Background: an optimization exercise with open tools, aiming at small area, a short achievable clock period and few clock cycles per item. Do not read the settings as production practice. Where RTL was checked, it was by simulation tests only, not by an equivalence proof against the original. The series may have gaps, and a smaller design here may also do less where the tests do not look. Only the layout flow was run in runs 2 to 5 and 15 to 17; the RTL was not checked for function there.

<file path="design/flow/flow/run.sh">
#!/bin/bash
# The standard layout (standard.sh), with one change: the buffers that
# buffer_ports puts on every input and output port are buf_2 cells.
set -o pipefail
export BUFFER_PORTS_ARGS="-buffer_cell sky130_fd_sc_hd__buf_2"
bash standard.sh > standard.log 2>&1
</file>
<file path="design/flow/standard.sh">
#!/bin/bash
# synth_recipe.tcl (not shown) runs the flow's synth.tcl, then flattens the netlist and writes it again
# the make line also repeats each setting of config.mk as NAME=value (left out here)
make -C /OpenROAD-flow-scripts/flow DESIGN_CONFIG=/design/flow/config.mk WORK_HOME=/design/flow/orfs CLKGATE_MAP_FILE= SYNTH_SCRIPT=/design/flow/synth_recipe.tcl "${@:-finish}"
</file>
<file path="design/flow/design.v">
module FP16_MAC_pipeline(
    input [15:0]data_k,
    input [15:0]data_x,
    input [15:0]data_b,
    input rst,
    input input_valid,
    input clk,
    input [1:0]opcode,
    output reg [15:0]data_o,
    output reg output_up,
    output reg [1:0]opcode_o
    );
    wire [15:0] k_0;
    wire [15:0] x_0;
    wire [15:0] b_0;
    wire [1:0] op_0;
    wire v_0;
    assign k_0 = data_k;
    assign x_0 = data_x;
    assign b_0 = data_b;
    assign op_0 = opcode;
    assign v_0 = input_valid;
    wire [10:0] mk_0;
    wire [10:0] mx_0;
    wire [10:0] mb_0;
    wire [4:0] ek_0;
    wire [4:0] ex_0;
    wire [4:0] eb_0;
    wire sp_0;
    wire sb_0;
    wire nzk_dec0 = |k_0[14:10];
    wire nzx_dec0 = |x_0[14:10];
    wire nzb_dec0 = |b_0[14:10];
    assign mk_0 = {nzk_dec0, k_0[9:0]};
    assign mx_0 = {nzx_dec0, x_0[9:0]};
    assign mb_0 = {nzb_dec0, b_0[9:0]};
    assign ek_0 = nzk_dec0 ? k_0[14:10] : {4'd0, |k_0[9:0]};
    assign ex_0 = nzx_dec0 ? x_0[14:10] : {4'd0, |x_0[9:0]};
    assign eb_0 = nzb_dec0 ? b_0[14:10] : {4'd0, |b_0[9:0]};
    assign sp_0 = k_0[15] ^ x_0[15];
    assign sb_0 = b_0[15];
    wire bo0_0;
    wire bt0_0;
    wire bn0_0;
    wire bo1_0;
    wire bt1_0;
    wire bn1_0;
    wire bo2_0;
    wire bt2_0;
    wire bn2_0;
    wire bo3_0;
    wire bt3_0;
    wire bn3_0;
    wire bo4_0;
    wire bt4_0;
    wire bn4_0;
    wire bo5_0;
    wire bt5_0;
    wire bn5_0;
    assign bo0_0 = mx_0[0] ^ 1'b0;
    assign bt0_0 = (mx_0[1] & ~mx_0[0] & ~1'b0) | (~mx_0[1] & mx_0[0] & 1'b0);
    assign bn0_0 = mx_0[1];
    assign bo1_0 = mx_0[2] ^ mx_0[1];
    assign bt1_0 = (mx_0[3] & ~mx_0[2] & ~mx_0[1]) | (~mx_0[3] & mx_0[2] & mx_0[1]);
    assign bn1_0 = mx_0[3];
    assign bo2_0 = mx_0[4] ^ mx_0[3];
    assign bt2_0 = (mx_0[5] & ~mx_0[4] & ~mx_0[3]) | (~mx_0[5] & mx_0[4] & mx_0[3]);
    assign bn2_0 = mx_0[5];
    assign bo3_0 = mx_0[6] ^ mx_0[5];
    assign bt3_0 = (mx_0[7] & ~mx_0[6] & ~mx_0[5]) | (~mx_0[7] & mx_0[6] & mx_0[5]);
    assign bn3_0 = mx_0[7];
    assign bo4_0 = mx_0[8] ^ mx_0[7];
    assign bt4_0 = (mx_0[9] & ~mx_0[8] & ~mx_0[7]) | (~mx_0[9] & mx_0[8] & mx_0[7]);
    assign bn4_0 = mx_0[9];
    assign bo5_0 = mx_0[10] ^ mx_0[9];
    assign bt5_0 = (1'b0 & ~mx_0[10] & ~mx_0[9]) | (~1'b0 & mx_0[10] & mx_0[9]);
    assign bn5_0 = 1'b0;
    reg bn0_r1;
    reg bn1_r1;
    reg bn2_r1;
    reg bn3_r1;
    reg bn4_r1;
    reg bn5_r1;
    reg bo0_r1;
    reg bo1_r1;
    reg bo2_r1;
    reg bo3_r1;
    reg bo4_r1;
    reg bo5_r1;
    reg bt0_r1;
    reg bt1_r1;
    reg bt2_r1;
    reg bt3_r1;
    reg bt4_r1;
    reg bt5_r1;
    reg [4:0] eb_r1;
    reg [4:0] ek_r1;
    reg [4:0] ex_r1;
    reg [10:0] mb_r1;
    reg [10:0] mk_r1;
    reg [1:0] op_r1;
    reg sb_r1;
    reg sp_r1;
    reg v_r1;
    always @(posedge clk) begin
        bn0_r1 <= bn0_0;
        bn1_r1 <= bn1_0;
        bn2_r1 <= bn2_0;
        bn3_r1 <= bn3_0;
        bn4_r1 <= bn4_0;
        bn5_r1 <= bn5_0;
        bo0_r1 <= bo0_0;
        bo1_r1 <= bo1_0;
        bo2_r1 <= bo2_0;
        bo3_r1 <= bo3_0;
        bo4_r1 <= bo4_0;
        bo5_r1 <= bo5_0;
        bt0_r1 <= bt0_0;
        bt1_r1 <= bt1_0;
        bt2_r1 <= bt2_0;
        bt3_r1 <= bt3_0;
        bt4_r1 <= bt4_0;
        bt5_r1 <= bt5_0;
        eb_r1 <= eb_0;
        ek_r1 <= ek_0;
        ex_r1 <= ex_0;
        mb_r1 <= mb_0;
        mk_r1 <= mk_0;
        op_r1 <= op_0;
        sb_r1 <= sb_0;
        sp_r1 <= sp_0;
        v_r1 <= v_0 & ~rst;
    end
    wire pp0_0_1;
    wire pp0_1_1;
    wire pp0_2_1;
    wire pp1_0_1;
    wire pp0_3_1;
    wire pp1_1_1;
    wire pp0_4_1;
    wire pp1_2_1;
    wire pp2_0_1;
    wire pp0_5_1;
    wire pp1_3_1;
    wire pp2_1_1;
    wire pp0_6_1;
    wire pp1_4_1;
    wire pp2_2_1;
    wire pp3_0_1;
    wire pp0_7_1;
    wire pp1_5_1;
    wire pp2_3_1;
    wire pp3_1_1;
    wire pp0_8_1;
    wire pp1_6_1;
    wire pp2_4_1;
    wire pp3_2_1;
    wire pp4_0_1;
    wire pp0_9_1;
    wire pp1_7_1;
    wire pp2_5_1;
    wire pp3_3_1;
    wire pp4_1_1;
    wire pp0_10_1;
    wire pp1_8_1;
    wire pp2_6_1;
    wire pp3_4_1;
    wire pp4_2_1;
    wire pp5_0_1;
    wire pp0_11_1;
    wire pp1_9_1;
    wire pp2_7_1;
    wire pp3_5_1;
    wire pp4_3_1;
    wire pp5_1_1;
    wire pp1_10_1;
    wire pp2_8_1;
    wire pp3_6_1;
    wire pp4_4_1;
    wire pp5_2_1;
    wire pp1_11_1;
    wire pp2_9_1;
    wire pp3_7_1;
    wire pp4_5_1;
    wire pp5_3_1;
    wire ps1_1;
    wire pp2_10_1;
    wire pp3_8_1;
    wire pp4_6_1;
    wire pp5_4_1;
    wire ps0_1;
    wire pp2_11_1;
    wire pp3_9_1;
    wire pp4_7_1;
    wire pp5_5_1;
    wire ps2_1;
    wire pp3_10_1;
    wire pp4_8_1;
    wire pp5_6_1;
    wire pp3_11_1;
    wire pp4_9_1;
    wire pp5_7_1;
    wire ps3_1;
    wire pp4_10_1;
    wire pp5_8_1;
    wire pp4_11_1;
    wire pp5_9_1;
    wire ps4_1;
    wire pp5_10_1;
    wire pp5_11_1;
    assign pp0_0_1 = ((bo0_r1 & mk_r1[0]) | (bt0_r1 & 1'b0)) ^ bn0_r1;
    assign pp0_1_1 = ((bo0_r1 & mk_r1[1]) | (bt0_r1 & mk_r1[0])) ^ bn0_r1;
    assign pp0_2_1 = ((bo0_r1 & mk_r1[2]) | (bt0_r1 & mk_r1[1])) ^ bn0_r1;
    assign pp0_3_1 = ((bo0_r1 & mk_r1[3]) | (bt0_r1 & mk_r1[2])) ^ bn0_r1;
    assign pp0_4_1 = ((bo0_r1 & mk_r1[4]) | (bt0_r1 & mk_r1[3])) ^ bn0_r1;
    assign pp0_5_1 = ((bo0_r1 & mk_r1[5]) | (bt0_r1 & mk_r1[4])) ^ bn0_r1;
    assign pp0_6_1 = ((bo0_r1 & mk_r1[6]) | (bt0_r1 & mk_r1[5])) ^ bn0_r1;
    assign pp0_7_1 = ((bo0_r1 & mk_r1[7]) | (bt0_r1 & mk_r1[6])) ^ bn0_r1;
    assign pp0_8_1 = ((bo0_r1 & mk_r1[8]) | (bt0_r1 & mk_r1[7])) ^ bn0_r1;
    assign pp0_9_1 = ((bo0_r1 & mk_r1[9]) | (bt0_r1 & mk_r1[8])) ^ bn0_r1;
    assign pp0_10_1 = ((bo0_r1 & mk_r1[10]) | (bt0_r1 & mk_r1[9])) ^ bn0_r1;
    assign pp0_11_1 = ((bo0_r1 & 1'b0) | (bt0_r1 & mk_r1[10])) ^ bn0_r1;
    assign ps0_1 = ~bn0_r1;
    assign pp1_0_1 = ((bo1_r1 & mk_r1[0]) | (bt1_r1 & 1'b0)) ^ bn1_r1;
    assign pp1_1_1 = ((bo1_r1 & mk_r1[1]) | (bt1_r1 & mk_r1[0])) ^ bn1_r1;
    assign pp1_2_1 = ((bo1_r1 & mk_r1[2]) | (bt1_r1 & mk_r1[1])) ^ bn1_r1;
    assign pp1_3_1 = ((bo1_r1 & mk_r1[3]) | (bt1_r1 & mk_r1[2])) ^ bn1_r1;
    assign pp1_4_1 = ((bo1_r1 & mk_r1[4]) | (bt1_r1 & mk_r1[3])) ^ bn1_r1;
    assign pp1_5_1 = ((bo1_r1 & mk_r1[5]) | (bt1_r1 & mk_r1[4])) ^ bn1_r1;
    assign pp1_6_1 = ((bo1_r1 & mk_r1[6]) | (bt1_r1 & mk_r1[5])) ^ bn1_r1;
    assign pp1_7_1 = ((bo1_r1 & mk_r1[7]) | (bt1_r1 & mk_r1[6])) ^ bn1_r1;
    assign pp1_8_1 = ((bo1_r1 & mk_r1[8]) | (bt1_r1 & mk_r1[7])) ^ bn1_r1;
    assign pp1_9_1 = ((bo1_r1 & mk_r1[9]) | (bt1_r1 & mk_r1[8])) ^ bn1_r1;
    assign pp1_10_1 = ((bo1_r1 & mk_r1[10]) | (bt1_r1 & mk_r1[9])) ^ bn1_r1;
    assign pp1_11_1 = ((bo1_r1 & 1'b0) | (bt1_r1 & mk_r1[10])) ^ bn1_r1;
    assign ps1_1 = ~bn1_r1;
    assign pp2_0_1 = ((bo2_r1 & mk_r1[0]) | (bt2_r1 & 1'b0)) ^ bn2_r1;
    assign pp2_1_1 = ((bo2_r1 & mk_r1[1]) | (bt2_r1 & mk_r1[0])) ^ bn2_r1;
    assign pp2_2_1 = ((bo2_r1 & mk_r1[2]) | (bt2_r1 & mk_r1[1])) ^ bn2_r1;
    assign pp2_3_1 = ((bo2_r1 & mk_r1[3]) | (bt2_r1 & mk_r1[2])) ^ bn2_r1;
    assign pp2_4_1 = ((bo2_r1 & mk_r1[4]) | (bt2_r1 & mk_r1[3])) ^ bn2_r1;
    assign pp2_5_1 = ((bo2_r1 & mk_r1[5]) | (bt2_r1 & mk_r1[4])) ^ bn2_r1;
    assign pp2_6_1 = ((bo2_r1 & mk_r1[6]) | (bt2_r1 & mk_r1[5])) ^ bn2_r1;
    assign pp2_7_1 = ((bo2_r1 & mk_r1[7]) | (bt2_r1 & mk_r1[6])) ^ bn2_r1;
    assign pp2_8_1 = ((bo2_r1 & mk_r1[8]) | (bt2_r1 & mk_r1[7])) ^ bn2_r1;
    assign pp2_9_1 = ((bo2_r1 & mk_r1[9]) | (bt2_r1 & mk_r1[8])) ^ bn2_r1;
    assign pp2_10_1 = ((bo2_r1 & mk_r1[10]) | (bt2_r1 & mk_r1[9])) ^ bn2_r1;
    assign pp2_11_1 = ((bo2_r1 & 1'b0) | (bt2_r1 & mk_r1[10])) ^ bn2_r1;
    assign ps2_1 = ~bn2_r1;
    assign pp3_0_1 = ((bo3_r1 & mk_r1[0]) | (bt3_r1 & 1'b0)) ^ bn3_r1;
    assign pp3_1_1 = ((bo3_r1 & mk_r1[1]) | (bt3_r1 & mk_r1[0])) ^ bn3_r1;
    assign pp3_2_1 = ((bo3_r1 & mk_r1[2]) | (bt3_r1 & mk_r1[1])) ^ bn3_r1;
    assign pp3_3_1 = ((bo3_r1 & mk_r1[3]) | (bt3_r1 & mk_r1[2])) ^ bn3_r1;
    assign pp3_4_1 = ((bo3_r1 & mk_r1[4]) | (bt3_r1 & mk_r1[3])) ^ bn3_r1;
    assign pp3_5_1 = ((bo3_r1 & mk_r1[5]) | (bt3_r1 & mk_r1[4])) ^ bn3_r1;
    assign pp3_6_1 = ((bo3_r1 & mk_r1[6]) | (bt3_r1 & mk_r1[5])) ^ bn3_r1;
    assign pp3_7_1 = ((bo3_r1 & mk_r1[7]) | (bt3_r1 & mk_r1[6])) ^ bn3_r1;
    assign pp3_8_1 = ((bo3_r1 & mk_r1[8]) | (bt3_r1 & mk_r1[7])) ^ bn3_r1;
    assign pp3_9_1 = ((bo3_r1 & mk_r1[9]) | (bt3_r1 & mk_r1[8])) ^ bn3_r1;
    assign pp3_10_1 = ((bo3_r1 & mk_r1[10]) | (bt3_r1 & mk_r1[9])) ^ bn3_r1;
    assign pp3_11_1 = ((bo3_r1 & 1'b0) | (bt3_r1 & mk_r1[10])) ^ bn3_r1;
    assign ps3_1 = ~bn3_r1;
    assign pp4_0_1 = ((bo4_r1 & mk_r1[0]) | (bt4_r1 & 1'b0)) ^ bn4_r1;
    assign pp4_1_1 = ((bo4_r1 & mk_r1[1]) | (bt4_r1 & mk_r1[0])) ^ bn4_r1;
    assign pp4_2_1 = ((bo4_r1 & mk_r1[2]) | (bt4_r1 & mk_r1[1])) ^ bn4_r1;
    assign pp4_3_1 = ((bo4_r1 & mk_r1[3]) | (bt4_r1 & mk_r1[2])) ^ bn4_r1;
    assign pp4_4_1 = ((bo4_r1 & mk_r1[4]) | (bt4_r1 & mk_r1[3])) ^ bn4_r1;
    assign pp4_5_1 = ((bo4_r1 & mk_r1[5]) | (bt4_r1 & mk_r1[4])) ^ bn4_r1;
    assign pp4_6_1 = ((bo4_r1 & mk_r1[6]) | (bt4_r1 & mk_r1[5])) ^ bn4_r1;
    assign pp4_7_1 = ((bo4_r1 & mk_r1[7]) | (bt4_r1 & mk_r1[6])) ^ bn4_r1;
    assign pp4_8_1 = ((bo4_r1 & mk_r1[8]) | (bt4_r1 & mk_r1[7])) ^ bn4_r1;
    assign pp4_9_1 = ((bo4_r1 & mk_r1[9]) | (bt4_r1 & mk_r1[8])) ^ bn4_r1;
    assign pp4_10_1 = ((bo4_r1 & mk_r1[10]) | (bt4_r1 & mk_r1[9])) ^ bn4_r1;
    assign pp4_11_1 = ((bo4_r1 & 1'b0) | (bt4_r1 & mk_r1[10])) ^ bn4_r1;
    assign ps4_1 = ~bn4_r1;
    assign pp5_0_1 = ((bo5_r1 & mk_r1[0]) | (bt5_r1 & 1'b0)) ^ bn5_r1;
    assign pp5_1_1 = ((bo5_r1 & mk_r1[1]) | (bt5_r1 & mk_r1[0])) ^ bn5_r1;
    assign pp5_2_1 = ((bo5_r1 & mk_r1[2]) | (bt5_r1 & mk_r1[1])) ^ bn5_r1;
    assign pp5_3_1 = ((bo5_r1 & mk_r1[3]) | (bt5_r1 & mk_r1[2])) ^ bn5_r1;
    assign pp5_4_1 = ((bo5_r1 & mk_r1[4]) | (bt5_r1 & mk_r1[3])) ^ bn5_r1;
    assign pp5_5_1 = ((bo5_r1 & mk_r1[5]) | (bt5_r1 & mk_r1[4])) ^ bn5_r1;
    assign pp5_6_1 = ((bo5_r1 & mk_r1[6]) | (bt5_r1 & mk_r1[5])) ^ bn5_r1;
    assign pp5_7_1 = ((bo5_r1 & mk_r1[7]) | (bt5_r1 & mk_r1[6])) ^ bn5_r1;
    assign pp5_8_1 = ((bo5_r1 & mk_r1[8]) | (bt5_r1 & mk_r1[7])) ^ bn5_r1;
    assign pp5_9_1 = ((bo5_r1 & mk_r1[9]) | (bt5_r1 & mk_r1[8])) ^ bn5_r1;
    assign pp5_10_1 = ((bo5_r1 & mk_r1[10]) | (bt5_r1 & mk_r1[9])) ^ bn5_r1;
    assign pp5_11_1 = ((bo5_r1 & 1'b0) | (bt5_r1 & mk_r1[10])) ^ bn5_r1;
    wire [6:0] e0_1;
    assign e0_1 = {2'b00, ek_r1} + {2'b00, ex_r1} - 7'd15;
    wire hs1_1;
    wire hc2_1;
    wire hs3_1;
    wire hc4_1;
    wire fs5_1;
    wire fc6_1;
    wire hs7_1;
    wire hc8_1;
    wire fs9_1;
    wire fc10_1;
    wire hs11_1;
    wire hc12_1;
    wire fs13_1;
    wire fc14_1;
    wire fs15_1;
    wire fc16_1;
    wire fs17_1;
    wire fc18_1;
    wire fs19_1;
    wire fc20_1;
    wire fs21_1;
    wire fc22_1;
    wire fs23_1;
    wire fc24_1;
    wire fs25_1;
    wire fc26_1;
    wire fs27_1;
    wire fc28_1;
    wire fs29_1;
    wire fc30_1;
    wire fs31_1;
    wire fc32_1;
    wire fs33_1;
    wire fc34_1;
    wire hs35_1;
    wire hc36_1;
    wire fs37_1;
    wire fc38_1;
    wire hs39_1;
    wire hc40_1;
    assign hs1_1 = pp0_6_1 ^ pp1_4_1;
    assign hc2_1 = pp0_6_1 & pp1_4_1;
    assign hs3_1 = pp0_7_1 ^ pp1_5_1;
    assign hc4_1 = pp0_7_1 & pp1_5_1;
    assign fs5_1 = pp0_8_1 ^ pp1_6_1 ^ pp2_4_1;
    assign fc6_1 = (pp0_8_1 & pp1_6_1) | (pp0_8_1 & pp2_4_1) | (pp1_6_1 & pp2_4_1);
    assign hs7_1 = pp3_2_1 ^ pp4_0_1;
    assign hc8_1 = pp3_2_1 & pp4_0_1;
    assign fs9_1 = pp0_9_1 ^ pp1_7_1 ^ pp2_5_1;
    assign fc10_1 = (pp0_9_1 & pp1_7_1) | (pp0_9_1 & pp2_5_1) | (pp1_7_1 & pp2_5_1);
    assign hs11_1 = pp3_3_1 ^ pp4_1_1;
    assign hc12_1 = pp3_3_1 & pp4_1_1;
    assign fs13_1 = pp0_10_1 ^ pp1_8_1 ^ pp2_6_1;
    assign fc14_1 = (pp0_10_1 & pp1_8_1) | (pp0_10_1 & pp2_6_1) | (pp1_8_1 & pp2_6_1);
    assign fs15_1 = pp3_4_1 ^ pp4_2_1 ^ pp5_0_1;
    assign fc16_1 = (pp3_4_1 & pp4_2_1) | (pp3_4_1 & pp5_0_1) | (pp4_2_1 & pp5_0_1);
    assign fs17_1 = pp0_11_1 ^ pp1_9_1 ^ pp2_7_1;
    assign fc18_1 = (pp0_11_1 & pp1_9_1) | (pp0_11_1 & pp2_7_1) | (pp1_9_1 & pp2_7_1);
    assign fs19_1 = pp3_5_1 ^ pp4_3_1 ^ pp5_1_1;
    assign fc20_1 = (pp3_5_1 & pp4_3_1) | (pp3_5_1 & pp5_1_1) | (pp4_3_1 & pp5_1_1);
    assign fs21_1 = pp1_10_1 ^ pp2_8_1 ^ pp3_6_1;
    assign fc22_1 = (pp1_10_1 & pp2_8_1) | (pp1_10_1 & pp3_6_1) | (pp2_8_1 & pp3_6_1);
    assign fs23_1 = pp4_4_1 ^ pp5_2_1 ^ bn0_r1;
    assign fc24_1 = (pp4_4_1 & pp5_2_1) | (pp4_4_1 & bn0_r1) | (pp5_2_1 & bn0_r1);
    assign fs25_1 = pp1_11_1 ^ pp2_9_1 ^ pp3_7_1;
    assign fc26_1 = (pp1_11_1 & pp2_9_1) | (pp1_11_1 & pp3_7_1) | (pp2_9_1 & pp3_7_1);
    assign fs27_1 = pp4_5_1 ^ pp5_3_1 ^ bn0_r1;
    assign fc28_1 = (pp4_5_1 & pp5_3_1) | (pp4_5_1 & bn0_r1) | (pp5_3_1 & bn0_r1);
    assign fs29_1 = ps1_1 ^ pp2_10_1 ^ pp3_8_1;
    assign fc30_1 = (ps1_1 & pp2_10_1) | (ps1_1 & pp3_8_1) | (pp2_10_1 & pp3_8_1);
    assign fs31_1 = pp4_6_1 ^ pp5_4_1 ^ ps0_1;
    assign fc32_1 = (pp4_6_1 & pp5_4_1) | (pp4_6_1 & ps0_1) | (pp5_4_1 & ps0_1);
    assign fs33_1 = pp2_11_1 ^ pp3_9_1 ^ pp4_7_1;
    assign fc34_1 = (pp2_11_1 & pp3_9_1) | (pp2_11_1 & pp4_7_1) | (pp3_9_1 & pp4_7_1);
    assign hs35_1 = pp5_5_1 ^ 1'b1;
    assign hc36_1 = pp5_5_1 & 1'b1;
    assign fs37_1 = ps2_1 ^ pp3_10_1 ^ pp4_8_1;
    assign fc38_1 = (ps2_1 & pp3_10_1) | (ps2_1 & pp4_8_1) | (pp3_10_1 & pp4_8_1);
    assign hs39_1 = pp3_11_1 ^ pp4_9_1;
    assign hc40_1 = pp3_11_1 & pp4_9_1;
    wire hs41_1;
    wire hc42_1;
    wire hs43_1;
    wire hc44_1;
    wire fs45_1;
    wire fc46_1;
    wire fs47_1;
    wire fc48_1;
    wire fs49_1;
    wire fc50_1;
    wire fs51_1;
    wire fc52_1;
    wire fs53_1;
    wire fc54_1;
    wire fs55_1;
    wire fc56_1;
    wire fs57_1;
    wire fc58_1;
    wire fs59_1;
    wire fc60_1;
    wire fs61_1;
    wire fc62_1;
    wire fs63_1;
    wire fc64_1;
    wire fs65_1;
    wire fc66_1;
    wire fs67_1;
    wire fc68_1;
    wire fs69_1;
    wire fc70_1;
    wire hs71_1;
    wire hc72_1;
    assign hs41_1 = pp0_4_1 ^ pp1_2_1;
    assign hc42_1 = pp0_4_1 & pp1_2_1;
    assign hs43_1 = pp0_5_1 ^ pp1_3_1;
    assign hc44_1 = pp0_5_1 & pp1_3_1;
    assign fs45_1 = pp2_2_1 ^ pp3_0_1 ^ bn3_r1;
    assign fc46_1 = (pp2_2_1 & pp3_0_1) | (pp2_2_1 & bn3_r1) | (pp3_0_1 & bn3_r1);
    assign fs47_1 = pp2_3_1 ^ pp3_1_1 ^ hs3_1;
    assign fc48_1 = (pp2_3_1 & pp3_1_1) | (pp2_3_1 & hs3_1) | (pp3_1_1 & hs3_1);
    assign fs49_1 = bn4_r1 ^ fs5_1 ^ hs7_1;
    assign fc50_1 = (bn4_r1 & fs5_1) | (bn4_r1 & hs7_1) | (fs5_1 & hs7_1);
    assign fs51_1 = fs9_1 ^ hs11_1 ^ fc6_1;
    assign fc52_1 = (fs9_1 & hs11_1) | (fs9_1 & fc6_1) | (hs11_1 & fc6_1);
    assign fs53_1 = fs13_1 ^ fs15_1 ^ fc10_1;
    assign fc54_1 = (fs13_1 & fs15_1) | (fs13_1 & fc10_1) | (fs15_1 & fc10_1);
    assign fs55_1 = fs17_1 ^ fs19_1 ^ fc14_1;
    assign fc56_1 = (fs17_1 & fs19_1) | (fs17_1 & fc14_1) | (fs19_1 & fc14_1);
    assign fs57_1 = fs21_1 ^ fs23_1 ^ fc18_1;
    assign fc58_1 = (fs21_1 & fs23_1) | (fs21_1 & fc18_1) | (fs23_1 & fc18_1);
    assign fs59_1 = fs25_1 ^ fs27_1 ^ fc22_1;
    assign fc60_1 = (fs25_1 & fs27_1) | (fs25_1 & fc22_1) | (fs27_1 & fc22_1);
    assign fs61_1 = fs29_1 ^ fs31_1 ^ fc26_1;
    assign fc62_1 = (fs29_1 & fs31_1) | (fs29_1 & fc26_1) | (fs31_1 & fc26_1);
    assign fs63_1 = fs33_1 ^ hs35_1 ^ fc30_1;
    assign fc64_1 = (fs33_1 & hs35_1) | (fs33_1 & fc30_1) | (hs35_1 & fc30_1);
    assign fs65_1 = pp5_6_1 ^ fs37_1 ^ fc34_1;
    assign fc66_1 = (pp5_6_1 & fs37_1) | (pp5_6_1 & fc34_1) | (fs37_1 & fc34_1);
    assign fs67_1 = pp5_7_1 ^ 1'b1 ^ hs39_1;
    assign fc68_1 = (pp5_7_1 & 1'b1) | (pp5_7_1 & hs39_1) | (1'b1 & hs39_1);
    assign fs69_1 = ps3_1 ^ pp4_10_1 ^ pp5_8_1;
    assign fc70_1 = (ps3_1 & pp4_10_1) | (ps3_1 & pp5_8_1) | (pp4_10_1 & pp5_8_1);
    assign hs71_1 = pp4_11_1 ^ pp5_9_1;
    assign hc72_1 = pp4_11_1 & pp5_9_1;
    wire hs73_1;
    wire hc74_1;
    wire hs75_1;
    wire hc76_1;
    wire fs77_1;
    wire fc78_1;
    wire fs79_1;
    wire fc80_1;
    wire fs81_1;
    wire fc82_1;
    wire fs83_1;
    wire fc84_1;
    wire fs85_1;
    wire fc86_1;
    wire fs87_1;
    wire fc88_1;
    wire fs89_1;
    wire fc90_1;
    wire fs91_1;
    wire fc92_1;
    wire fs93_1;
    wire fc94_1;
    wire fs95_1;
    wire fc96_1;
    wire fs97_1;
    wire fc98_1;
    wire fs99_1;
    wire fc100_1;
    wire fs101_1;
    wire fc102_1;
    wire fs103_1;
    wire fc104_1;
    wire fs105_1;
    wire fc106_1;
    wire fs107_1;
    wire fc108_1;
    wire fs109_1;
    wire fc110_1;
    wire hs111_1;
    wire hc112_1;
    assign hs73_1 = pp0_2_1 ^ pp1_0_1;
    assign hc74_1 = pp0_2_1 & pp1_0_1;
    assign hs75_1 = pp0_3_1 ^ pp1_1_1;
    assign hc76_1 = pp0_3_1 & pp1_1_1;
    assign fs77_1 = pp2_0_1 ^ bn2_r1 ^ hs41_1;
    assign fc78_1 = (pp2_0_1 & bn2_r1) | (pp2_0_1 & hs41_1) | (bn2_r1 & hs41_1);
    assign fs79_1 = pp2_1_1 ^ hs43_1 ^ hc42_1;
    assign fc80_1 = (pp2_1_1 & hs43_1) | (pp2_1_1 & hc42_1) | (hs43_1 & hc42_1);
    assign fs81_1 = hs1_1 ^ fs45_1 ^ hc44_1;
    assign fc82_1 = (hs1_1 & fs45_1) | (hs1_1 & hc44_1) | (fs45_1 & hc44_1);
    assign fs83_1 = hc2_1 ^ fs47_1 ^ fc46_1;
    assign fc84_1 = (hc2_1 & fs47_1) | (hc2_1 & fc46_1) | (fs47_1 & fc46_1);
    assign fs85_1 = hc4_1 ^ fs49_1 ^ fc48_1;
    assign fc86_1 = (hc4_1 & fs49_1) | (hc4_1 & fc48_1) | (fs49_1 & fc48_1);
    assign fs87_1 = hc8_1 ^ fs51_1 ^ fc50_1;
    assign fc88_1 = (hc8_1 & fs51_1) | (hc8_1 & fc50_1) | (fs51_1 & fc50_1);
    assign fs89_1 = hc12_1 ^ fs53_1 ^ fc52_1;
    assign fc90_1 = (hc12_1 & fs53_1) | (hc12_1 & fc52_1) | (fs53_1 & fc52_1);
    assign fs91_1 = fc16_1 ^ fs55_1 ^ fc54_1;
    assign fc92_1 = (fc16_1 & fs55_1) | (fc16_1 & fc54_1) | (fs55_1 & fc54_1);
    assign fs93_1 = fc20_1 ^ fs57_1 ^ fc56_1;
    assign fc94_1 = (fc20_1 & fs57_1) | (fc20_1 & fc56_1) | (fs57_1 & fc56_1);
    assign fs95_1 = fc24_1 ^ fs59_1 ^ fc58_1;
    assign fc96_1 = (fc24_1 & fs59_1) | (fc24_1 & fc58_1) | (fs59_1 & fc58_1);
    assign fs97_1 = fc28_1 ^ fs61_1 ^ fc60_1;
    assign fc98_1 = (fc28_1 & fs61_1) | (fc28_1 & fc60_1) | (fs61_1 & fc60_1);
    assign fs99_1 = fc32_1 ^ fs63_1 ^ fc62_1;
    assign fc100_1 = (fc32_1 & fs63_1) | (fc32_1 & fc62_1) | (fs63_1 & fc62_1);
    assign fs101_1 = hc36_1 ^ fs65_1 ^ fc64_1;
    assign fc102_1 = (hc36_1 & fs65_1) | (hc36_1 & fc64_1) | (fs65_1 & fc64_1);
    assign fs103_1 = fc38_1 ^ fs67_1 ^ fc66_1;
    assign fc104_1 = (fc38_1 & fs67_1) | (fc38_1 & fc66_1) | (fs67_1 & fc66_1);
    assign fs105_1 = hc40_1 ^ fs69_1 ^ fc68_1;
    assign fc106_1 = (hc40_1 & fs69_1) | (hc40_1 & fc68_1) | (fs69_1 & fc68_1);
    assign fs107_1 = 1'b1 ^ hs71_1 ^ fc70_1;
    assign fc108_1 = (1'b1 & hs71_1) | (1'b1 & fc70_1) | (hs71_1 & fc70_1);
    assign fs109_1 = ps4_1 ^ pp5_10_1 ^ hc72_1;
    assign fc110_1 = (ps4_1 & pp5_10_1) | (ps4_1 & hc72_1) | (pp5_10_1 & hc72_1);
    assign hs111_1 = pp5_11_1 ^ 1'b1;
    assign hc112_1 = pp5_11_1 & 1'b1;
    reg bn0_r2;
    reg bn1_r2;
    reg [6:0] e0_r2;
    reg [4:0] eb_r2;
    reg fc100_r2;
    reg fc102_r2;
    reg fc104_r2;
    reg fc106_r2;
    reg fc108_r2;
    reg fc110_r2;
    reg fc78_r2;
    reg fc80_r2;
    reg fc82_r2;
    reg fc84_r2;
    reg fc86_r2;
    reg fc88_r2;
    reg fc90_r2;
    reg fc92_r2;
    reg fc94_r2;
    reg fc96_r2;
    reg fc98_r2;
    reg fs101_r2;
    reg fs103_r2;
    reg fs105_r2;
    reg fs107_r2;
    reg fs109_r2;
    reg fs77_r2;
    reg fs79_r2;
    reg fs81_r2;
    reg fs83_r2;
    reg fs85_r2;
    reg fs87_r2;
    reg fs89_r2;
    reg fs91_r2;
    reg fs93_r2;
    reg fs95_r2;
    reg fs97_r2;
    reg fs99_r2;
    reg hc74_r2;
    reg hc76_r2;
    reg hs111_r2;
    reg hs73_r2;
    reg hs75_r2;
    reg [10:0] mb_r2;
    reg [1:0] op_r2;
    reg pp0_0_r2;
    reg pp0_1_r2;
    reg sb_r2;
    reg sp_r2;
    reg v_r2;
    always @(posedge clk) begin
        bn0_r2 <= bn0_r1;
        bn1_r2 <= bn1_r1;
        e0_r2 <= e0_1;
        eb_r2 <= eb_r1;
        fc100_r2 <= fc100_1;
        fc102_r2 <= fc102_1;
        fc104_r2 <= fc104_1;
        fc106_r2 <= fc106_1;
        fc108_r2 <= fc108_1;
        fc110_r2 <= fc110_1;
        fc78_r2 <= fc78_1;
        fc80_r2 <= fc80_1;
        fc82_r2 <= fc82_1;
        fc84_r2 <= fc84_1;
        fc86_r2 <= fc86_1;
        fc88_r2 <= fc88_1;
        fc90_r2 <= fc90_1;
        fc92_r2 <= fc92_1;
        fc94_r2 <= fc94_1;
        fc96_r2 <= fc96_1;
        fc98_r2 <= fc98_1;
        fs101_r2 <= fs101_1;
        fs103_r2 <= fs103_1;
        fs105_r2 <= fs105_1;
        fs107_r2 <= fs107_1;
        fs109_r2 <= fs109_1;
        fs77_r2 <= fs77_1;
        fs79_r2 <= fs79_1;
        fs81_r2 <= fs81_1;
        fs83_r2 <= fs83_1;
        fs85_r2 <= fs85_1;
        fs87_r2 <= fs87_1;
        fs89_r2 <= fs89_1;
        fs91_r2 <= fs91_1;
        fs93_r2 <= fs93_1;
        fs95_r2 <= fs95_1;
        fs97_r2 <= fs97_1;
        fs99_r2 <= fs99_1;
        hc74_r2 <= hc74_1;
        hc76_r2 <= hc76_1;
        hs111_r2 <= hs111_1;
        hs73_r2 <= hs73_1;
        hs75_r2 <= hs75_1;
        mb_r2 <= mb_r1;
        op_r2 <= op_r1;
        pp0_0_r2 <= pp0_0_1;
        pp0_1_r2 <= pp0_1_1;
        sb_r2 <= sb_r1;
        sp_r2 <= sp_r1;
        v_r2 <= v_r1 & ~rst;
    end
    wire [21:0] p_2;
    assign p_2 = {hs111_r2, fs109_r2, fs107_r2, fs105_r2, fs103_r2, fs101_r2, fs99_r2, fs97_r2, fs95_r2, fs93_r2, fs91_r2, fs89_r2, fs87_r2, fs85_r2, fs83_r2, fs81_r2, fs79_r2, fs77_r2, hs75_r2, bn1_r2, pp0_1_r2, pp0_0_r2} + {fc110_r2, fc108_r2, fc106_r2, fc104_r2, fc102_r2, fc100_r2, fc98_r2, fc96_r2, fc94_r2, fc92_r2, fc90_r2, fc88_r2, fc86_r2, fc84_r2, fc82_r2, fc80_r2, fc78_r2, hc76_r2, hc74_r2, hs73_r2, 1'b0, bn0_r2};
    wire [4:0] ad_2;
    wire ph_2;
    wire bX_2;
    wire eX_2;
    wire [6:0] eh_2;
    wire signed [6:0] dd_ctl2 = e0_r2 - {2'b00, eb_r2};
    wire [6:0] nd_ctl2 = -dd_ctl2;
    assign ph_2 = ~dd_ctl2[6];
    assign ad_2 = dd_ctl2[6] ? nd_ctl2[4:0] : dd_ctl2[4:0];
    assign bX_2 = ph_2 ? (dd_ctl2 >= 7'sd22) : (dd_ctl2 <= -7'sd23);
    assign eX_2 = ph_2 ? (dd_ctl2 == 7'sd21) : (dd_ctl2 == -7'sd22);
    assign eh_2 = ph_2 ? e0_r2 : {2'b00, eb_r2};
    reg [4:0] ad_r3;
    reg bX_r3;
    reg eX_r3;
    reg [6:0] eh_r3;
    reg [10:0] mb_r3;
    reg [1:0] op_r3;
    reg [21:0] p_r3;
    reg ph_r3;
    reg sb_r3;
    reg sp_r3;
    reg v_r3;
    always @(posedge clk) begin
        ad_r3 <= ad_2;
        bX_r3 <= bX_2;
        eX_r3 <= eX_2;
        eh_r3 <= eh_2;
        mb_r3 <= mb_r2;
        op_r3 <= op_r2;
        p_r3 <= p_2;
        ph_r3 <= ph_2;
        sb_r3 <= sb_r2;
        sp_r3 <= sp_r2;
        v_r3 <= v_r2 & ~rst;
    end
    wire [32:0] pv_3;
    wire [21:0] gv_3;
    wire zs_3;
    wire sh_3;
    wire sub_3;
    assign sub_3 = sp_r3 ^ sb_r3;
    wire p21_align3 = p_r3[21];
    wire ph_align3 = ph_r3;
    wire [21:0] pp_align3 = {p_r3[21:1], p_r3[0] & ~p21_align3};
    wire big_align3 = bX_r3 | (eX_r3 & (ph_align3 ~^ p21_align3));
    wire [21:0] hi_align3 = ph_align3 ? pp_align3 : {1'b0, mb_r3, 10'd0};
    wire [32:0] lo0_align3 = ph_align3 ? {1'b0, mb_r3, 21'd0} : {pp_align3, 11'd0};
    wire [32:0] lo1_align3 = lo0_align3 >> ad_r3;
    assign zs_3 = ph_align3 & p21_align3;
    wire [32:0] lx_align3 = {1'b0, (big_align3 ? 32'd0 : {lo1_align3[31:1], lo1_align3[0] & ~zs_3})} ^ {33{sub_3}};
    wire [32:0] hx_align3 = {hi_align3, 11'd0};
    assign pv_3 = hx_align3 ^ lx_align3;
    assign gv_3 = hi_align3 & lx_align3[32:11];
    assign sh_3 = ph_align3 ? sp_r3 : sb_r3;
    reg [6:0] eh_r4;
    reg [21:0] gv_r4;
    reg [1:0] op_r4;
    reg [32:0] pv_r4;
    reg sh_r4;
    reg sub_r4;
    reg v_r4;
    reg zs_r4;
    always @(posedge clk) begin
        eh_r4 <= eh_r3;
        gv_r4 <= gv_3;
        op_r4 <= op_r3;
        pv_r4 <= pv_3;
        sh_r4 <= sh_3;
        sub_r4 <= sub_3;
        v_r4 <= v_r3 & ~rst;
        zs_r4 <= zs_3;
    end
    wire [33:0] a_4;
    wire sgn_4;
    wire [22:0] pu_addsub4 = {sub_r4, pv_r4[32:11]};
    wire [22:0] gu_addsub4 = {1'b0, gv_r4};
    wire c11_addsub4 = &pv_r4[10:0];
    wire xaddsub4_p0 = pu_addsub4[0];
    wire xaddsub4_g0 = gu_addsub4[0];
    wire xaddsub4_p1 = pu_addsub4[1];
    wire xaddsub4_g1 = gu_addsub4[1];
    wire xaddsub4_p2 = pu_addsub4[2];
    wire xaddsub4_g2 = gu_addsub4[2];
    wire xaddsub4_p3 = pu_addsub4[3];
    wire xaddsub4_g3 = gu_addsub4[3];
    wire xaddsub4_p4 = pu_addsub4[4];
    wire xaddsub4_g4 = gu_addsub4[4];
    wire xaddsub4_p5 = pu_addsub4[5];
    wire xaddsub4_g5 = gu_addsub4[5];
    wire xaddsub4_p6 = pu_addsub4[6];
    wire xaddsub4_g6 = gu_addsub4[6];
    wire xaddsub4_p7 = pu_addsub4[7];
    wire xaddsub4_g7 = gu_addsub4[7];
    wire xaddsub4_p8 = pu_addsub4[8];
    wire xaddsub4_g8 = gu_addsub4[8];
    wire xaddsub4_p9 = pu_addsub4[9];
    wire xaddsub4_g9 = gu_addsub4[9];
    wire xaddsub4_p10 = pu_addsub4[10];
    wire xaddsub4_g10 = gu_addsub4[10];
    wire xaddsub4_p11 = pu_addsub4[11];
    wire xaddsub4_g11 = gu_addsub4[11];
    wire xaddsub4_p12 = pu_addsub4[12];
    wire xaddsub4_g12 = gu_addsub4[12];
    wire xaddsub4_p13 = pu_addsub4[13];
    wire xaddsub4_g13 = gu_addsub4[13];
    wire xaddsub4_p14 = pu_addsub4[14];
    wire xaddsub4_g14 = gu_addsub4[14];
    wire xaddsub4_p15 = pu_addsub4[15];
    wire xaddsub4_g15 = gu_addsub4[15];
    wire xaddsub4_p16 = pu_addsub4[16];
    wire xaddsub4_g16 = gu_addsub4[16];
    wire xaddsub4_p17 = pu_addsub4[17];
    wire xaddsub4_g17 = gu_addsub4[17];
    wire xaddsub4_p18 = pu_addsub4[18];
    wire xaddsub4_g18 = gu_addsub4[18];
    wire xaddsub4_p19 = pu_addsub4[19];
    wire xaddsub4_g19 = gu_addsub4[19];
    wire xaddsub4_p20 = pu_addsub4[20];
    wire xaddsub4_g20 = gu_addsub4[20];
    wire xaddsub4_p21 = pu_addsub4[21];
    wire xaddsub4_g21 = gu_addsub4[21];
    wire xaddsub4_p22 = pu_addsub4[22];
    wire xaddsub4_g22 = gu_addsub4[22];
    wire xaddsub4_g1_0 = xaddsub4_g1 | (xaddsub4_p1 & xaddsub4_g0);
    wire xaddsub4_q1_0 = xaddsub4_p1 & xaddsub4_p0;
    wire xaddsub4_g3_0 = xaddsub4_g3 | (xaddsub4_p3 & xaddsub4_g2);
    wire xaddsub4_q3_0 = xaddsub4_p3 & xaddsub4_p2;
    wire xaddsub4_g5_0 = xaddsub4_g5 | (xaddsub4_p5 & xaddsub4_g4);
    wire xaddsub4_q5_0 = xaddsub4_p5 & xaddsub4_p4;
    wire xaddsub4_g7_0 = xaddsub4_g7 | (xaddsub4_p7 & xaddsub4_g6);
    wire xaddsub4_q7_0 = xaddsub4_p7 & xaddsub4_p6;
    wire xaddsub4_g9_0 = xaddsub4_g9 | (xaddsub4_p9 & xaddsub4_g8);
    wire xaddsub4_q9_0 = xaddsub4_p9 & xaddsub4_p8;
    wire xaddsub4_g11_0 = xaddsub4_g11 | (xaddsub4_p11 & xaddsub4_g10);
    wire xaddsub4_q11_0 = xaddsub4_p11 & xaddsub4_p10;
    wire xaddsub4_g13_0 = xaddsub4_g13 | (xaddsub4_p13 & xaddsub4_g12);
    wire xaddsub4_q13_0 = xaddsub4_p13 & xaddsub4_p12;
    wire xaddsub4_g15_0 = xaddsub4_g15 | (xaddsub4_p15 & xaddsub4_g14);
    wire xaddsub4_q15_0 = xaddsub4_p15 & xaddsub4_p14;
    wire xaddsub4_g17_0 = xaddsub4_g17 | (xaddsub4_p17 & xaddsub4_g16);
    wire xaddsub4_q17_0 = xaddsub4_p17 & xaddsub4_p16;
    wire xaddsub4_g19_0 = xaddsub4_g19 | (xaddsub4_p19 & xaddsub4_g18);
    wire xaddsub4_q19_0 = xaddsub4_p19 & xaddsub4_p18;
    wire xaddsub4_g21_0 = xaddsub4_g21 | (xaddsub4_p21 & xaddsub4_g20);
    wire xaddsub4_q21_0 = xaddsub4_p21 & xaddsub4_p20;
    wire xaddsub4_g2_1 = xaddsub4_g2 | (xaddsub4_p2 & xaddsub4_g1_0);
    wire xaddsub4_q2_1 = xaddsub4_p2 & xaddsub4_q1_0;
    wire xaddsub4_g3_1 = xaddsub4_g3_0 | (xaddsub4_q3_0 & xaddsub4_g1_0);
    wire xaddsub4_q3_1 = xaddsub4_q3_0 & xaddsub4_q1_0;
    wire xaddsub4_g6_1 = xaddsub4_g6 | (xaddsub4_p6 & xaddsub4_g5_0);
    wire xaddsub4_q6_1 = xaddsub4_p6 & xaddsub4_q5_0;
    wire xaddsub4_g7_1 = xaddsub4_g7_0 | (xaddsub4_q7_0 & xaddsub4_g5_0);
    wire xaddsub4_q7_1 = xaddsub4_q7_0 & xaddsub4_q5_0;
    wire xaddsub4_g10_1 = xaddsub4_g10 | (xaddsub4_p10 & xaddsub4_g9_0);
    wire xaddsub4_q10_1 = xaddsub4_p10 & xaddsub4_q9_0;
    wire xaddsub4_g11_1 = xaddsub4_g11_0 | (xaddsub4_q11_0 & xaddsub4_g9_0);
    wire xaddsub4_q11_1 = xaddsub4_q11_0 & xaddsub4_q9_0;
    wire xaddsub4_g14_1 = xaddsub4_g14 | (xaddsub4_p14 & xaddsub4_g13_0);
    wire xaddsub4_q14_1 = xaddsub4_p14 & xaddsub4_q13_0;
    wire xaddsub4_g15_1 = xaddsub4_g15_0 | (xaddsub4_q15_0 & xaddsub4_g13_0);
    wire xaddsub4_q15_1 = xaddsub4_q15_0 & xaddsub4_q13_0;
    wire xaddsub4_g18_1 = xaddsub4_g18 | (xaddsub4_p18 & xaddsub4_g17_0);
    wire xaddsub4_q18_1 = xaddsub4_p18 & xaddsub4_q17_0;
    wire xaddsub4_g19_1 = xaddsub4_g19_0 | (xaddsub4_q19_0 & xaddsub4_g17_0);
    wire xaddsub4_q19_1 = xaddsub4_q19_0 & xaddsub4_q17_0;
    wire xaddsub4_g22_1 = xaddsub4_g22 | (xaddsub4_p22 & xaddsub4_g21_0);
    wire xaddsub4_q22_1 = xaddsub4_p22 & xaddsub4_q21_0;
    wire xaddsub4_g4_2 = xaddsub4_g4 | (xaddsub4_p4 & xaddsub4_g3_1);
    wire xaddsub4_q4_2 = xaddsub4_p4 & xaddsub4_q3_1;
    wire xaddsub4_g5_2 = xaddsub4_g5_0 | (xaddsub4_q5_0 & xaddsub4_g3_1);
    wire xaddsub4_q5_2 = xaddsub4_q5_0 & xaddsub4_q3_1;
    wire xaddsub4_g6_2 = xaddsub4_g6_1 | (xaddsub4_q6_1 & xaddsub4_g3_1);
    wire xaddsub4_q6_2 = xaddsub4_q6_1 & xaddsub4_q3_1;
    wire xaddsub4_g7_2 = xaddsub4_g7_1 | (xaddsub4_q7_1 & xaddsub4_g3_1);
    wire xaddsub4_q7_2 = xaddsub4_q7_1 & xaddsub4_q3_1;
    wire xaddsub4_g12_2 = xaddsub4_g12 | (xaddsub4_p12 & xaddsub4_g11_1);
    wire xaddsub4_q12_2 = xaddsub4_p12 & xaddsub4_q11_1;
    wire xaddsub4_g13_2 = xaddsub4_g13_0 | (xaddsub4_q13_0 & xaddsub4_g11_1);
    wire xaddsub4_q13_2 = xaddsub4_q13_0 & xaddsub4_q11_1;
    wire xaddsub4_g14_2 = xaddsub4_g14_1 | (xaddsub4_q14_1 & xaddsub4_g11_1);
    wire xaddsub4_q14_2 = xaddsub4_q14_1 & xaddsub4_q11_1;
    wire xaddsub4_g15_2 = xaddsub4_g15_1 | (xaddsub4_q15_1 & xaddsub4_g11_1);
    wire xaddsub4_q15_2 = xaddsub4_q15_1 & xaddsub4_q11_1;
    wire xaddsub4_g20_2 = xaddsub4_g20 | (xaddsub4_p20 & xaddsub4_g19_1);
    wire xaddsub4_q20_2 = xaddsub4_p20 & xaddsub4_q19_1;
    wire xaddsub4_g21_2 = xaddsub4_g21_0 | (xaddsub4_q21_0 & xaddsub4_g19_1);
    wire xaddsub4_q21_2 = xaddsub4_q21_0 & xaddsub4_q19_1;
    wire xaddsub4_g22_2 = xaddsub4_g22_1 | (xaddsub4_q22_1 & xaddsub4_g19_1);
    wire xaddsub4_q22_2 = xaddsub4_q22_1 & xaddsub4_q19_1;
    wire xaddsub4_g8_3 = xaddsub4_g8 | (xaddsub4_p8 & xaddsub4_g7_2);
    wire xaddsub4_q8_3 = xaddsub4_p8 & xaddsub4_q7_2;
    wire xaddsub4_g9_3 = xaddsub4_g9_0 | (xaddsub4_q9_0 & xaddsub4_g7_2);
    wire xaddsub4_q9_3 = xaddsub4_q9_0 & xaddsub4_q7_2;
    wire xaddsub4_g10_3 = xaddsub4_g10_1 | (xaddsub4_q10_1 & xaddsub4_g7_2);
    wire xaddsub4_q10_3 = xaddsub4_q10_1 & xaddsub4_q7_2;
    wire xaddsub4_g11_3 = xaddsub4_g11_1 | (xaddsub4_q11_1 & xaddsub4_g7_2);
    wire xaddsub4_q11_3 = xaddsub4_q11_1 & xaddsub4_q7_2;
    wire xaddsub4_g12_3 = xaddsub4_g12_2 | (xaddsub4_q12_2 & xaddsub4_g7_2);
    wire xaddsub4_q12_3 = xaddsub4_q12_2 & xaddsub4_q7_2;
    wire xaddsub4_g13_3 = xaddsub4_g13_2 | (xaddsub4_q13_2 & xaddsub4_g7_2);
    wire xaddsub4_q13_3 = xaddsub4_q13_2 & xaddsub4_q7_2;
    wire xaddsub4_g14_3 = xaddsub4_g14_2 | (xaddsub4_q14_2 & xaddsub4_g7_2);
    wire xaddsub4_q14_3 = xaddsub4_q14_2 & xaddsub4_q7_2;
    wire xaddsub4_g15_3 = xaddsub4_g15_2 | (xaddsub4_q15_2 & xaddsub4_g7_2);
    wire xaddsub4_q15_3 = xaddsub4_q15_2 & xaddsub4_q7_2;
    wire xaddsub4_g16_4 = xaddsub4_g16 | (xaddsub4_p16 & xaddsub4_g15_3);
    wire xaddsub4_q16_4 = xaddsub4_p16 & xaddsub4_q15_3;
    wire xaddsub4_g17_4 = xaddsub4_g17_0 | (xaddsub4_q17_0 & xaddsub4_g15_3);
    wire xaddsub4_q17_4 = xaddsub4_q17_0 & xaddsub4_q15_3;
    wire xaddsub4_g18_4 = xaddsub4_g18_1 | (xaddsub4_q18_1 & xaddsub4_g15_3);
    wire xaddsub4_q18_4 = xaddsub4_q18_1 & xaddsub4_q15_3;
    wire xaddsub4_g19_4 = xaddsub4_g19_1 | (xaddsub4_q19_1 & xaddsub4_g15_3);
    wire xaddsub4_q19_4 = xaddsub4_q19_1 & xaddsub4_q15_3;
    wire xaddsub4_g20_4 = xaddsub4_g20_2 | (xaddsub4_q20_2 & xaddsub4_g15_3);
    wire xaddsub4_q20_4 = xaddsub4_q20_2 & xaddsub4_q15_3;
    wire xaddsub4_g21_4 = xaddsub4_g21_2 | (xaddsub4_q21_2 & xaddsub4_g15_3);
    wire xaddsub4_q21_4 = xaddsub4_q21_2 & xaddsub4_q15_3;
    wire xaddsub4_g22_4 = xaddsub4_g22_2 | (xaddsub4_q22_2 & xaddsub4_g15_3);
    wire xaddsub4_q22_4 = xaddsub4_q22_2 & xaddsub4_q15_3;
    wire [33:0] s0_addsub4 = {xaddsub4_p22 ^ xaddsub4_g21_4, xaddsub4_p21 ^ xaddsub4_g20_4, xaddsub4_p20 ^ xaddsub4_g19_4, xaddsub4_p19 ^ xaddsub4_g18_4, xaddsub4_p18 ^ xaddsub4_g17_4, xaddsub4_p17 ^ xaddsub4_g16_4, xaddsub4_p16 ^ xaddsub4_g15_3, xaddsub4_p15 ^ xaddsub4_g14_3, xaddsub4_p14 ^ xaddsub4_g13_3, xaddsub4_p13 ^ xaddsub4_g12_3, xaddsub4_p12 ^ xaddsub4_g11_3, xaddsub4_p11 ^ xaddsub4_g10_3, xaddsub4_p10 ^ xaddsub4_g9_3, xaddsub4_p9 ^ xaddsub4_g8_3, xaddsub4_p8 ^ xaddsub4_g7_2, xaddsub4_p7 ^ xaddsub4_g6_2, xaddsub4_p6 ^ xaddsub4_g5_2, xaddsub4_p5 ^ xaddsub4_g4_2, xaddsub4_p4 ^ xaddsub4_g3_1, xaddsub4_p3 ^ xaddsub4_g2_1, xaddsub4_p2 ^ xaddsub4_g1_0, xaddsub4_p1 ^ xaddsub4_g0, xaddsub4_p0, pv_r4[10], pv_r4[9], pv_r4[8], pv_r4[7], pv_r4[6], pv_r4[5], pv_r4[4], pv_r4[3], pv_r4[2], pv_r4[1], pv_r4[0]};
    wire [33:0] s1_addsub4 = {xaddsub4_p22 ^ (xaddsub4_g21_4 | (xaddsub4_q21_4 & c11_addsub4)), xaddsub4_p21 ^ (xaddsub4_g20_4 | (xaddsub4_q20_4 & c11_addsub4)), xaddsub4_p20 ^ (xaddsub4_g19_4 | (xaddsub4_q19_4 & c11_addsub4)), xaddsub4_p19 ^ (xaddsub4_g18_4 | (xaddsub4_q18_4 & c11_addsub4)), xaddsub4_p18 ^ (xaddsub4_g17_4 | (xaddsub4_q17_4 & c11_addsub4)), xaddsub4_p17 ^ (xaddsub4_g16_4 | (xaddsub4_q16_4 & c11_addsub4)), xaddsub4_p16 ^ (xaddsub4_g15_3 | (xaddsub4_q15_3 & c11_addsub4)), xaddsub4_p15 ^ (xaddsub4_g14_3 | (xaddsub4_q14_3 & c11_addsub4)), xaddsub4_p14 ^ (xaddsub4_g13_3 | (xaddsub4_q13_3 & c11_addsub4)), xaddsub4_p13 ^ (xaddsub4_g12_3 | (xaddsub4_q12_3 & c11_addsub4)), xaddsub4_p12 ^ (xaddsub4_g11_3 | (xaddsub4_q11_3 & c11_addsub4)), xaddsub4_p11 ^ (xaddsub4_g10_3 | (xaddsub4_q10_3 & c11_addsub4)), xaddsub4_p10 ^ (xaddsub4_g9_3 | (xaddsub4_q9_3 & c11_addsub4)), xaddsub4_p9 ^ (xaddsub4_g8_3 | (xaddsub4_q8_3 & c11_addsub4)), xaddsub4_p8 ^ (xaddsub4_g7_2 | (xaddsub4_q7_2 & c11_addsub4)), xaddsub4_p7 ^ (xaddsub4_g6_2 | (xaddsub4_q6_2 & c11_addsub4)), xaddsub4_p6 ^ (xaddsub4_g5_2 | (xaddsub4_q5_2 & c11_addsub4)), xaddsub4_p5 ^ (xaddsub4_g4_2 | (xaddsub4_q4_2 & c11_addsub4)), xaddsub4_p4 ^ (xaddsub4_g3_1 | (xaddsub4_q3_1 & c11_addsub4)), xaddsub4_p3 ^ (xaddsub4_g2_1 | (xaddsub4_q2_1 & c11_addsub4)), xaddsub4_p2 ^ (xaddsub4_g1_0 | (xaddsub4_q1_0 & c11_addsub4)), xaddsub4_p1 ^ (xaddsub4_g0 | (xaddsub4_p0 & c11_addsub4)), xaddsub4_p0 ^ c11_addsub4, pv_r4[10] ^ (pv_r4[0] & pv_r4[1] & pv_r4[2] & pv_r4[3] & pv_r4[4] & pv_r4[5] & pv_r4[6] & pv_r4[7] & pv_r4[8] & pv_r4[9]), pv_r4[9] ^ (pv_r4[0] & pv_r4[1] & pv_r4[2] & pv_r4[3] & pv_r4[4] & pv_r4[5] & pv_r4[6] & pv_r4[7] & pv_r4[8]), pv_r4[8] ^ (pv_r4[0] & pv_r4[1] & pv_r4[2] & pv_r4[3] & pv_r4[4] & pv_r4[5] & pv_r4[6] & pv_r4[7]), pv_r4[7] ^ (pv_r4[0] & pv_r4[1] & pv_r4[2] & pv_r4[3] & pv_r4[4] & pv_r4[5] & pv_r4[6]), pv_r4[6] ^ (pv_r4[0] & pv_r4[1] & pv_r4[2] & pv_r4[3] & pv_r4[4] & pv_r4[5]), pv_r4[5] ^ (pv_r4[0] & pv_r4[1] & pv_r4[2] & pv_r4[3] & pv_r4[4]), pv_r4[4] ^ (pv_r4[0] & pv_r4[1] & pv_r4[2] & pv_r4[3]), pv_r4[3] ^ (pv_r4[0] & pv_r4[1] & pv_r4[2]), pv_r4[2] ^ (pv_r4[0] & pv_r4[1]), pv_r4[1] ^ (pv_r4[0]), pv_r4[0] ^ (1'b1)};
    wire neg_addsub4 = sub_r4 & ~(xaddsub4_g22_4 | (xaddsub4_q22_4 & c11_addsub4));
    assign a_4 = ~sub_r4 ? s0_addsub4 : neg_addsub4 ? ~s0_addsub4 : s1_addsub4;
    assign sgn_4 = sh_r4 ^ neg_addsub4;
    reg [33:0] a_r5;
    reg [6:0] eh_r5;
    reg [1:0] op_r5;
    reg sgn_r5;
    reg v_r5;
    reg zs_r5;
    always @(posedge clk) begin
        a_r5 <= a_4;
        eh_r5 <= eh_r4;
        op_r5 <= op_r4;
        sgn_r5 <= sgn_4;
        v_r5 <= v_r4 & ~rst;
        zs_r5 <= zs_r4;
    end
    wire [4:0] s_5;
    wire zero_5;
    wire [32:0] mk33_lzc5 = 33'h100000000 >> eh_r5[5:0];
    wire [26:0] q_lzc5 = a_r5[33:7] | {1'b0, mk33_lzc5[32:7]};
    reg [4:0] lz_lzc5;
    integer i_lzc5;
    always @(*) begin
        lz_lzc5 = 5'd26;
        for (i_lzc5 = 0; i_lzc5 <= 26; i_lzc5 = i_lzc5 + 1)
            if (q_lzc5[i_lzc5]) lz_lzc5 = 26 - i_lzc5;
    end
    assign s_5 = lz_lzc5;
    assign zero_5 = ~|a_r5[33:8] & ~(a_r5[7] & ~zs_r5);
    reg [33:0] a_r6;
    reg [6:0] eh_r6;
    reg [1:0] op_r6;
    reg [4:0] s_r6;
    reg sgn_r6;
    reg v_r6;
    reg zero_r6;
    always @(posedge clk) begin
        a_r6 <= a_r5;
        eh_r6 <= eh_r5;
        op_r6 <= op_r5;
        s_r6 <= s_5;
        sgn_r6 <= sgn_r5;
        v_r6 <= v_r5 & ~rst;
        zero_r6 <= zero_5;
    end
    wire [10:0] man_6;
    wire rnd_6;
    wire [6:0] ef_6;
    wire [36:0] z0_shift6 = {a_r6, 3'b000};
    wire [36:10] z16_shift6;
    genvar g16_shift6;
    generate for (g16_shift6 = 10; g16_shift6 <= 36; g16_shift6 = g16_shift6 + 1) begin : l16_shift6
        assign z16_shift6[g16_shift6] = s_r6[4] ? ((g16_shift6 >= 16) ? z0_shift6[g16_shift6 - 16] : 1'b0) : z0_shift6[g16_shift6];
    end endgenerate
    wire [36:18] z8_shift6;
    genvar g8_shift6;
    generate for (g8_shift6 = 18; g8_shift6 <= 36; g8_shift6 = g8_shift6 + 1) begin : l8_shift6
        assign z8_shift6[g8_shift6] = s_r6[3] ? ((g8_shift6 >= 8) ? z16_shift6[g8_shift6 - 8] : 1'b0) : z16_shift6[g8_shift6];
    end endgenerate
    wire [36:22] z4_shift6;
    genvar g4_shift6;
    generate for (g4_shift6 = 22; g4_shift6 <= 36; g4_shift6 = g4_shift6 + 1) begin : l4_shift6
        assign z4_shift6[g4_shift6] = s_r6[2] ? ((g4_shift6 >= 4) ? z8_shift6[g4_shift6 - 4] : 1'b0) : z8_shift6[g4_shift6];
    end endgenerate
    wire [36:24] z2_shift6;
    genvar g2_shift6;
    generate for (g2_shift6 = 24; g2_shift6 <= 36; g2_shift6 = g2_shift6 + 1) begin : l2_shift6
        assign z2_shift6[g2_shift6] = s_r6[1] ? ((g2_shift6 >= 2) ? z4_shift6[g2_shift6 - 2] : 1'b0) : z4_shift6[g2_shift6];
    end endgenerate
    wire [36:25] z1_shift6;
    genvar g1_shift6;
    generate for (g1_shift6 = 25; g1_shift6 <= 36; g1_shift6 = g1_shift6 + 1) begin : l1_shift6
        assign z1_shift6[g1_shift6] = s_r6[0] ? ((g1_shift6 >= 1) ? z2_shift6[g1_shift6 - 1] : 1'b0) : z2_shift6[g1_shift6];
    end endgenerate
    assign man_6 = z1_shift6[36:26];
    assign rnd_6 = z1_shift6[25];
    assign ef_6 = eh_r6 + 7'd1 - {2'b00, s_r6};
    reg [6:0] ef_r7;
    reg [10:0] man_r7;
    reg [1:0] op_r7;
    reg rnd_r7;
    reg sgn_r7;
    reg v_r7;
    reg zero_r7;
    always @(posedge clk) begin
        ef_r7 <= ef_6;
        man_r7 <= man_6;
        op_r7 <= op_r6;
        rnd_r7 <= rnd_6;
        sgn_r7 <= sgn_r6;
        v_r7 <= v_r6 & ~rst;
        zero_r7 <= zero_r6;
    end
    wire [15:0] res_7;
    wire [16:0] t_round7 = {ef_r7, 10'd0} + {6'd0, man_r7} + {16'd0, rnd_r7};
    assign res_7 = zero_r7 ? 16'd0 :
                   (t_round7[16:10] > 7'd30) ? {sgn_r7, 15'h7bff} :
                   (t_round7 == 17'd0) ? 16'd0 : {sgn_r7, t_round7[14:0]};
always @(posedge clk) begin
    output_up <= v_r7 & ~rst;
    opcode_o  <= op_r7;
    data_o    <= res_7;
end
endmodule
</file>
<file path="design/flow/config.mk">
export PLATFORM = sky130hd
export DESIGN_NAME = FP16_MAC_pipeline
export DESIGN_NICKNAME = FP16_MAC_pipeline
export VERILOG_FILES = /design/flow/design.v
export SDC_FILE = /design/flow/constraint.sdc
export NUM_CORES = 4
export LEC_CHECK = 0
export CAP_MARGIN = 20
export CORE_MARGIN = 2
export CORE_UTILIZATION = 60
export CTS_CLUSTER_DIAMETER = 80
export CTS_CLUSTER_SIZE = 30
export PLACE_DENSITY = 0.75
export SETUP_SLACK_MARGIN = 3.5
export SLEW_MARGIN = 20
</file>
<file path="design/flow/constraint.sdc">
create_clock -name core_clock -period 6.0 [get_ports {clk}]
set_input_delay 1.2000 -clock core_clock [delete_from_list [all_inputs] [get_ports {clk}]]
set_output_delay 1.2000 -clock core_clock [all_outputs]
set_load 0.01 [all_outputs]
</file>
==> flow_metrics.py, run 1 <==
metrics = {
    "job": {
        "maxCapViolCount": 0,
    },
    "synthesis": {
        "ys_top_cells_by_count": "391 x dfxtp_1, 124 x nand2_1, 113 x nor2_1",
        "synth_edf_count": 0,
        "avgSynthCellArea_um2": 9.88,
        "netlist_instances": 1854,
        "synth_top_family_by_area": "compound AO/OA/AOI/OAI gates",
        "synth_ff_type": "dfxtp_1",
        "synth-simple-area-share": 0.115,
        "ys_warn_count": 1,
    },
    "final_layout": {
        "multi_input_area_um2": 10600,
        "register_area_um2": 7960,
        "comb.multi_input.count": 1266,
        "non_clock_buffer_count": 154,
        "inv_count": 101,
        "multi_input_area_share": 0.501,
        "seq_cells": 391,
        "fin_util": 0.706,
        "clock_buffers": 20,
    },
    "global_route": {
        "grt_pass1_wl_um": 65400,
        "antenna_found_initial": 0,
    },
    "detailed_routing": {
        "drc": 0,
        "wl_met2_um": 22500,
        "routed-wl-met3_um": 2090,
        "drt_first_pass_iters": 5,
    },
    "clock_tree": {
        "ctsLongestPathBuffers": 3,
        "clkLatencyLatePin_ns": 0.53,
        "cts_resized": 87,
        "numCtsBuffers": 18,
    },
    "critical_path": {
        "crit_type": "flip-flop to flip-flop",
        "path_max_fanout": 6,
        "cp-start-kind": "flip-flop",
        "worst-path-stages": 7,
        "reg2reg_slack_ns": 3.39,
        "r2r_cells": 7,
    },
    "die": {
        "die_w_um": 179,
        "die_area_um2": 32000,
    },
    "status": {
        "status": "complete, no violations",
    },
    "sta": {
        "max-slew-margin-rel": 0.533,
        "setup_tns_ns": 0,
    },
    "place": {
        "io_buffers": 71,
    },
}
Testbench counts for the RTL of run 1, summed over its fixed seeds: cycles 2,112, items 2,048.
==> run 1: placed cells by master (no fill, tap or decap), types with 62 or more instances in the layout <==
cell | synthesis | final
dfxtp_1 | 391 | 341
nand2_1 | 124 | 121
nor2_1 | 113 | 108
xnor2_1 | 108 | 101
ha_1 | 105 | 98
a21oi_1 | 108 | 94
inv_1 | 97 | 92
buf_2 | 10 | 72
o21ai_0 | 79 | 62
buf_4 | 1 | 62
==> run 1: worst register-to-register path, delay by kind of cell, from the launching register on <==
family / cells / cell delay (ns)
XOR/XNOR: 1 / 0.26
buffers and inverters: 2 / 0.19
AO/OA/AOI/OAI: 1 / 0.18
adder cells (fa/ha/maj): 3 / 1.57
flip-flops: 1 / 0.37
==> run 1: flip-flops by register name, summed over array words and instances (netlist names), 11 cells and up <==
| signal | cells |
|---|---|
| a_r5 | 34 |
| a_r6 | 34 |
| pv_r4 | 33 |
| gv_r4 | 22 |
| p_r3 | 22 |
| data_o | 16 |
| man_r7 | 11 |
| mb_r1 | 11 |
| mb_r2 | 11 |
| mb_r3 | 11 |
| mk_r1 | 11 |
Fig. 1: run 1, M1 wires
The bar under the picture is 50 um long. Cells faint in the background.
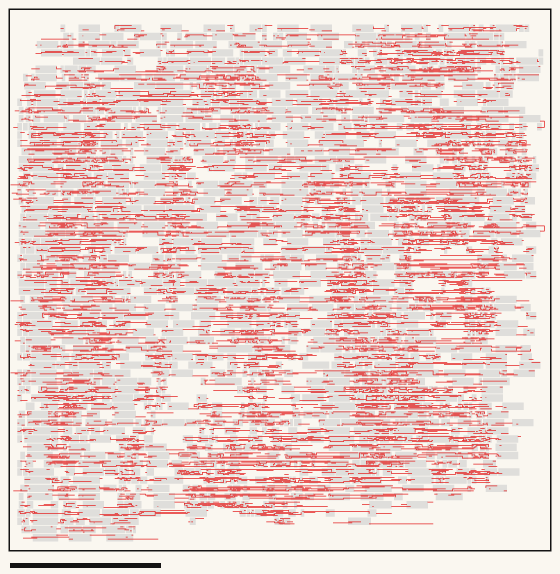
share of all routed wire: 40%
longest straight run: 43.2 um
wire length on this layer: 17400 um
nets with wire on the layer: 1997
via count: 13700
Routed WL: 43800 um

Fig. 2: run 1, the metal 2 layer
The bar under the picture is 50 um long.
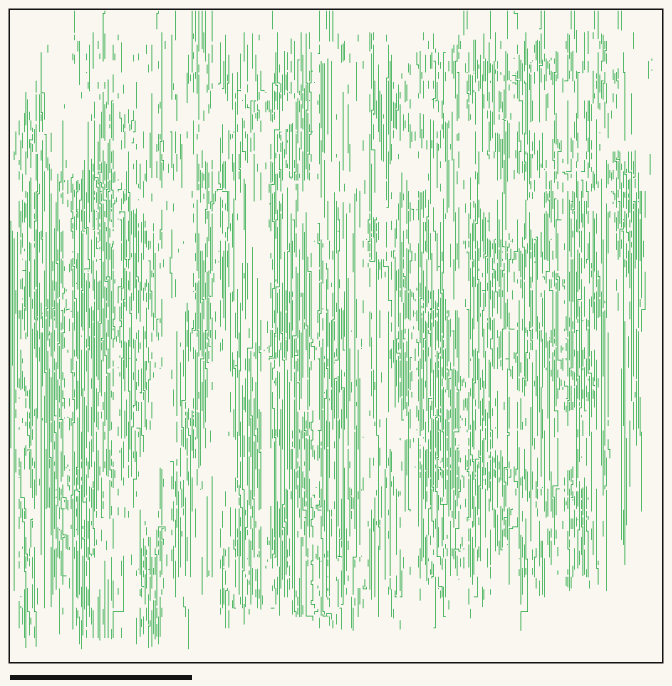
wire length on this layer: 22.5 mm
longest straight run: 96.6 um
nets with wire on the layer: 1826
share of all routed wire: 51%
met2 usage: 0.477

Fig. 3: run 1, metal 3
Cells faint in the background.
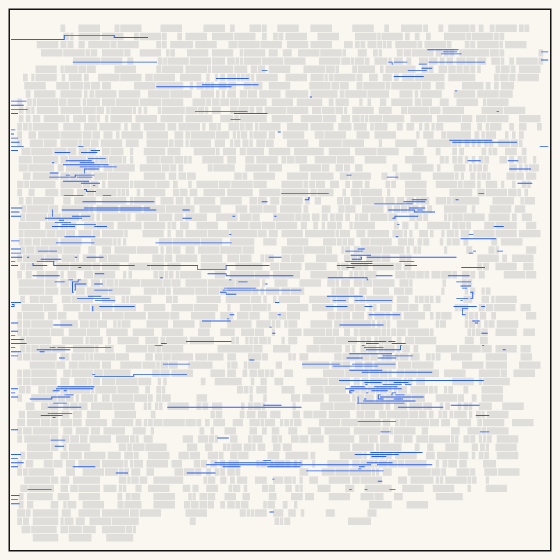
main direction: horizontal
nets with wire on the layer: 212
share of all routed wire: 4.8%
met3 usage: 0.0252

Fig. 4: run 1, signal wires on met4
The bar under the picture is 50 um long. Cells faint in the background.
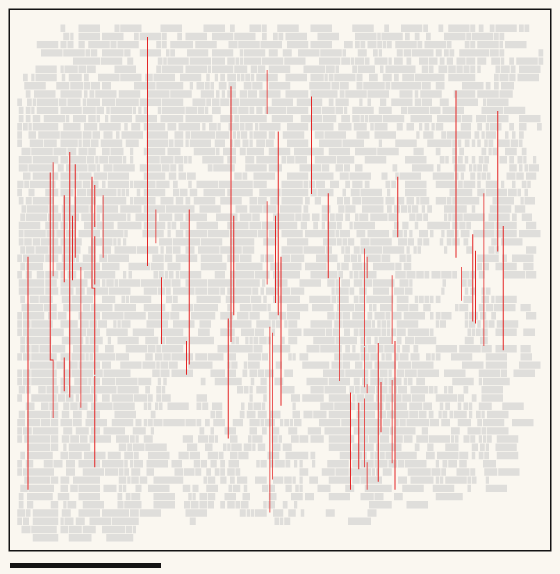
longest straight run: 84.3 um
wire length on this layer: 1840 um
main direction: vertical
nets with wire on the layer: 44
share of all routed wire: 4.2%

Fig. 5: run 1, wires after detailed routing
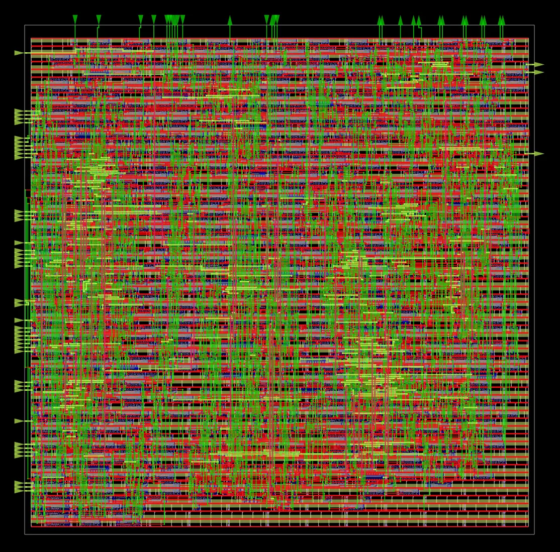

==> run 2, diff against run 1 <==
--- a/design/flow/design.v
+++ b/design/flow/design.v
@@ -513,4 +513,4 @@
     assign hc112_1 = pp5_11_1 & 1'b1;
-    reg bn0_r2;
-    reg bn1_r2;
+    wire [8:0] plo_1;
+    assign plo_1 = {fs83_1, fs81_1, fs79_1, fs77_1, hs75_1, bn1_r1, pp0_1_1, pp0_0_1} + {fc82_1, fc80_1, fc78_1, hc76_1, hc74_1, hs73_1, 1'b0, bn0_r1};
     reg [6:0] e0_r2;
@@ -523,5 +523,2 @@
     reg fc110_r2;
-    reg fc78_r2;
-    reg fc80_r2;
-    reg fc82_r2;
     reg fc84_r2;
@@ -539,6 +536,2 @@
     reg fs109_r2;
-    reg fs77_r2;
-    reg fs79_r2;
-    reg fs81_r2;
-    reg fs83_r2;
     reg fs85_r2;
@@ -551,11 +544,6 @@
     reg fs99_r2;
-    reg hc74_r2;
-    reg hc76_r2;
     reg hs111_r2;
-    reg hs73_r2;
-    reg hs75_r2;
     reg [10:0] mb_r2;
     reg [1:0] op_r2;
-    reg pp0_0_r2;
-    reg pp0_1_r2;
+    reg [8:0] plo_r2;
     reg sb_r2;
@@ -564,4 +552,2 @@
     always @(posedge clk) begin
-        bn0_r2 <= bn0_r1;
-        bn1_r2 <= bn1_r1;
         e0_r2 <= e0_1;
@@ -574,5 +560,2 @@
         fc110_r2 <= fc110_1;
-        fc78_r2 <= fc78_1;
-        fc80_r2 <= fc80_1;
-        fc82_r2 <= fc82_1;
         fc84_r2 <= fc84_1;
@@ -590,6 +573,2 @@
         fs109_r2 <= fs109_1;
-        fs77_r2 <= fs77_1;
-        fs79_r2 <= fs79_1;
-        fs81_r2 <= fs81_1;
-        fs83_r2 <= fs83_1;
         fs85_r2 <= fs85_1;
@@ -602,11 +581,6 @@
         fs99_r2 <= fs99_1;
-        hc74_r2 <= hc74_1;
-        hc76_r2 <= hc76_1;
         hs111_r2 <= hs111_1;
-        hs73_r2 <= hs73_1;
-        hs75_r2 <= hs75_1;
         mb_r2 <= mb_r1;
         op_r2 <= op_r1;
-        pp0_0_r2 <= pp0_0_1;
-        pp0_1_r2 <= pp0_1_1;
+        plo_r2 <= plo_1;
         sb_r2 <= sb_r1;
@@ -616,3 +590,3 @@
     wire [21:0] p_2;
-    assign p_2 = {hs111_r2, fs109_r2, fs107_r2, fs105_r2, fs103_r2, fs101_r2, fs99_r2, fs97_r2, fs95_r2, fs93_r2, fs91_r2, fs89_r2, fs87_r2, fs85_r2, fs83_r2, fs81_r2, fs79_r2, fs77_r2, hs75_r2, bn1_r2, pp0_1_r2, pp0_0_r2} + {fc110_r2, fc108_r2, fc106_r2, fc104_r2, fc102_r2, fc100_r2, fc98_r2, fc96_r2, fc94_r2, fc92_r2, fc90_r2, fc88_r2, fc86_r2, fc84_r2, fc82_r2, fc80_r2, fc78_r2, hc76_r2, hc74_r2, hs73_r2, 1'b0, bn0_r2};
+    assign p_2 = {{hs111_r2, fs109_r2, fs107_r2, fs105_r2, fs103_r2, fs101_r2, fs99_r2, fs97_r2, fs95_r2, fs93_r2, fs91_r2, fs89_r2, fs87_r2, fs85_r2} + {fc110_r2, fc108_r2, fc106_r2, fc104_r2, fc102_r2, fc100_r2, fc98_r2, fc96_r2, fc94_r2, fc92_r2, fc90_r2, fc88_r2, fc86_r2, fc84_r2} + plo_r2[8], plo_r2[7:0]};
     wire [4:0] ad_2;
@@ -626,4 +600,4 @@
     assign ad_2 = dd_ctl2[6] ? nd_ctl2[4:0] : dd_ctl2[4:0];
-    assign bX_2 = ph_2 ? (dd_ctl2 >= 7'sd22) : (dd_ctl2 <= -7'sd23);
-    assign eX_2 = ph_2 ? (dd_ctl2 == 7'sd21) : (dd_ctl2 == -7'sd22);
+    assign bX_2 = (dd_ctl2 >= 7'sd22) | (dd_ctl2 <= -7'sd23);
+    assign eX_2 = (dd_ctl2 == 7'sd21) | (dd_ctl2 == -7'sd22);
     assign eh_2 = ph_2 ? e0_r2 : {2'b00, eb_r2};
==> design/flow/run.sh (new file) <==
#!/bin/bash
# synth_recipe.tcl (not shown) runs the flow's synth.tcl, then flattens the netlist and writes it again
# the make line also repeats each setting of config.mk as NAME=value (left out here)
make -C /OpenROAD-flow-scripts/flow DESIGN_CONFIG=/design/flow/config.mk WORK_HOME=/design/flow/orfs CLKGATE_MAP_FILE= SYNTH_SCRIPT=/design/flow/synth_recipe.tcl finish
--- a/design/flow/config.mk
+++ b/design/flow/config.mk
@@ -13,3 +13,3 @@
 export PLACE_DENSITY = 0.75
-export SETUP_SLACK_MARGIN = 3.5
+export SETUP_SLACK_MARGIN = 3.3
 export SLEW_MARGIN = 20
removed: design/flow/flow/run.sh
removed: design/flow/standard.sh
Fig. 6: run 2, wires after detailed routing
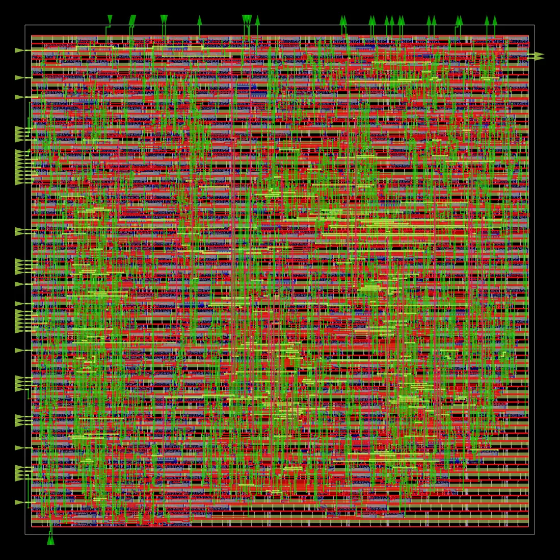
Routed WL: 41100 um
WL met3: 2070 um
Top Metal Used: met4
Detail Route met2 WL: 19600 um

Fig. 7: run 2, signal wires on met4
The bar under the picture is 50 um long. Cells faint in the background.
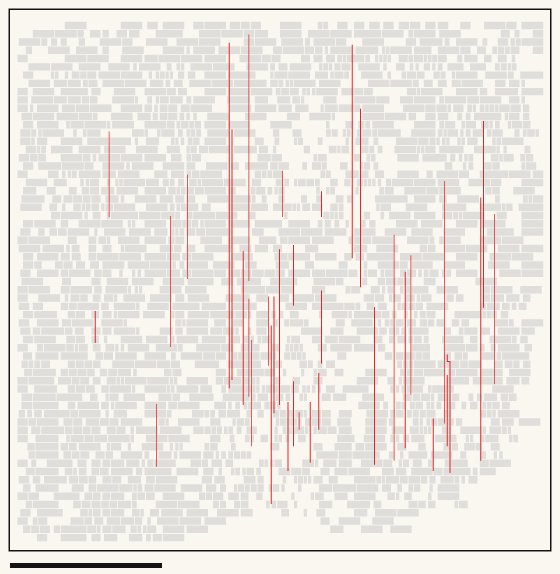
nets with wire on the layer: 32
longest straight run: 114 um
via count: 13200

==> run 2 against run 1 <==
Against the previous run:
- sequential share of layout area up 0.44 points
- clock skew increased by 0.0011 ns
- global-route usage grew 0.12 points
- count of clock-buffer cells in the layout shrank 1
- critical endpoint is now a_r5[22]$_DFF_P_
- hold slack improved by 0.0040 ns
- still clean on timing, DRC and antenna
- final area fell by 3.3%
- wire length decreased by 6.2%
- highest routed layer unchanged
- area after synthesis is 1.0% lower
- utilization shrank 2.0 points
==> flow_metrics.py, run 2 <==
metrics = {
    "die": {
        "die_w_um": 178,
        "die_area_um2": 31600,
    },
    "critical_path": {
        "r2r_cells": 10,
        "reg2reg_slack_ns": 3.38,
        "crit_type": "flip-flop to flip-flop",
        "crit_path_end": "a_r5[22]$_DFF_P_",
        "path_max_fanout": 10,
    },
    "sta": {
        "max-slew-margin-rel": 0.483,
        "fin_worst_skew_ns": 0.0202,
    },
    "synthesis": {
        "netlist_instances": 1812,
        "ys_top_cells_by_count": "385 x dfxtp_1, 127 x nand2_1, 127 x xnor2_1",
        "ys_warn_count": 1,
        "synth_ff_type": "dfxtp_1",
        "avgSynthCellArea_um2": 10.0,
        "synth_edf_count": 0,
        "synth-simple-area-share": 0.111,
        "synth_top_family_by_area": "compound AO/OA/AOI/OAI gates",
    },
    "detailed_routing": {
        "drt_first_pass_iters": 5,
        "drc": 0,
        "drt_iter0_markers": 929,
    },
    "global_route": {
        "grt_pass1_wl_um": 65200,
        "antenna_found_initial": 0,
        "met3_usage": 0.0330,
    },
    "clock_tree": {
        "htreeDepth": 1,
        "ctsLongestPathBuffers": 3,
        "clkLatencyLatePin_ns": 0.54,
        "cts_tree": "done",
        "cts_resized": 43,
        "numCtsBuffers": 19,
    },
    "final_layout": {
        "final_common_cell": "dfxtp_1",
        "reg.largest.list": "a_r5: 34 flops, a_r6: 34 flops, pv_r4: 33 flops",
        "fin_cells": 2256,
        "layout_common_cells": "347 x dfxtp_1, 125 x nand2_1, 124 x xnor2_1",
    },
    "status": {
        "status": "complete, no violations",
    },
    "place": {
        "io_buffers": 71,
    },
    "job": {
        "maxCapViolCount": 0,
    },
}
Fig. 8: run 2, the metal 2 layer
The bar under the picture is 50 um long.
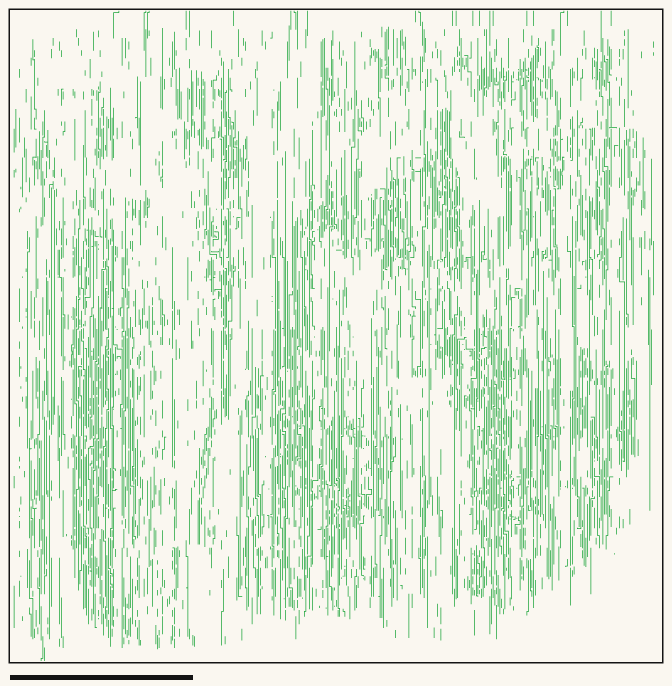
met2 usage: 0.434

Fig. 9: run 2, M1 wires
The bar under the picture is 50 um long. Cells faint in the background.
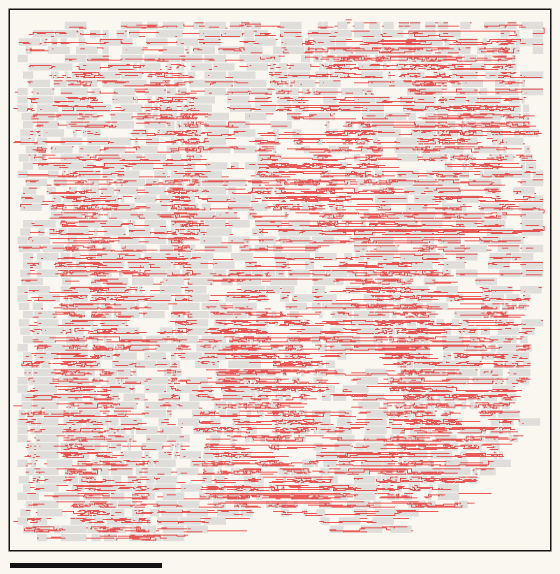
share of all routed wire: 43%
nets with wire on the layer: 1932
grt met1 use: 0.333

run 2: cell count changes after synthesis, moves of 8 or more:
cell and delta:
o21a_1 +8, xnor2_1 +19, a21oi_1 -35, and3_1 -11
xor2_1 -24, nor2_1 -22
run 2: stage by stage:
step | setup slack [ns] | hold WS [ns] | utilization | instance area [um^2]
after global placement | 2.68 | 0.310 | 0.641 | 19000
after detailed placement | 2.71 | 0.312 | 0.641 | 19000
final | 3.38 | 0.334 | 0.686 | 20400
after global routing | 3.26 | 0.342 | 0.686 | 20400
after CTS | 3.29 | 0.335 | 0.670 | 19900
after floorplan | 3.30 | 0.310 | - | 18100
run 2: cell type report:
| type | count | area [um^2] |
|---|---|---|
| fill | 2276 | 9340 |
| timing repair buffer | 121 | 1170 |
| tap | 390 | 488 |
| clock buffer | 19 | 475 |
| sequential | 385 | 7790 |
| inverter | 108 | 418 |
| multi-input combinational | 1222 | 9870 |
| clock inverter | 11 | 176 |
Fig. 10: run 2, metal 3
Cells faint in the background.
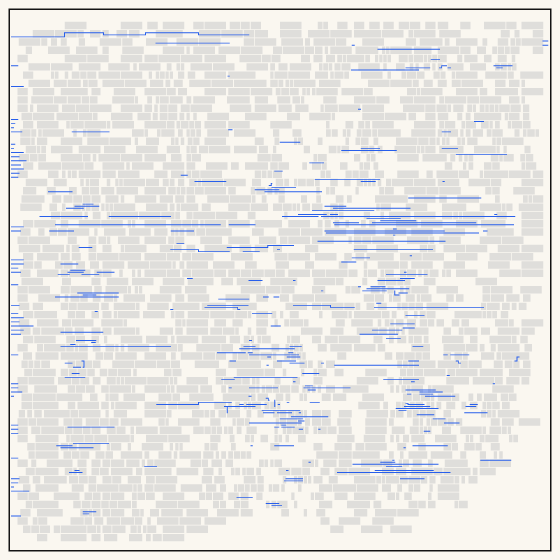

==> run 3, diff against run 2 <==
--- a/design/flow/config.mk
+++ b/design/flow/config.mk
@@ -13,3 +13,3 @@
 export PLACE_DENSITY = 0.75
-export SETUP_SLACK_MARGIN = 3.3
+export SETUP_SLACK_MARGIN = 3.4
 export SLEW_MARGIN = 20
Fig. 11: run 3, metal 3
Cells faint in the background.
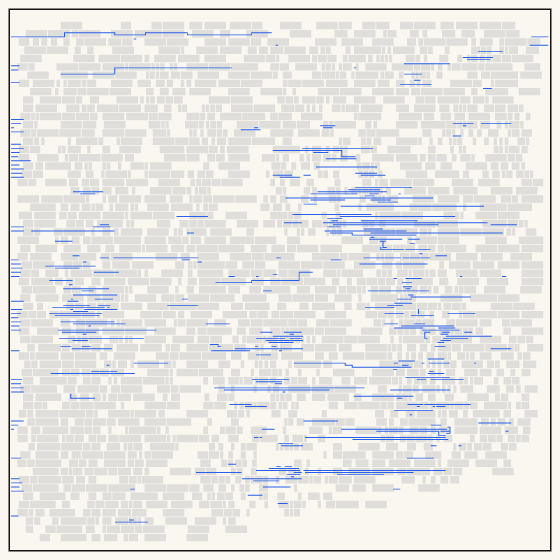
longest straight run: 53.8 um
nets with wire on the layer: 217
Routed WL: 41300 um
via count: 13200

Fig. 12: run 3, signal wires on met4
The bar under the picture is 50 um long. Cells faint in the background.
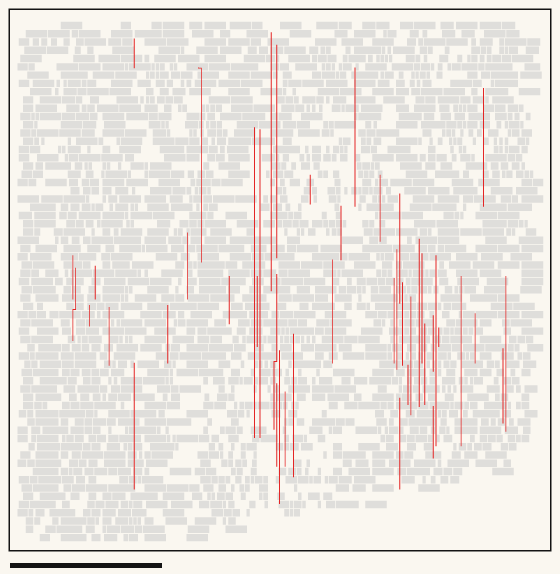
main direction: vertical
longest straight run: 102 um
nets with wire on the layer: 37
share of all routed wire: 3.8%

==> run 3 against run 2 <==
Against the previous run:
- synthesized cell count unchanged
- critical endpoint is now a_r5[16]$_DFF_P_
- count of clock-buffer cells in the layout up 2
- critical path type unchanged
- register-to-register slack worse by 0.06 ns
- final area up 1.2%
==> flow_metrics.py, run 3 <==
metrics = {
    "die": {
        "die_area_um2": 31600,
        "num_tap_cells": 390,
        "die_w_um": 178,
    },
    "sta": {
        "layout_setup_ws_ns": 3.32,
        "max-slew-margin-rel": 0.334,
        "setup_tns_ns": 0,
        "fin_worst_skew_ns": 0.0123,
    },
    "detailed_routing": {
        "drt_iter0_markers": 928,
        "dr.max_layer_used": "met4",
        "drt_first_pass_iters": 5,
    },
    "final_layout": {
        "seq_share": 0.379,
        "final_common_cell": "dfxtp_1",
        "layout_common_cells": "341 x dfxtp_1, 126 x nand2_1, 122 x xnor2_1",
        "non_clock_buffer_count": 123,
        "register_area_um2": 7810,
        "fillers": 2223,
        "dominant_cells": "multi-input combinational cells",
        "clock_buffers": 21,
    },
    "global_route": {
        "met2_usage": 0.431,
        "grt_pass1_wl_um": 64500,
    },
    "critical_path": {
        "crit_type": "flip-flop to flip-flop",
        "cp-start-kind": "flip-flop",
        "reg2reg_slack_ns": 3.32,
    },
    "synthesis": {
        "synth-simple-area-share": 0.111,
        "ys_warn_count": 1,
        "ys_top_cells_by_count": "385 x dfxtp_1, 127 x nand2_1, 127 x xnor2_1",
    },
    "status": {
        "status": "complete, no violations",
    },
    "clock_tree": {
        "cts_tree": "done",
        "htreeDepth": 1,
        "clkLatencyLatePin_ns": 0.53,
    },
    "job": {
        "maxCapViolCount": 0,
    },
}
Fig. 13: run 3, wires after detailed routing
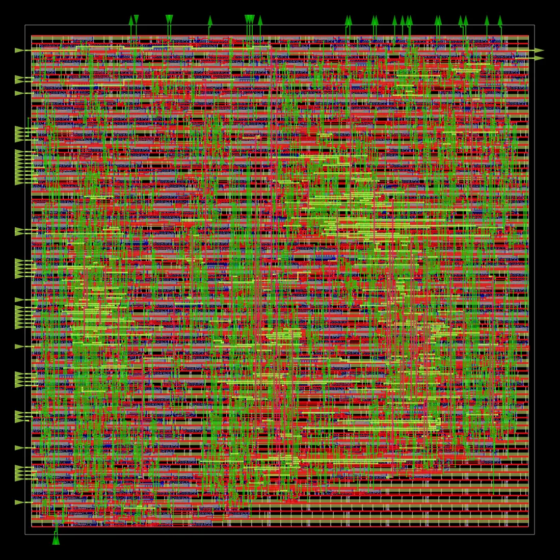
Detail Route met2 WL: 19600 um
Avg WL per Cell: 18.3 um
Total GRT Usage: 0.254
WL met3: 2590 um

Fig. 14: run 3, M1 wires
The bar under the picture is 50 um long. Cells faint in the background.
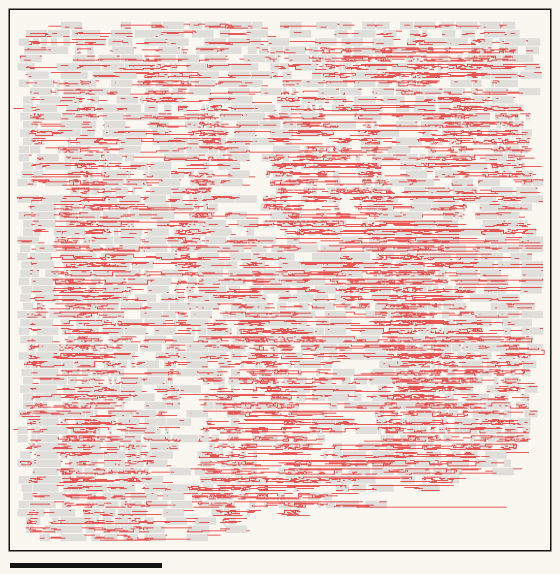
longest straight run: 49.2 um
nets with wire on the layer: 1933
share of all routed wire: 43%
main direction: horizontal
grt met1 use: 0.335

-- run 3: cell counts after synthesis --
No cell type changed its count.
-- run 3: how the worst max path moves through the flow --
stage	startpoint	end	slack, ns	cells past startpoint
after floorplan	bn0_r1$_DFF_P_	fs87_r2$_DFF_P_	3.40	7
after global placement	ph_r3$_DFF_P_	pv_r4[25]$_DFF_P_	2.72	9
after detailed placement	ph_r3$_DFF_P_	pv_r4[27]$_DFF_P_	2.66	9
after CTS	data_o[15]$_SDFF_PP0_	data_o[15]	3.40	1
after global routing	pv_r4[1]$_DFF_P_	a_r5[26]$_DFF_P_	3.26	10
final	pv_r4[1]$_DFF_P_	a_r5[16]$_DFF_P_	3.32	10
-- run 3: through the flow --
stage,cell area (um^2),utilization
2_1_floorplan,18200,-
3_3_place_gp,19000,0.640
3_5_place_dp,19000,0.640
4_1_cts,19900,0.670
5_1_grt,20600,0.694
6_report,20600,0.694
-- run 3: what timing repair did --
item | CTS | global route
gates resized for setup | 65 | 130
endpoints found under the setup margin | 122 | 86
pin swaps | 5 | 44
gates cloned | 0 | 4
buffers inserted | 18 | 24
Fig. 15: run 3, the metal 2 layer
The bar under the picture is 50 um long.
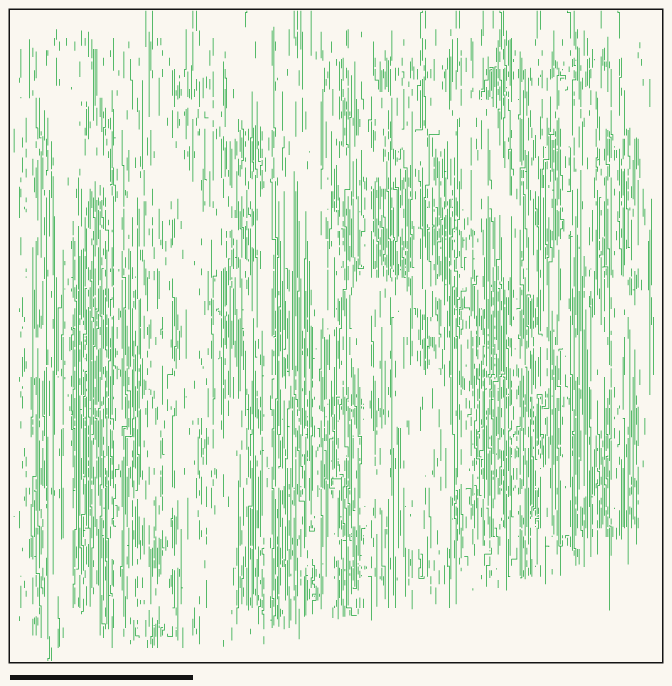

==> run 4, diff against run 3 <==
--- a/design/flow/config.mk
+++ b/design/flow/config.mk
@@ -9,3 +9,3 @@
 export CORE_MARGIN = 2
-export CORE_UTILIZATION = 60
+export CORE_UTILIZATION = 70
 export CTS_CLUSTER_DIAMETER = 80
@@ -13,3 +13,3 @@
 export PLACE_DENSITY = 0.75
-export SETUP_SLACK_MARGIN = 3.4
+export SETUP_SLACK_MARGIN = 3.3
 export SLEW_MARGIN = 20
Fig. 16: run 4, the metal 2 layer
The bar under the picture is 50 um long.
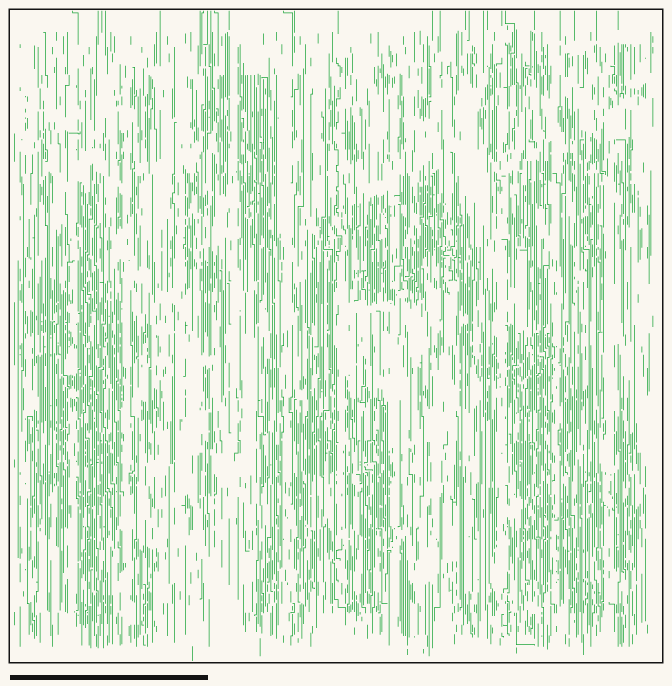
main direction: vertical
longest straight run: 97.3 um
via count: 13400
Routed WL: 41800 um
met2 usage: 0.533

Fig. 17: run 4, wires after detailed routing
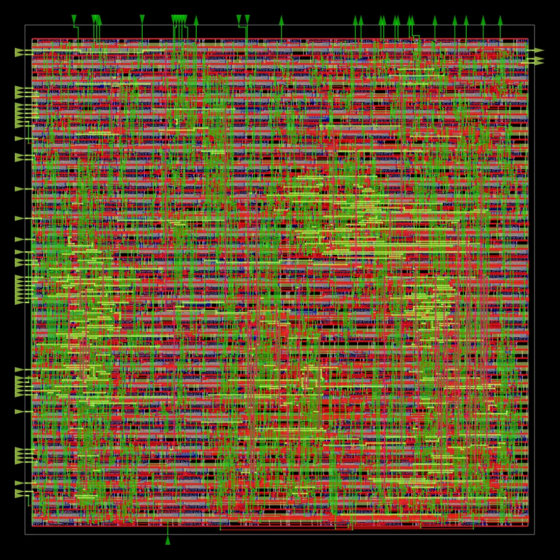
WL met3: 2650 um
Detail Route met2 WL: 20300 um
wl on met1: 17000 um
Avg WL per Cell: 19.1 um

Fig. 18: run 4, signal wires on met4
The bar under the picture is 50 um long. Cells faint in the background.
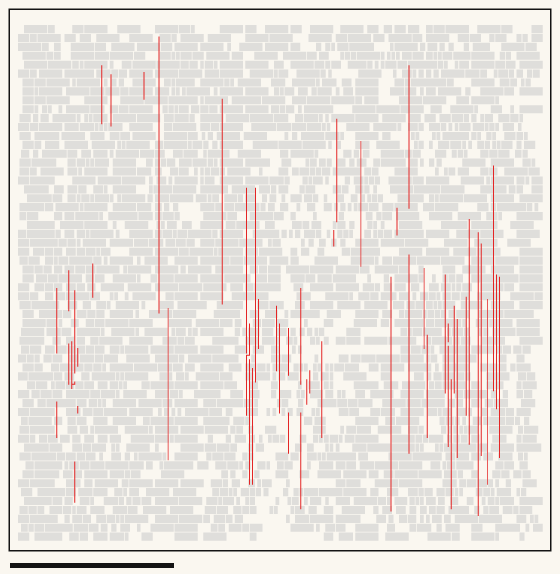

Fig. 19: run 4, metal 3
Cells faint in the background.
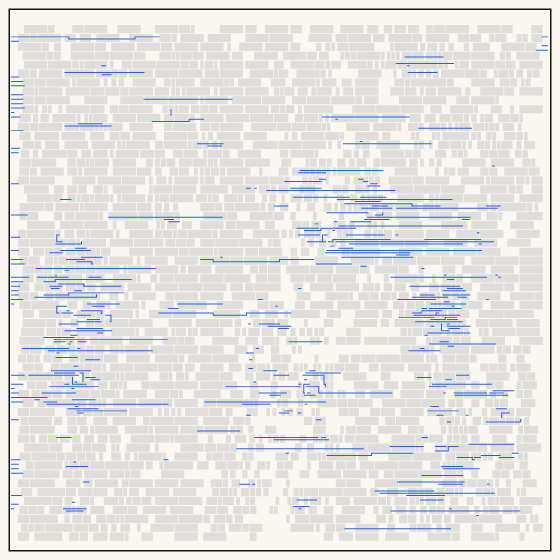
main direction: horizontal
wire length on this layer: 2650 um
share of all routed wire: 6.4%
nets with wire on the layer: 225
longest straight run: 48.1 um
met3 usage: 0.0359

==> run 4 against run 3 <==
Against the previous run:
- clock skew down 0.0014 ns
- synthesized cell count unchanged
- global-route usage up 4.9 points
- hold slack better by 0.0039 ns
- count of clock-buffer cells in the layout down 3
- utilization up 10 points
- highest routed layer unchanged
==> flow_metrics.py, run 4 <==
metrics = {
    "final_layout": {
        "reg.largest.list": "a_r5: 34 flops, a_r6: 34 flops, pv_r4: 33 flops",
        "inv_count": 108,
        "layout_common_cells": "347 x dfxtp_1, 126 x nand2_1, 124 x xnor2_1",
        "clock_buffers": 18,
        "dominant_cells": "multi-input combinational cells",
        "fin_util": 0.794,
        "fillers": 1627,
        "register_area_um2": 7790,
        "multi_input_area_share": 0.491,
        "seq_cells": 385,
        "clk_share": 0.0249,
        "seq_share": 0.387,
        "buffer_area_frac": 0.0550,
        "final_common_cell": "dfxtp_1",
        "non_clock_buffer_count": 119,
        "multi_input_area_um2": 9870,
    },
    "die": {
        "die_area_um2": 27200,
        "die_w_um": 165,
        "num_tap_cells": 330,
    },
    "synthesis": {
        "synth_ff_type": "dfxtp_1",
        "synth_top_family_by_area": "compound AO/OA/AOI/OAI gates",
        "synth-simple-area-share": 0.111,
        "avgSynthCellArea_um2": 10.0,
        "ys_top_cells_by_count": "385 x dfxtp_1, 127 x nand2_1, 127 x xnor2_1",
        "netlist_instances": 1812,
        "synth_edf_count": 0,
    },
    "critical_path": {
        "arrival_ns": 3.08,
        "crit_type": "flip-flop to flip-flop",
        "cp-start-kind": "flip-flop",
        "path_max_fanout": 7,
    },
    "clock_tree": {
        "ctsLongestPathBuffers": 3,
        "clkLatencyLatePin_ns": 0.51,
        "numCtsBuffers": 17,
        "cts_resized": 44,
        "cts_tree": "done",
    },
    "global_route": {
        "antenna_found_initial": 2,
        "track_usage": 0.303,
        "grt_pass1_wl_um": 65200,
    },
    "sta": {
        "setup_tns_ns": 0,
        "fin_worst_skew_ns": 0.0109,
        "fmax_ghz": 0.372,
        "hold_slack_ns": 0.335,
    },
    "detailed_routing": {
        "drt_first_pass_iters": 6,
        "drc": 0,
    },
    "job": {
        "maxCapViolCount": 0,
    },
    "status": {
        "status": "complete, no violations",
    },
}
==> run 4: metrics by stage <==
| stage | area, um^2 | worst slack [ns] |
|---|---|---|
| floorplan | 18100 | 3.30 |
| global placement | 18900 | 2.54 |
| detailed placement | 18900 | 2.55 |
| CTS | 19700 | 3.30 |
| global route | 20100 | 3.19 |
| finish | 20100 | 3.31 |
==> run 4: metal layers <==
metal,vias to the layer above,share of wire,global-route usage,wire length [um]
li1,6389,-,-,-
met1,6377,0.41,0.383,17000
met2,533,0.49,0.533,20300
met3,117,0.063,0.0359,2650
met4,0,0.041,0.117,1730
met5,-,0,0,0
==> run 4: worst paths after layout <==
| check | endpoint | cells after the start | slack [ns] | start |
|---|---|---|---|---|
| min reg2reg | p_r3[5]$_DFF_P_ | 0 | 0.33 | plo_r2[5]$_DFF_P_ |
| min | p_r3[5]$_DFF_P_ | 0 | 0.33 | plo_r2[5]$_DFF_P_ |
| max | fs85_r2$_DFF_P_ | 7 | 3.31 | mk_r1[5]$_DFF_P_ |
| max reg2reg | fs85_r2$_DFF_P_ | 7 | 3.31 | mk_r1[5]$_DFF_P_ |
Fig. 20: run 4, M1 wires
The bar under the picture is 50 um long. Cells faint in the background.
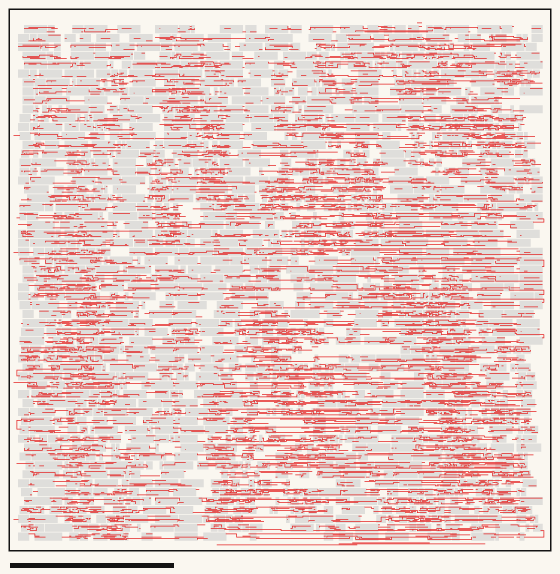

==> run 5, diff against run 4 <==
--- a/design/flow/config.mk
+++ b/design/flow/config.mk
@@ -9,6 +9,6 @@
 export CORE_MARGIN = 2
-export CORE_UTILIZATION = 70
+export CORE_UTILIZATION = 65
 export CTS_CLUSTER_DIAMETER = 80
 export CTS_CLUSTER_SIZE = 30
-export PLACE_DENSITY = 0.75
+export PLACE_DENSITY = 0.7
 export SETUP_SLACK_MARGIN = 3.3
Fig. 21: run 5, M1 wires
The bar under the picture is 50 um long. Cells faint in the background.
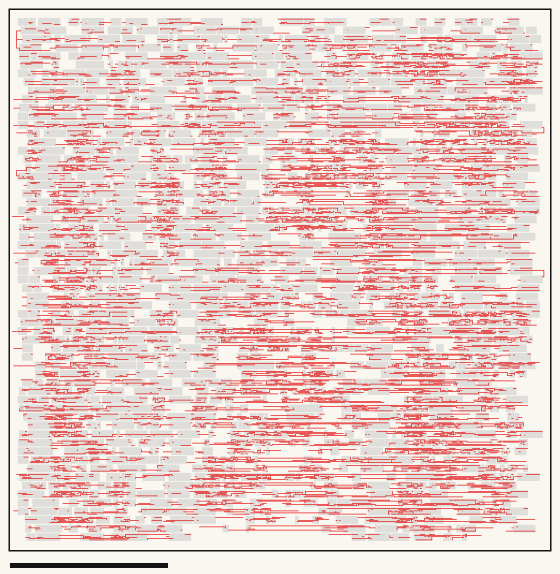
longest straight run: 79.1 um
share of all routed wire: 42%
nets with wire on the layer: 1937
main direction: horizontal
via count: 13100
grt met1 use: 0.354
Routed WL: 41200 um

Fig. 22: run 5, wires after detailed routing
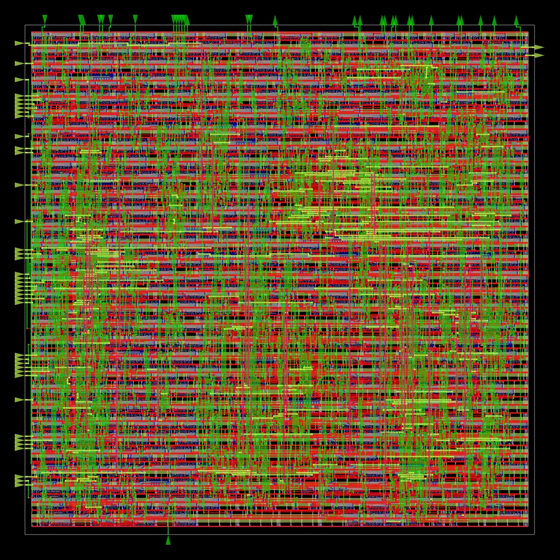
Avg WL per Cell: 18.6 um
WL met3: 2240 um
wl on met1: 17300 um

Fig. 23: run 5, signal wires on met4
The bar under the picture is 50 um long. Cells faint in the background.
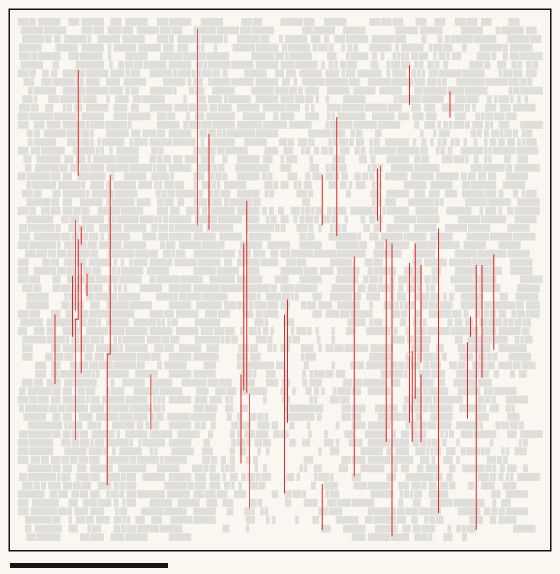
nets with wire on the layer: 34
share of all routed wire: 3.6%
main direction: vertical
longest straight run: 92.5 um
wire length on this layer: 1480 um

Fig. 24: run 5, metal 3
Cells faint in the background.
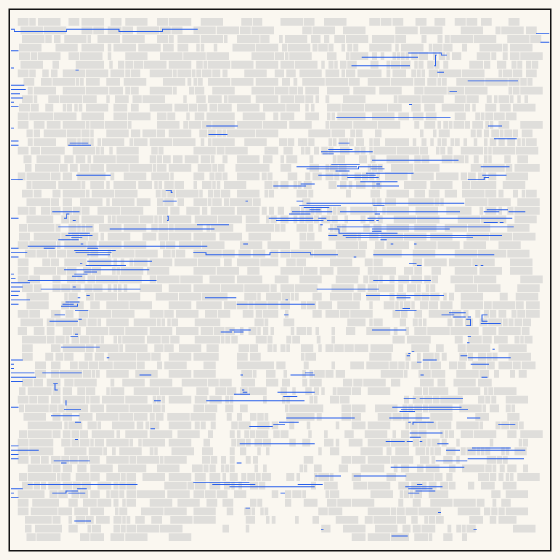
main direction: horizontal
nets with wire on the layer: 190
wire length on this layer: 2240 um
met3 usage: 0.0338

==> run 5 against run 4 <==
Against the previous run:
- critical endpoint is now fs91_r2$_DFF_P_
- hold slack got worse by 0.0047 ns
- highest routed layer unchanged
- wire length fell by 1.3%
- clock skew rose by 0.013 ns
- final area rose by 0.33%
- via count fell by 2.1%
- first-iteration DRC count fell by 15%
- largest cell class unchanged
- maximum frequency barely moved
- register-to-register slack barely moved
- critical path depth did not move
- non-clock buffer count fell by 15
==> flow_metrics.py, run 5 <==
metrics = {
    "clock_tree": {
        "htreeDepth": 1,
        "numCtsBuffers": 18,
        "cts_resized": 49,
        "cts_setup_buffers": 6,
        "ctsLongestPathBuffers": 3,
        "clkLatencyLatePin_ns": 0.52,
        "cts_num_sinks": 385,
    },
    "synthesis": {
        "synth-simple-area-share": 0.111,
        "ys_top_cells_by_count": "385 x dfxtp_1, 127 x nand2_1, 127 x xnor2_1",
        "ys_warn_count": 1,
        "synth_top_family_by_area": "compound AO/OA/AOI/OAI gates",
        "synthMuxAreaShare": 0.0745,
        "netlist_instances": 1812,
        "synth_edf_count": 0,
        "synth_ff_type": "dfxtp_1",
        "avgSynthCellArea_um2": 10.0,
    },
    "detailed_routing": {
        "ant_nets": 0,
        "drc": 0,
        "wl_met2_um": 20200,
        "dr.max_layer_used": "met4",
        "drt_iter0_markers": 1004,
    },
    "critical_path": {
        "arrival_ns": 3.09,
        "path_max_fanout": 6,
        "crit_type": "flip-flop to flip-flop",
        "cp-start-kind": "flip-flop",
    },
    "status": {
        "status": "complete, no violations",
    },
    "sta": {
        "fmax_ghz": 0.372,
        "fin_worst_skew_ns": 0.0241,
        "max-slew-margin-rel": 0.485,
        "setup_tns_ns": 0,
    },
    "final_layout": {
        "layout_common_cells": "351 x dfxtp_1, 126 x nand2_1, 123 x xnor2_1",
        "final_common_cell": "dfxtp_1",
        "multi_input_area_um2": 9890,
        "register_area_um2": 7770,
        "fin_util": 0.730,
        "reg.largest.list": "a_r5: 34 flops, a_r6: 34 flops, pv_r4: 33 flops",
        "fillers": 2030,
    },
    "global_route": {
        "met2_usage": 0.497,
        "antenna_found_initial": 0,
    },
    "die": {
        "die_w_um": 171,
        "die_area_um2": 29200,
    },
    "place": {
        "io_buffers": 71,
    },
}
==> run 5: stage by stage <==
step	worst slack, ns	instance area (um^2)	std cells
4_1_cts	3.30	19800	2203
3_5_place_dp	2.77	19000	2171
5_1_grt	3.24	20200	2222
2_1_floorplan	3.30	18100	1812
6_report	3.32	20200	2222
3_3_place_gp	2.79	19000	2171
==> run 5: path summary, 6_finish.rpt <==
kind,startpoint,cells past startpoint,slack [ns],endpoint
hold / removal,eh_r4[3]$_DFF_P_,0,0.33,eh_r5[3]$_DFF_P_
setup / recovery,bt1_r1$_DFF_P_,7,3.32,fs91_r2$_DFF_P_
setup reg to reg,bt1_r1$_DFF_P_,7,3.32,fs91_r2$_DFF_P_
hold reg to reg,eh_r4[3]$_DFF_P_,0,0.33,eh_r5[3]$_DFF_P_
==> run 5: cell type report <==
type | instances | area share
multi-input combinational | 1222 | 0.491
inverter | 108 | 0.0206
sequential | 385 | 0.386
clock buffer | 20 | 0.0243
clock inverter | 5 | 0.00527
tap | 378 | 0.0235
timing repair buffer | 104 | 0.0502
Fig. 25: run 5, the metal 2 layer
The bar under the picture is 50 um long.
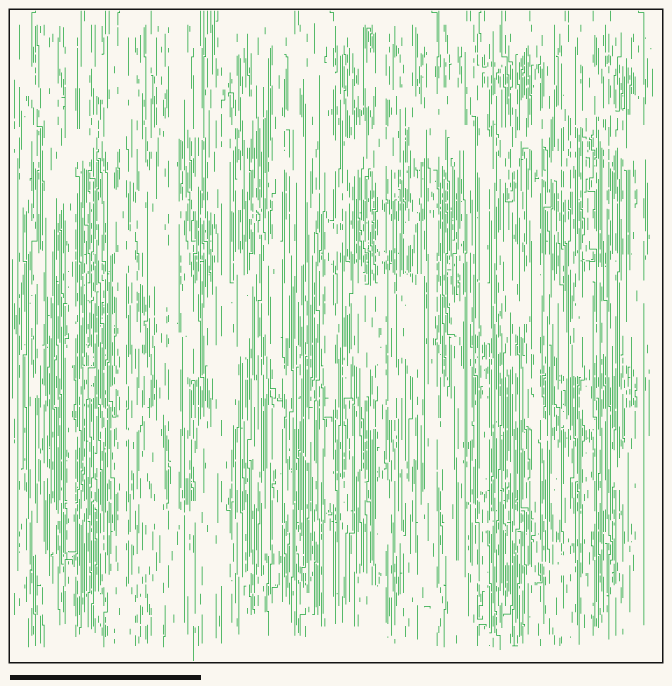

==> run 6, diff against run 5 <==
--- a/design/flow/design.v
+++ b/design/flow/design.v
@@ -595,3 +595,3 @@
     wire eX_2;
-    wire [6:0] eh_2;
+    wire [5:0] eh_2;
     wire signed [6:0] dd_ctl2 = e0_r2 - {2'b00, eb_r2};
@@ -602,3 +602,3 @@
     assign eX_2 = (dd_ctl2 == 7'sd21) | (dd_ctl2 == -7'sd22);
-    assign eh_2 = ph_2 ? e0_r2 : {2'b00, eb_r2};
+    assign eh_2 = ph_2 ? e0_r2[5:0] : {1'b0, eb_r2};
     reg [4:0] ad_r3;
@@ -606,3 +606,3 @@
     reg eX_r3;
-    reg [6:0] eh_r3;
+    reg [5:0] eh_r3;
     reg [10:0] mb_r3;
@@ -646,3 +646,3 @@
     assign sh_3 = ph_align3 ? sp_r3 : sb_r3;
-    reg [6:0] eh_r4;
+    reg [5:0] eh_r4;
     reg [21:0] gv_r4;
@@ -817,3 +817,3 @@
     reg [33:0] a_r5;
-    reg [6:0] eh_r5;
+    reg [5:0] eh_r5;
     reg [1:0] op_r5;
@@ -844,3 +844,3 @@
     reg [33:0] a_r6;
-    reg [6:0] eh_r6;
+    reg [5:0] eh_r6;
     reg [1:0] op_r6;
@@ -861,3 +861,3 @@
     wire rnd_6;
-    wire [6:0] ef_6;
+    wire [5:0] ef_6;
     wire [36:0] z0_shift6 = {a_r6, 3'b000};
@@ -890,4 +890,4 @@
     assign rnd_6 = z1_shift6[25];
-    assign ef_6 = eh_r6 + 7'd1 - {2'b00, s_r6};
-    reg [6:0] ef_r7;
+    assign ef_6 = eh_r6 + 6'd1 - {1'b0, s_r6};
+    reg [5:0] ef_r7;
     reg [10:0] man_r7;
@@ -908,3 +908,3 @@
     wire [15:0] res_7;
-    wire [16:0] t_round7 = {ef_r7, 10'd0} + {6'd0, man_r7} + {16'd0, rnd_r7};
+    wire [16:0] t_round7 = {1'b0, ef_r7, 10'd0} + {6'd0, man_r7} + {16'd0, rnd_r7};
     assign res_7 = zero_r7 ? 16'd0 :
--- a/design/flow/config.mk
+++ b/design/flow/config.mk
@@ -9,6 +9,6 @@
 export CORE_MARGIN = 2
-export CORE_UTILIZATION = 65
+export CORE_UTILIZATION = 60
 export CTS_CLUSTER_DIAMETER = 80
 export CTS_CLUSTER_SIZE = 30
-export PLACE_DENSITY = 0.7
+export PLACE_DENSITY = 0.75
 export SETUP_SLACK_MARGIN = 3.3
Fig. 26: run 6, the metal 2 layer
The bar under the picture is 50 um long.
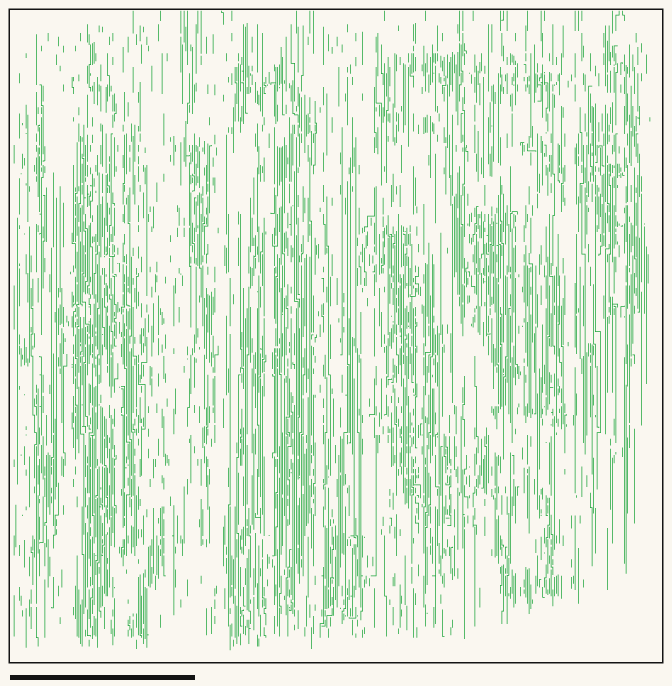
wire length on this layer: 20.2 mm
main direction: vertical
share of all routed wire: 53%
Routed WL: 38400 um
via count: 12600
met2 usage: 0.471

Fig. 27: run 6, metal 3
Cells faint in the background.
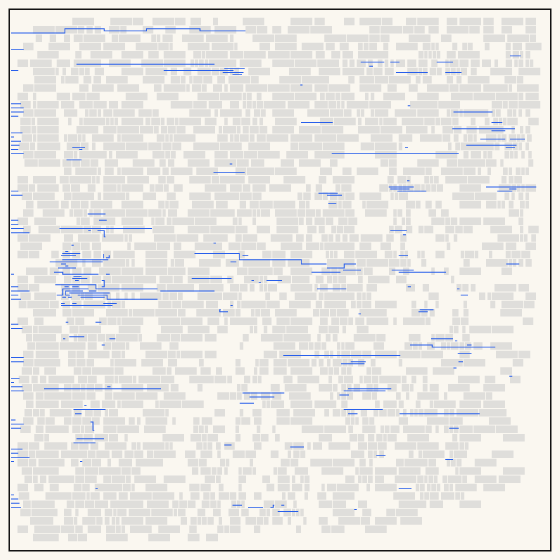
longest straight run: 44.9 um
share of all routed wire: 3.2%
met3 usage: 0.0215

==> run 6 against run 5 <==
Against the previous run:
- non-clock buffer count down 7
- global-route usage down 3.5 points
- die area grew 6.5%
- synthesized cell count shrank 0.55%
- count of clock-buffer cells in the layout is 3 lower
- hold slack lost 0.0042 ns
- wire length fell by 6.9%
- largest cell class unchanged
- highest routed layer unchanged
==> flow_metrics.py, run 6 <==
metrics = {
    "status": {
        "status": "complete, no violations",
    },
    "detailed_routing": {
        "drt_first_pass_iters": 5,
        "wl_per_cell_um": 17.4,
        "dr.max_layer_used": "met4",
        "routed-wl-met3_um": 1240,
        "drt-met1-wl_um": 15800,
        "drt_iter0_markers": 770,
        "wl_met2_um": 20200,
    },
    "final_layout": {
        "layout_common_cells": "353 x dfxtp_1, 124 x nand2_1, 108 x nor2_1",
        "fillers": 2321,
    },
    "die": {
        "die_w_um": 176,
        "die_area_um2": 31100,
    },
    "synthesis": {
        "synthMuxAreaShare": 0.0734,
        "synth_ff_type": "dfxtp_1",
        "synth-simple-area-share": 0.113,
        "synth_top_family_by_area": "compound AO/OA/AOI/OAI gates",
        "synth_edf_count": 0,
        "ys_warn_count": 1,
        "avgSynthCellArea_um2": 9.91,
        "ys_top_cells_by_count": "380 x dfxtp_1, 124 x nand2_1, 110 x nor2_1",
    },
    "sta": {
        "fin_worst_skew_ns": 0.0156,
        "layout_setup_ws_ns": 3.37,
        "setup_tns_ns": 0,
        "fmax_ghz": 0.380,
    },
    "clock_tree": {
        "htreeDepth": 1,
        "ctsLongestPathBuffers": 3,
        "cts_resized": 37,
        "cts_tree": "done",
        "cts_setup_buffers": 3,
    },
    "global_route": {
        "grt_pass1_wl_um": 61700,
        "track_usage": 0.245,
    },
    "place": {
        "io_buffers": 71,
        "dp_slack_ns": 2.88,
    },
    "critical_path": {
        "crit_type": "flip-flop to flip-flop",
        "startpoint": "eh_r5[0]$_DFF_P_",
        "crit_path_end": "s_r6[1]$_SDFF_PP0_",
        "reg2reg_slack_ns": 3.37,
        "arrival_ns": 3.04,
        "cp-start-kind": "flip-flop",
        "reg2reg_to": "s_r6[1]$_SDFF_PP0_",
        "path_max_fanout": 19,
    },
    "job": {
        "maxCapViolCount": 0,
    },
    "min_path": {
        "min_path_cells": 0,
    },
}
Testbench counts for the RTL of run 6, summed over its fixed seeds: cycles 2,112, items 2,048.
Fig. 28: run 6, signal wires on met4
The bar under the picture is 50 um long. Cells faint in the background.
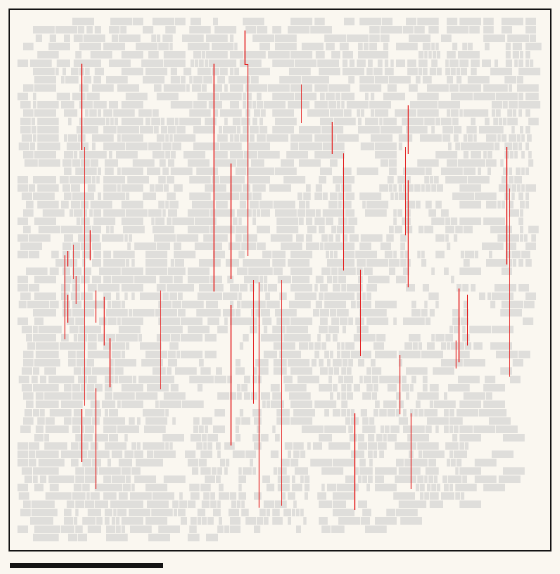
nets with wire on the layer: 26
share of all routed wire: 2.9%
main direction: vertical
longest straight run: 84.3 um
wire length on this layer: 1110 um

Fig. 29: run 6, M1 wires
The bar under the picture is 50 um long. Cells faint in the background.
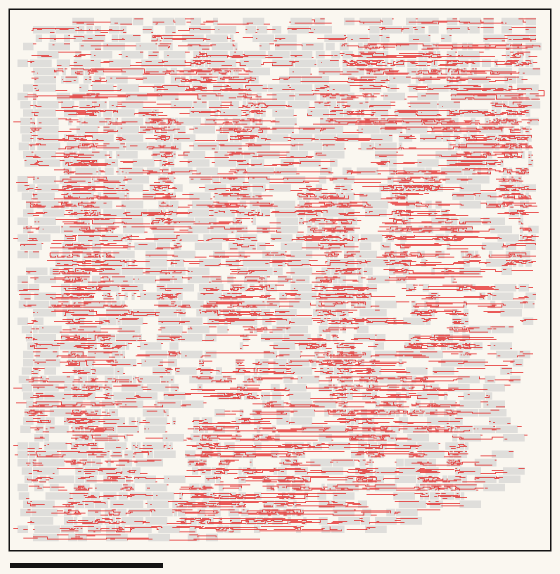
share of all routed wire: 41%
longest straight run: 35.0 um
main direction: horizontal
nets with wire on the layer: 1893
wire length on this layer: 15800 um
grt met1 use: 0.286

[run 6: per-stage QoR]
step	hold slack (ns)	utilization	std cells
6_report	0.326	0.666	2210
5_1_grt	0.340	0.666	2210
4_1_cts	0.326	0.658	2198
3_5_place_dp	0.312	0.636	2172
3_3_place_gp	0.310	0.636	2172
2_1_floorplan	0.310	-	1802
[run 6: layout make-up]
type,count,area (um^2),area share
Tap cell,390,488,0.0248
Inverter,93,354,0.0180
Timing Repair Buffer,97,943,0.0480
Sequential cell,380,7670,0.391
Multi-Input combinational cell,1227,9660,0.492
Clock inverter,6,98.8,0.00503
Clock buffer,17,425,0.0217
[run 6: critical path, stage by stage, from the launching register on]
cell	delay, ns
dfxtp_1	0.80
xor2_1	0.44
nor2b_1	0.27
a21boi_0	0.14
o21ai_0	0.11
a21boi_0	0.10
o21ai_0	0.23
a221oi_1	0.11
a311oi_1	0.33
Fig. 30: run 6, wires after detailed routing
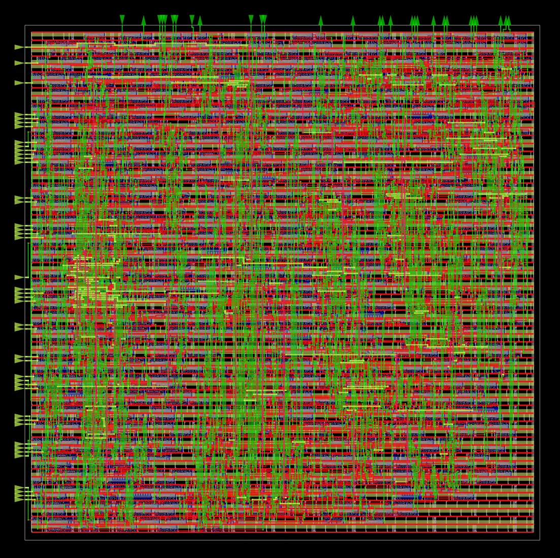

==> run 7, diff against run 6 <==
--- a/design/flow/config.mk
+++ b/design/flow/config.mk
@@ -12,4 +12,5 @@
 export CTS_CLUSTER_SIZE = 30
+export GPL_ROUTABILITY_DRIVEN = 0
 export PLACE_DENSITY = 0.75
-export SETUP_SLACK_MARGIN = 3.3
+export SETUP_SLACK_MARGIN = 3.2
 export SLEW_MARGIN = 20
Fig. 31: run 7, wires after detailed routing
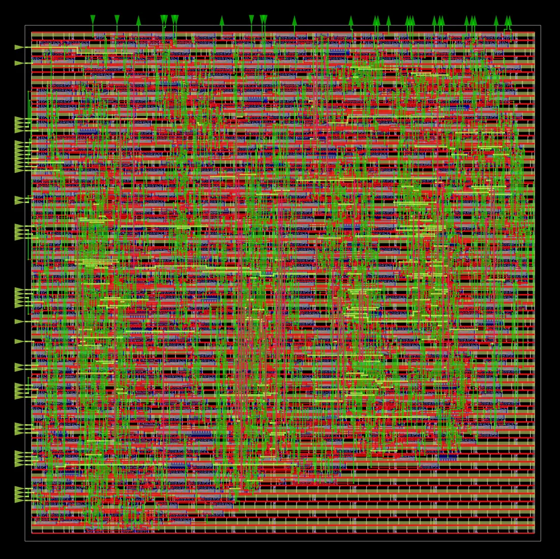
via count: 12600
wl on met1: 15100 um
Total GRT Usage: 0.232
WL met3: 1420 um
Avg WL per Cell: 16.5 um

Fig. 32: run 7, the metal 2 layer
The bar under the picture is 50 um long.
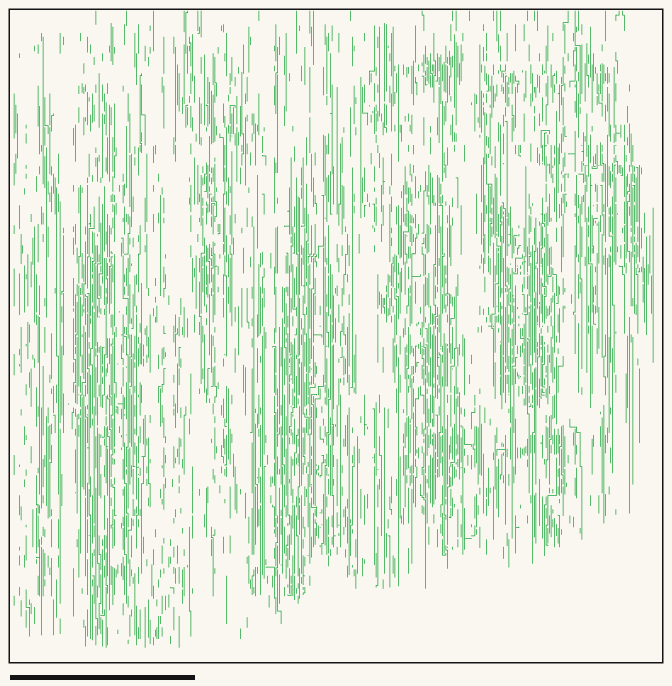
met2 usage: 0.422
Routed WL: 36400 um

Fig. 33: run 7, metal 3
Cells faint in the background.
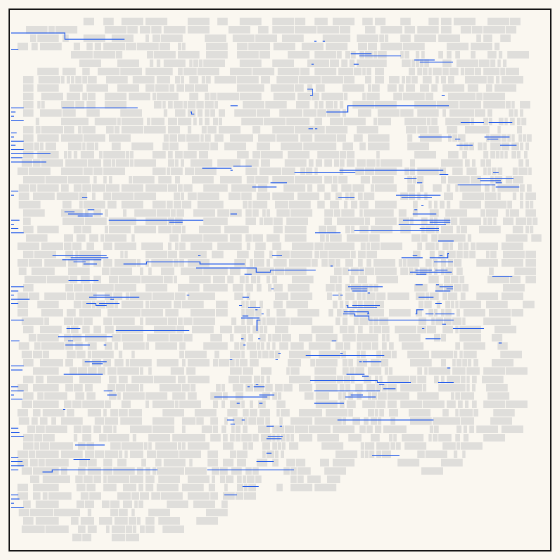
share of all routed wire: 3.9%
main direction: horizontal
met3 usage: 0.0209

Fig. 34: run 7, signal wires on met4
The bar under the picture is 50 um long. Cells faint in the background.
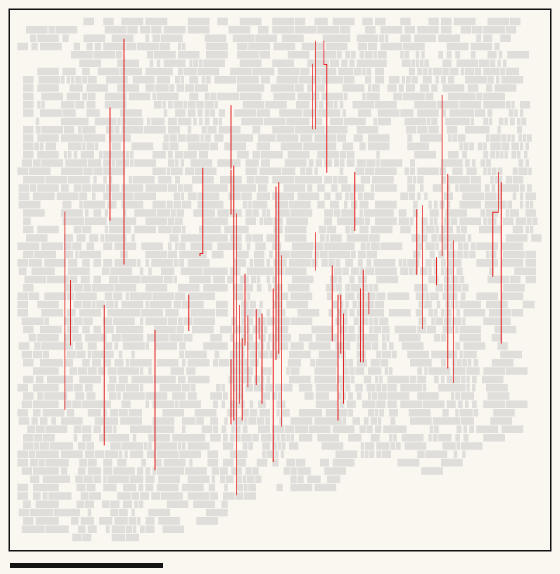
longest straight run: 91.8 um
nets with wire on the layer: 36
wire length on this layer: 1570 um

==> run 7 against run 6 <==
Against the previous run:
- global-route usage down 1.2 points
- synthesized cell count unchanged
- setup slack lost 0.061 ns
- hold slack worse by 0.0073 ns
- sequential share of layout area grew 0.081 points
- via count about the same
==> flow_metrics.py, run 7 <==
metrics = {
    "clock_tree": {
        "numCtsBuffers": 18,
        "clkLatencyLatePin_ns": 0.53,
        "ctsLongestPathBuffers": 3,
        "cts_num_sinks": 380,
        "htreeDepth": 1,
    },
    "detailed_routing": {
        "wl_met2_um": 18300,
        "drt_iter0_markers": 708,
        "dr.max_layer_used": "met4",
        "drc": 0,
        "ant_nets": 0,
    },
    "final_layout": {
        "seq_share": 0.391,
        "clock_buffers": 19,
        "non_clock_buffer_count": 85,
        "fin_util": 0.664,
        "buffer_area_frac": 0.0439,
        "reg.largest.list": "a_r5: 34 flops, a_r6: 34 flops, pv_r4: 33 flops",
        "multi_input_area_um2": 9580,
        "fillers": 2363,
        "layout_common_cells": "353 x dfxtp_1, 124 x nand2_1, 109 x nor2_1",
        "inv_count": 93,
        "seq_cells": 380,
        "dominant_cells": "multi-input combinational cells",
        "register_area_um2": 7660,
    },
    "critical_path": {
        "crit_buf_inv": 2,
        "arrival_ns": 3.12,
        "crit_type": "flip-flop to flip-flop",
        "crit_chain": "a22oi_1 -> xnor2_1 -> fa_1 -> inv_1 -> fa_1 -> fa_1 -> inv_1",
        "cp_top_family": "adder cells",
        "cp-start-kind": "flip-flop",
    },
    "place": {
        "place_area_um2": 18700,
        "dp_slack_ns": 2.93,
    },
    "synthesis": {
        "synth_ff_type": "dfxtp_1",
        "ys_warn_count": 1,
        "netlist_instances": 1802,
    },
    "sta": {
        "fin_worst_skew_ns": 0.0146,
        "max-slew-margin-rel": 0.281,
        "fmax_ghz": 0.372,
        "layout_setup_ws_ns": 3.31,
        "hold_slack_ns": 0.319,
    },
    "die": {
        "num_tap_cells": 390,
        "die_w_um": 176,
        "die_area_um2": 31100,
    },
    "global_route": {
        "use_met1": 0.280,
    },
    "status": {
        "status": "complete, no violations",
    },
    "job": {
        "maxCapViolCount": 0,
    },
}
[run 7: cell counts after synthesis]
No cell type changed its count.
[run 7: timing repair]
action	in CTS	in global routing
pin swaps	1	7
setup buffers	3	3
endpoints found under the setup margin	79	66
gates resized for setup	18	43
gates cloned	0	1
[run 7: final timing paths]
kind | depth (start not counted) | from | to | slack (ns)
setup / recovery | 7 | mk_r1[10]$_DFF_P_ | fs101_r2$_DFF_P_ | 3.31
hold / removal | 0 | eh_r4[1]$_DFF_P_ | eh_r5[1]$_DFF_P_ | 0.32
setup reg to reg | 7 | mk_r1[10]$_DFF_P_ | fs101_r2$_DFF_P_ | 3.31
hold reg to reg | 0 | eh_r4[1]$_DFF_P_ | eh_r5[1]$_DFF_P_ | 0.32
[run 7: cells by family (layout without fill, tap and decap cells)]
kind of cell	count (synthesis)	after routing	share of synthesized area
adders and majority gates	146	146	0.121
and+or+nand+nor	420	420	0.113
DFF	380	380	0.426
xor gates and xnor gates	168	168	0.0824
AOI/OAI and AO/OA	382	382	0.141
muxes	111	111	0.0734
buffers and inverters	195	205	0.0425
Fig. 35: run 7, M1 wires
The bar under the picture is 50 um long. Cells faint in the background.
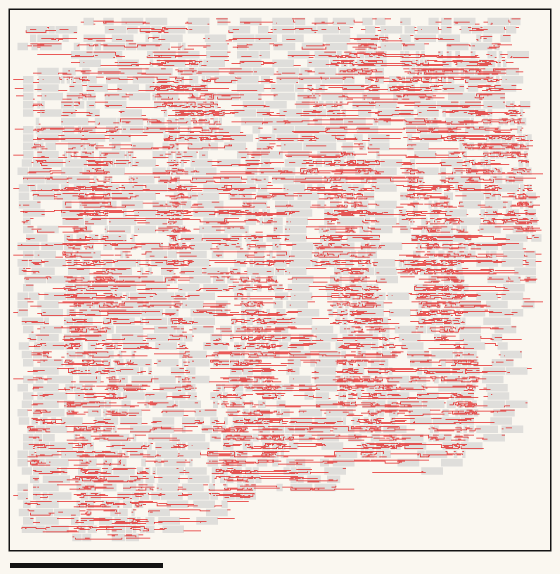

==> run 8, diff against run 7 <==
--- a/design/flow/config.mk
+++ b/design/flow/config.mk
@@ -9,3 +9,3 @@
 export CORE_MARGIN = 2
-export CORE_UTILIZATION = 60
+export CORE_UTILIZATION = 65
 export CTS_CLUSTER_DIAMETER = 80
@@ -13,4 +13,4 @@
 export GPL_ROUTABILITY_DRIVEN = 0
-export PLACE_DENSITY = 0.75
-export SETUP_SLACK_MARGIN = 3.2
+export PLACE_DENSITY = 0.8
+export SETUP_SLACK_MARGIN = 3.3
 export SLEW_MARGIN = 20
Fig. 36: run 8, M1 wires
The bar under the picture is 50 um long. Cells faint in the background.
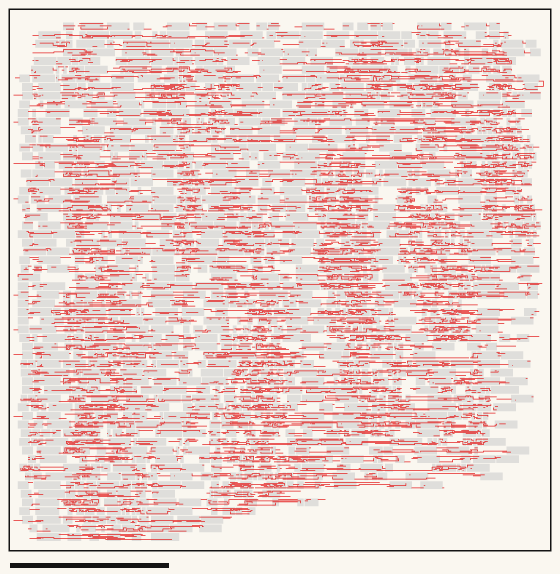
longest straight run: 48.3 um
main direction: horizontal
wire length on this layer: 15200 um
nets with wire on the layer: 1905
share of all routed wire: 40%
grt met1 use: 0.303
Routed WL: 38000 um

Fig. 37: run 8, wires after detailed routing
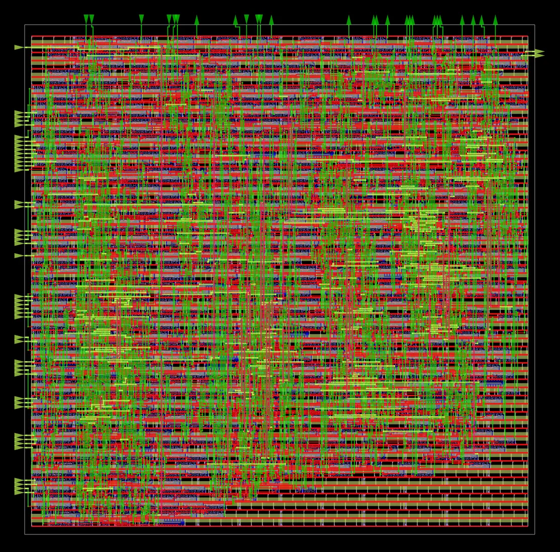
Total GRT Usage: 0.259
Avg WL per Cell: 17.6 um
via count: 12900
WL met3: 2000 um
Detail Route met2 WL: 19400 um

Fig. 38: run 8, signal wires on met4
The bar under the picture is 50 um long. Cells faint in the background.
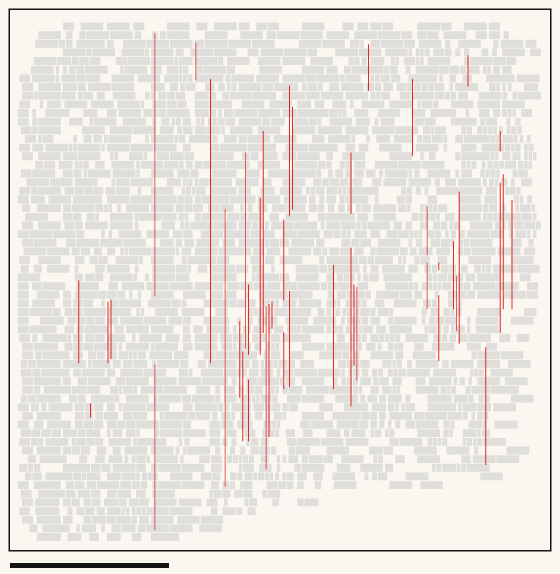
main direction: vertical
wire length on this layer: 1410 um

Fig. 39: run 8, metal 3
Cells faint in the background.
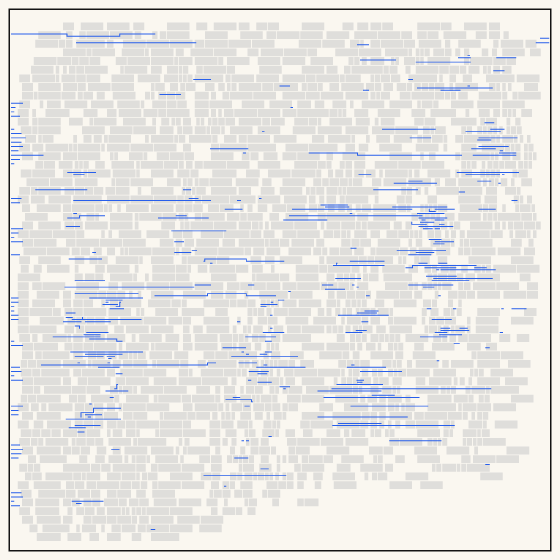
nets with wire on the layer: 195
longest straight run: 52.2 um
main direction: horizontal
met3 usage: 0.0310

==> run 8 against run 7 <==
Against the previous run:
- critical endpoint is now a_r5[30]$_DFF_P_
- register-to-register slack better by 0.03 ns
- synthesized cell count unchanged
- first-iteration DRC count increased by 22%
- global-route usage rose by 2.7 points
- highest routed layer unchanged
- via count increased by 2.5%
- clock skew is 0.0063 ns higher
- non-clock buffer count rose by 18
- count of clock-buffer cells in the layout is 1 lower
==> flow_metrics.py, run 8 <==
metrics = {
    "clock_tree": {
        "cts_num_sinks": 380,
        "numCtsBuffers": 17,
        "clkLatencyLatePin_ns": 0.53,
        "ctsLongestPathBuffers": 3,
        "cts_tree": "done",
        "htreeDepth": 1,
    },
    "synthesis": {
        "avgSynthCellArea_um2": 9.91,
        "ys_warn_count": 1,
        "synth_ff_type": "dfxtp_1",
        "netlist_instances": 1802,
        "ys_top_cells_by_count": "380 x dfxtp_1, 124 x nand2_1, 110 x nor2_1",
        "synth_edf_count": 0,
    },
    "detailed_routing": {
        "ant_nets": 0,
        "drc": 0,
        "dr.max_layer_used": "met4",
    },
    "die": {
        "die_area_um2": 28800,
        "die_w_um": 170,
        "ios": 72,
    },
    "sta": {
        "fmax_ghz": 0.376,
        "fin_worst_skew_ns": 0.0209,
        "fin_crit_sh": 0.443,
        "setup_tns_ns": 0,
        "rsz0062_at_grt": "true",
        "layout_setup_ws_ns": 3.34,
    },
    "critical_path": {
        "path_max_fanout": 12,
        "cp-start-kind": "flip-flop",
        "crit_chain": "a21oi_1 -> o22ai_1 -> or4_1 -> o221a_4 -> o41a_1 -> buf_12 -> nor2_4 -> mux2i_1 -> xnor2_1",
        "arrival_ns": 3.11,
        "reg2reg_slack_ns": 3.34,
        "r2r_cells": 9,
        "slowest_delay_ns": 0.47,
        "slowest_stage": "o41a_1",
        "crit_type": "flip-flop to flip-flop",
        "crit_path_end": "a_r5[30]$_DFF_P_",
        "reg2reg_to": "a_r5[30]$_DFF_P_",
        "rr_startpoint": "pv_r4[20]$_DFF_P_",
    },
    "global_route": {
        "busiest_layer": "met2",
        "grt_pass1_wl_um": 61200,
        "antenna_found_initial": 0,
        "met2_usage": 0.486,
    },
    "final_layout": {
        "multi_input_area_um2": 9680,
        "register_area_um2": 7680,
        "layout_common_cells": "347 x dfxtp_1, 124 x nand2_1, 107 x nor2_1",
        "fillers": 1912,
        "fin_cells": 2167,
        "reg.largest.list": "a_r5: 34 flops, a_r6: 34 flops, pv_r4: 33 flops",
        "design_area_um2": 19700,
        "nNetsFinal": 2021,
    },
    "place": {
        "dp.cells": 2119,
        "io_buffers": 71,
        "dpl.hpwl_um": 28400,
        "dp_slack_ns": 2.93,
    },
    "job": {
        "maxCapViolCount": 0,
    },
    "status": {
        "status": "complete, no violations",
    },
    "min_path": {
        "min_path_cells": 0,
    },
}
-- run 8: timing repair --
item	4_1_cts	5_1_grt
gates resized for setup	32	56
setup endpoints to repair	97	81
pin swaps	6	14
cloned	0	3
buffers inserted	5	17
-- run 8: kinds of logic (layout without fill, tap and decap cells) --
logic type               count (synthesis)  after routing  synth area share
AND/OR/NAND/NOR                        420            420             0.113
multiplexers                           111            111            0.0734
buffers and inverters                  195            219            0.0425
adder cells (fa/ha/maj)                146            146             0.121
XOR/XNOR                               168            168            0.0824
AO/OA/AOI/OAI                          382            382             0.141
flip-flops                             380            380             0.426
-- run 8: area by class of cell --
type | instances | area share
flip-flops and latches | 380 | 0.390
well taps | 341 | 0.0217
repair buffers | 103 | 0.0540
clock inverters | 5 | 0.00273
inverters | 93 | 0.0180
multi-input cells | 1227 | 0.492
clock buffers | 18 | 0.0223
-- run 8: worst max-delay path: cells and delay by family, from the launching register on --
family	cells	cell delay, ns
compound gates	4	1.03
xor+xnor	1	0.15
buf+inv	1	0.18
flops	1	0.38
mux	1	0.25
simple gates	2	0.61
Fig. 40: run 8, the metal 2 layer
The bar under the picture is 50 um long.
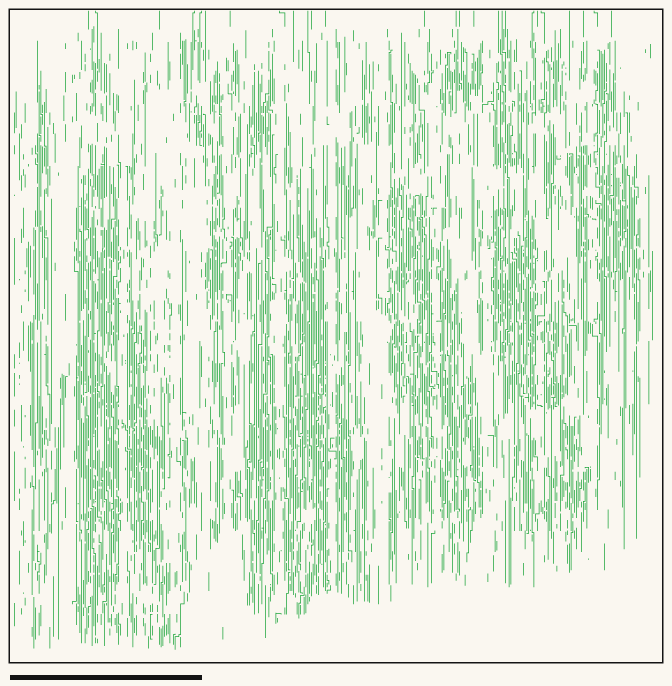

==> run 9, diff against run 8 <==
--- a/design/flow/config.mk
+++ b/design/flow/config.mk
@@ -7,5 +7,5 @@
 export LEC_CHECK = 0
-export CAP_MARGIN = 20
+export CAP_MARGIN = 10
 export CORE_MARGIN = 2
-export CORE_UTILIZATION = 65
+export CORE_UTILIZATION = 60
 export CTS_CLUSTER_DIAMETER = 80
@@ -13,4 +13,4 @@
 export GPL_ROUTABILITY_DRIVEN = 0
-export PLACE_DENSITY = 0.8
+export PLACE_DENSITY = 0.75
 export SETUP_SLACK_MARGIN = 3.3
-export SLEW_MARGIN = 20
+export SLEW_MARGIN = 10
Fig. 41: run 9, the metal 2 layer
The bar under the picture is 50 um long.
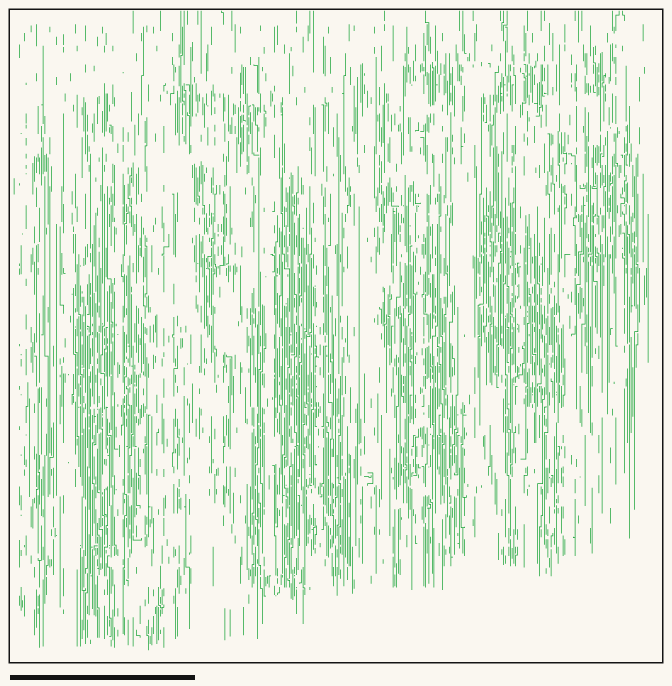
longest straight run: 73.4 um
wire length on this layer: 18100 um
nets with wire on the layer: 1653
share of all routed wire: 50%
Routed WL: 36100 um
met2 usage: 0.409
via count: 12600

Fig. 42: run 9, signal wires on met4
The bar under the picture is 50 um long. Cells faint in the background.
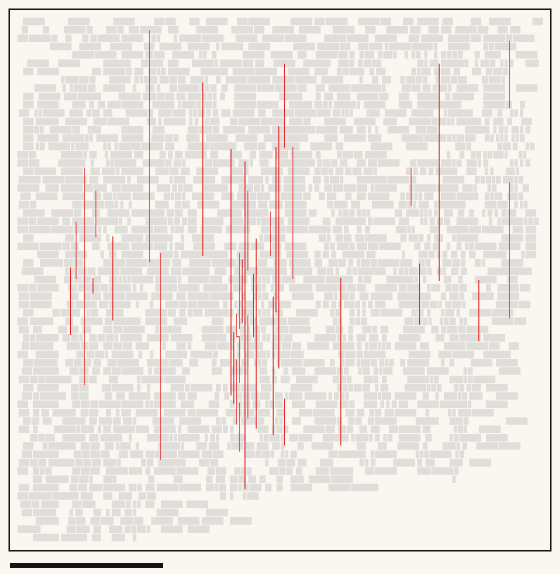
main direction: vertical
wire length on this layer: 1330 um
longest straight run: 107 um
nets with wire on the layer: 26
share of all routed wire: 3.7%

==> run 9 against run 8 <==
Against the previous run:
- global-route usage down 3.0 points
- first-iteration DRC count is 13% lower
- highest routed layer unchanged
==> flow_metrics.py, run 9 <==
metrics = {
    "critical_path": {
        "crit_type": "flip-flop to flip-flop",
        "rr_startpoint": "bt0_r1$_DFF_P_",
        "crit_path_end": "plo_r2[8]$_DFF_P_",
        "startpoint": "bt0_r1$_DFF_P_",
        "crit_chain": "a22oi_2 -> xnor2_1 -> ha_1 -> inv_1 -> fa_1 -> fa_1 -> inv_1 -> ha_1 -> o21ai_0 -> nand2b_1",
        "cp_top_family": "adder cells",
        "reg2reg_to": "plo_r2[8]$_DFF_P_",
    },
    "clock_tree": {
        "ctsLongestPathBuffers": 3,
        "cts_num_sinks": 380,
    },
    "final_layout": {
        "inv_count": 93,
        "buffer_area_frac": 0.0502,
        "layout_common_cells": "345 x dfxtp_1, 124 x nand2_1, 108 x nor2_1",
        "seq_cells": 380,
        "nNetsFinal": 2014,
        "register_area_um2": 7680,
    },
    "status": {
        "status": "complete, no violations",
    },
    "detailed_routing": {
        "drt_first_pass_iters": 6,
        "wl_per_cell_um": 16.3,
        "drc": 0,
        "ant_nets": 0,
    },
    "die": {
        "num_tap_cells": 390,
    },
    "global_route": {
        "grt_pass1_wl_um": 58700,
        "track_usage": 0.229,
    },
    "place": {
        "io_buffers": 71,
    },
    "sta": {
        "setup_tns_ns": 0,
        "fin_worst_skew_ns": 0.0132,
    },
    "synthesis": {
        "netlist_instances": 1802,
        "synth_edf_count": 0,
    },
    "min_path": {
        "min_path_cells": 0,
    },
}
Fig. 43: run 9, metal 3
Cells faint in the background.
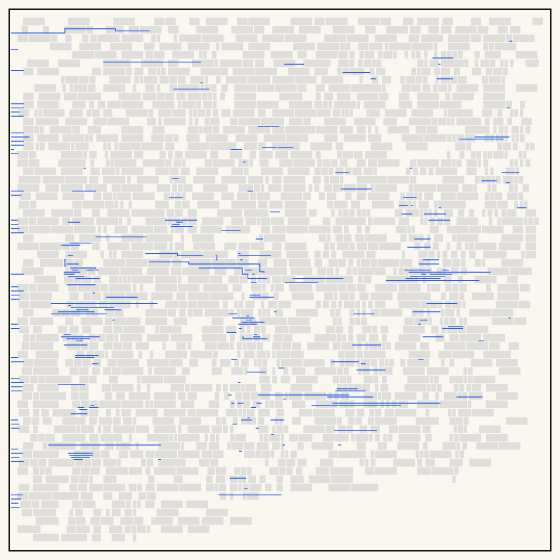
main direction: horizontal
wire length on this layer: 1280 um
share of all routed wire: 3.5%
longest straight run: 36.6 um
met3 usage: 0.0205

Fig. 44: run 9, M1 wires
The bar under the picture is 50 um long. Cells faint in the background.
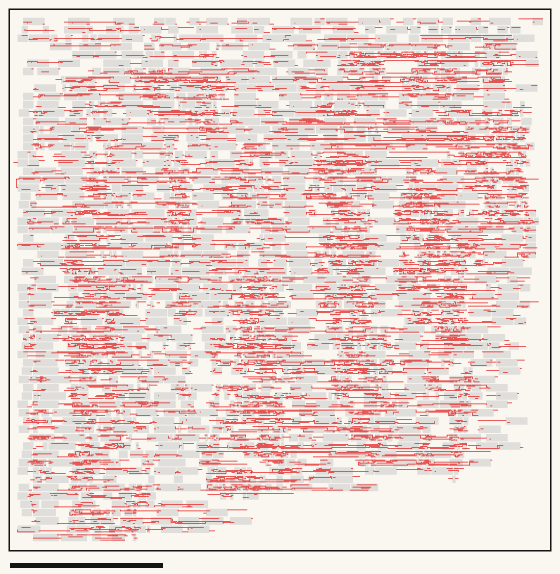
share of all routed wire: 43%
nets with wire on the layer: 1888
main direction: horizontal
wire length on this layer: 15300 um
longest straight run: 40.9 um
grt met1 use: 0.286

## run 9: cell counts after synthesis
No cell type changed its count.
## run 9: per-stage QoR
step                std cells   util  hold slack, ns  cell area, um^2
global placement         2169  0.635           0.310            18700
detailed placement       2169  0.635           0.312            18700
global route             2210  0.668           0.340            19700
finish                   2210  0.668           0.325            19700
CTS                      2196  0.657           0.333            19400
floorplan                1802      -           0.310            17900
## run 9: kinds of logic after synthesis
group / Yosys count / share of synthesized area
and+or+nand+nor: 420 / 0.113
AOI/OAI and AO/OA: 382 / 0.141
DFF: 380 / 0.426
buffers and inverters: 195 / 0.0425
xor gates and xnor gates: 168 / 0.0824
adders and majority gates: 146 / 0.121
muxes: 111 / 0.0734
## run 9: metal layers
layer / vias up / GRT usage / wire length, um
met5: - / 0 / 0
met4: 0 / 0.0906 / 1330
met2: 345 / 0.409 / 18100
met3: 75 / 0.0205 / 1280
met1: 5865 / 0.286 / 15300
li1: 6279 / - / -
Fig. 45: run 9, wires after detailed routing
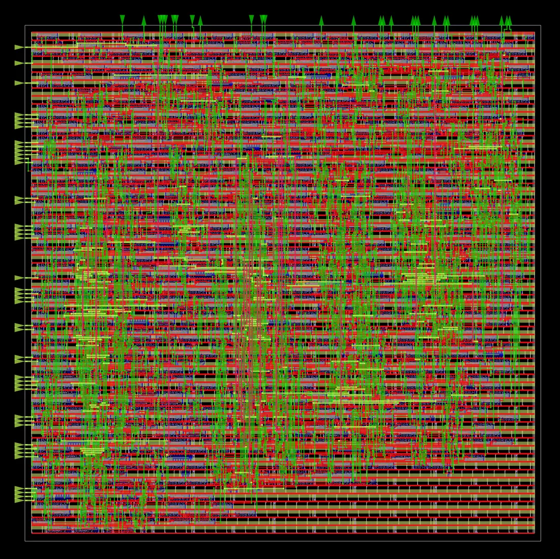

==> run 10, diff against run 9 <==
--- a/design/flow/config.mk
+++ b/design/flow/config.mk
@@ -7,3 +7,3 @@
 export LEC_CHECK = 0
-export CAP_MARGIN = 10
+export CAP_MARGIN = 20
 export CORE_MARGIN = 2
@@ -11,3 +11,3 @@
 export CTS_CLUSTER_DIAMETER = 80
-export CTS_CLUSTER_SIZE = 30
+export CTS_CLUSTER_SIZE = 35
 export GPL_ROUTABILITY_DRIVEN = 0
@@ -15,2 +15,2 @@
 export SETUP_SLACK_MARGIN = 3.3
-export SLEW_MARGIN = 10
+export SLEW_MARGIN = 20
Fig. 46: run 10, wires after detailed routing
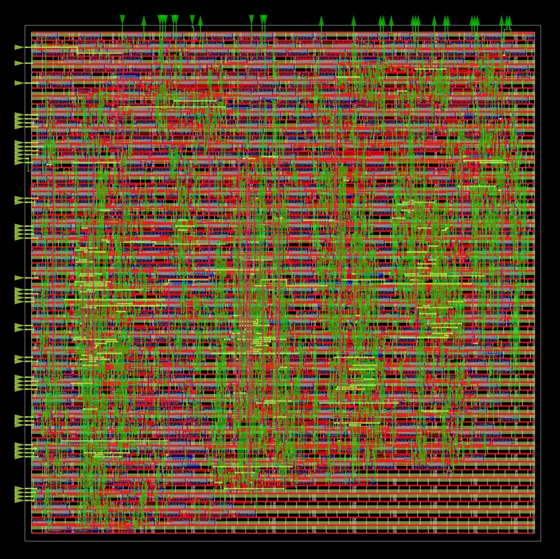
Routed WL: 36100 um
Detail Route met2 WL: 18200 um
WL met3: 1250 um
wl on met1: 15300 um

Fig. 47: run 10, the metal 2 layer
The bar under the picture is 50 um long.
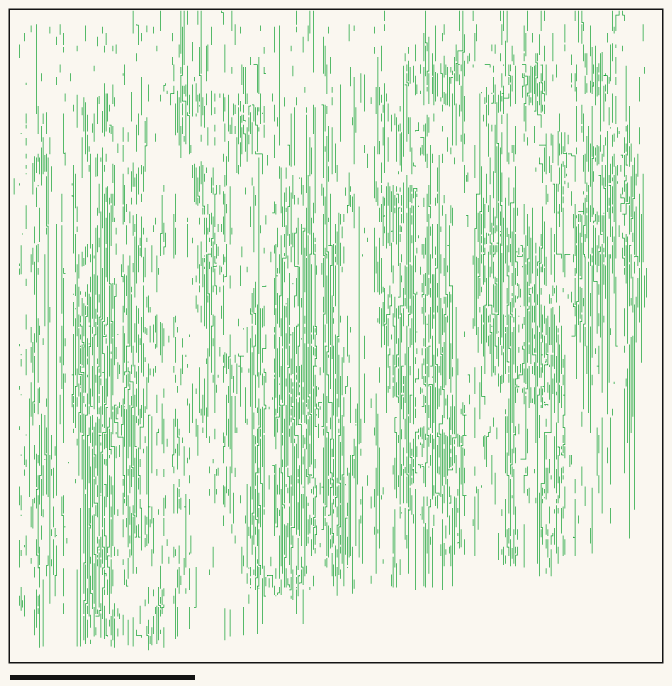
met2 usage: 0.414
via count: 12500

Fig. 48: run 10, metal 3
Cells faint in the background.
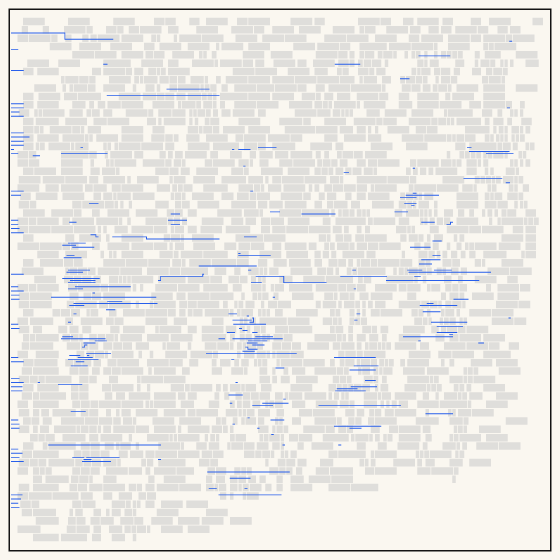
nets with wire on the layer: 152
main direction: horizontal
longest straight run: 36.6 um
met3 usage: 0.0196

Fig. 49: run 10, signal wires on met4
The bar under the picture is 50 um long. Cells faint in the background.
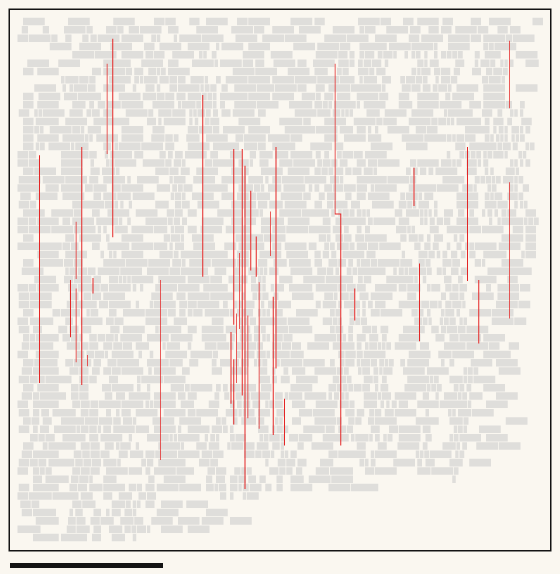

==> run 10 against run 9 <==
Against the previous run:
- count of clock-buffer cells in the layout fell by 3
- area after synthesis is the same
- sequential cell count stayed put
- critical path type unchanged
- final cell count shrank 0.14%
==> flow_metrics.py, run 10 <==
metrics = {
    "place": {
        "dp.cells": 2169,
        "io_buffers": 71,
        "dpl.hpwl_um": 27600,
        "dp_slack_ns": 2.94,
        "place_area_um2": 18700,
    },
    "die": {
        "die_area_um2": 31100,
        "ios": 72,
    },
    "clock_tree": {
        "htreeDepth": 1,
        "cts_tree": "done",
        "numCtsBuffers": 15,
        "cts_num_sinks": 380,
        "clkLatencyLatePin_ns": 0.52,
    },
    "global_route": {
        "use_met1": 0.284,
        "antenna_found_initial": 0,
        "track_usage": 0.229,
        "grt_pass1_wl_um": 58700,
        "busiest_layer": "met2",
    },
    "status": {
        "status": "complete, no violations",
    },
    "synthesis": {
        "netlist_instances": 1802,
        "synth_ff_type": "dfxtp_1",
        "synthMuxAreaShare": 0.0734,
        "ys_top_cells_by_count": "380 x dfxtp_1, 124 x nand2_1, 110 x nor2_1",
        "synth_compound_area_frac": 0.141,
        "synth-simple-area-share": 0.113,
        "synthAdderAreaFrac": 0.121,
        "synth_edf_count": 0,
        "yosys.area_share.xor_xnor": 0.0824,
    },
    "critical_path": {
        "path_max_fanout": 11,
        "reg2reg_to": "plo_r2[8]$_DFF_P_",
        "crit_type": "flip-flop to flip-flop",
        "startpoint": "bt0_r1$_DFF_P_",
        "cp-start-kind": "flip-flop",
        "rr_startpoint": "bt0_r1$_DFF_P_",
        "r2r_cells": 10,
    },
    "sta": {
        "fin_worst_skew_ns": 0.0263,
        "fin_crit_sh": 0.441,
        "layout_setup_ws_ns": 3.36,
        "hold_slack_ns": 0.321,
        "rsz0062_at_grt": "true",
        "max-slew-margin-rel": 0.538,
    },
    "final_layout": {
        "nNetsFinal": 2012,
        "design_area_um2": 19600,
        "reg.largest.list": "a_r5: 34 flops, a_r6: 34 flops, pv_r4: 33 flops",
        "layout_common_cells": "344 x dfxtp_1, 124 x nand2_1, 108 x nor2_1",
        "multi_input_area_um2": 9630,
        "fin_cells": 2207,
        "register_area_um2": 7680,
        "fin_util": 0.664,
        "final_common_cell": "dfxtp_1",
        "fillers": 2368,
    },
    "detailed_routing": {
        "drt_iter0_markers": 750,
        "wl_per_cell_um": 16.3,
        "ant_nets": 0,
    },
    "min_path": {
        "holdPathEnd": "eh_r5[0]$_DFF_P_",
    },
}
==> run 10: critical path, cell delays in order (launching register included) <==
cell and delay [ns]:
dfxtp_4 0.40, a22oi_2 0.23, xnor2_1 0.09, ha_1 0.27, inv_1 0.05, fa_1 0.49, fa_1 0.51, inv_1 0.04
ha_1 0.30, o21ai_0 0.08, nand2b_1 0.07
==> run 10: repair_timing <==
item,4_1_cts,5_1_grt
setup buffers,3,11
gates cloned,0,3
resized for setup,27,59
pin swaps,2,10
endpoints found under the setup margin,92,78
==> run 10: final cells by class <==
type | instances | share of cell area
well taps | 390 | 0.0249
clock inverters | 6 | 0.00275
flip-flops and latches | 380 | 0.392
inverters | 93 | 0.0182
repair buffers | 96 | 0.0505
clock buffers | 15 | 0.0192
multi-input cells | 1227 | 0.492
Fig. 50: run 10, M1 wires
The bar under the picture is 50 um long. Cells faint in the background.
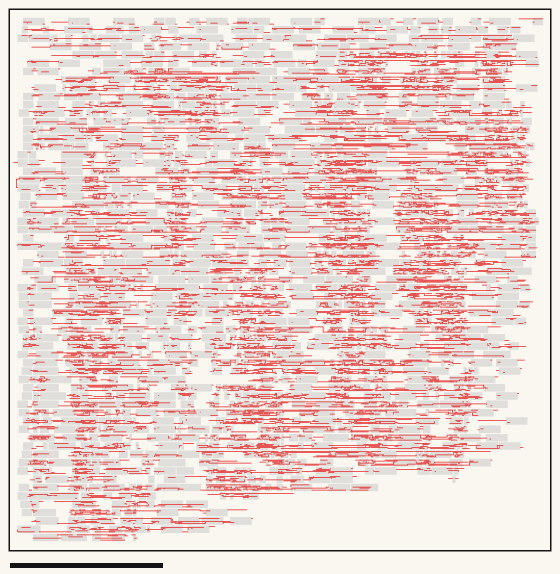

==> run 11, diff against run 10 <==
--- a/design/flow/config.mk
+++ b/design/flow/config.mk
@@ -10,4 +10,4 @@
 export CORE_UTILIZATION = 60
-export CTS_CLUSTER_DIAMETER = 80
-export CTS_CLUSTER_SIZE = 35
+export CTS_CLUSTER_DIAMETER = 70
+export CTS_CLUSTER_SIZE = 25
 export GPL_ROUTABILITY_DRIVEN = 0
Fig. 51: run 11, M1 wires
The bar under the picture is 50 um long. Cells faint in the background.
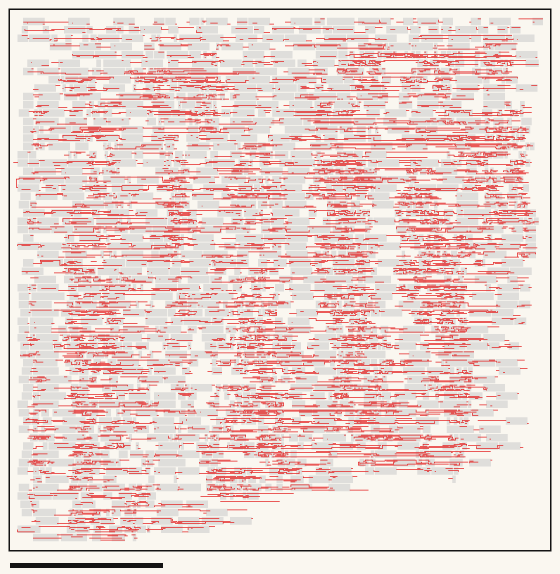
via count: 12600
grt met1 use: 0.283
Routed WL: 36000 um

Fig. 52: run 11, metal 3
Cells faint in the background.
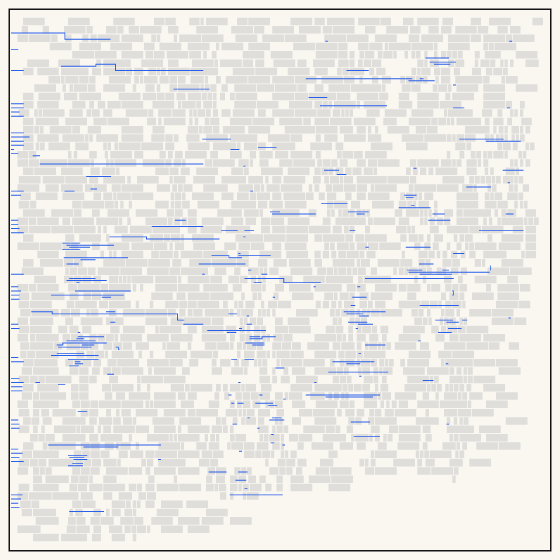
main direction: horizontal
share of all routed wire: 3.9%
nets with wire on the layer: 161
wire length on this layer: 1410 um
longest straight run: 53.1 um
met3 usage: 0.0215

Fig. 53: run 11, wires after detailed routing
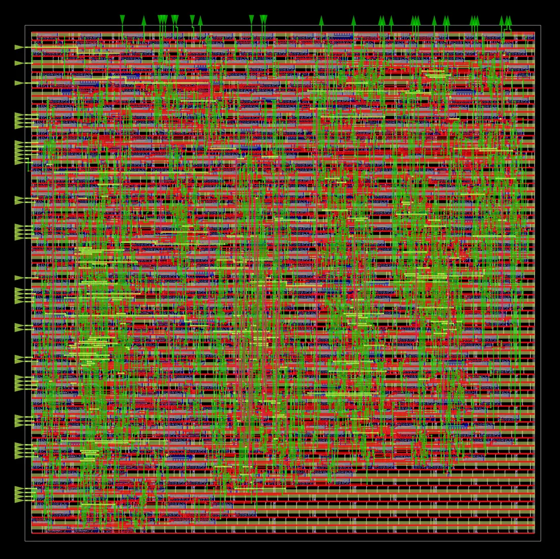
WL met3: 1410 um
wl on met1: 15000 um

Fig. 54: run 11, the metal 2 layer
The bar under the picture is 50 um long.
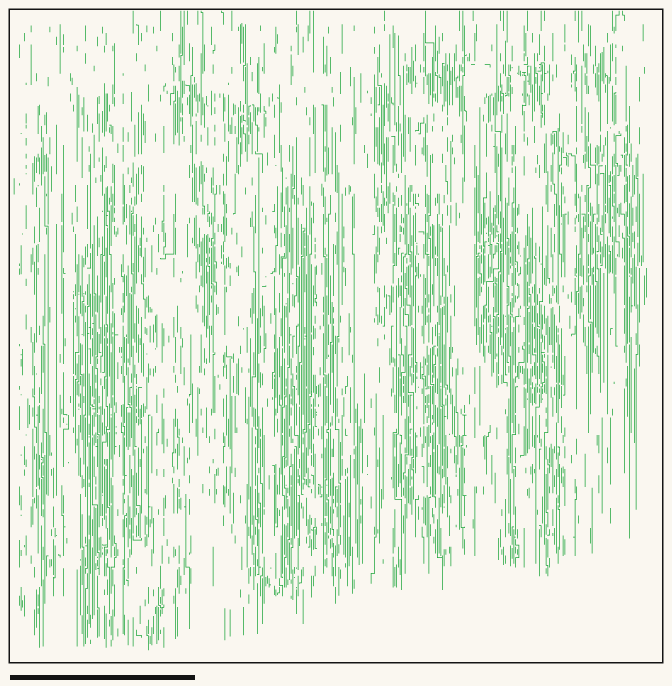
met2 usage: 0.418

==> run 11 against run 10 <==
Against the previous run:
- via count grew 0.79%
- final area grew 1.0%
- non-clock buffer count shrank 4
- utilization grew 0.69 points
- first-iteration DRC count grew 2.3%
- critical endpoint unchanged
- synthesized cell count is the same
- clock skew shrank 0.011 ns
- area after synthesis is the same
==> flow_metrics.py, run 11 <==
metrics = {
    "sta": {
        "fin_crit_sh": 0.441,
        "fin_worst_skew_ns": 0.0158,
        "setup_tns_ns": 0,
        "fmax_ghz": 0.378,
        "rsz0062_at_grt": "true",
    },
    "min_path": {
        "min_path_cells": 0,
    },
    "synthesis": {
        "synth_top_family_by_area": "compound AO/OA/AOI/OAI gates",
        "yosys.area_share.xor_xnor": 0.0824,
        "synth_compound_area_frac": 0.141,
        "synth_edf_count": 0,
        "synth-simple-area-share": 0.113,
        "synthAdderAreaFrac": 0.121,
        "avgSynthCellArea_um2": 9.91,
    },
    "final_layout": {
        "fin_cells": 2221,
        "reg.largest.list": "a_r5: 34 flops, a_r6: 34 flops, pv_r4: 33 flops",
        "nNetsFinal": 2015,
        "fin_util": 0.671,
    },
    "critical_path": {
        "crit_type": "flip-flop to flip-flop",
        "arrival_ns": 3.07,
        "slowest_delay_ns": 0.51,
        "r2r_cells": 10,
        "crit_buf_inv": 2,
        "rr_startpoint": "bt0_r1$_DFF_P_",
        "slowest_stage": "fa_1",
        "startpoint": "bt0_r1$_DFF_P_",
    },
    "die": {
        "ios": 72,
        "die_w_um": 176,
        "die_area_um2": 31100,
    },
    "detailed_routing": {
        "wl_met2_um": 18200,
        "drc": 0,
        "drt_first_pass_iters": 5,
    },
    "place": {
        "dp.cells": 2169,
        "dp_slack_ns": 2.94,
        "io_buffers": 71,
    },
    "clock_tree": {
        "cts_num_sinks": 380,
        "cts_tree": "done",
        "numCtsBuffers": 22,
    },
    "global_route": {
        "grt_pass1_wl_um": 59000,
        "track_usage": 0.230,
        "antenna_found_initial": 0,
        "busiest_layer": "met2",
    },
    "job": {
        "maxCapViolCount": 0,
    },
    "status": {
        "status": "complete, no violations",
    },
}
==> run 11: worst paths after layout <==
path	end	slack, ns
setup / recovery	plo_r2[8]$_DFF_P_	3.36
hold / removal	eh_r5[5]$_DFF_P_	0.33
setup reg to reg	plo_r2[8]$_DFF_P_	3.36
hold reg to reg	eh_r5[5]$_DFF_P_	0.33
==> run 11: per-stage QoR <==
step / area (um^2) / hold slack [ns]
global placement: 18700 / 0.310
global route: 19800 / 0.335
CTS: 19600 / 0.332
detailed placement: 18700 / 0.312
floorplan: 17900 / 0.310
finish: 19800 / 0.329
==> run 11: final cells by class <==
type	instances	area share
clock buffers	28	0.0311
clock inverters	11	0.00595
inverters	93	0.0178
multi-input cells	1227	0.486
flip-flops and latches	380	0.388
well taps	390	0.0247
repair buffers	92	0.0467
==> run 11: repair_timing <==
| action | 4_1_cts | 5_1_grt |
|---|---|---|
| pin swaps | 2 | 10 |
| cloned | 0 | 1 |
| setup buffers | 3 | 9 |
| endpoints found under the setup margin | 93 | 74 |
| resized for setup | 26 | 49 |
Fig. 55: run 11, signal wires on met4
The bar under the picture is 50 um long. Cells faint in the background.
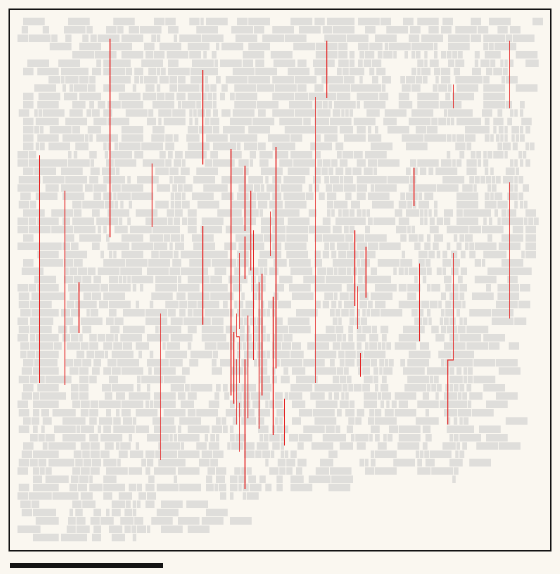

==> run 12, diff against run 11 <==
--- a/design/flow/config.mk
+++ b/design/flow/config.mk
@@ -10,4 +10,4 @@
 export CORE_UTILIZATION = 60
-export CTS_CLUSTER_DIAMETER = 70
-export CTS_CLUSTER_SIZE = 25
+export CTS_CLUSTER_DIAMETER = 60
+export CTS_CLUSTER_SIZE = 30
 export GPL_ROUTABILITY_DRIVEN = 0
Fig. 56: run 12, signal wires on met4
The bar under the picture is 50 um long. Cells faint in the background.
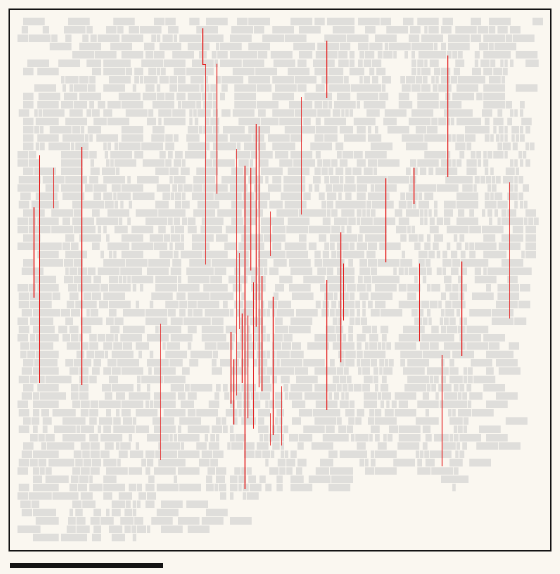
longest straight run: 105 um
nets with wire on the layer: 25
share of all routed wire: 3.8%
wire length on this layer: 1400 um
main direction: vertical
via count: 12800
Routed WL: 36700 um

Fig. 57: run 12, wires after detailed routing
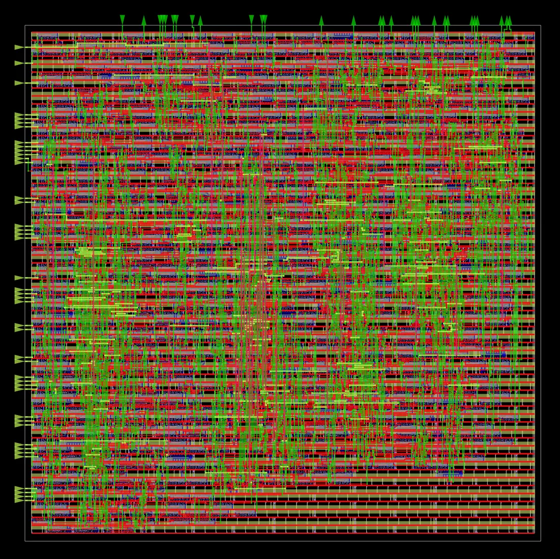
Avg WL per Cell: 16.4 um
wl on met1: 15300 um
Total GRT Usage: 0.233
Detail Route met2 WL: 18600 um

==> run 12 against run 11 <==
Against the previous run:
- still clean on timing, DRC and antenna
- synthesized cell count did not move
- sequential cell count did not move
- global-route usage rose by 0.26 points
- critical endpoint unchanged
==> flow_metrics.py, run 12 <==
metrics = {
    "sta": {
        "layout_setup_ws_ns": 3.36,
        "max-slew-margin-rel": 0.512,
        "fin_crit_sh": 0.440,
    },
    "min_path": {
        "min-delay-start": "eh_r4[5]$_DFF_P_",
    },
    "job": {
        "maxCapViolCount": 0,
    },
    "global_route": {
        "busiest_layer": "met2",
    },
    "synthesis": {
        "synthAdderAreaFrac": 0.121,
        "synthMuxAreaShare": 0.0734,
        "synth_edf_count": 0,
    },
    "critical_path": {
        "startpoint": "bt0_r1$_DFF_P_",
        "crit_buf_inv": 2,
        "rr_startpoint": "bt0_r1$_DFF_P_",
    },
    "status": {
        "status": "complete, no violations",
    },
    "detailed_routing": {
        "drt_iter0_markers": 700,
        "drt_first_pass_iters": 5,
        "routed-wl-met3_um": 1430,
    },
    "final_layout": {
        "fin_cells": 2235,
        "reg.largest.list": "a_r5: 34 flops, a_r6: 34 flops, pv_r4: 33 flops",
        "nNetsFinal": 2023,
    },
    "clock_tree": {
        "cts_tree": "done",
        "cts_num_sinks": 380,
    },
    "place": {
        "dp.cells": 2169,
    },
}
Fig. 58: run 12, metal 3
Cells faint in the background.
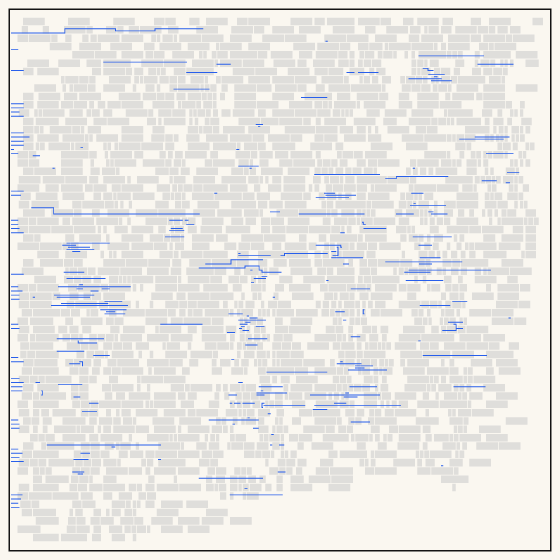
met3 usage: 0.0243

Fig. 59: run 12, M1 wires
The bar under the picture is 50 um long. Cells faint in the background.
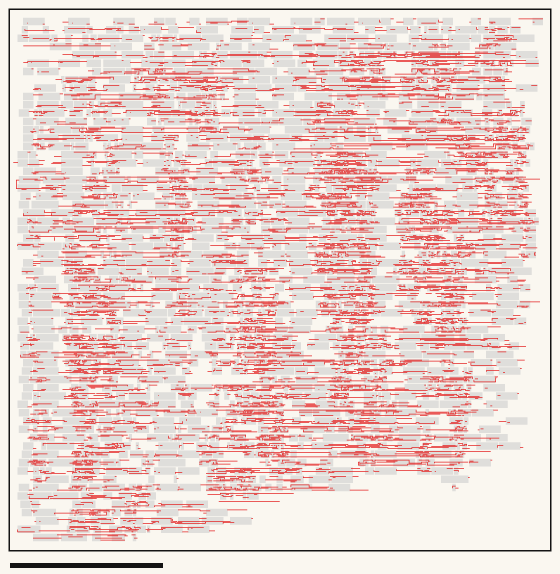
nets with wire on the layer: 1902
wire length on this layer: 15300 um
grt met1 use: 0.285

[run 12: cell counts after synthesis]
Identical to the previous run, type by type.
[run 12: cell families after synthesis]
| group | Yosys count |
|---|---|
| xor+xnor | 168 |
| compound gates | 382 |
| buf+inv | 195 |
| flops | 380 |
| mux | 111 |
| simple gates | 420 |
| fa+ha+maj | 146 |
[run 12: final timing paths]
| path | end |
|---|---|
| min reg2reg | eh_r5[5]$_DFF_P_ |
| min | eh_r5[5]$_DFF_P_ |
| max reg2reg | plo_r2[8]$_DFF_P_ |
| max | plo_r2[8]$_DFF_P_ |
[run 12: stage by stage]
step	hold WS, ns
floorplan	0.310
global placement	0.310
detailed placement	0.312
CTS	0.327
global route	0.328
finish	0.318
[run 12: layout make-up]
cell class | instances | area (um^2) | area share
inverters | 93 | 352 | 0.0175
clock inverters | 18 | 228 | 0.0113
flip-flops and latches | 380 | 7680 | 0.382
clock buffers | 33 | 759 | 0.0378
repair buffers | 94 | 956 | 0.0475
well taps | 390 | 488 | 0.0243
multi-input cells | 1227 | 9660 | 0.480
==> run 13, diff against run 12 <==
--- a/design/flow/config.mk
+++ b/design/flow/config.mk
@@ -10,3 +10,3 @@
 export CORE_UTILIZATION = 60
-export CTS_CLUSTER_DIAMETER = 60
+export CTS_CLUSTER_DIAMETER = 80
 export CTS_CLUSTER_SIZE = 30
==> run 13 against run 12 <==
Against the previous run:
- still clean
- clock skew down 0.0074 ns
- utilization shrank 1.4 points
- sequential cell count unchanged
- synthesized cell count is the same
- critical endpoint unchanged
- largest cell class unchanged
- highest routed layer unchanged
==> flow_metrics.py, run 13 <==
metrics = {
    "synthesis": {
        "ys_warn_count": 1,
        "netlist_instances": 1802,
        "yosys.area_share.xor_xnor": 0.0824,
        "synth-simple-area-share": 0.113,
        "synthAdderAreaFrac": 0.121,
        "ys_top_cells_by_count": "380 x dfxtp_1, 124 x nand2_1, 110 x nor2_1",
        "synthMuxAreaShare": 0.0734,
    },
    "clock_tree": {
        "htreeDepth": 1,
        "numCtsBuffers": 17,
        "cts_num_sinks": 380,
    },
    "min_path": {
        "min_path_cells": 0,
    },
    "sta": {
        "fin_crit_sh": 0.441,
        "hold_slack_ns": 0.325,
        "fmax_ghz": 0.378,
    },
    "critical_path": {
        "reg2reg_to": "plo_r2[8]$_DFF_P_",
        "crit_path_end": "plo_r2[8]$_DFF_P_",
        "cp_top_family": "adder cells",
        "r2r_cells": 10,
        "crit_chain": "a22oi_2 -> xnor2_1 -> ha_1 -> inv_1 -> fa_1 -> fa_1 -> inv_1 -> ha_1 -> o21ai_0 -> nand2b_1",
        "worst-path-stages": 10,
        "rr_startpoint": "bt0_r1$_DFF_P_",
        "slowest_stage": "fa_1",
        "startpoint": "bt0_r1$_DFF_P_",
    },
    "die": {
        "die_area_um2": 31100,
    },
    "final_layout": {
        "multi_input_area_um2": 9640,
        "register_area_um2": 7680,
        "nNetsFinal": 2014,
        "final_common_cell": "dfxtp_1",
        "layout_common_cells": "345 x dfxtp_1, 124 x nand2_1, 108 x nor2_1",
    },
    "global_route": {
        "antenna_found_initial": 0,
    },
    "detailed_routing": {
        "drt_first_pass_iters": 6,
        "totalWireLength_um": 36100,
    },
    "place": {
        "dpl.hpwl_um": 27600,
        "io_buffers": 71,
    },
    "status": {
        "status": "complete, no violations",
    },
    "job": {
        "maxCapViolCount": 0,
    },
}
-- run 13: cell counts after synthesis --
No cell type changed its count.
-- run 13: repair_timing --
item | 4_1_cts | 5_1_grt
pin swaps | 2 | 10
resized for setup | 26 | 61
buffers inserted | 3 | 11
endpoints found under the setup margin | 92 | 83
cloned | 0 | 3
-- run 13: layout make-up --
type | instances | share of cell area
timing repair buffer | 96 | 0.0502
tap | 390 | 0.0248
multi-input combinational | 1227 | 0.489
clock buffer | 18 | 0.0223
sequential | 380 | 0.390
clock inverter | 6 | 0.00521
inverter | 93 | 0.0180
-- run 13: per-layer routing --
metal / vias to the layer above / global-route usage
met1: 5865 / 0.286
met2: 345 / 0.409
met4: 0 / 0.0906
li1: 6279 / -
met3: 75 / 0.0205
met5: - / 0
-- run 13: metrics by stage --
stage,std cells,area [um^2]
6_report,2210,19700
3_3_place_gp,2169,18700
2_1_floorplan,1802,17900
5_1_grt,2210,19700
4_1_cts,2196,19400
3_5_place_dp,2169,18700
==> run 14, diff against run 13 <==
--- a/design/flow/config.mk
+++ b/design/flow/config.mk
@@ -9,3 +9,3 @@
 export CORE_MARGIN = 2
-export CORE_UTILIZATION = 60
+export CORE_UTILIZATION = 62
 export CTS_CLUSTER_DIAMETER = 80
@@ -13,3 +13,3 @@
 export GPL_ROUTABILITY_DRIVEN = 0
-export PLACE_DENSITY = 0.75
+export PLACE_DENSITY = 0.78
 export SETUP_SLACK_MARGIN = 3.3
Fig. 60: run 14, signal wires on met4
The bar under the picture is 50 um long. Cells faint in the background.
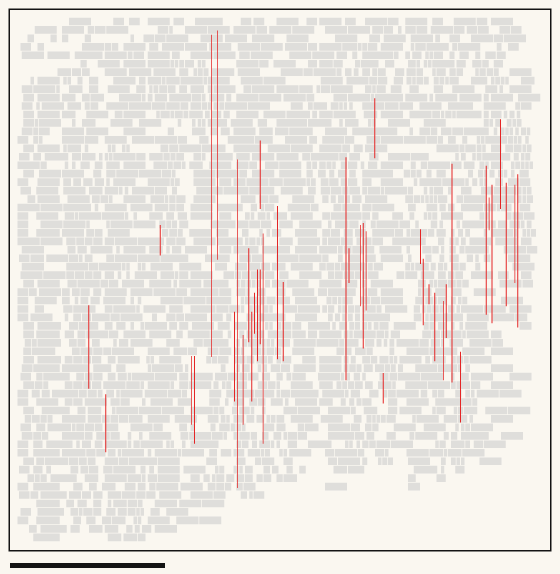
wire length on this layer: 1380 um
share of all routed wire: 3.7%
main direction: vertical
nets with wire on the layer: 36
longest straight run: 105 um
Routed WL: 37500 um
via count: 12900

Fig. 61: run 14, M1 wires
The bar under the picture is 50 um long. Cells faint in the background.
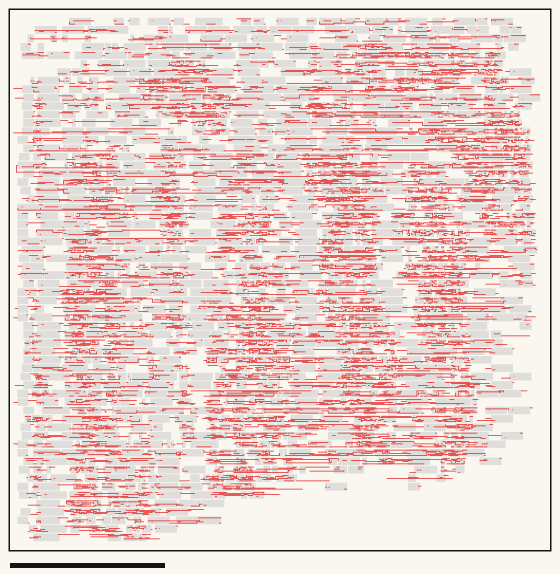
share of all routed wire: 41%
main direction: horizontal
nets with wire on the layer: 1901
longest straight run: 46.5 um
wire length on this layer: 15300 um
grt met1 use: 0.291

Fig. 62: run 14, wires after detailed routing
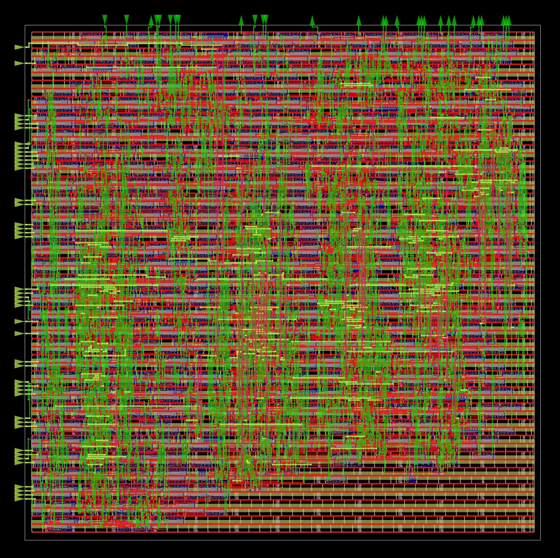
Avg WL per Cell: 16.9 um
Detail Route met2 WL: 19300 um

Fig. 63: run 14, the metal 2 layer
The bar under the picture is 50 um long.
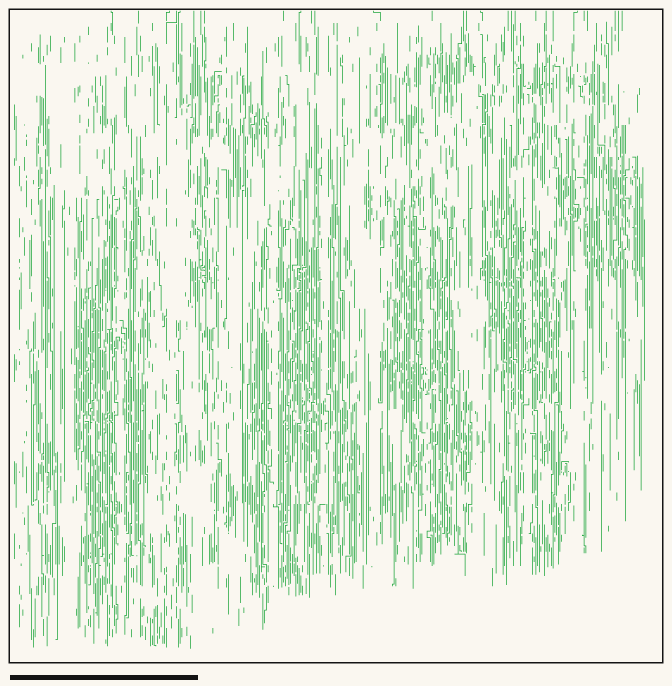
main direction: vertical
share of all routed wire: 51%
wire length on this layer: 19300 um
longest straight run: 86.0 um
met2 usage: 0.451

==> run 14 against run 13 <==
Against the previous run:
- count of clock-buffer cells in the layout decreased by 1
- critical path depth up 1
- die area is 3.2% lower
==> flow_metrics.py, run 14 <==
metrics = {
    "clock_tree": {
        "ctsLongestPathBuffers": 3,
        "cts_num_sinks": 380,
        "cts_tree": "done",
    },
    "final_layout": {
        "fillers": 2213,
        "reg.largest.list": "a_r5: 34 flops, a_r6: 34 flops, pv_r4: 33 flops",
        "register_area_um2": 7690,
    },
    "detailed_routing": {
        "drt_first_pass_iters": 6,
        "ant_nets": 0,
    },
    "critical_path": {
        "slowest_stage": "dfxtp_4",
        "r2r_cells": 11,
        "rr_startpoint": "pv_r4[12]$_DFF_P_",
        "startpoint": "pv_r4[12]$_DFF_P_",
        "cp_top_family": "compound AO/OA/AOI/OAI gates",
    },
    "min_path": {
        "min-delay-start": "zero_r6$_DFF_P_",
        "holdPathEnd": "zero_r7$_DFF_P_",
    },
    "status": {
        "status": "complete, no violations",
    },
    "global_route": {
        "antenna_found_initial": 0,
        "track_usage": 0.243,
        "met3_usage": 0.0248,
    },
    "synthesis": {
        "synthMuxAreaShare": 0.0734,
        "ys_warn_count": 1,
        "synthAdderAreaFrac": 0.121,
        "netlist_instances": 1802,
    },
    "die": {
        "ios": 72,
    },
    "sta": {
        "max-slew-margin-rel": 0.539,
    },
}
run 14: cell types whose count changed in the layout (fill, tap and decap cells not counted), moves of 4 or more:
cell     before  now
a21oi_1      98   87
a21oi_2       6   17
buf_4        19   26
nor2_1      108  103
buf_6         0    4
dfxtp_2      23   19
run 14: layout make-up:
cell class / instances / share of cell area
sequential: 380 / 0.387
multi-input combinational: 1227 / 0.489
timing repair buffer: 109 / 0.0573
tap: 384 / 0.0242
clock inverter: 6 / 0.00396
inverter: 93 / 0.0179
clock buffer: 17 / 0.0214
run 14: timing repair:
| action | 4_1_cts | 5_1_grt |
|---|---|---|
| gates cloned | 1 | 3 |
| gates resized for setup | 34 | 77 |
| endpoints found under the setup margin | 95 | 92 |
| setup buffers | 6 | 21 |
| pin swaps | 5 | 11 |
run 14: through the flow:
stage | setup slack (ns) | hold WS (ns)
finish | 3.34 | 0.331
global route | 3.23 | 0.336
CTS | 3.22 | 0.333
detailed placement | 2.88 | 0.312
global placement | 2.93 | 0.310
floorplan | 3.30 | 0.310
Fig. 64: run 14, metal 3
Cells faint in the background.
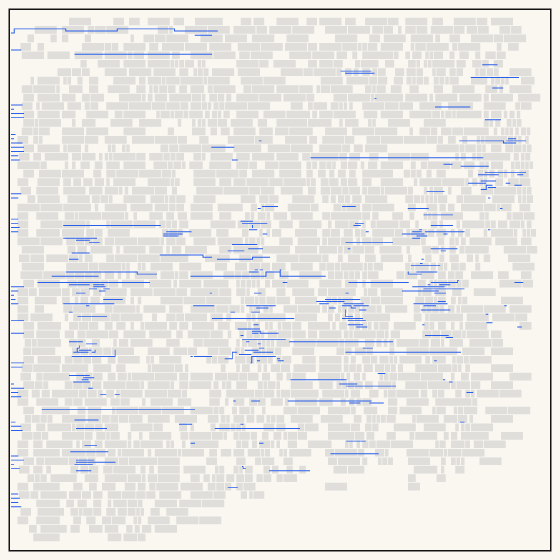

==> run 15, diff against run 14 <==
--- a/design/flow/design.v
+++ b/design/flow/design.v
@@ -513,4 +513,4 @@
     assign hc112_1 = pp5_11_1 & 1'b1;
-    wire [8:0] plo_1;
-    assign plo_1 = {fs83_1, fs81_1, fs79_1, fs77_1, hs75_1, bn1_r1, pp0_1_1, pp0_0_1} + {fc82_1, fc80_1, fc78_1, hc76_1, hc74_1, hs73_1, 1'b0, bn0_r1};
+    wire [6:0] plo_1;
+    assign plo_1 = {fs79_1, fs77_1, hs75_1, bn1_r1, pp0_1_1, pp0_0_1} + {fc78_1, hc76_1, hc74_1, hs73_1, 1'b0, bn0_r1};
     reg [6:0] e0_r2;
@@ -523,2 +523,4 @@
     reg fc110_r2;
+    reg fc80_r2;
+    reg fc82_r2;
     reg fc84_r2;
@@ -536,2 +538,4 @@
     reg fs109_r2;
+    reg fs81_r2;
+    reg fs83_r2;
     reg fs85_r2;
@@ -547,3 +551,3 @@
     reg [1:0] op_r2;
-    reg [8:0] plo_r2;
+    reg [6:0] plo_r2;
     reg sb_r2;
@@ -560,2 +564,4 @@
         fc110_r2 <= fc110_1;
+        fc80_r2 <= fc80_1;
+        fc82_r2 <= fc82_1;
         fc84_r2 <= fc84_1;
@@ -573,2 +579,4 @@
         fs109_r2 <= fs109_1;
+        fs81_r2 <= fs81_1;
+        fs83_r2 <= fs83_1;
         fs85_r2 <= fs85_1;
@@ -590,3 +598,3 @@
     wire [21:0] p_2;
-    assign p_2 = {{hs111_r2, fs109_r2, fs107_r2, fs105_r2, fs103_r2, fs101_r2, fs99_r2, fs97_r2, fs95_r2, fs93_r2, fs91_r2, fs89_r2, fs87_r2, fs85_r2} + {fc110_r2, fc108_r2, fc106_r2, fc104_r2, fc102_r2, fc100_r2, fc98_r2, fc96_r2, fc94_r2, fc92_r2, fc90_r2, fc88_r2, fc86_r2, fc84_r2} + plo_r2[8], plo_r2[7:0]};
+    assign p_2 = {{hs111_r2, fs109_r2, fs107_r2, fs105_r2, fs103_r2, fs101_r2, fs99_r2, fs97_r2, fs95_r2, fs93_r2, fs91_r2, fs89_r2, fs87_r2, fs85_r2, fs83_r2, fs81_r2} + {fc110_r2, fc108_r2, fc106_r2, fc104_r2, fc102_r2, fc100_r2, fc98_r2, fc96_r2, fc94_r2, fc92_r2, fc90_r2, fc88_r2, fc86_r2, fc84_r2, fc82_r2, fc80_r2} + plo_r2[6], plo_r2[5:0]};
     wire [4:0] ad_2;
--- a/design/flow/config.mk
+++ b/design/flow/config.mk
@@ -9,3 +9,3 @@
 export CORE_MARGIN = 2
-export CORE_UTILIZATION = 62
+export CORE_UTILIZATION = 60
 export CTS_CLUSTER_DIAMETER = 80
@@ -13,3 +13,3 @@
 export GPL_ROUTABILITY_DRIVEN = 0
-export PLACE_DENSITY = 0.78
+export PLACE_DENSITY = 0.75
 export SETUP_SLACK_MARGIN = 3.3
Fig. 65: run 15, metal 3
Cells faint in the background.
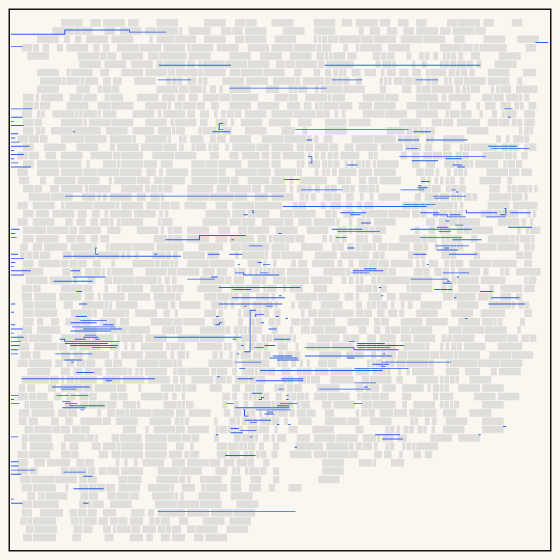
nets with wire on the layer: 182
longest straight run: 71.3 um
wire length on this layer: 1860 um
main direction: horizontal
Routed WL: 38900 um
via count: 12900
met3 usage: 0.0314

Fig. 66: run 15, wires after detailed routing
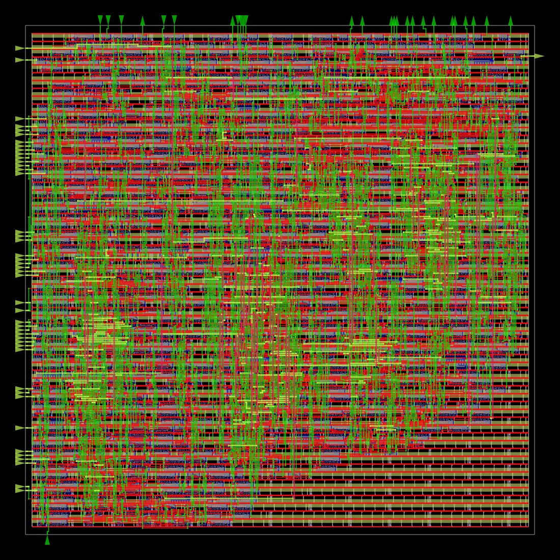
Total GRT Usage: 0.249
wl on met1: 16100 um

Fig. 67: run 15, M1 wires
The bar under the picture is 50 um long. Cells faint in the background.
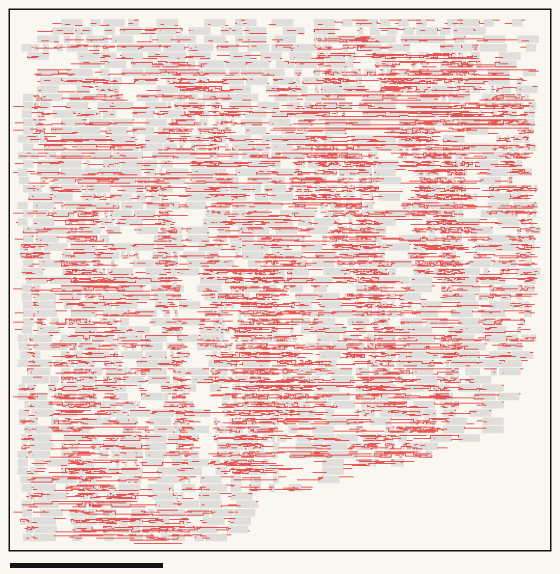
nets with wire on the layer: 1895
share of all routed wire: 41%
wire length on this layer: 16100 um
grt met1 use: 0.301

Fig. 68: run 15, signal wires on met4
The bar under the picture is 50 um long. Cells faint in the background.
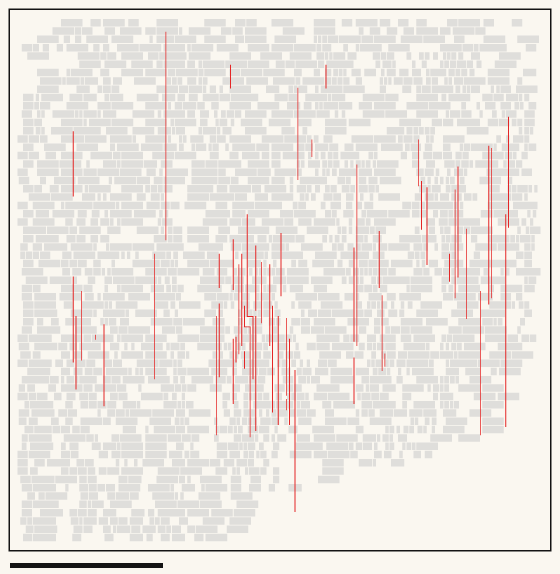
share of all routed wire: 3.7%
nets with wire on the layer: 44

==> run 15 against run 14 <==
Against the previous run:
- clock skew grew 0.0043 ns
- final cell count rose by 0.14%
- hold slack worse by 0.0081 ns
- sequential share of layout area increased by 0.58 points
- die area increased by 3.7%
==> flow_metrics.py, run 15 <==
metrics = {
    "sta": {
        "rsz0062_at_grt": "true",
        "fin_worst_skew_ns": 0.0161,
        "layout_setup_ws_ns": 3.35,
        "fin_crit_sh": 0.441,
        "setup_tns_ns": 0,
        "hold_slack_ns": 0.323,
    },
    "critical_path": {
        "path_max_fanout": 16,
        "rr_startpoint": "gv_r4[9]$_DFF_P_",
        "reg2reg_slack_ns": 3.35,
        "slowest_stage": "a22o_2",
        "crit_type": "flip-flop to flip-flop",
        "startpoint": "gv_r4[9]$_DFF_P_",
        "cp_top_family": "compound AO/OA/AOI/OAI gates",
    },
    "final_layout": {
        "layout_common_cells": "350 x dfxtp_1, 125 x nand2_1, 117 x xnor2_1",
        "inv_count": 99,
        "clock_buffers": 19,
        "buffer_area_frac": 0.0438,
        "fillers": 2352,
        "multi_input_area_share": 0.494,
        "fin_cells": 2219,
        "seq_share": 0.392,
        "design_area_um2": 19600,
    },
    "status": {
        "status": "complete, no violations",
    },
    "global_route": {
        "antenna_found_initial": 0,
        "busiest_layer": "met2",
    },
    "place": {
        "dp.cells": 2180,
        "dp_slack_ns": 2.74,
    },
    "synthesis": {
        "avgSynthCellArea_um2": 9.89,
        "synth_top_family_by_area": "compound AO/OA/AOI/OAI gates",
        "synth_edf_count": 0,
        "synthMuxAreaShare": 0.0723,
        "synth_ff_type": "dfxtp_1",
        "yosys.area_share.xor_xnor": 0.0811,
        "ys_top_cells_by_count": "382 x dfxtp_1, 126 x nand2_1, 119 x xnor2_1",
        "ys_warn_count": 1,
        "synth_compound_area_frac": 0.143,
    },
    "clock_tree": {
        "cts_tree": "done",
        "cts_num_sinks": 382,
        "clkLatencyLatePin_ns": 0.53,
    },
    "detailed_routing": {
        "routed-wl-met3_um": 1860,
        "ant_nets": 0,
        "drt_iter0_markers": 1025,
        "wl_met2_um": 19500,
        "dr.max_layer_used": "met4",
    },
    "min_path": {
        "min_path_cells": 0,
    },
    "job": {
        "maxCapViolCount": 0,
    },
    "die": {
        "die_area_um2": 31300,
    },
}
## run 15: how the worst max path moves through the flow
stage | to | depth (start not counted)
floorplan | pv_r4[12]$_DFF_P_ | 11
detailed placement | pv_r4[27]$_DFF_P_ | 9
global placement | pv_r4[17]$_DFF_P_ | 11
CTS | fs91_r2$_DFF_P_ | 7
global route | a_r5[1]$_DFF_P_ | 8
finish | a_r5[1]$_DFF_P_ | 8
## run 15: worst reg2reg max path, cell delays in order (launching register included)
cell	delay [ns]
dfxtp_1	0.36
or3_1	0.36
a211o_1	0.33
o22ai_4	0.22
o2111ai_4	0.22
buf_4	0.24
a22o_2	0.41
a211oi_1	0.30
nor2_1	0.09
## run 15: timing repair
| item | CTS | global route |
|---|---|---|
| pin swaps | 2 | 7 |
| gates cloned | 0 | 1 |
| setup endpoints to repair | 118 | 77 |
| setup buffers | 5 | 9 |
| resized for setup | 30 | 43 |
Fig. 69: run 15, the metal 2 layer
The bar under the picture is 50 um long.
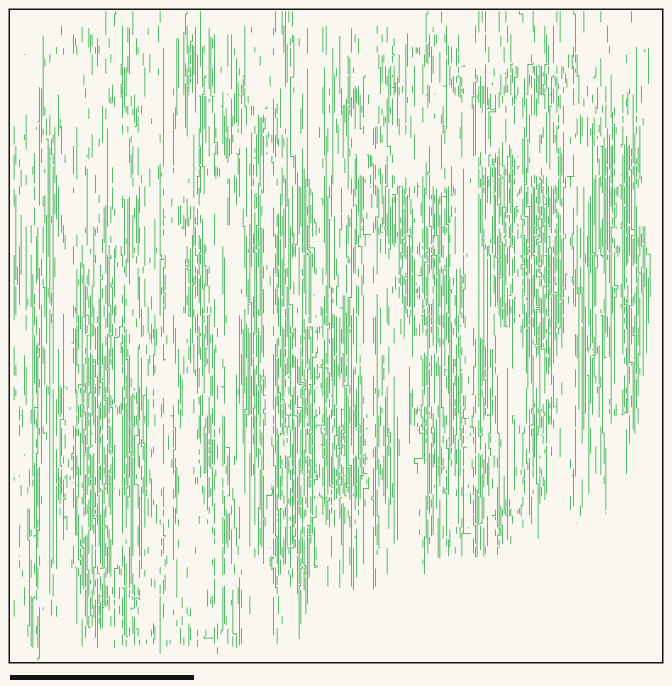

==> run 16, diff against run 15 <==
--- a/design/flow/design.v
+++ b/design/flow/design.v
@@ -513,4 +513,4 @@
     assign hc112_1 = pp5_11_1 & 1'b1;
-    wire [6:0] plo_1;
-    assign plo_1 = {fs79_1, fs77_1, hs75_1, bn1_r1, pp0_1_1, pp0_0_1} + {fc78_1, hc76_1, hc74_1, hs73_1, 1'b0, bn0_r1};
+    wire [8:0] plo_1;
+    assign plo_1 = {fs83_1, fs81_1, fs79_1, fs77_1, hs75_1, bn1_r1, pp0_1_1, pp0_0_1} + {fc82_1, fc80_1, fc78_1, hc76_1, hc74_1, hs73_1, 1'b0, bn0_r1};
     reg [6:0] e0_r2;
@@ -523,4 +523,2 @@
     reg fc110_r2;
-    reg fc80_r2;
-    reg fc82_r2;
     reg fc84_r2;
@@ -538,4 +536,2 @@
     reg fs109_r2;
-    reg fs81_r2;
-    reg fs83_r2;
     reg fs85_r2;
@@ -551,3 +547,3 @@
     reg [1:0] op_r2;
-    reg [6:0] plo_r2;
+    reg [8:0] plo_r2;
     reg sb_r2;
@@ -564,4 +560,2 @@
         fc110_r2 <= fc110_1;
-        fc80_r2 <= fc80_1;
-        fc82_r2 <= fc82_1;
         fc84_r2 <= fc84_1;
@@ -579,4 +573,2 @@
         fs109_r2 <= fs109_1;
-        fs81_r2 <= fs81_1;
-        fs83_r2 <= fs83_1;
         fs85_r2 <= fs85_1;
@@ -598,3 +590,3 @@
     wire [21:0] p_2;
-    assign p_2 = {{hs111_r2, fs109_r2, fs107_r2, fs105_r2, fs103_r2, fs101_r2, fs99_r2, fs97_r2, fs95_r2, fs93_r2, fs91_r2, fs89_r2, fs87_r2, fs85_r2, fs83_r2, fs81_r2} + {fc110_r2, fc108_r2, fc106_r2, fc104_r2, fc102_r2, fc100_r2, fc98_r2, fc96_r2, fc94_r2, fc92_r2, fc90_r2, fc88_r2, fc86_r2, fc84_r2, fc82_r2, fc80_r2} + plo_r2[6], plo_r2[5:0]};
+    assign p_2 = {{hs111_r2, fs109_r2, fs107_r2, fs105_r2, fs103_r2, fs101_r2, fs99_r2, fs97_r2, fs95_r2, fs93_r2, fs91_r2, fs89_r2, fs87_r2, fs85_r2} + {fc110_r2, fc108_r2, fc106_r2, fc104_r2, fc102_r2, fc100_r2, fc98_r2, fc96_r2, fc94_r2, fc92_r2, fc90_r2, fc88_r2, fc86_r2, fc84_r2} + plo_r2[8], plo_r2[7:0]};
     wire [4:0] ad_2;
@@ -640,3 +632,4 @@
     wire sub_3;
-    assign sub_3 = sp_r3 ^ sb_r3;
+    wire sub_align3 = sp_r3 ^ sb_r3;
+    assign sub_3 = sub_align3;
     wire p21_align3 = p_r3[21];
@@ -646,6 +639,32 @@
     wire [21:0] hi_align3 = ph_align3 ? pp_align3 : {1'b0, mb_r3, 10'd0};
-    wire [32:0] lo0_align3 = ph_align3 ? {1'b0, mb_r3, 21'd0} : {pp_align3, 11'd0};
-    wire [32:0] lo1_align3 = lo0_align3 >> ad_r3;
+    wire [32:0] fa_align3 = {1'b0, mb_r3, 21'd0} ^ {33{sub_align3}};
+    wire [32:0] fb_align3 = {pp_align3, 11'd0} ^ {33{sub_align3}};
+    wire [32:0] l0x_align3 = ph_align3 ? fa_align3 : fb_align3;
+    wire [32:0] l1x_align3;
+    genvar q1_align3;
+    generate for (q1_align3 = 0; q1_align3 <= 32; q1_align3 = q1_align3 + 1) begin : r1_align3
+        assign l1x_align3[q1_align3] = ad_r3[0] ? ((q1_align3 + 1 <= 32) ? l0x_align3[q1_align3 + 1] : sub_align3) : l0x_align3[q1_align3];
+    end endgenerate
+    wire [32:0] l2x_align3;
+    genvar q2_align3;
+    generate for (q2_align3 = 0; q2_align3 <= 32; q2_align3 = q2_align3 + 1) begin : r2_align3
+        assign l2x_align3[q2_align3] = ad_r3[1] ? ((q2_align3 + 2 <= 32) ? l1x_align3[q2_align3 + 2] : sub_align3) : l1x_align3[q2_align3];
+    end endgenerate
+    wire [32:0] l4x_align3;
+    genvar q4_align3;
+    generate for (q4_align3 = 0; q4_align3 <= 32; q4_align3 = q4_align3 + 1) begin : r4_align3
+        assign l4x_align3[q4_align3] = ad_r3[2] ? ((q4_align3 + 4 <= 32) ? l2x_align3[q4_align3 + 4] : sub_align3) : l2x_align3[q4_align3];
+    end endgenerate
+    wire [32:0] l8x_align3;
+    genvar q8_align3;
+    generate for (q8_align3 = 0; q8_align3 <= 32; q8_align3 = q8_align3 + 1) begin : r8_align3
+        assign l8x_align3[q8_align3] = ad_r3[3] ? ((q8_align3 + 8 <= 32) ? l4x_align3[q8_align3 + 8] : sub_align3) : l4x_align3[q8_align3];
+    end endgenerate
+    wire [32:0] l16x_align3;
+    genvar q16_align3;
+    generate for (q16_align3 = 0; q16_align3 <= 32; q16_align3 = q16_align3 + 1) begin : r16_align3
+        assign l16x_align3[q16_align3] = ad_r3[4] ? ((q16_align3 + 16 <= 32) ? l8x_align3[q16_align3 + 16] : sub_align3) : l8x_align3[q16_align3];
+    end endgenerate
     assign zs_3 = ph_align3 & p21_align3;
-    wire [32:0] lx_align3 = {1'b0, (big_align3 ? 32'd0 : {lo1_align3[31:1], lo1_align3[0] & ~zs_3})} ^ {33{sub_3}};
+    wire [32:0] lx_align3 = {sub_align3, big_align3 ? {31{sub_align3}} : l16x_align3[31:1], (big_align3 | zs_3) ? sub_align3 : l16x_align3[0]};
     wire [32:0] hx_align3 = {hi_align3, 11'd0};
--- a/design/flow/config.mk
+++ b/design/flow/config.mk
@@ -14,3 +14,3 @@
 export PLACE_DENSITY = 0.75
-export SETUP_SLACK_MARGIN = 3.3
+export SETUP_SLACK_MARGIN = 3.4
 export SLEW_MARGIN = 20
Fig. 70: run 16, the metal 2 layer
The bar under the picture is 50 um long.
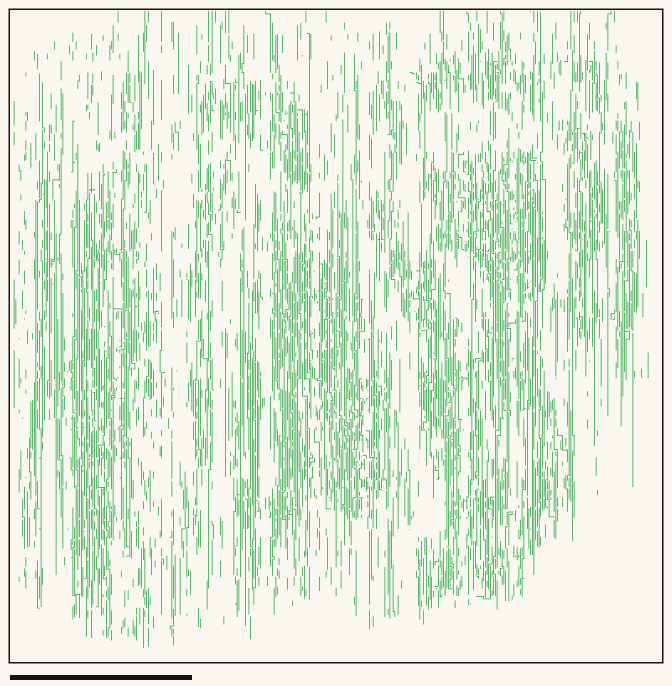
longest straight run: 93.5 um
nets with wire on the layer: 1809
Routed WL: 41200 um
via count: 13800
met2 usage: 0.445

Fig. 71: run 16, metal 3
Cells faint in the background.
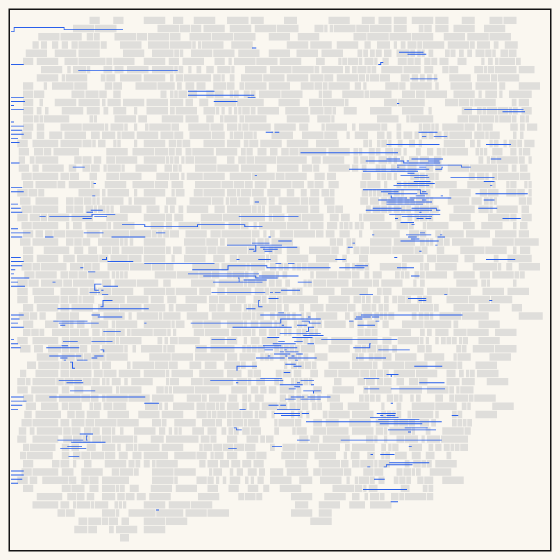
longest straight run: 44.6 um
share of all routed wire: 5.3%
nets with wire on the layer: 215
main direction: horizontal
wire length on this layer: 2180 um
met3 usage: 0.0263

==> run 16 against run 15 <==
Against the previous run:
- critical path depth grew 1
- wire length grew 6.1%
- via count up 7.0%
- final cell count increased by 4.4%
- non-clock buffer count up 38
- clock skew fell by 0.0019 ns
- utilization is 2.4 points higher
- critical path type unchanged
- maximum frequency is 1.6% higher
- global-route usage fell by 0.077 points
==> flow_metrics.py, run 16 <==
metrics = {
    "die": {
        "num_tap_cells": 396,
        "die_area_um2": 32000,
    },
    "global_route": {
        "grt_pass1_wl_um": 64300,
    },
    "sta": {
        "rsz0062_at_grt": "true",
    },
    "detailed_routing": {
        "drt_iter0_markers": 1102,
        "wl_per_cell_um": 17.8,
        "drt_first_pass_iters": 9,
    },
    "clock_tree": {
        "numCtsBuffers": 17,
        "cts_tree": "done",
        "cts_num_sinks": 380,
    },
    "final_layout": {
        "multi_input_area_share": 0.502,
        "seq_cells": 380,
        "comb.multi_input.count": 1289,
    },
    "critical_path": {
        "slowest_stage": "mux4_2",
        "cp-start-kind": "flip-flop",
    },
    "synthesis": {
        "synth_edf_count": 0,
        "ys_warn_count": 1,
        "synth_top_family_by_area": "compound AO/OA/AOI/OAI gates",
        "netlist_instances": 1881,
        "avgSynthCellArea_um2": 9.75,
    },
    "place": {
        "dpl.hpwl_um": 29800,
    },
    "status": {
        "status": "complete, no violations",
    },
    "min_path": {
        "min-delay-start": "op_r7[0]$_DFF_P_",
    },
}
Fig. 72: run 16, wires after detailed routing
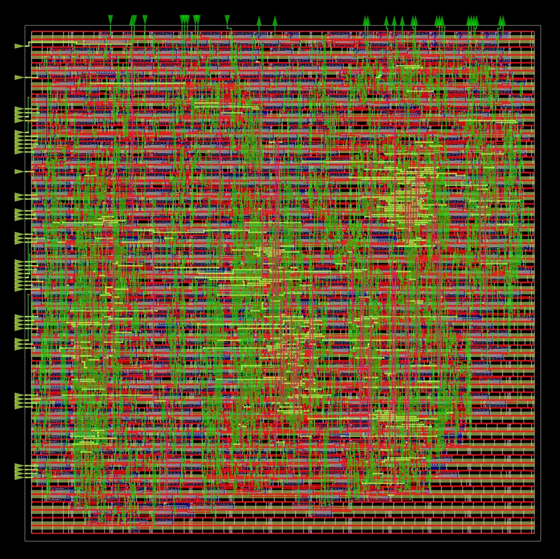
WL met3: 2180 um
Detail Route met2 WL: 20500 um
wl on met1: 16700 um
Total GRT Usage: 0.248

Fig. 73: run 16, signal wires on met4
The bar under the picture is 50 um long. Cells faint in the background.
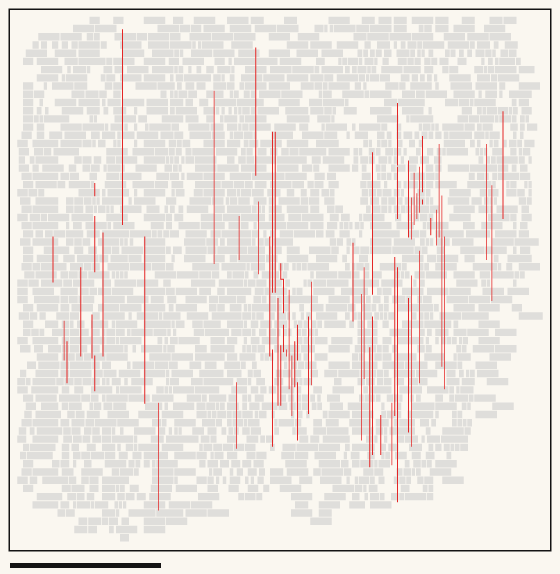
main direction: vertical
wire length on this layer: 1850 um

==> run 16: repair_timing <==
action / in CTS / in global routing
setup buffers: 13 / 30
gates resized for setup: 53 / 161
setup endpoints to repair: 117 / 116
pin swaps: 4 / 38
hold buffers: 0 / 0
cloned: 2 / 2
==> run 16: logic make-up after synthesis <==
kind of cell	Yosys count
AO/OA/AOI/OAI	432
XOR/XNOR	163
adder cells (fa/ha/maj)	145
buffers and inverters	213
flip-flops	380
multiplexers	122
AND/OR/NAND/NOR	426
==> run 16: routing by layer <==
metal	track usage	routed length, um
met5	0	0
met4	0.106	1850
met3	0.0263	2180
met2	0.445	20500
met1	0.301	16700
==> run 16: per-stage QoR <==
step	worst slack, ns	hold WS, ns	util
2_1_floorplan	3.39	0.310	-
3_3_place_gp	2.53	0.310	0.632
3_5_place_dp	2.39	0.312	0.632
4_1_cts	3.29	0.335	0.659
5_1_grt	3.24	0.337	0.688
6_report	3.40	0.327	0.688
==> run 16: worst max-delay path, delay by kind of cell, from the launching register on <==
family	cells	cell delay, ns
fa+ha+maj	1	0.27
buf+inv	1	0.13
xor+xnor	1	0.17
simple gates	1	0.07
mux	3	1.07
flops	1	0.44
compound gates	2	0.35
Fig. 74: run 16, M1 wires
The bar under the picture is 50 um long. Cells faint in the background.
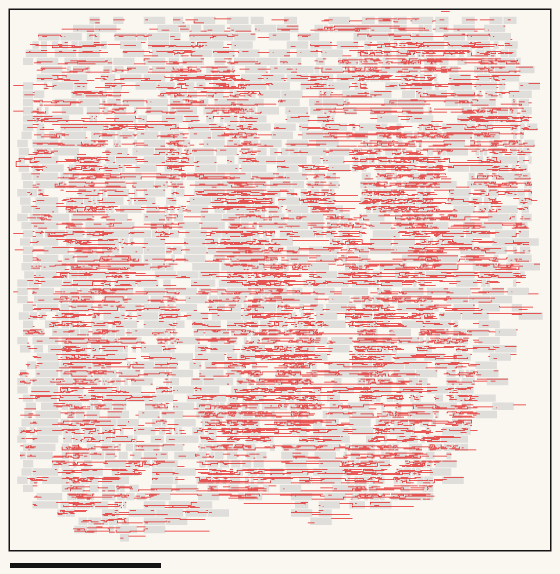

==> run 17, diff against run 16 <==
--- a/design/flow/config.mk
+++ b/design/flow/config.mk
@@ -14,3 +14,3 @@
 export PLACE_DENSITY = 0.75
-export SETUP_SLACK_MARGIN = 3.4
+export SETUP_SLACK_MARGIN = 3.3
 export SLEW_MARGIN = 20
Fig. 75: run 17, M1 wires
The bar under the picture is 50 um long. Cells faint in the background.
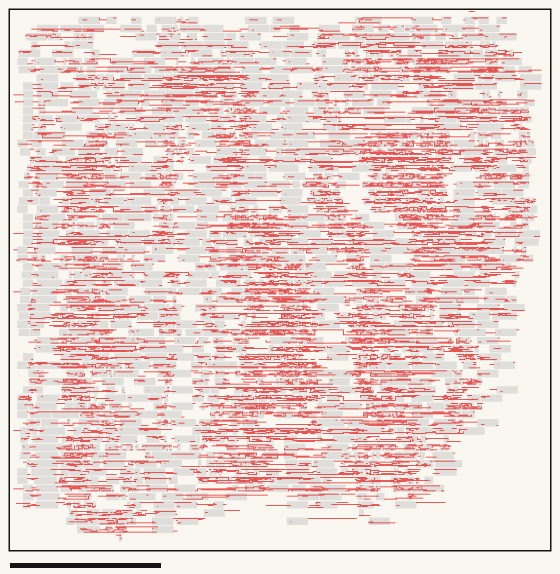
grt met1 use: 0.299
via count: 13600

Fig. 76: run 17, metal 3
Cells faint in the background.
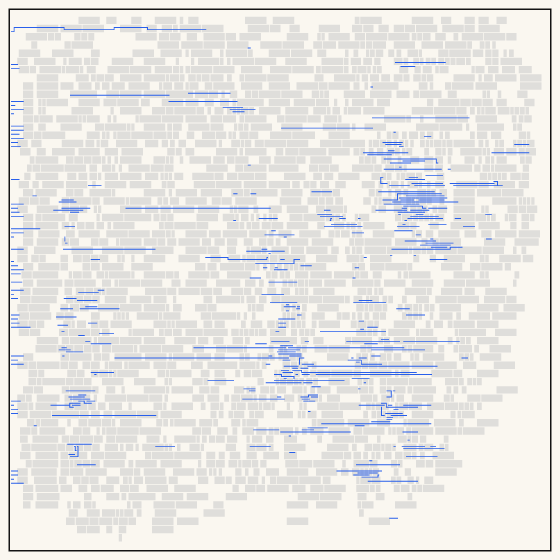
wire length on this layer: 2120 um
main direction: horizontal
met3 usage: 0.0259
Routed WL: 39700 um

==> run 17 against run 16 <==
Against the previous run:
- still clean
- utilization is 2.4 points lower
- hold slack got worse by 0.0028 ns
- wire length decreased by 3.6%
==> flow_metrics.py, run 17 <==
metrics = {
    "critical_path": {
        "reg2reg_to": "plo_r2[8]$_DFF_P_",
        "crit_type": "flip-flop to flip-flop",
        "path_max_fanout": 8,
        "slowest_stage": "fa_1",
        "crit_buf_inv": 1,
        "slowest_delay_ns": 0.46,
        "crit_chain": "buf_4 -> a22oi_1 -> xnor2_1 -> ha_1 -> fa_1 -> ha_1 -> a21oi_1 -> nor2b_1 -> o21ai_0 -> nand2b_1",
        "cp-start-kind": "flip-flop",
        "cpMostUsedCell": "ha_1",
        "rr_startpoint": "mk_r1[4]$_DFF_P_",
    },
    "sta": {
        "fin_worst_skew_ns": 0.0256,
        "hold_slack_ns": 0.325,
        "fmax_ghz": 0.380,
        "setup_tns_ns": 0,
        "rsz0062_at_grt": "false",
    },
    "min_path": {
        "min_path_cells": 0,
        "min-delay-start": "eh_r4[5]$_DFF_P_",
        "holdPathEnd": "eh_r5[5]$_DFF_P_",
    },
    "final_layout": {
        "fin_cells": 2292,
        "layout_common_cells": "348 x dfxtp_1, 120 x a21oi_1, 115 x xnor2_1",
        "design_area_um2": 20200,
        "nNetsFinal": 2090,
        "fillers": 2348,
    },
    "synthesis": {
        "ys_top_cells_by_count": "380 x dfxtp_1, 126 x a21oi_1, 117 x xnor2_1",
        "synth_compound_area_frac": 0.151,
        "synth_ff_type": "dfxtp_1",
        "synth_edf_count": 0,
        "synthAdderAreaFrac": 0.117,
    },
    "place": {
        "place_area_um2": 19200,
        "dp_slack_ns": 2.44,
    },
    "die": {
        "die_area_um2": 32000,
    },
    "detailed_routing": {
        "drt_iter0_markers": 1062,
        "drt-met1-wl_um": 16200,
        "ant_nets": 0,
        "routed-wl-met3_um": 2120,
        "drt_first_pass_iters": 5,
        "wl_per_cell_um": 17.3,
        "dr.max_layer_used": "met5",
    },
    "global_route": {
        "track_usage": 0.244,
        "busiest_layer": "met2",
        "antenna_found_initial": 1,
    },
    "clock_tree": {
        "cts_num_sinks": 380,
        "numCtsBuffers": 17,
        "cts_setup_buffers": 3,
        "ctsLongestPathBuffers": 3,
        "holdBufCountCts": 0,
        "cts_tree": "done",
        "clkLatencyLatePin_ns": 0.53,
    },
    "status": {
        "status": "complete, no violations",
    },
}
Fig. 77: run 17, the metal 2 layer
The bar under the picture is 50 um long.
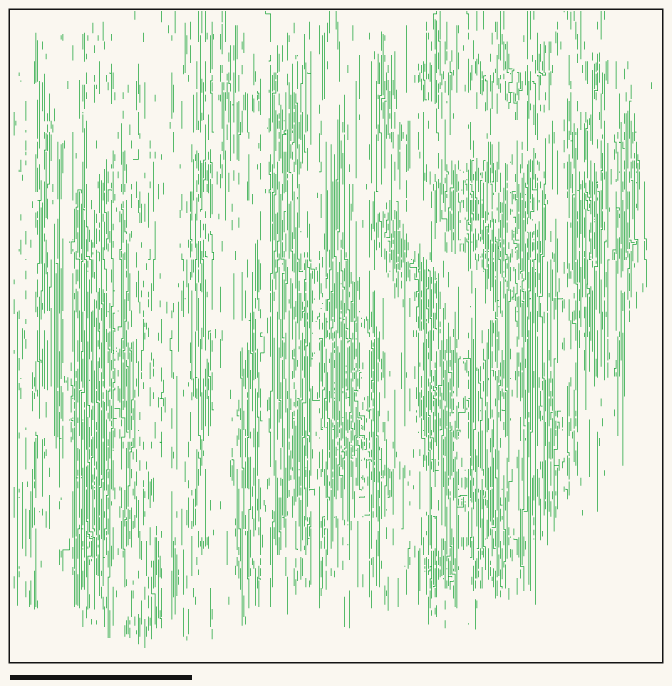
wire length on this layer: 20.0 mm
share of all routed wire: 50%
met2 usage: 0.444

Fig. 78: run 17, signal wires on met4
The bar under the picture is 50 um long. Cells faint in the background.
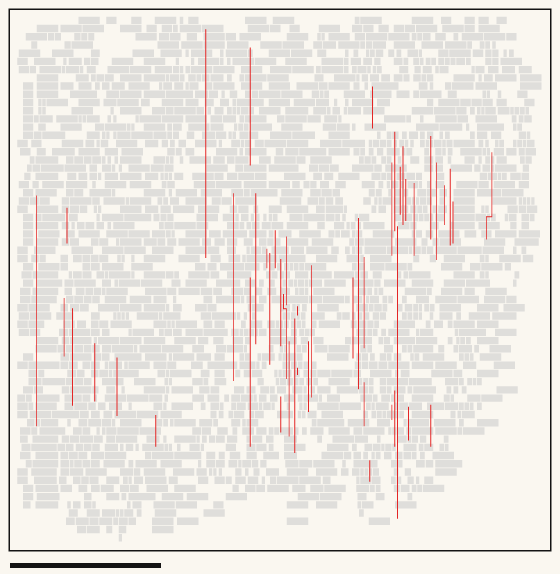
main direction: vertical
share of all routed wire: 3.4%
nets with wire on the layer: 45
wire length on this layer: 1340 um
longest straight run: 96.6 um

-- run 17: cell counts after synthesis --
No cell type changed its count.
-- run 17: cell type report --
cell class	count	area (um^2)	area share
clock buffers	19	443	0.0220
clock inverters	4	46.3	0.00230
inverters	101	395	0.0196
multi-input cells	1290	10100	0.501
flip-flops and latches	380	7670	0.381
well taps	396	495	0.0246
repair buffers	102	1000	0.0496
-- run 17: how the worst max path moves through the flow --
| stage | depth (start not counted) | startpoint | end | slack (ns) |
|---|---|---|---|---|
| after floorplan | 10 | bn1_r1$_DFF_P_ | plo_r2[8]$_DFF_P_ | 3.30 |
| after global placement | 8 | ph_r3$_DFF_P_ | pv_r4[28]$_DFF_P_ | 2.52 |
| after detailed placement | 8 | ph_r3$_DFF_P_ | pv_r4[27]$_DFF_P_ | 2.44 |
| after CTS | 9 | pv_r4[0]$_DFF_P_ | a_r5[13]$_DFF_P_ | 3.26 |
| after global routing | 10 | mk_r1[4]$_DFF_P_ | plo_r2[8]$_DFF_P_ | 3.27 |
| final | 10 | mk_r1[4]$_DFF_P_ | plo_r2[8]$_DFF_P_ | 3.37 |

## re-timing with driven ports
How much do the figures lean on ideal ports? The routed layouts below were timed once more, with nothing changed but the port constraints.
Step 1, drivers: a clkbuf_16 drives clk and a buf_2 each remaining input, both assumed.
Step 2, shift: input delay + t, output delay - t, t = (earliest + latest rising clock arrival at the registers) / 2. This alone moves slack from input paths to output paths.
Three values: ideal ports, drivers, drivers and shift; two values: the first two.
run | shift t [ns] | setup WS [ns] | worst setup path after step 2
run 1 | 0.575 | 3.388 / 3.388 / 3.294 | input to register
run 2 | 0.583 | 3.380 / 3.346 / 2.950 | input to register
run 3 | 0.575 | 3.315 / 3.315 / 2.934 | input to register
run 4 | 0.557 | 3.313 / 3.313 / 3.135 | input to register
run 5 | 0.555 | 3.315 / 3.315 / 3.090 | input to register
run 6 | 0.558 | 3.371 / 3.366 / 3.094 | input to register
run 7 | 0.570 | 3.309 / 3.309 / 3.084 | input to register
run 8 | 0.572 | 3.342 / 3.338 / 3.176 | input to register
run 9 | 0.558 | 3.357 / 3.357 / 3.115 | input to register
run 10 | 0.555 | 3.356 / 3.355 / 3.061 | input to register
run 11 | 0.573 | 3.357 / 3.352 / 3.040 | input to register
run 12 | 0.607 | 3.359 / 3.339 / 3.047 | input to register
run 13 | 0.558 | 3.357 / 3.357 / 3.115 | input to register
run 14 | 0.557 | 3.345 / 3.345 / 3.101 | input to register
run 15 | 0.573 | 3.355 / 3.355 / 3.000 | input to register
run 16 | 0.558 | 3.396 / 3.396 / 3.025 | input to register
run 17 | 0.565 | 3.366 / 3.364 / 2.954 | input to register
After both steps every run listed still meets setup and hold. For run 2, which loses most, drivers alone change the setup slack by -0.034 ns; drivers and shift together by -0.430 ns.
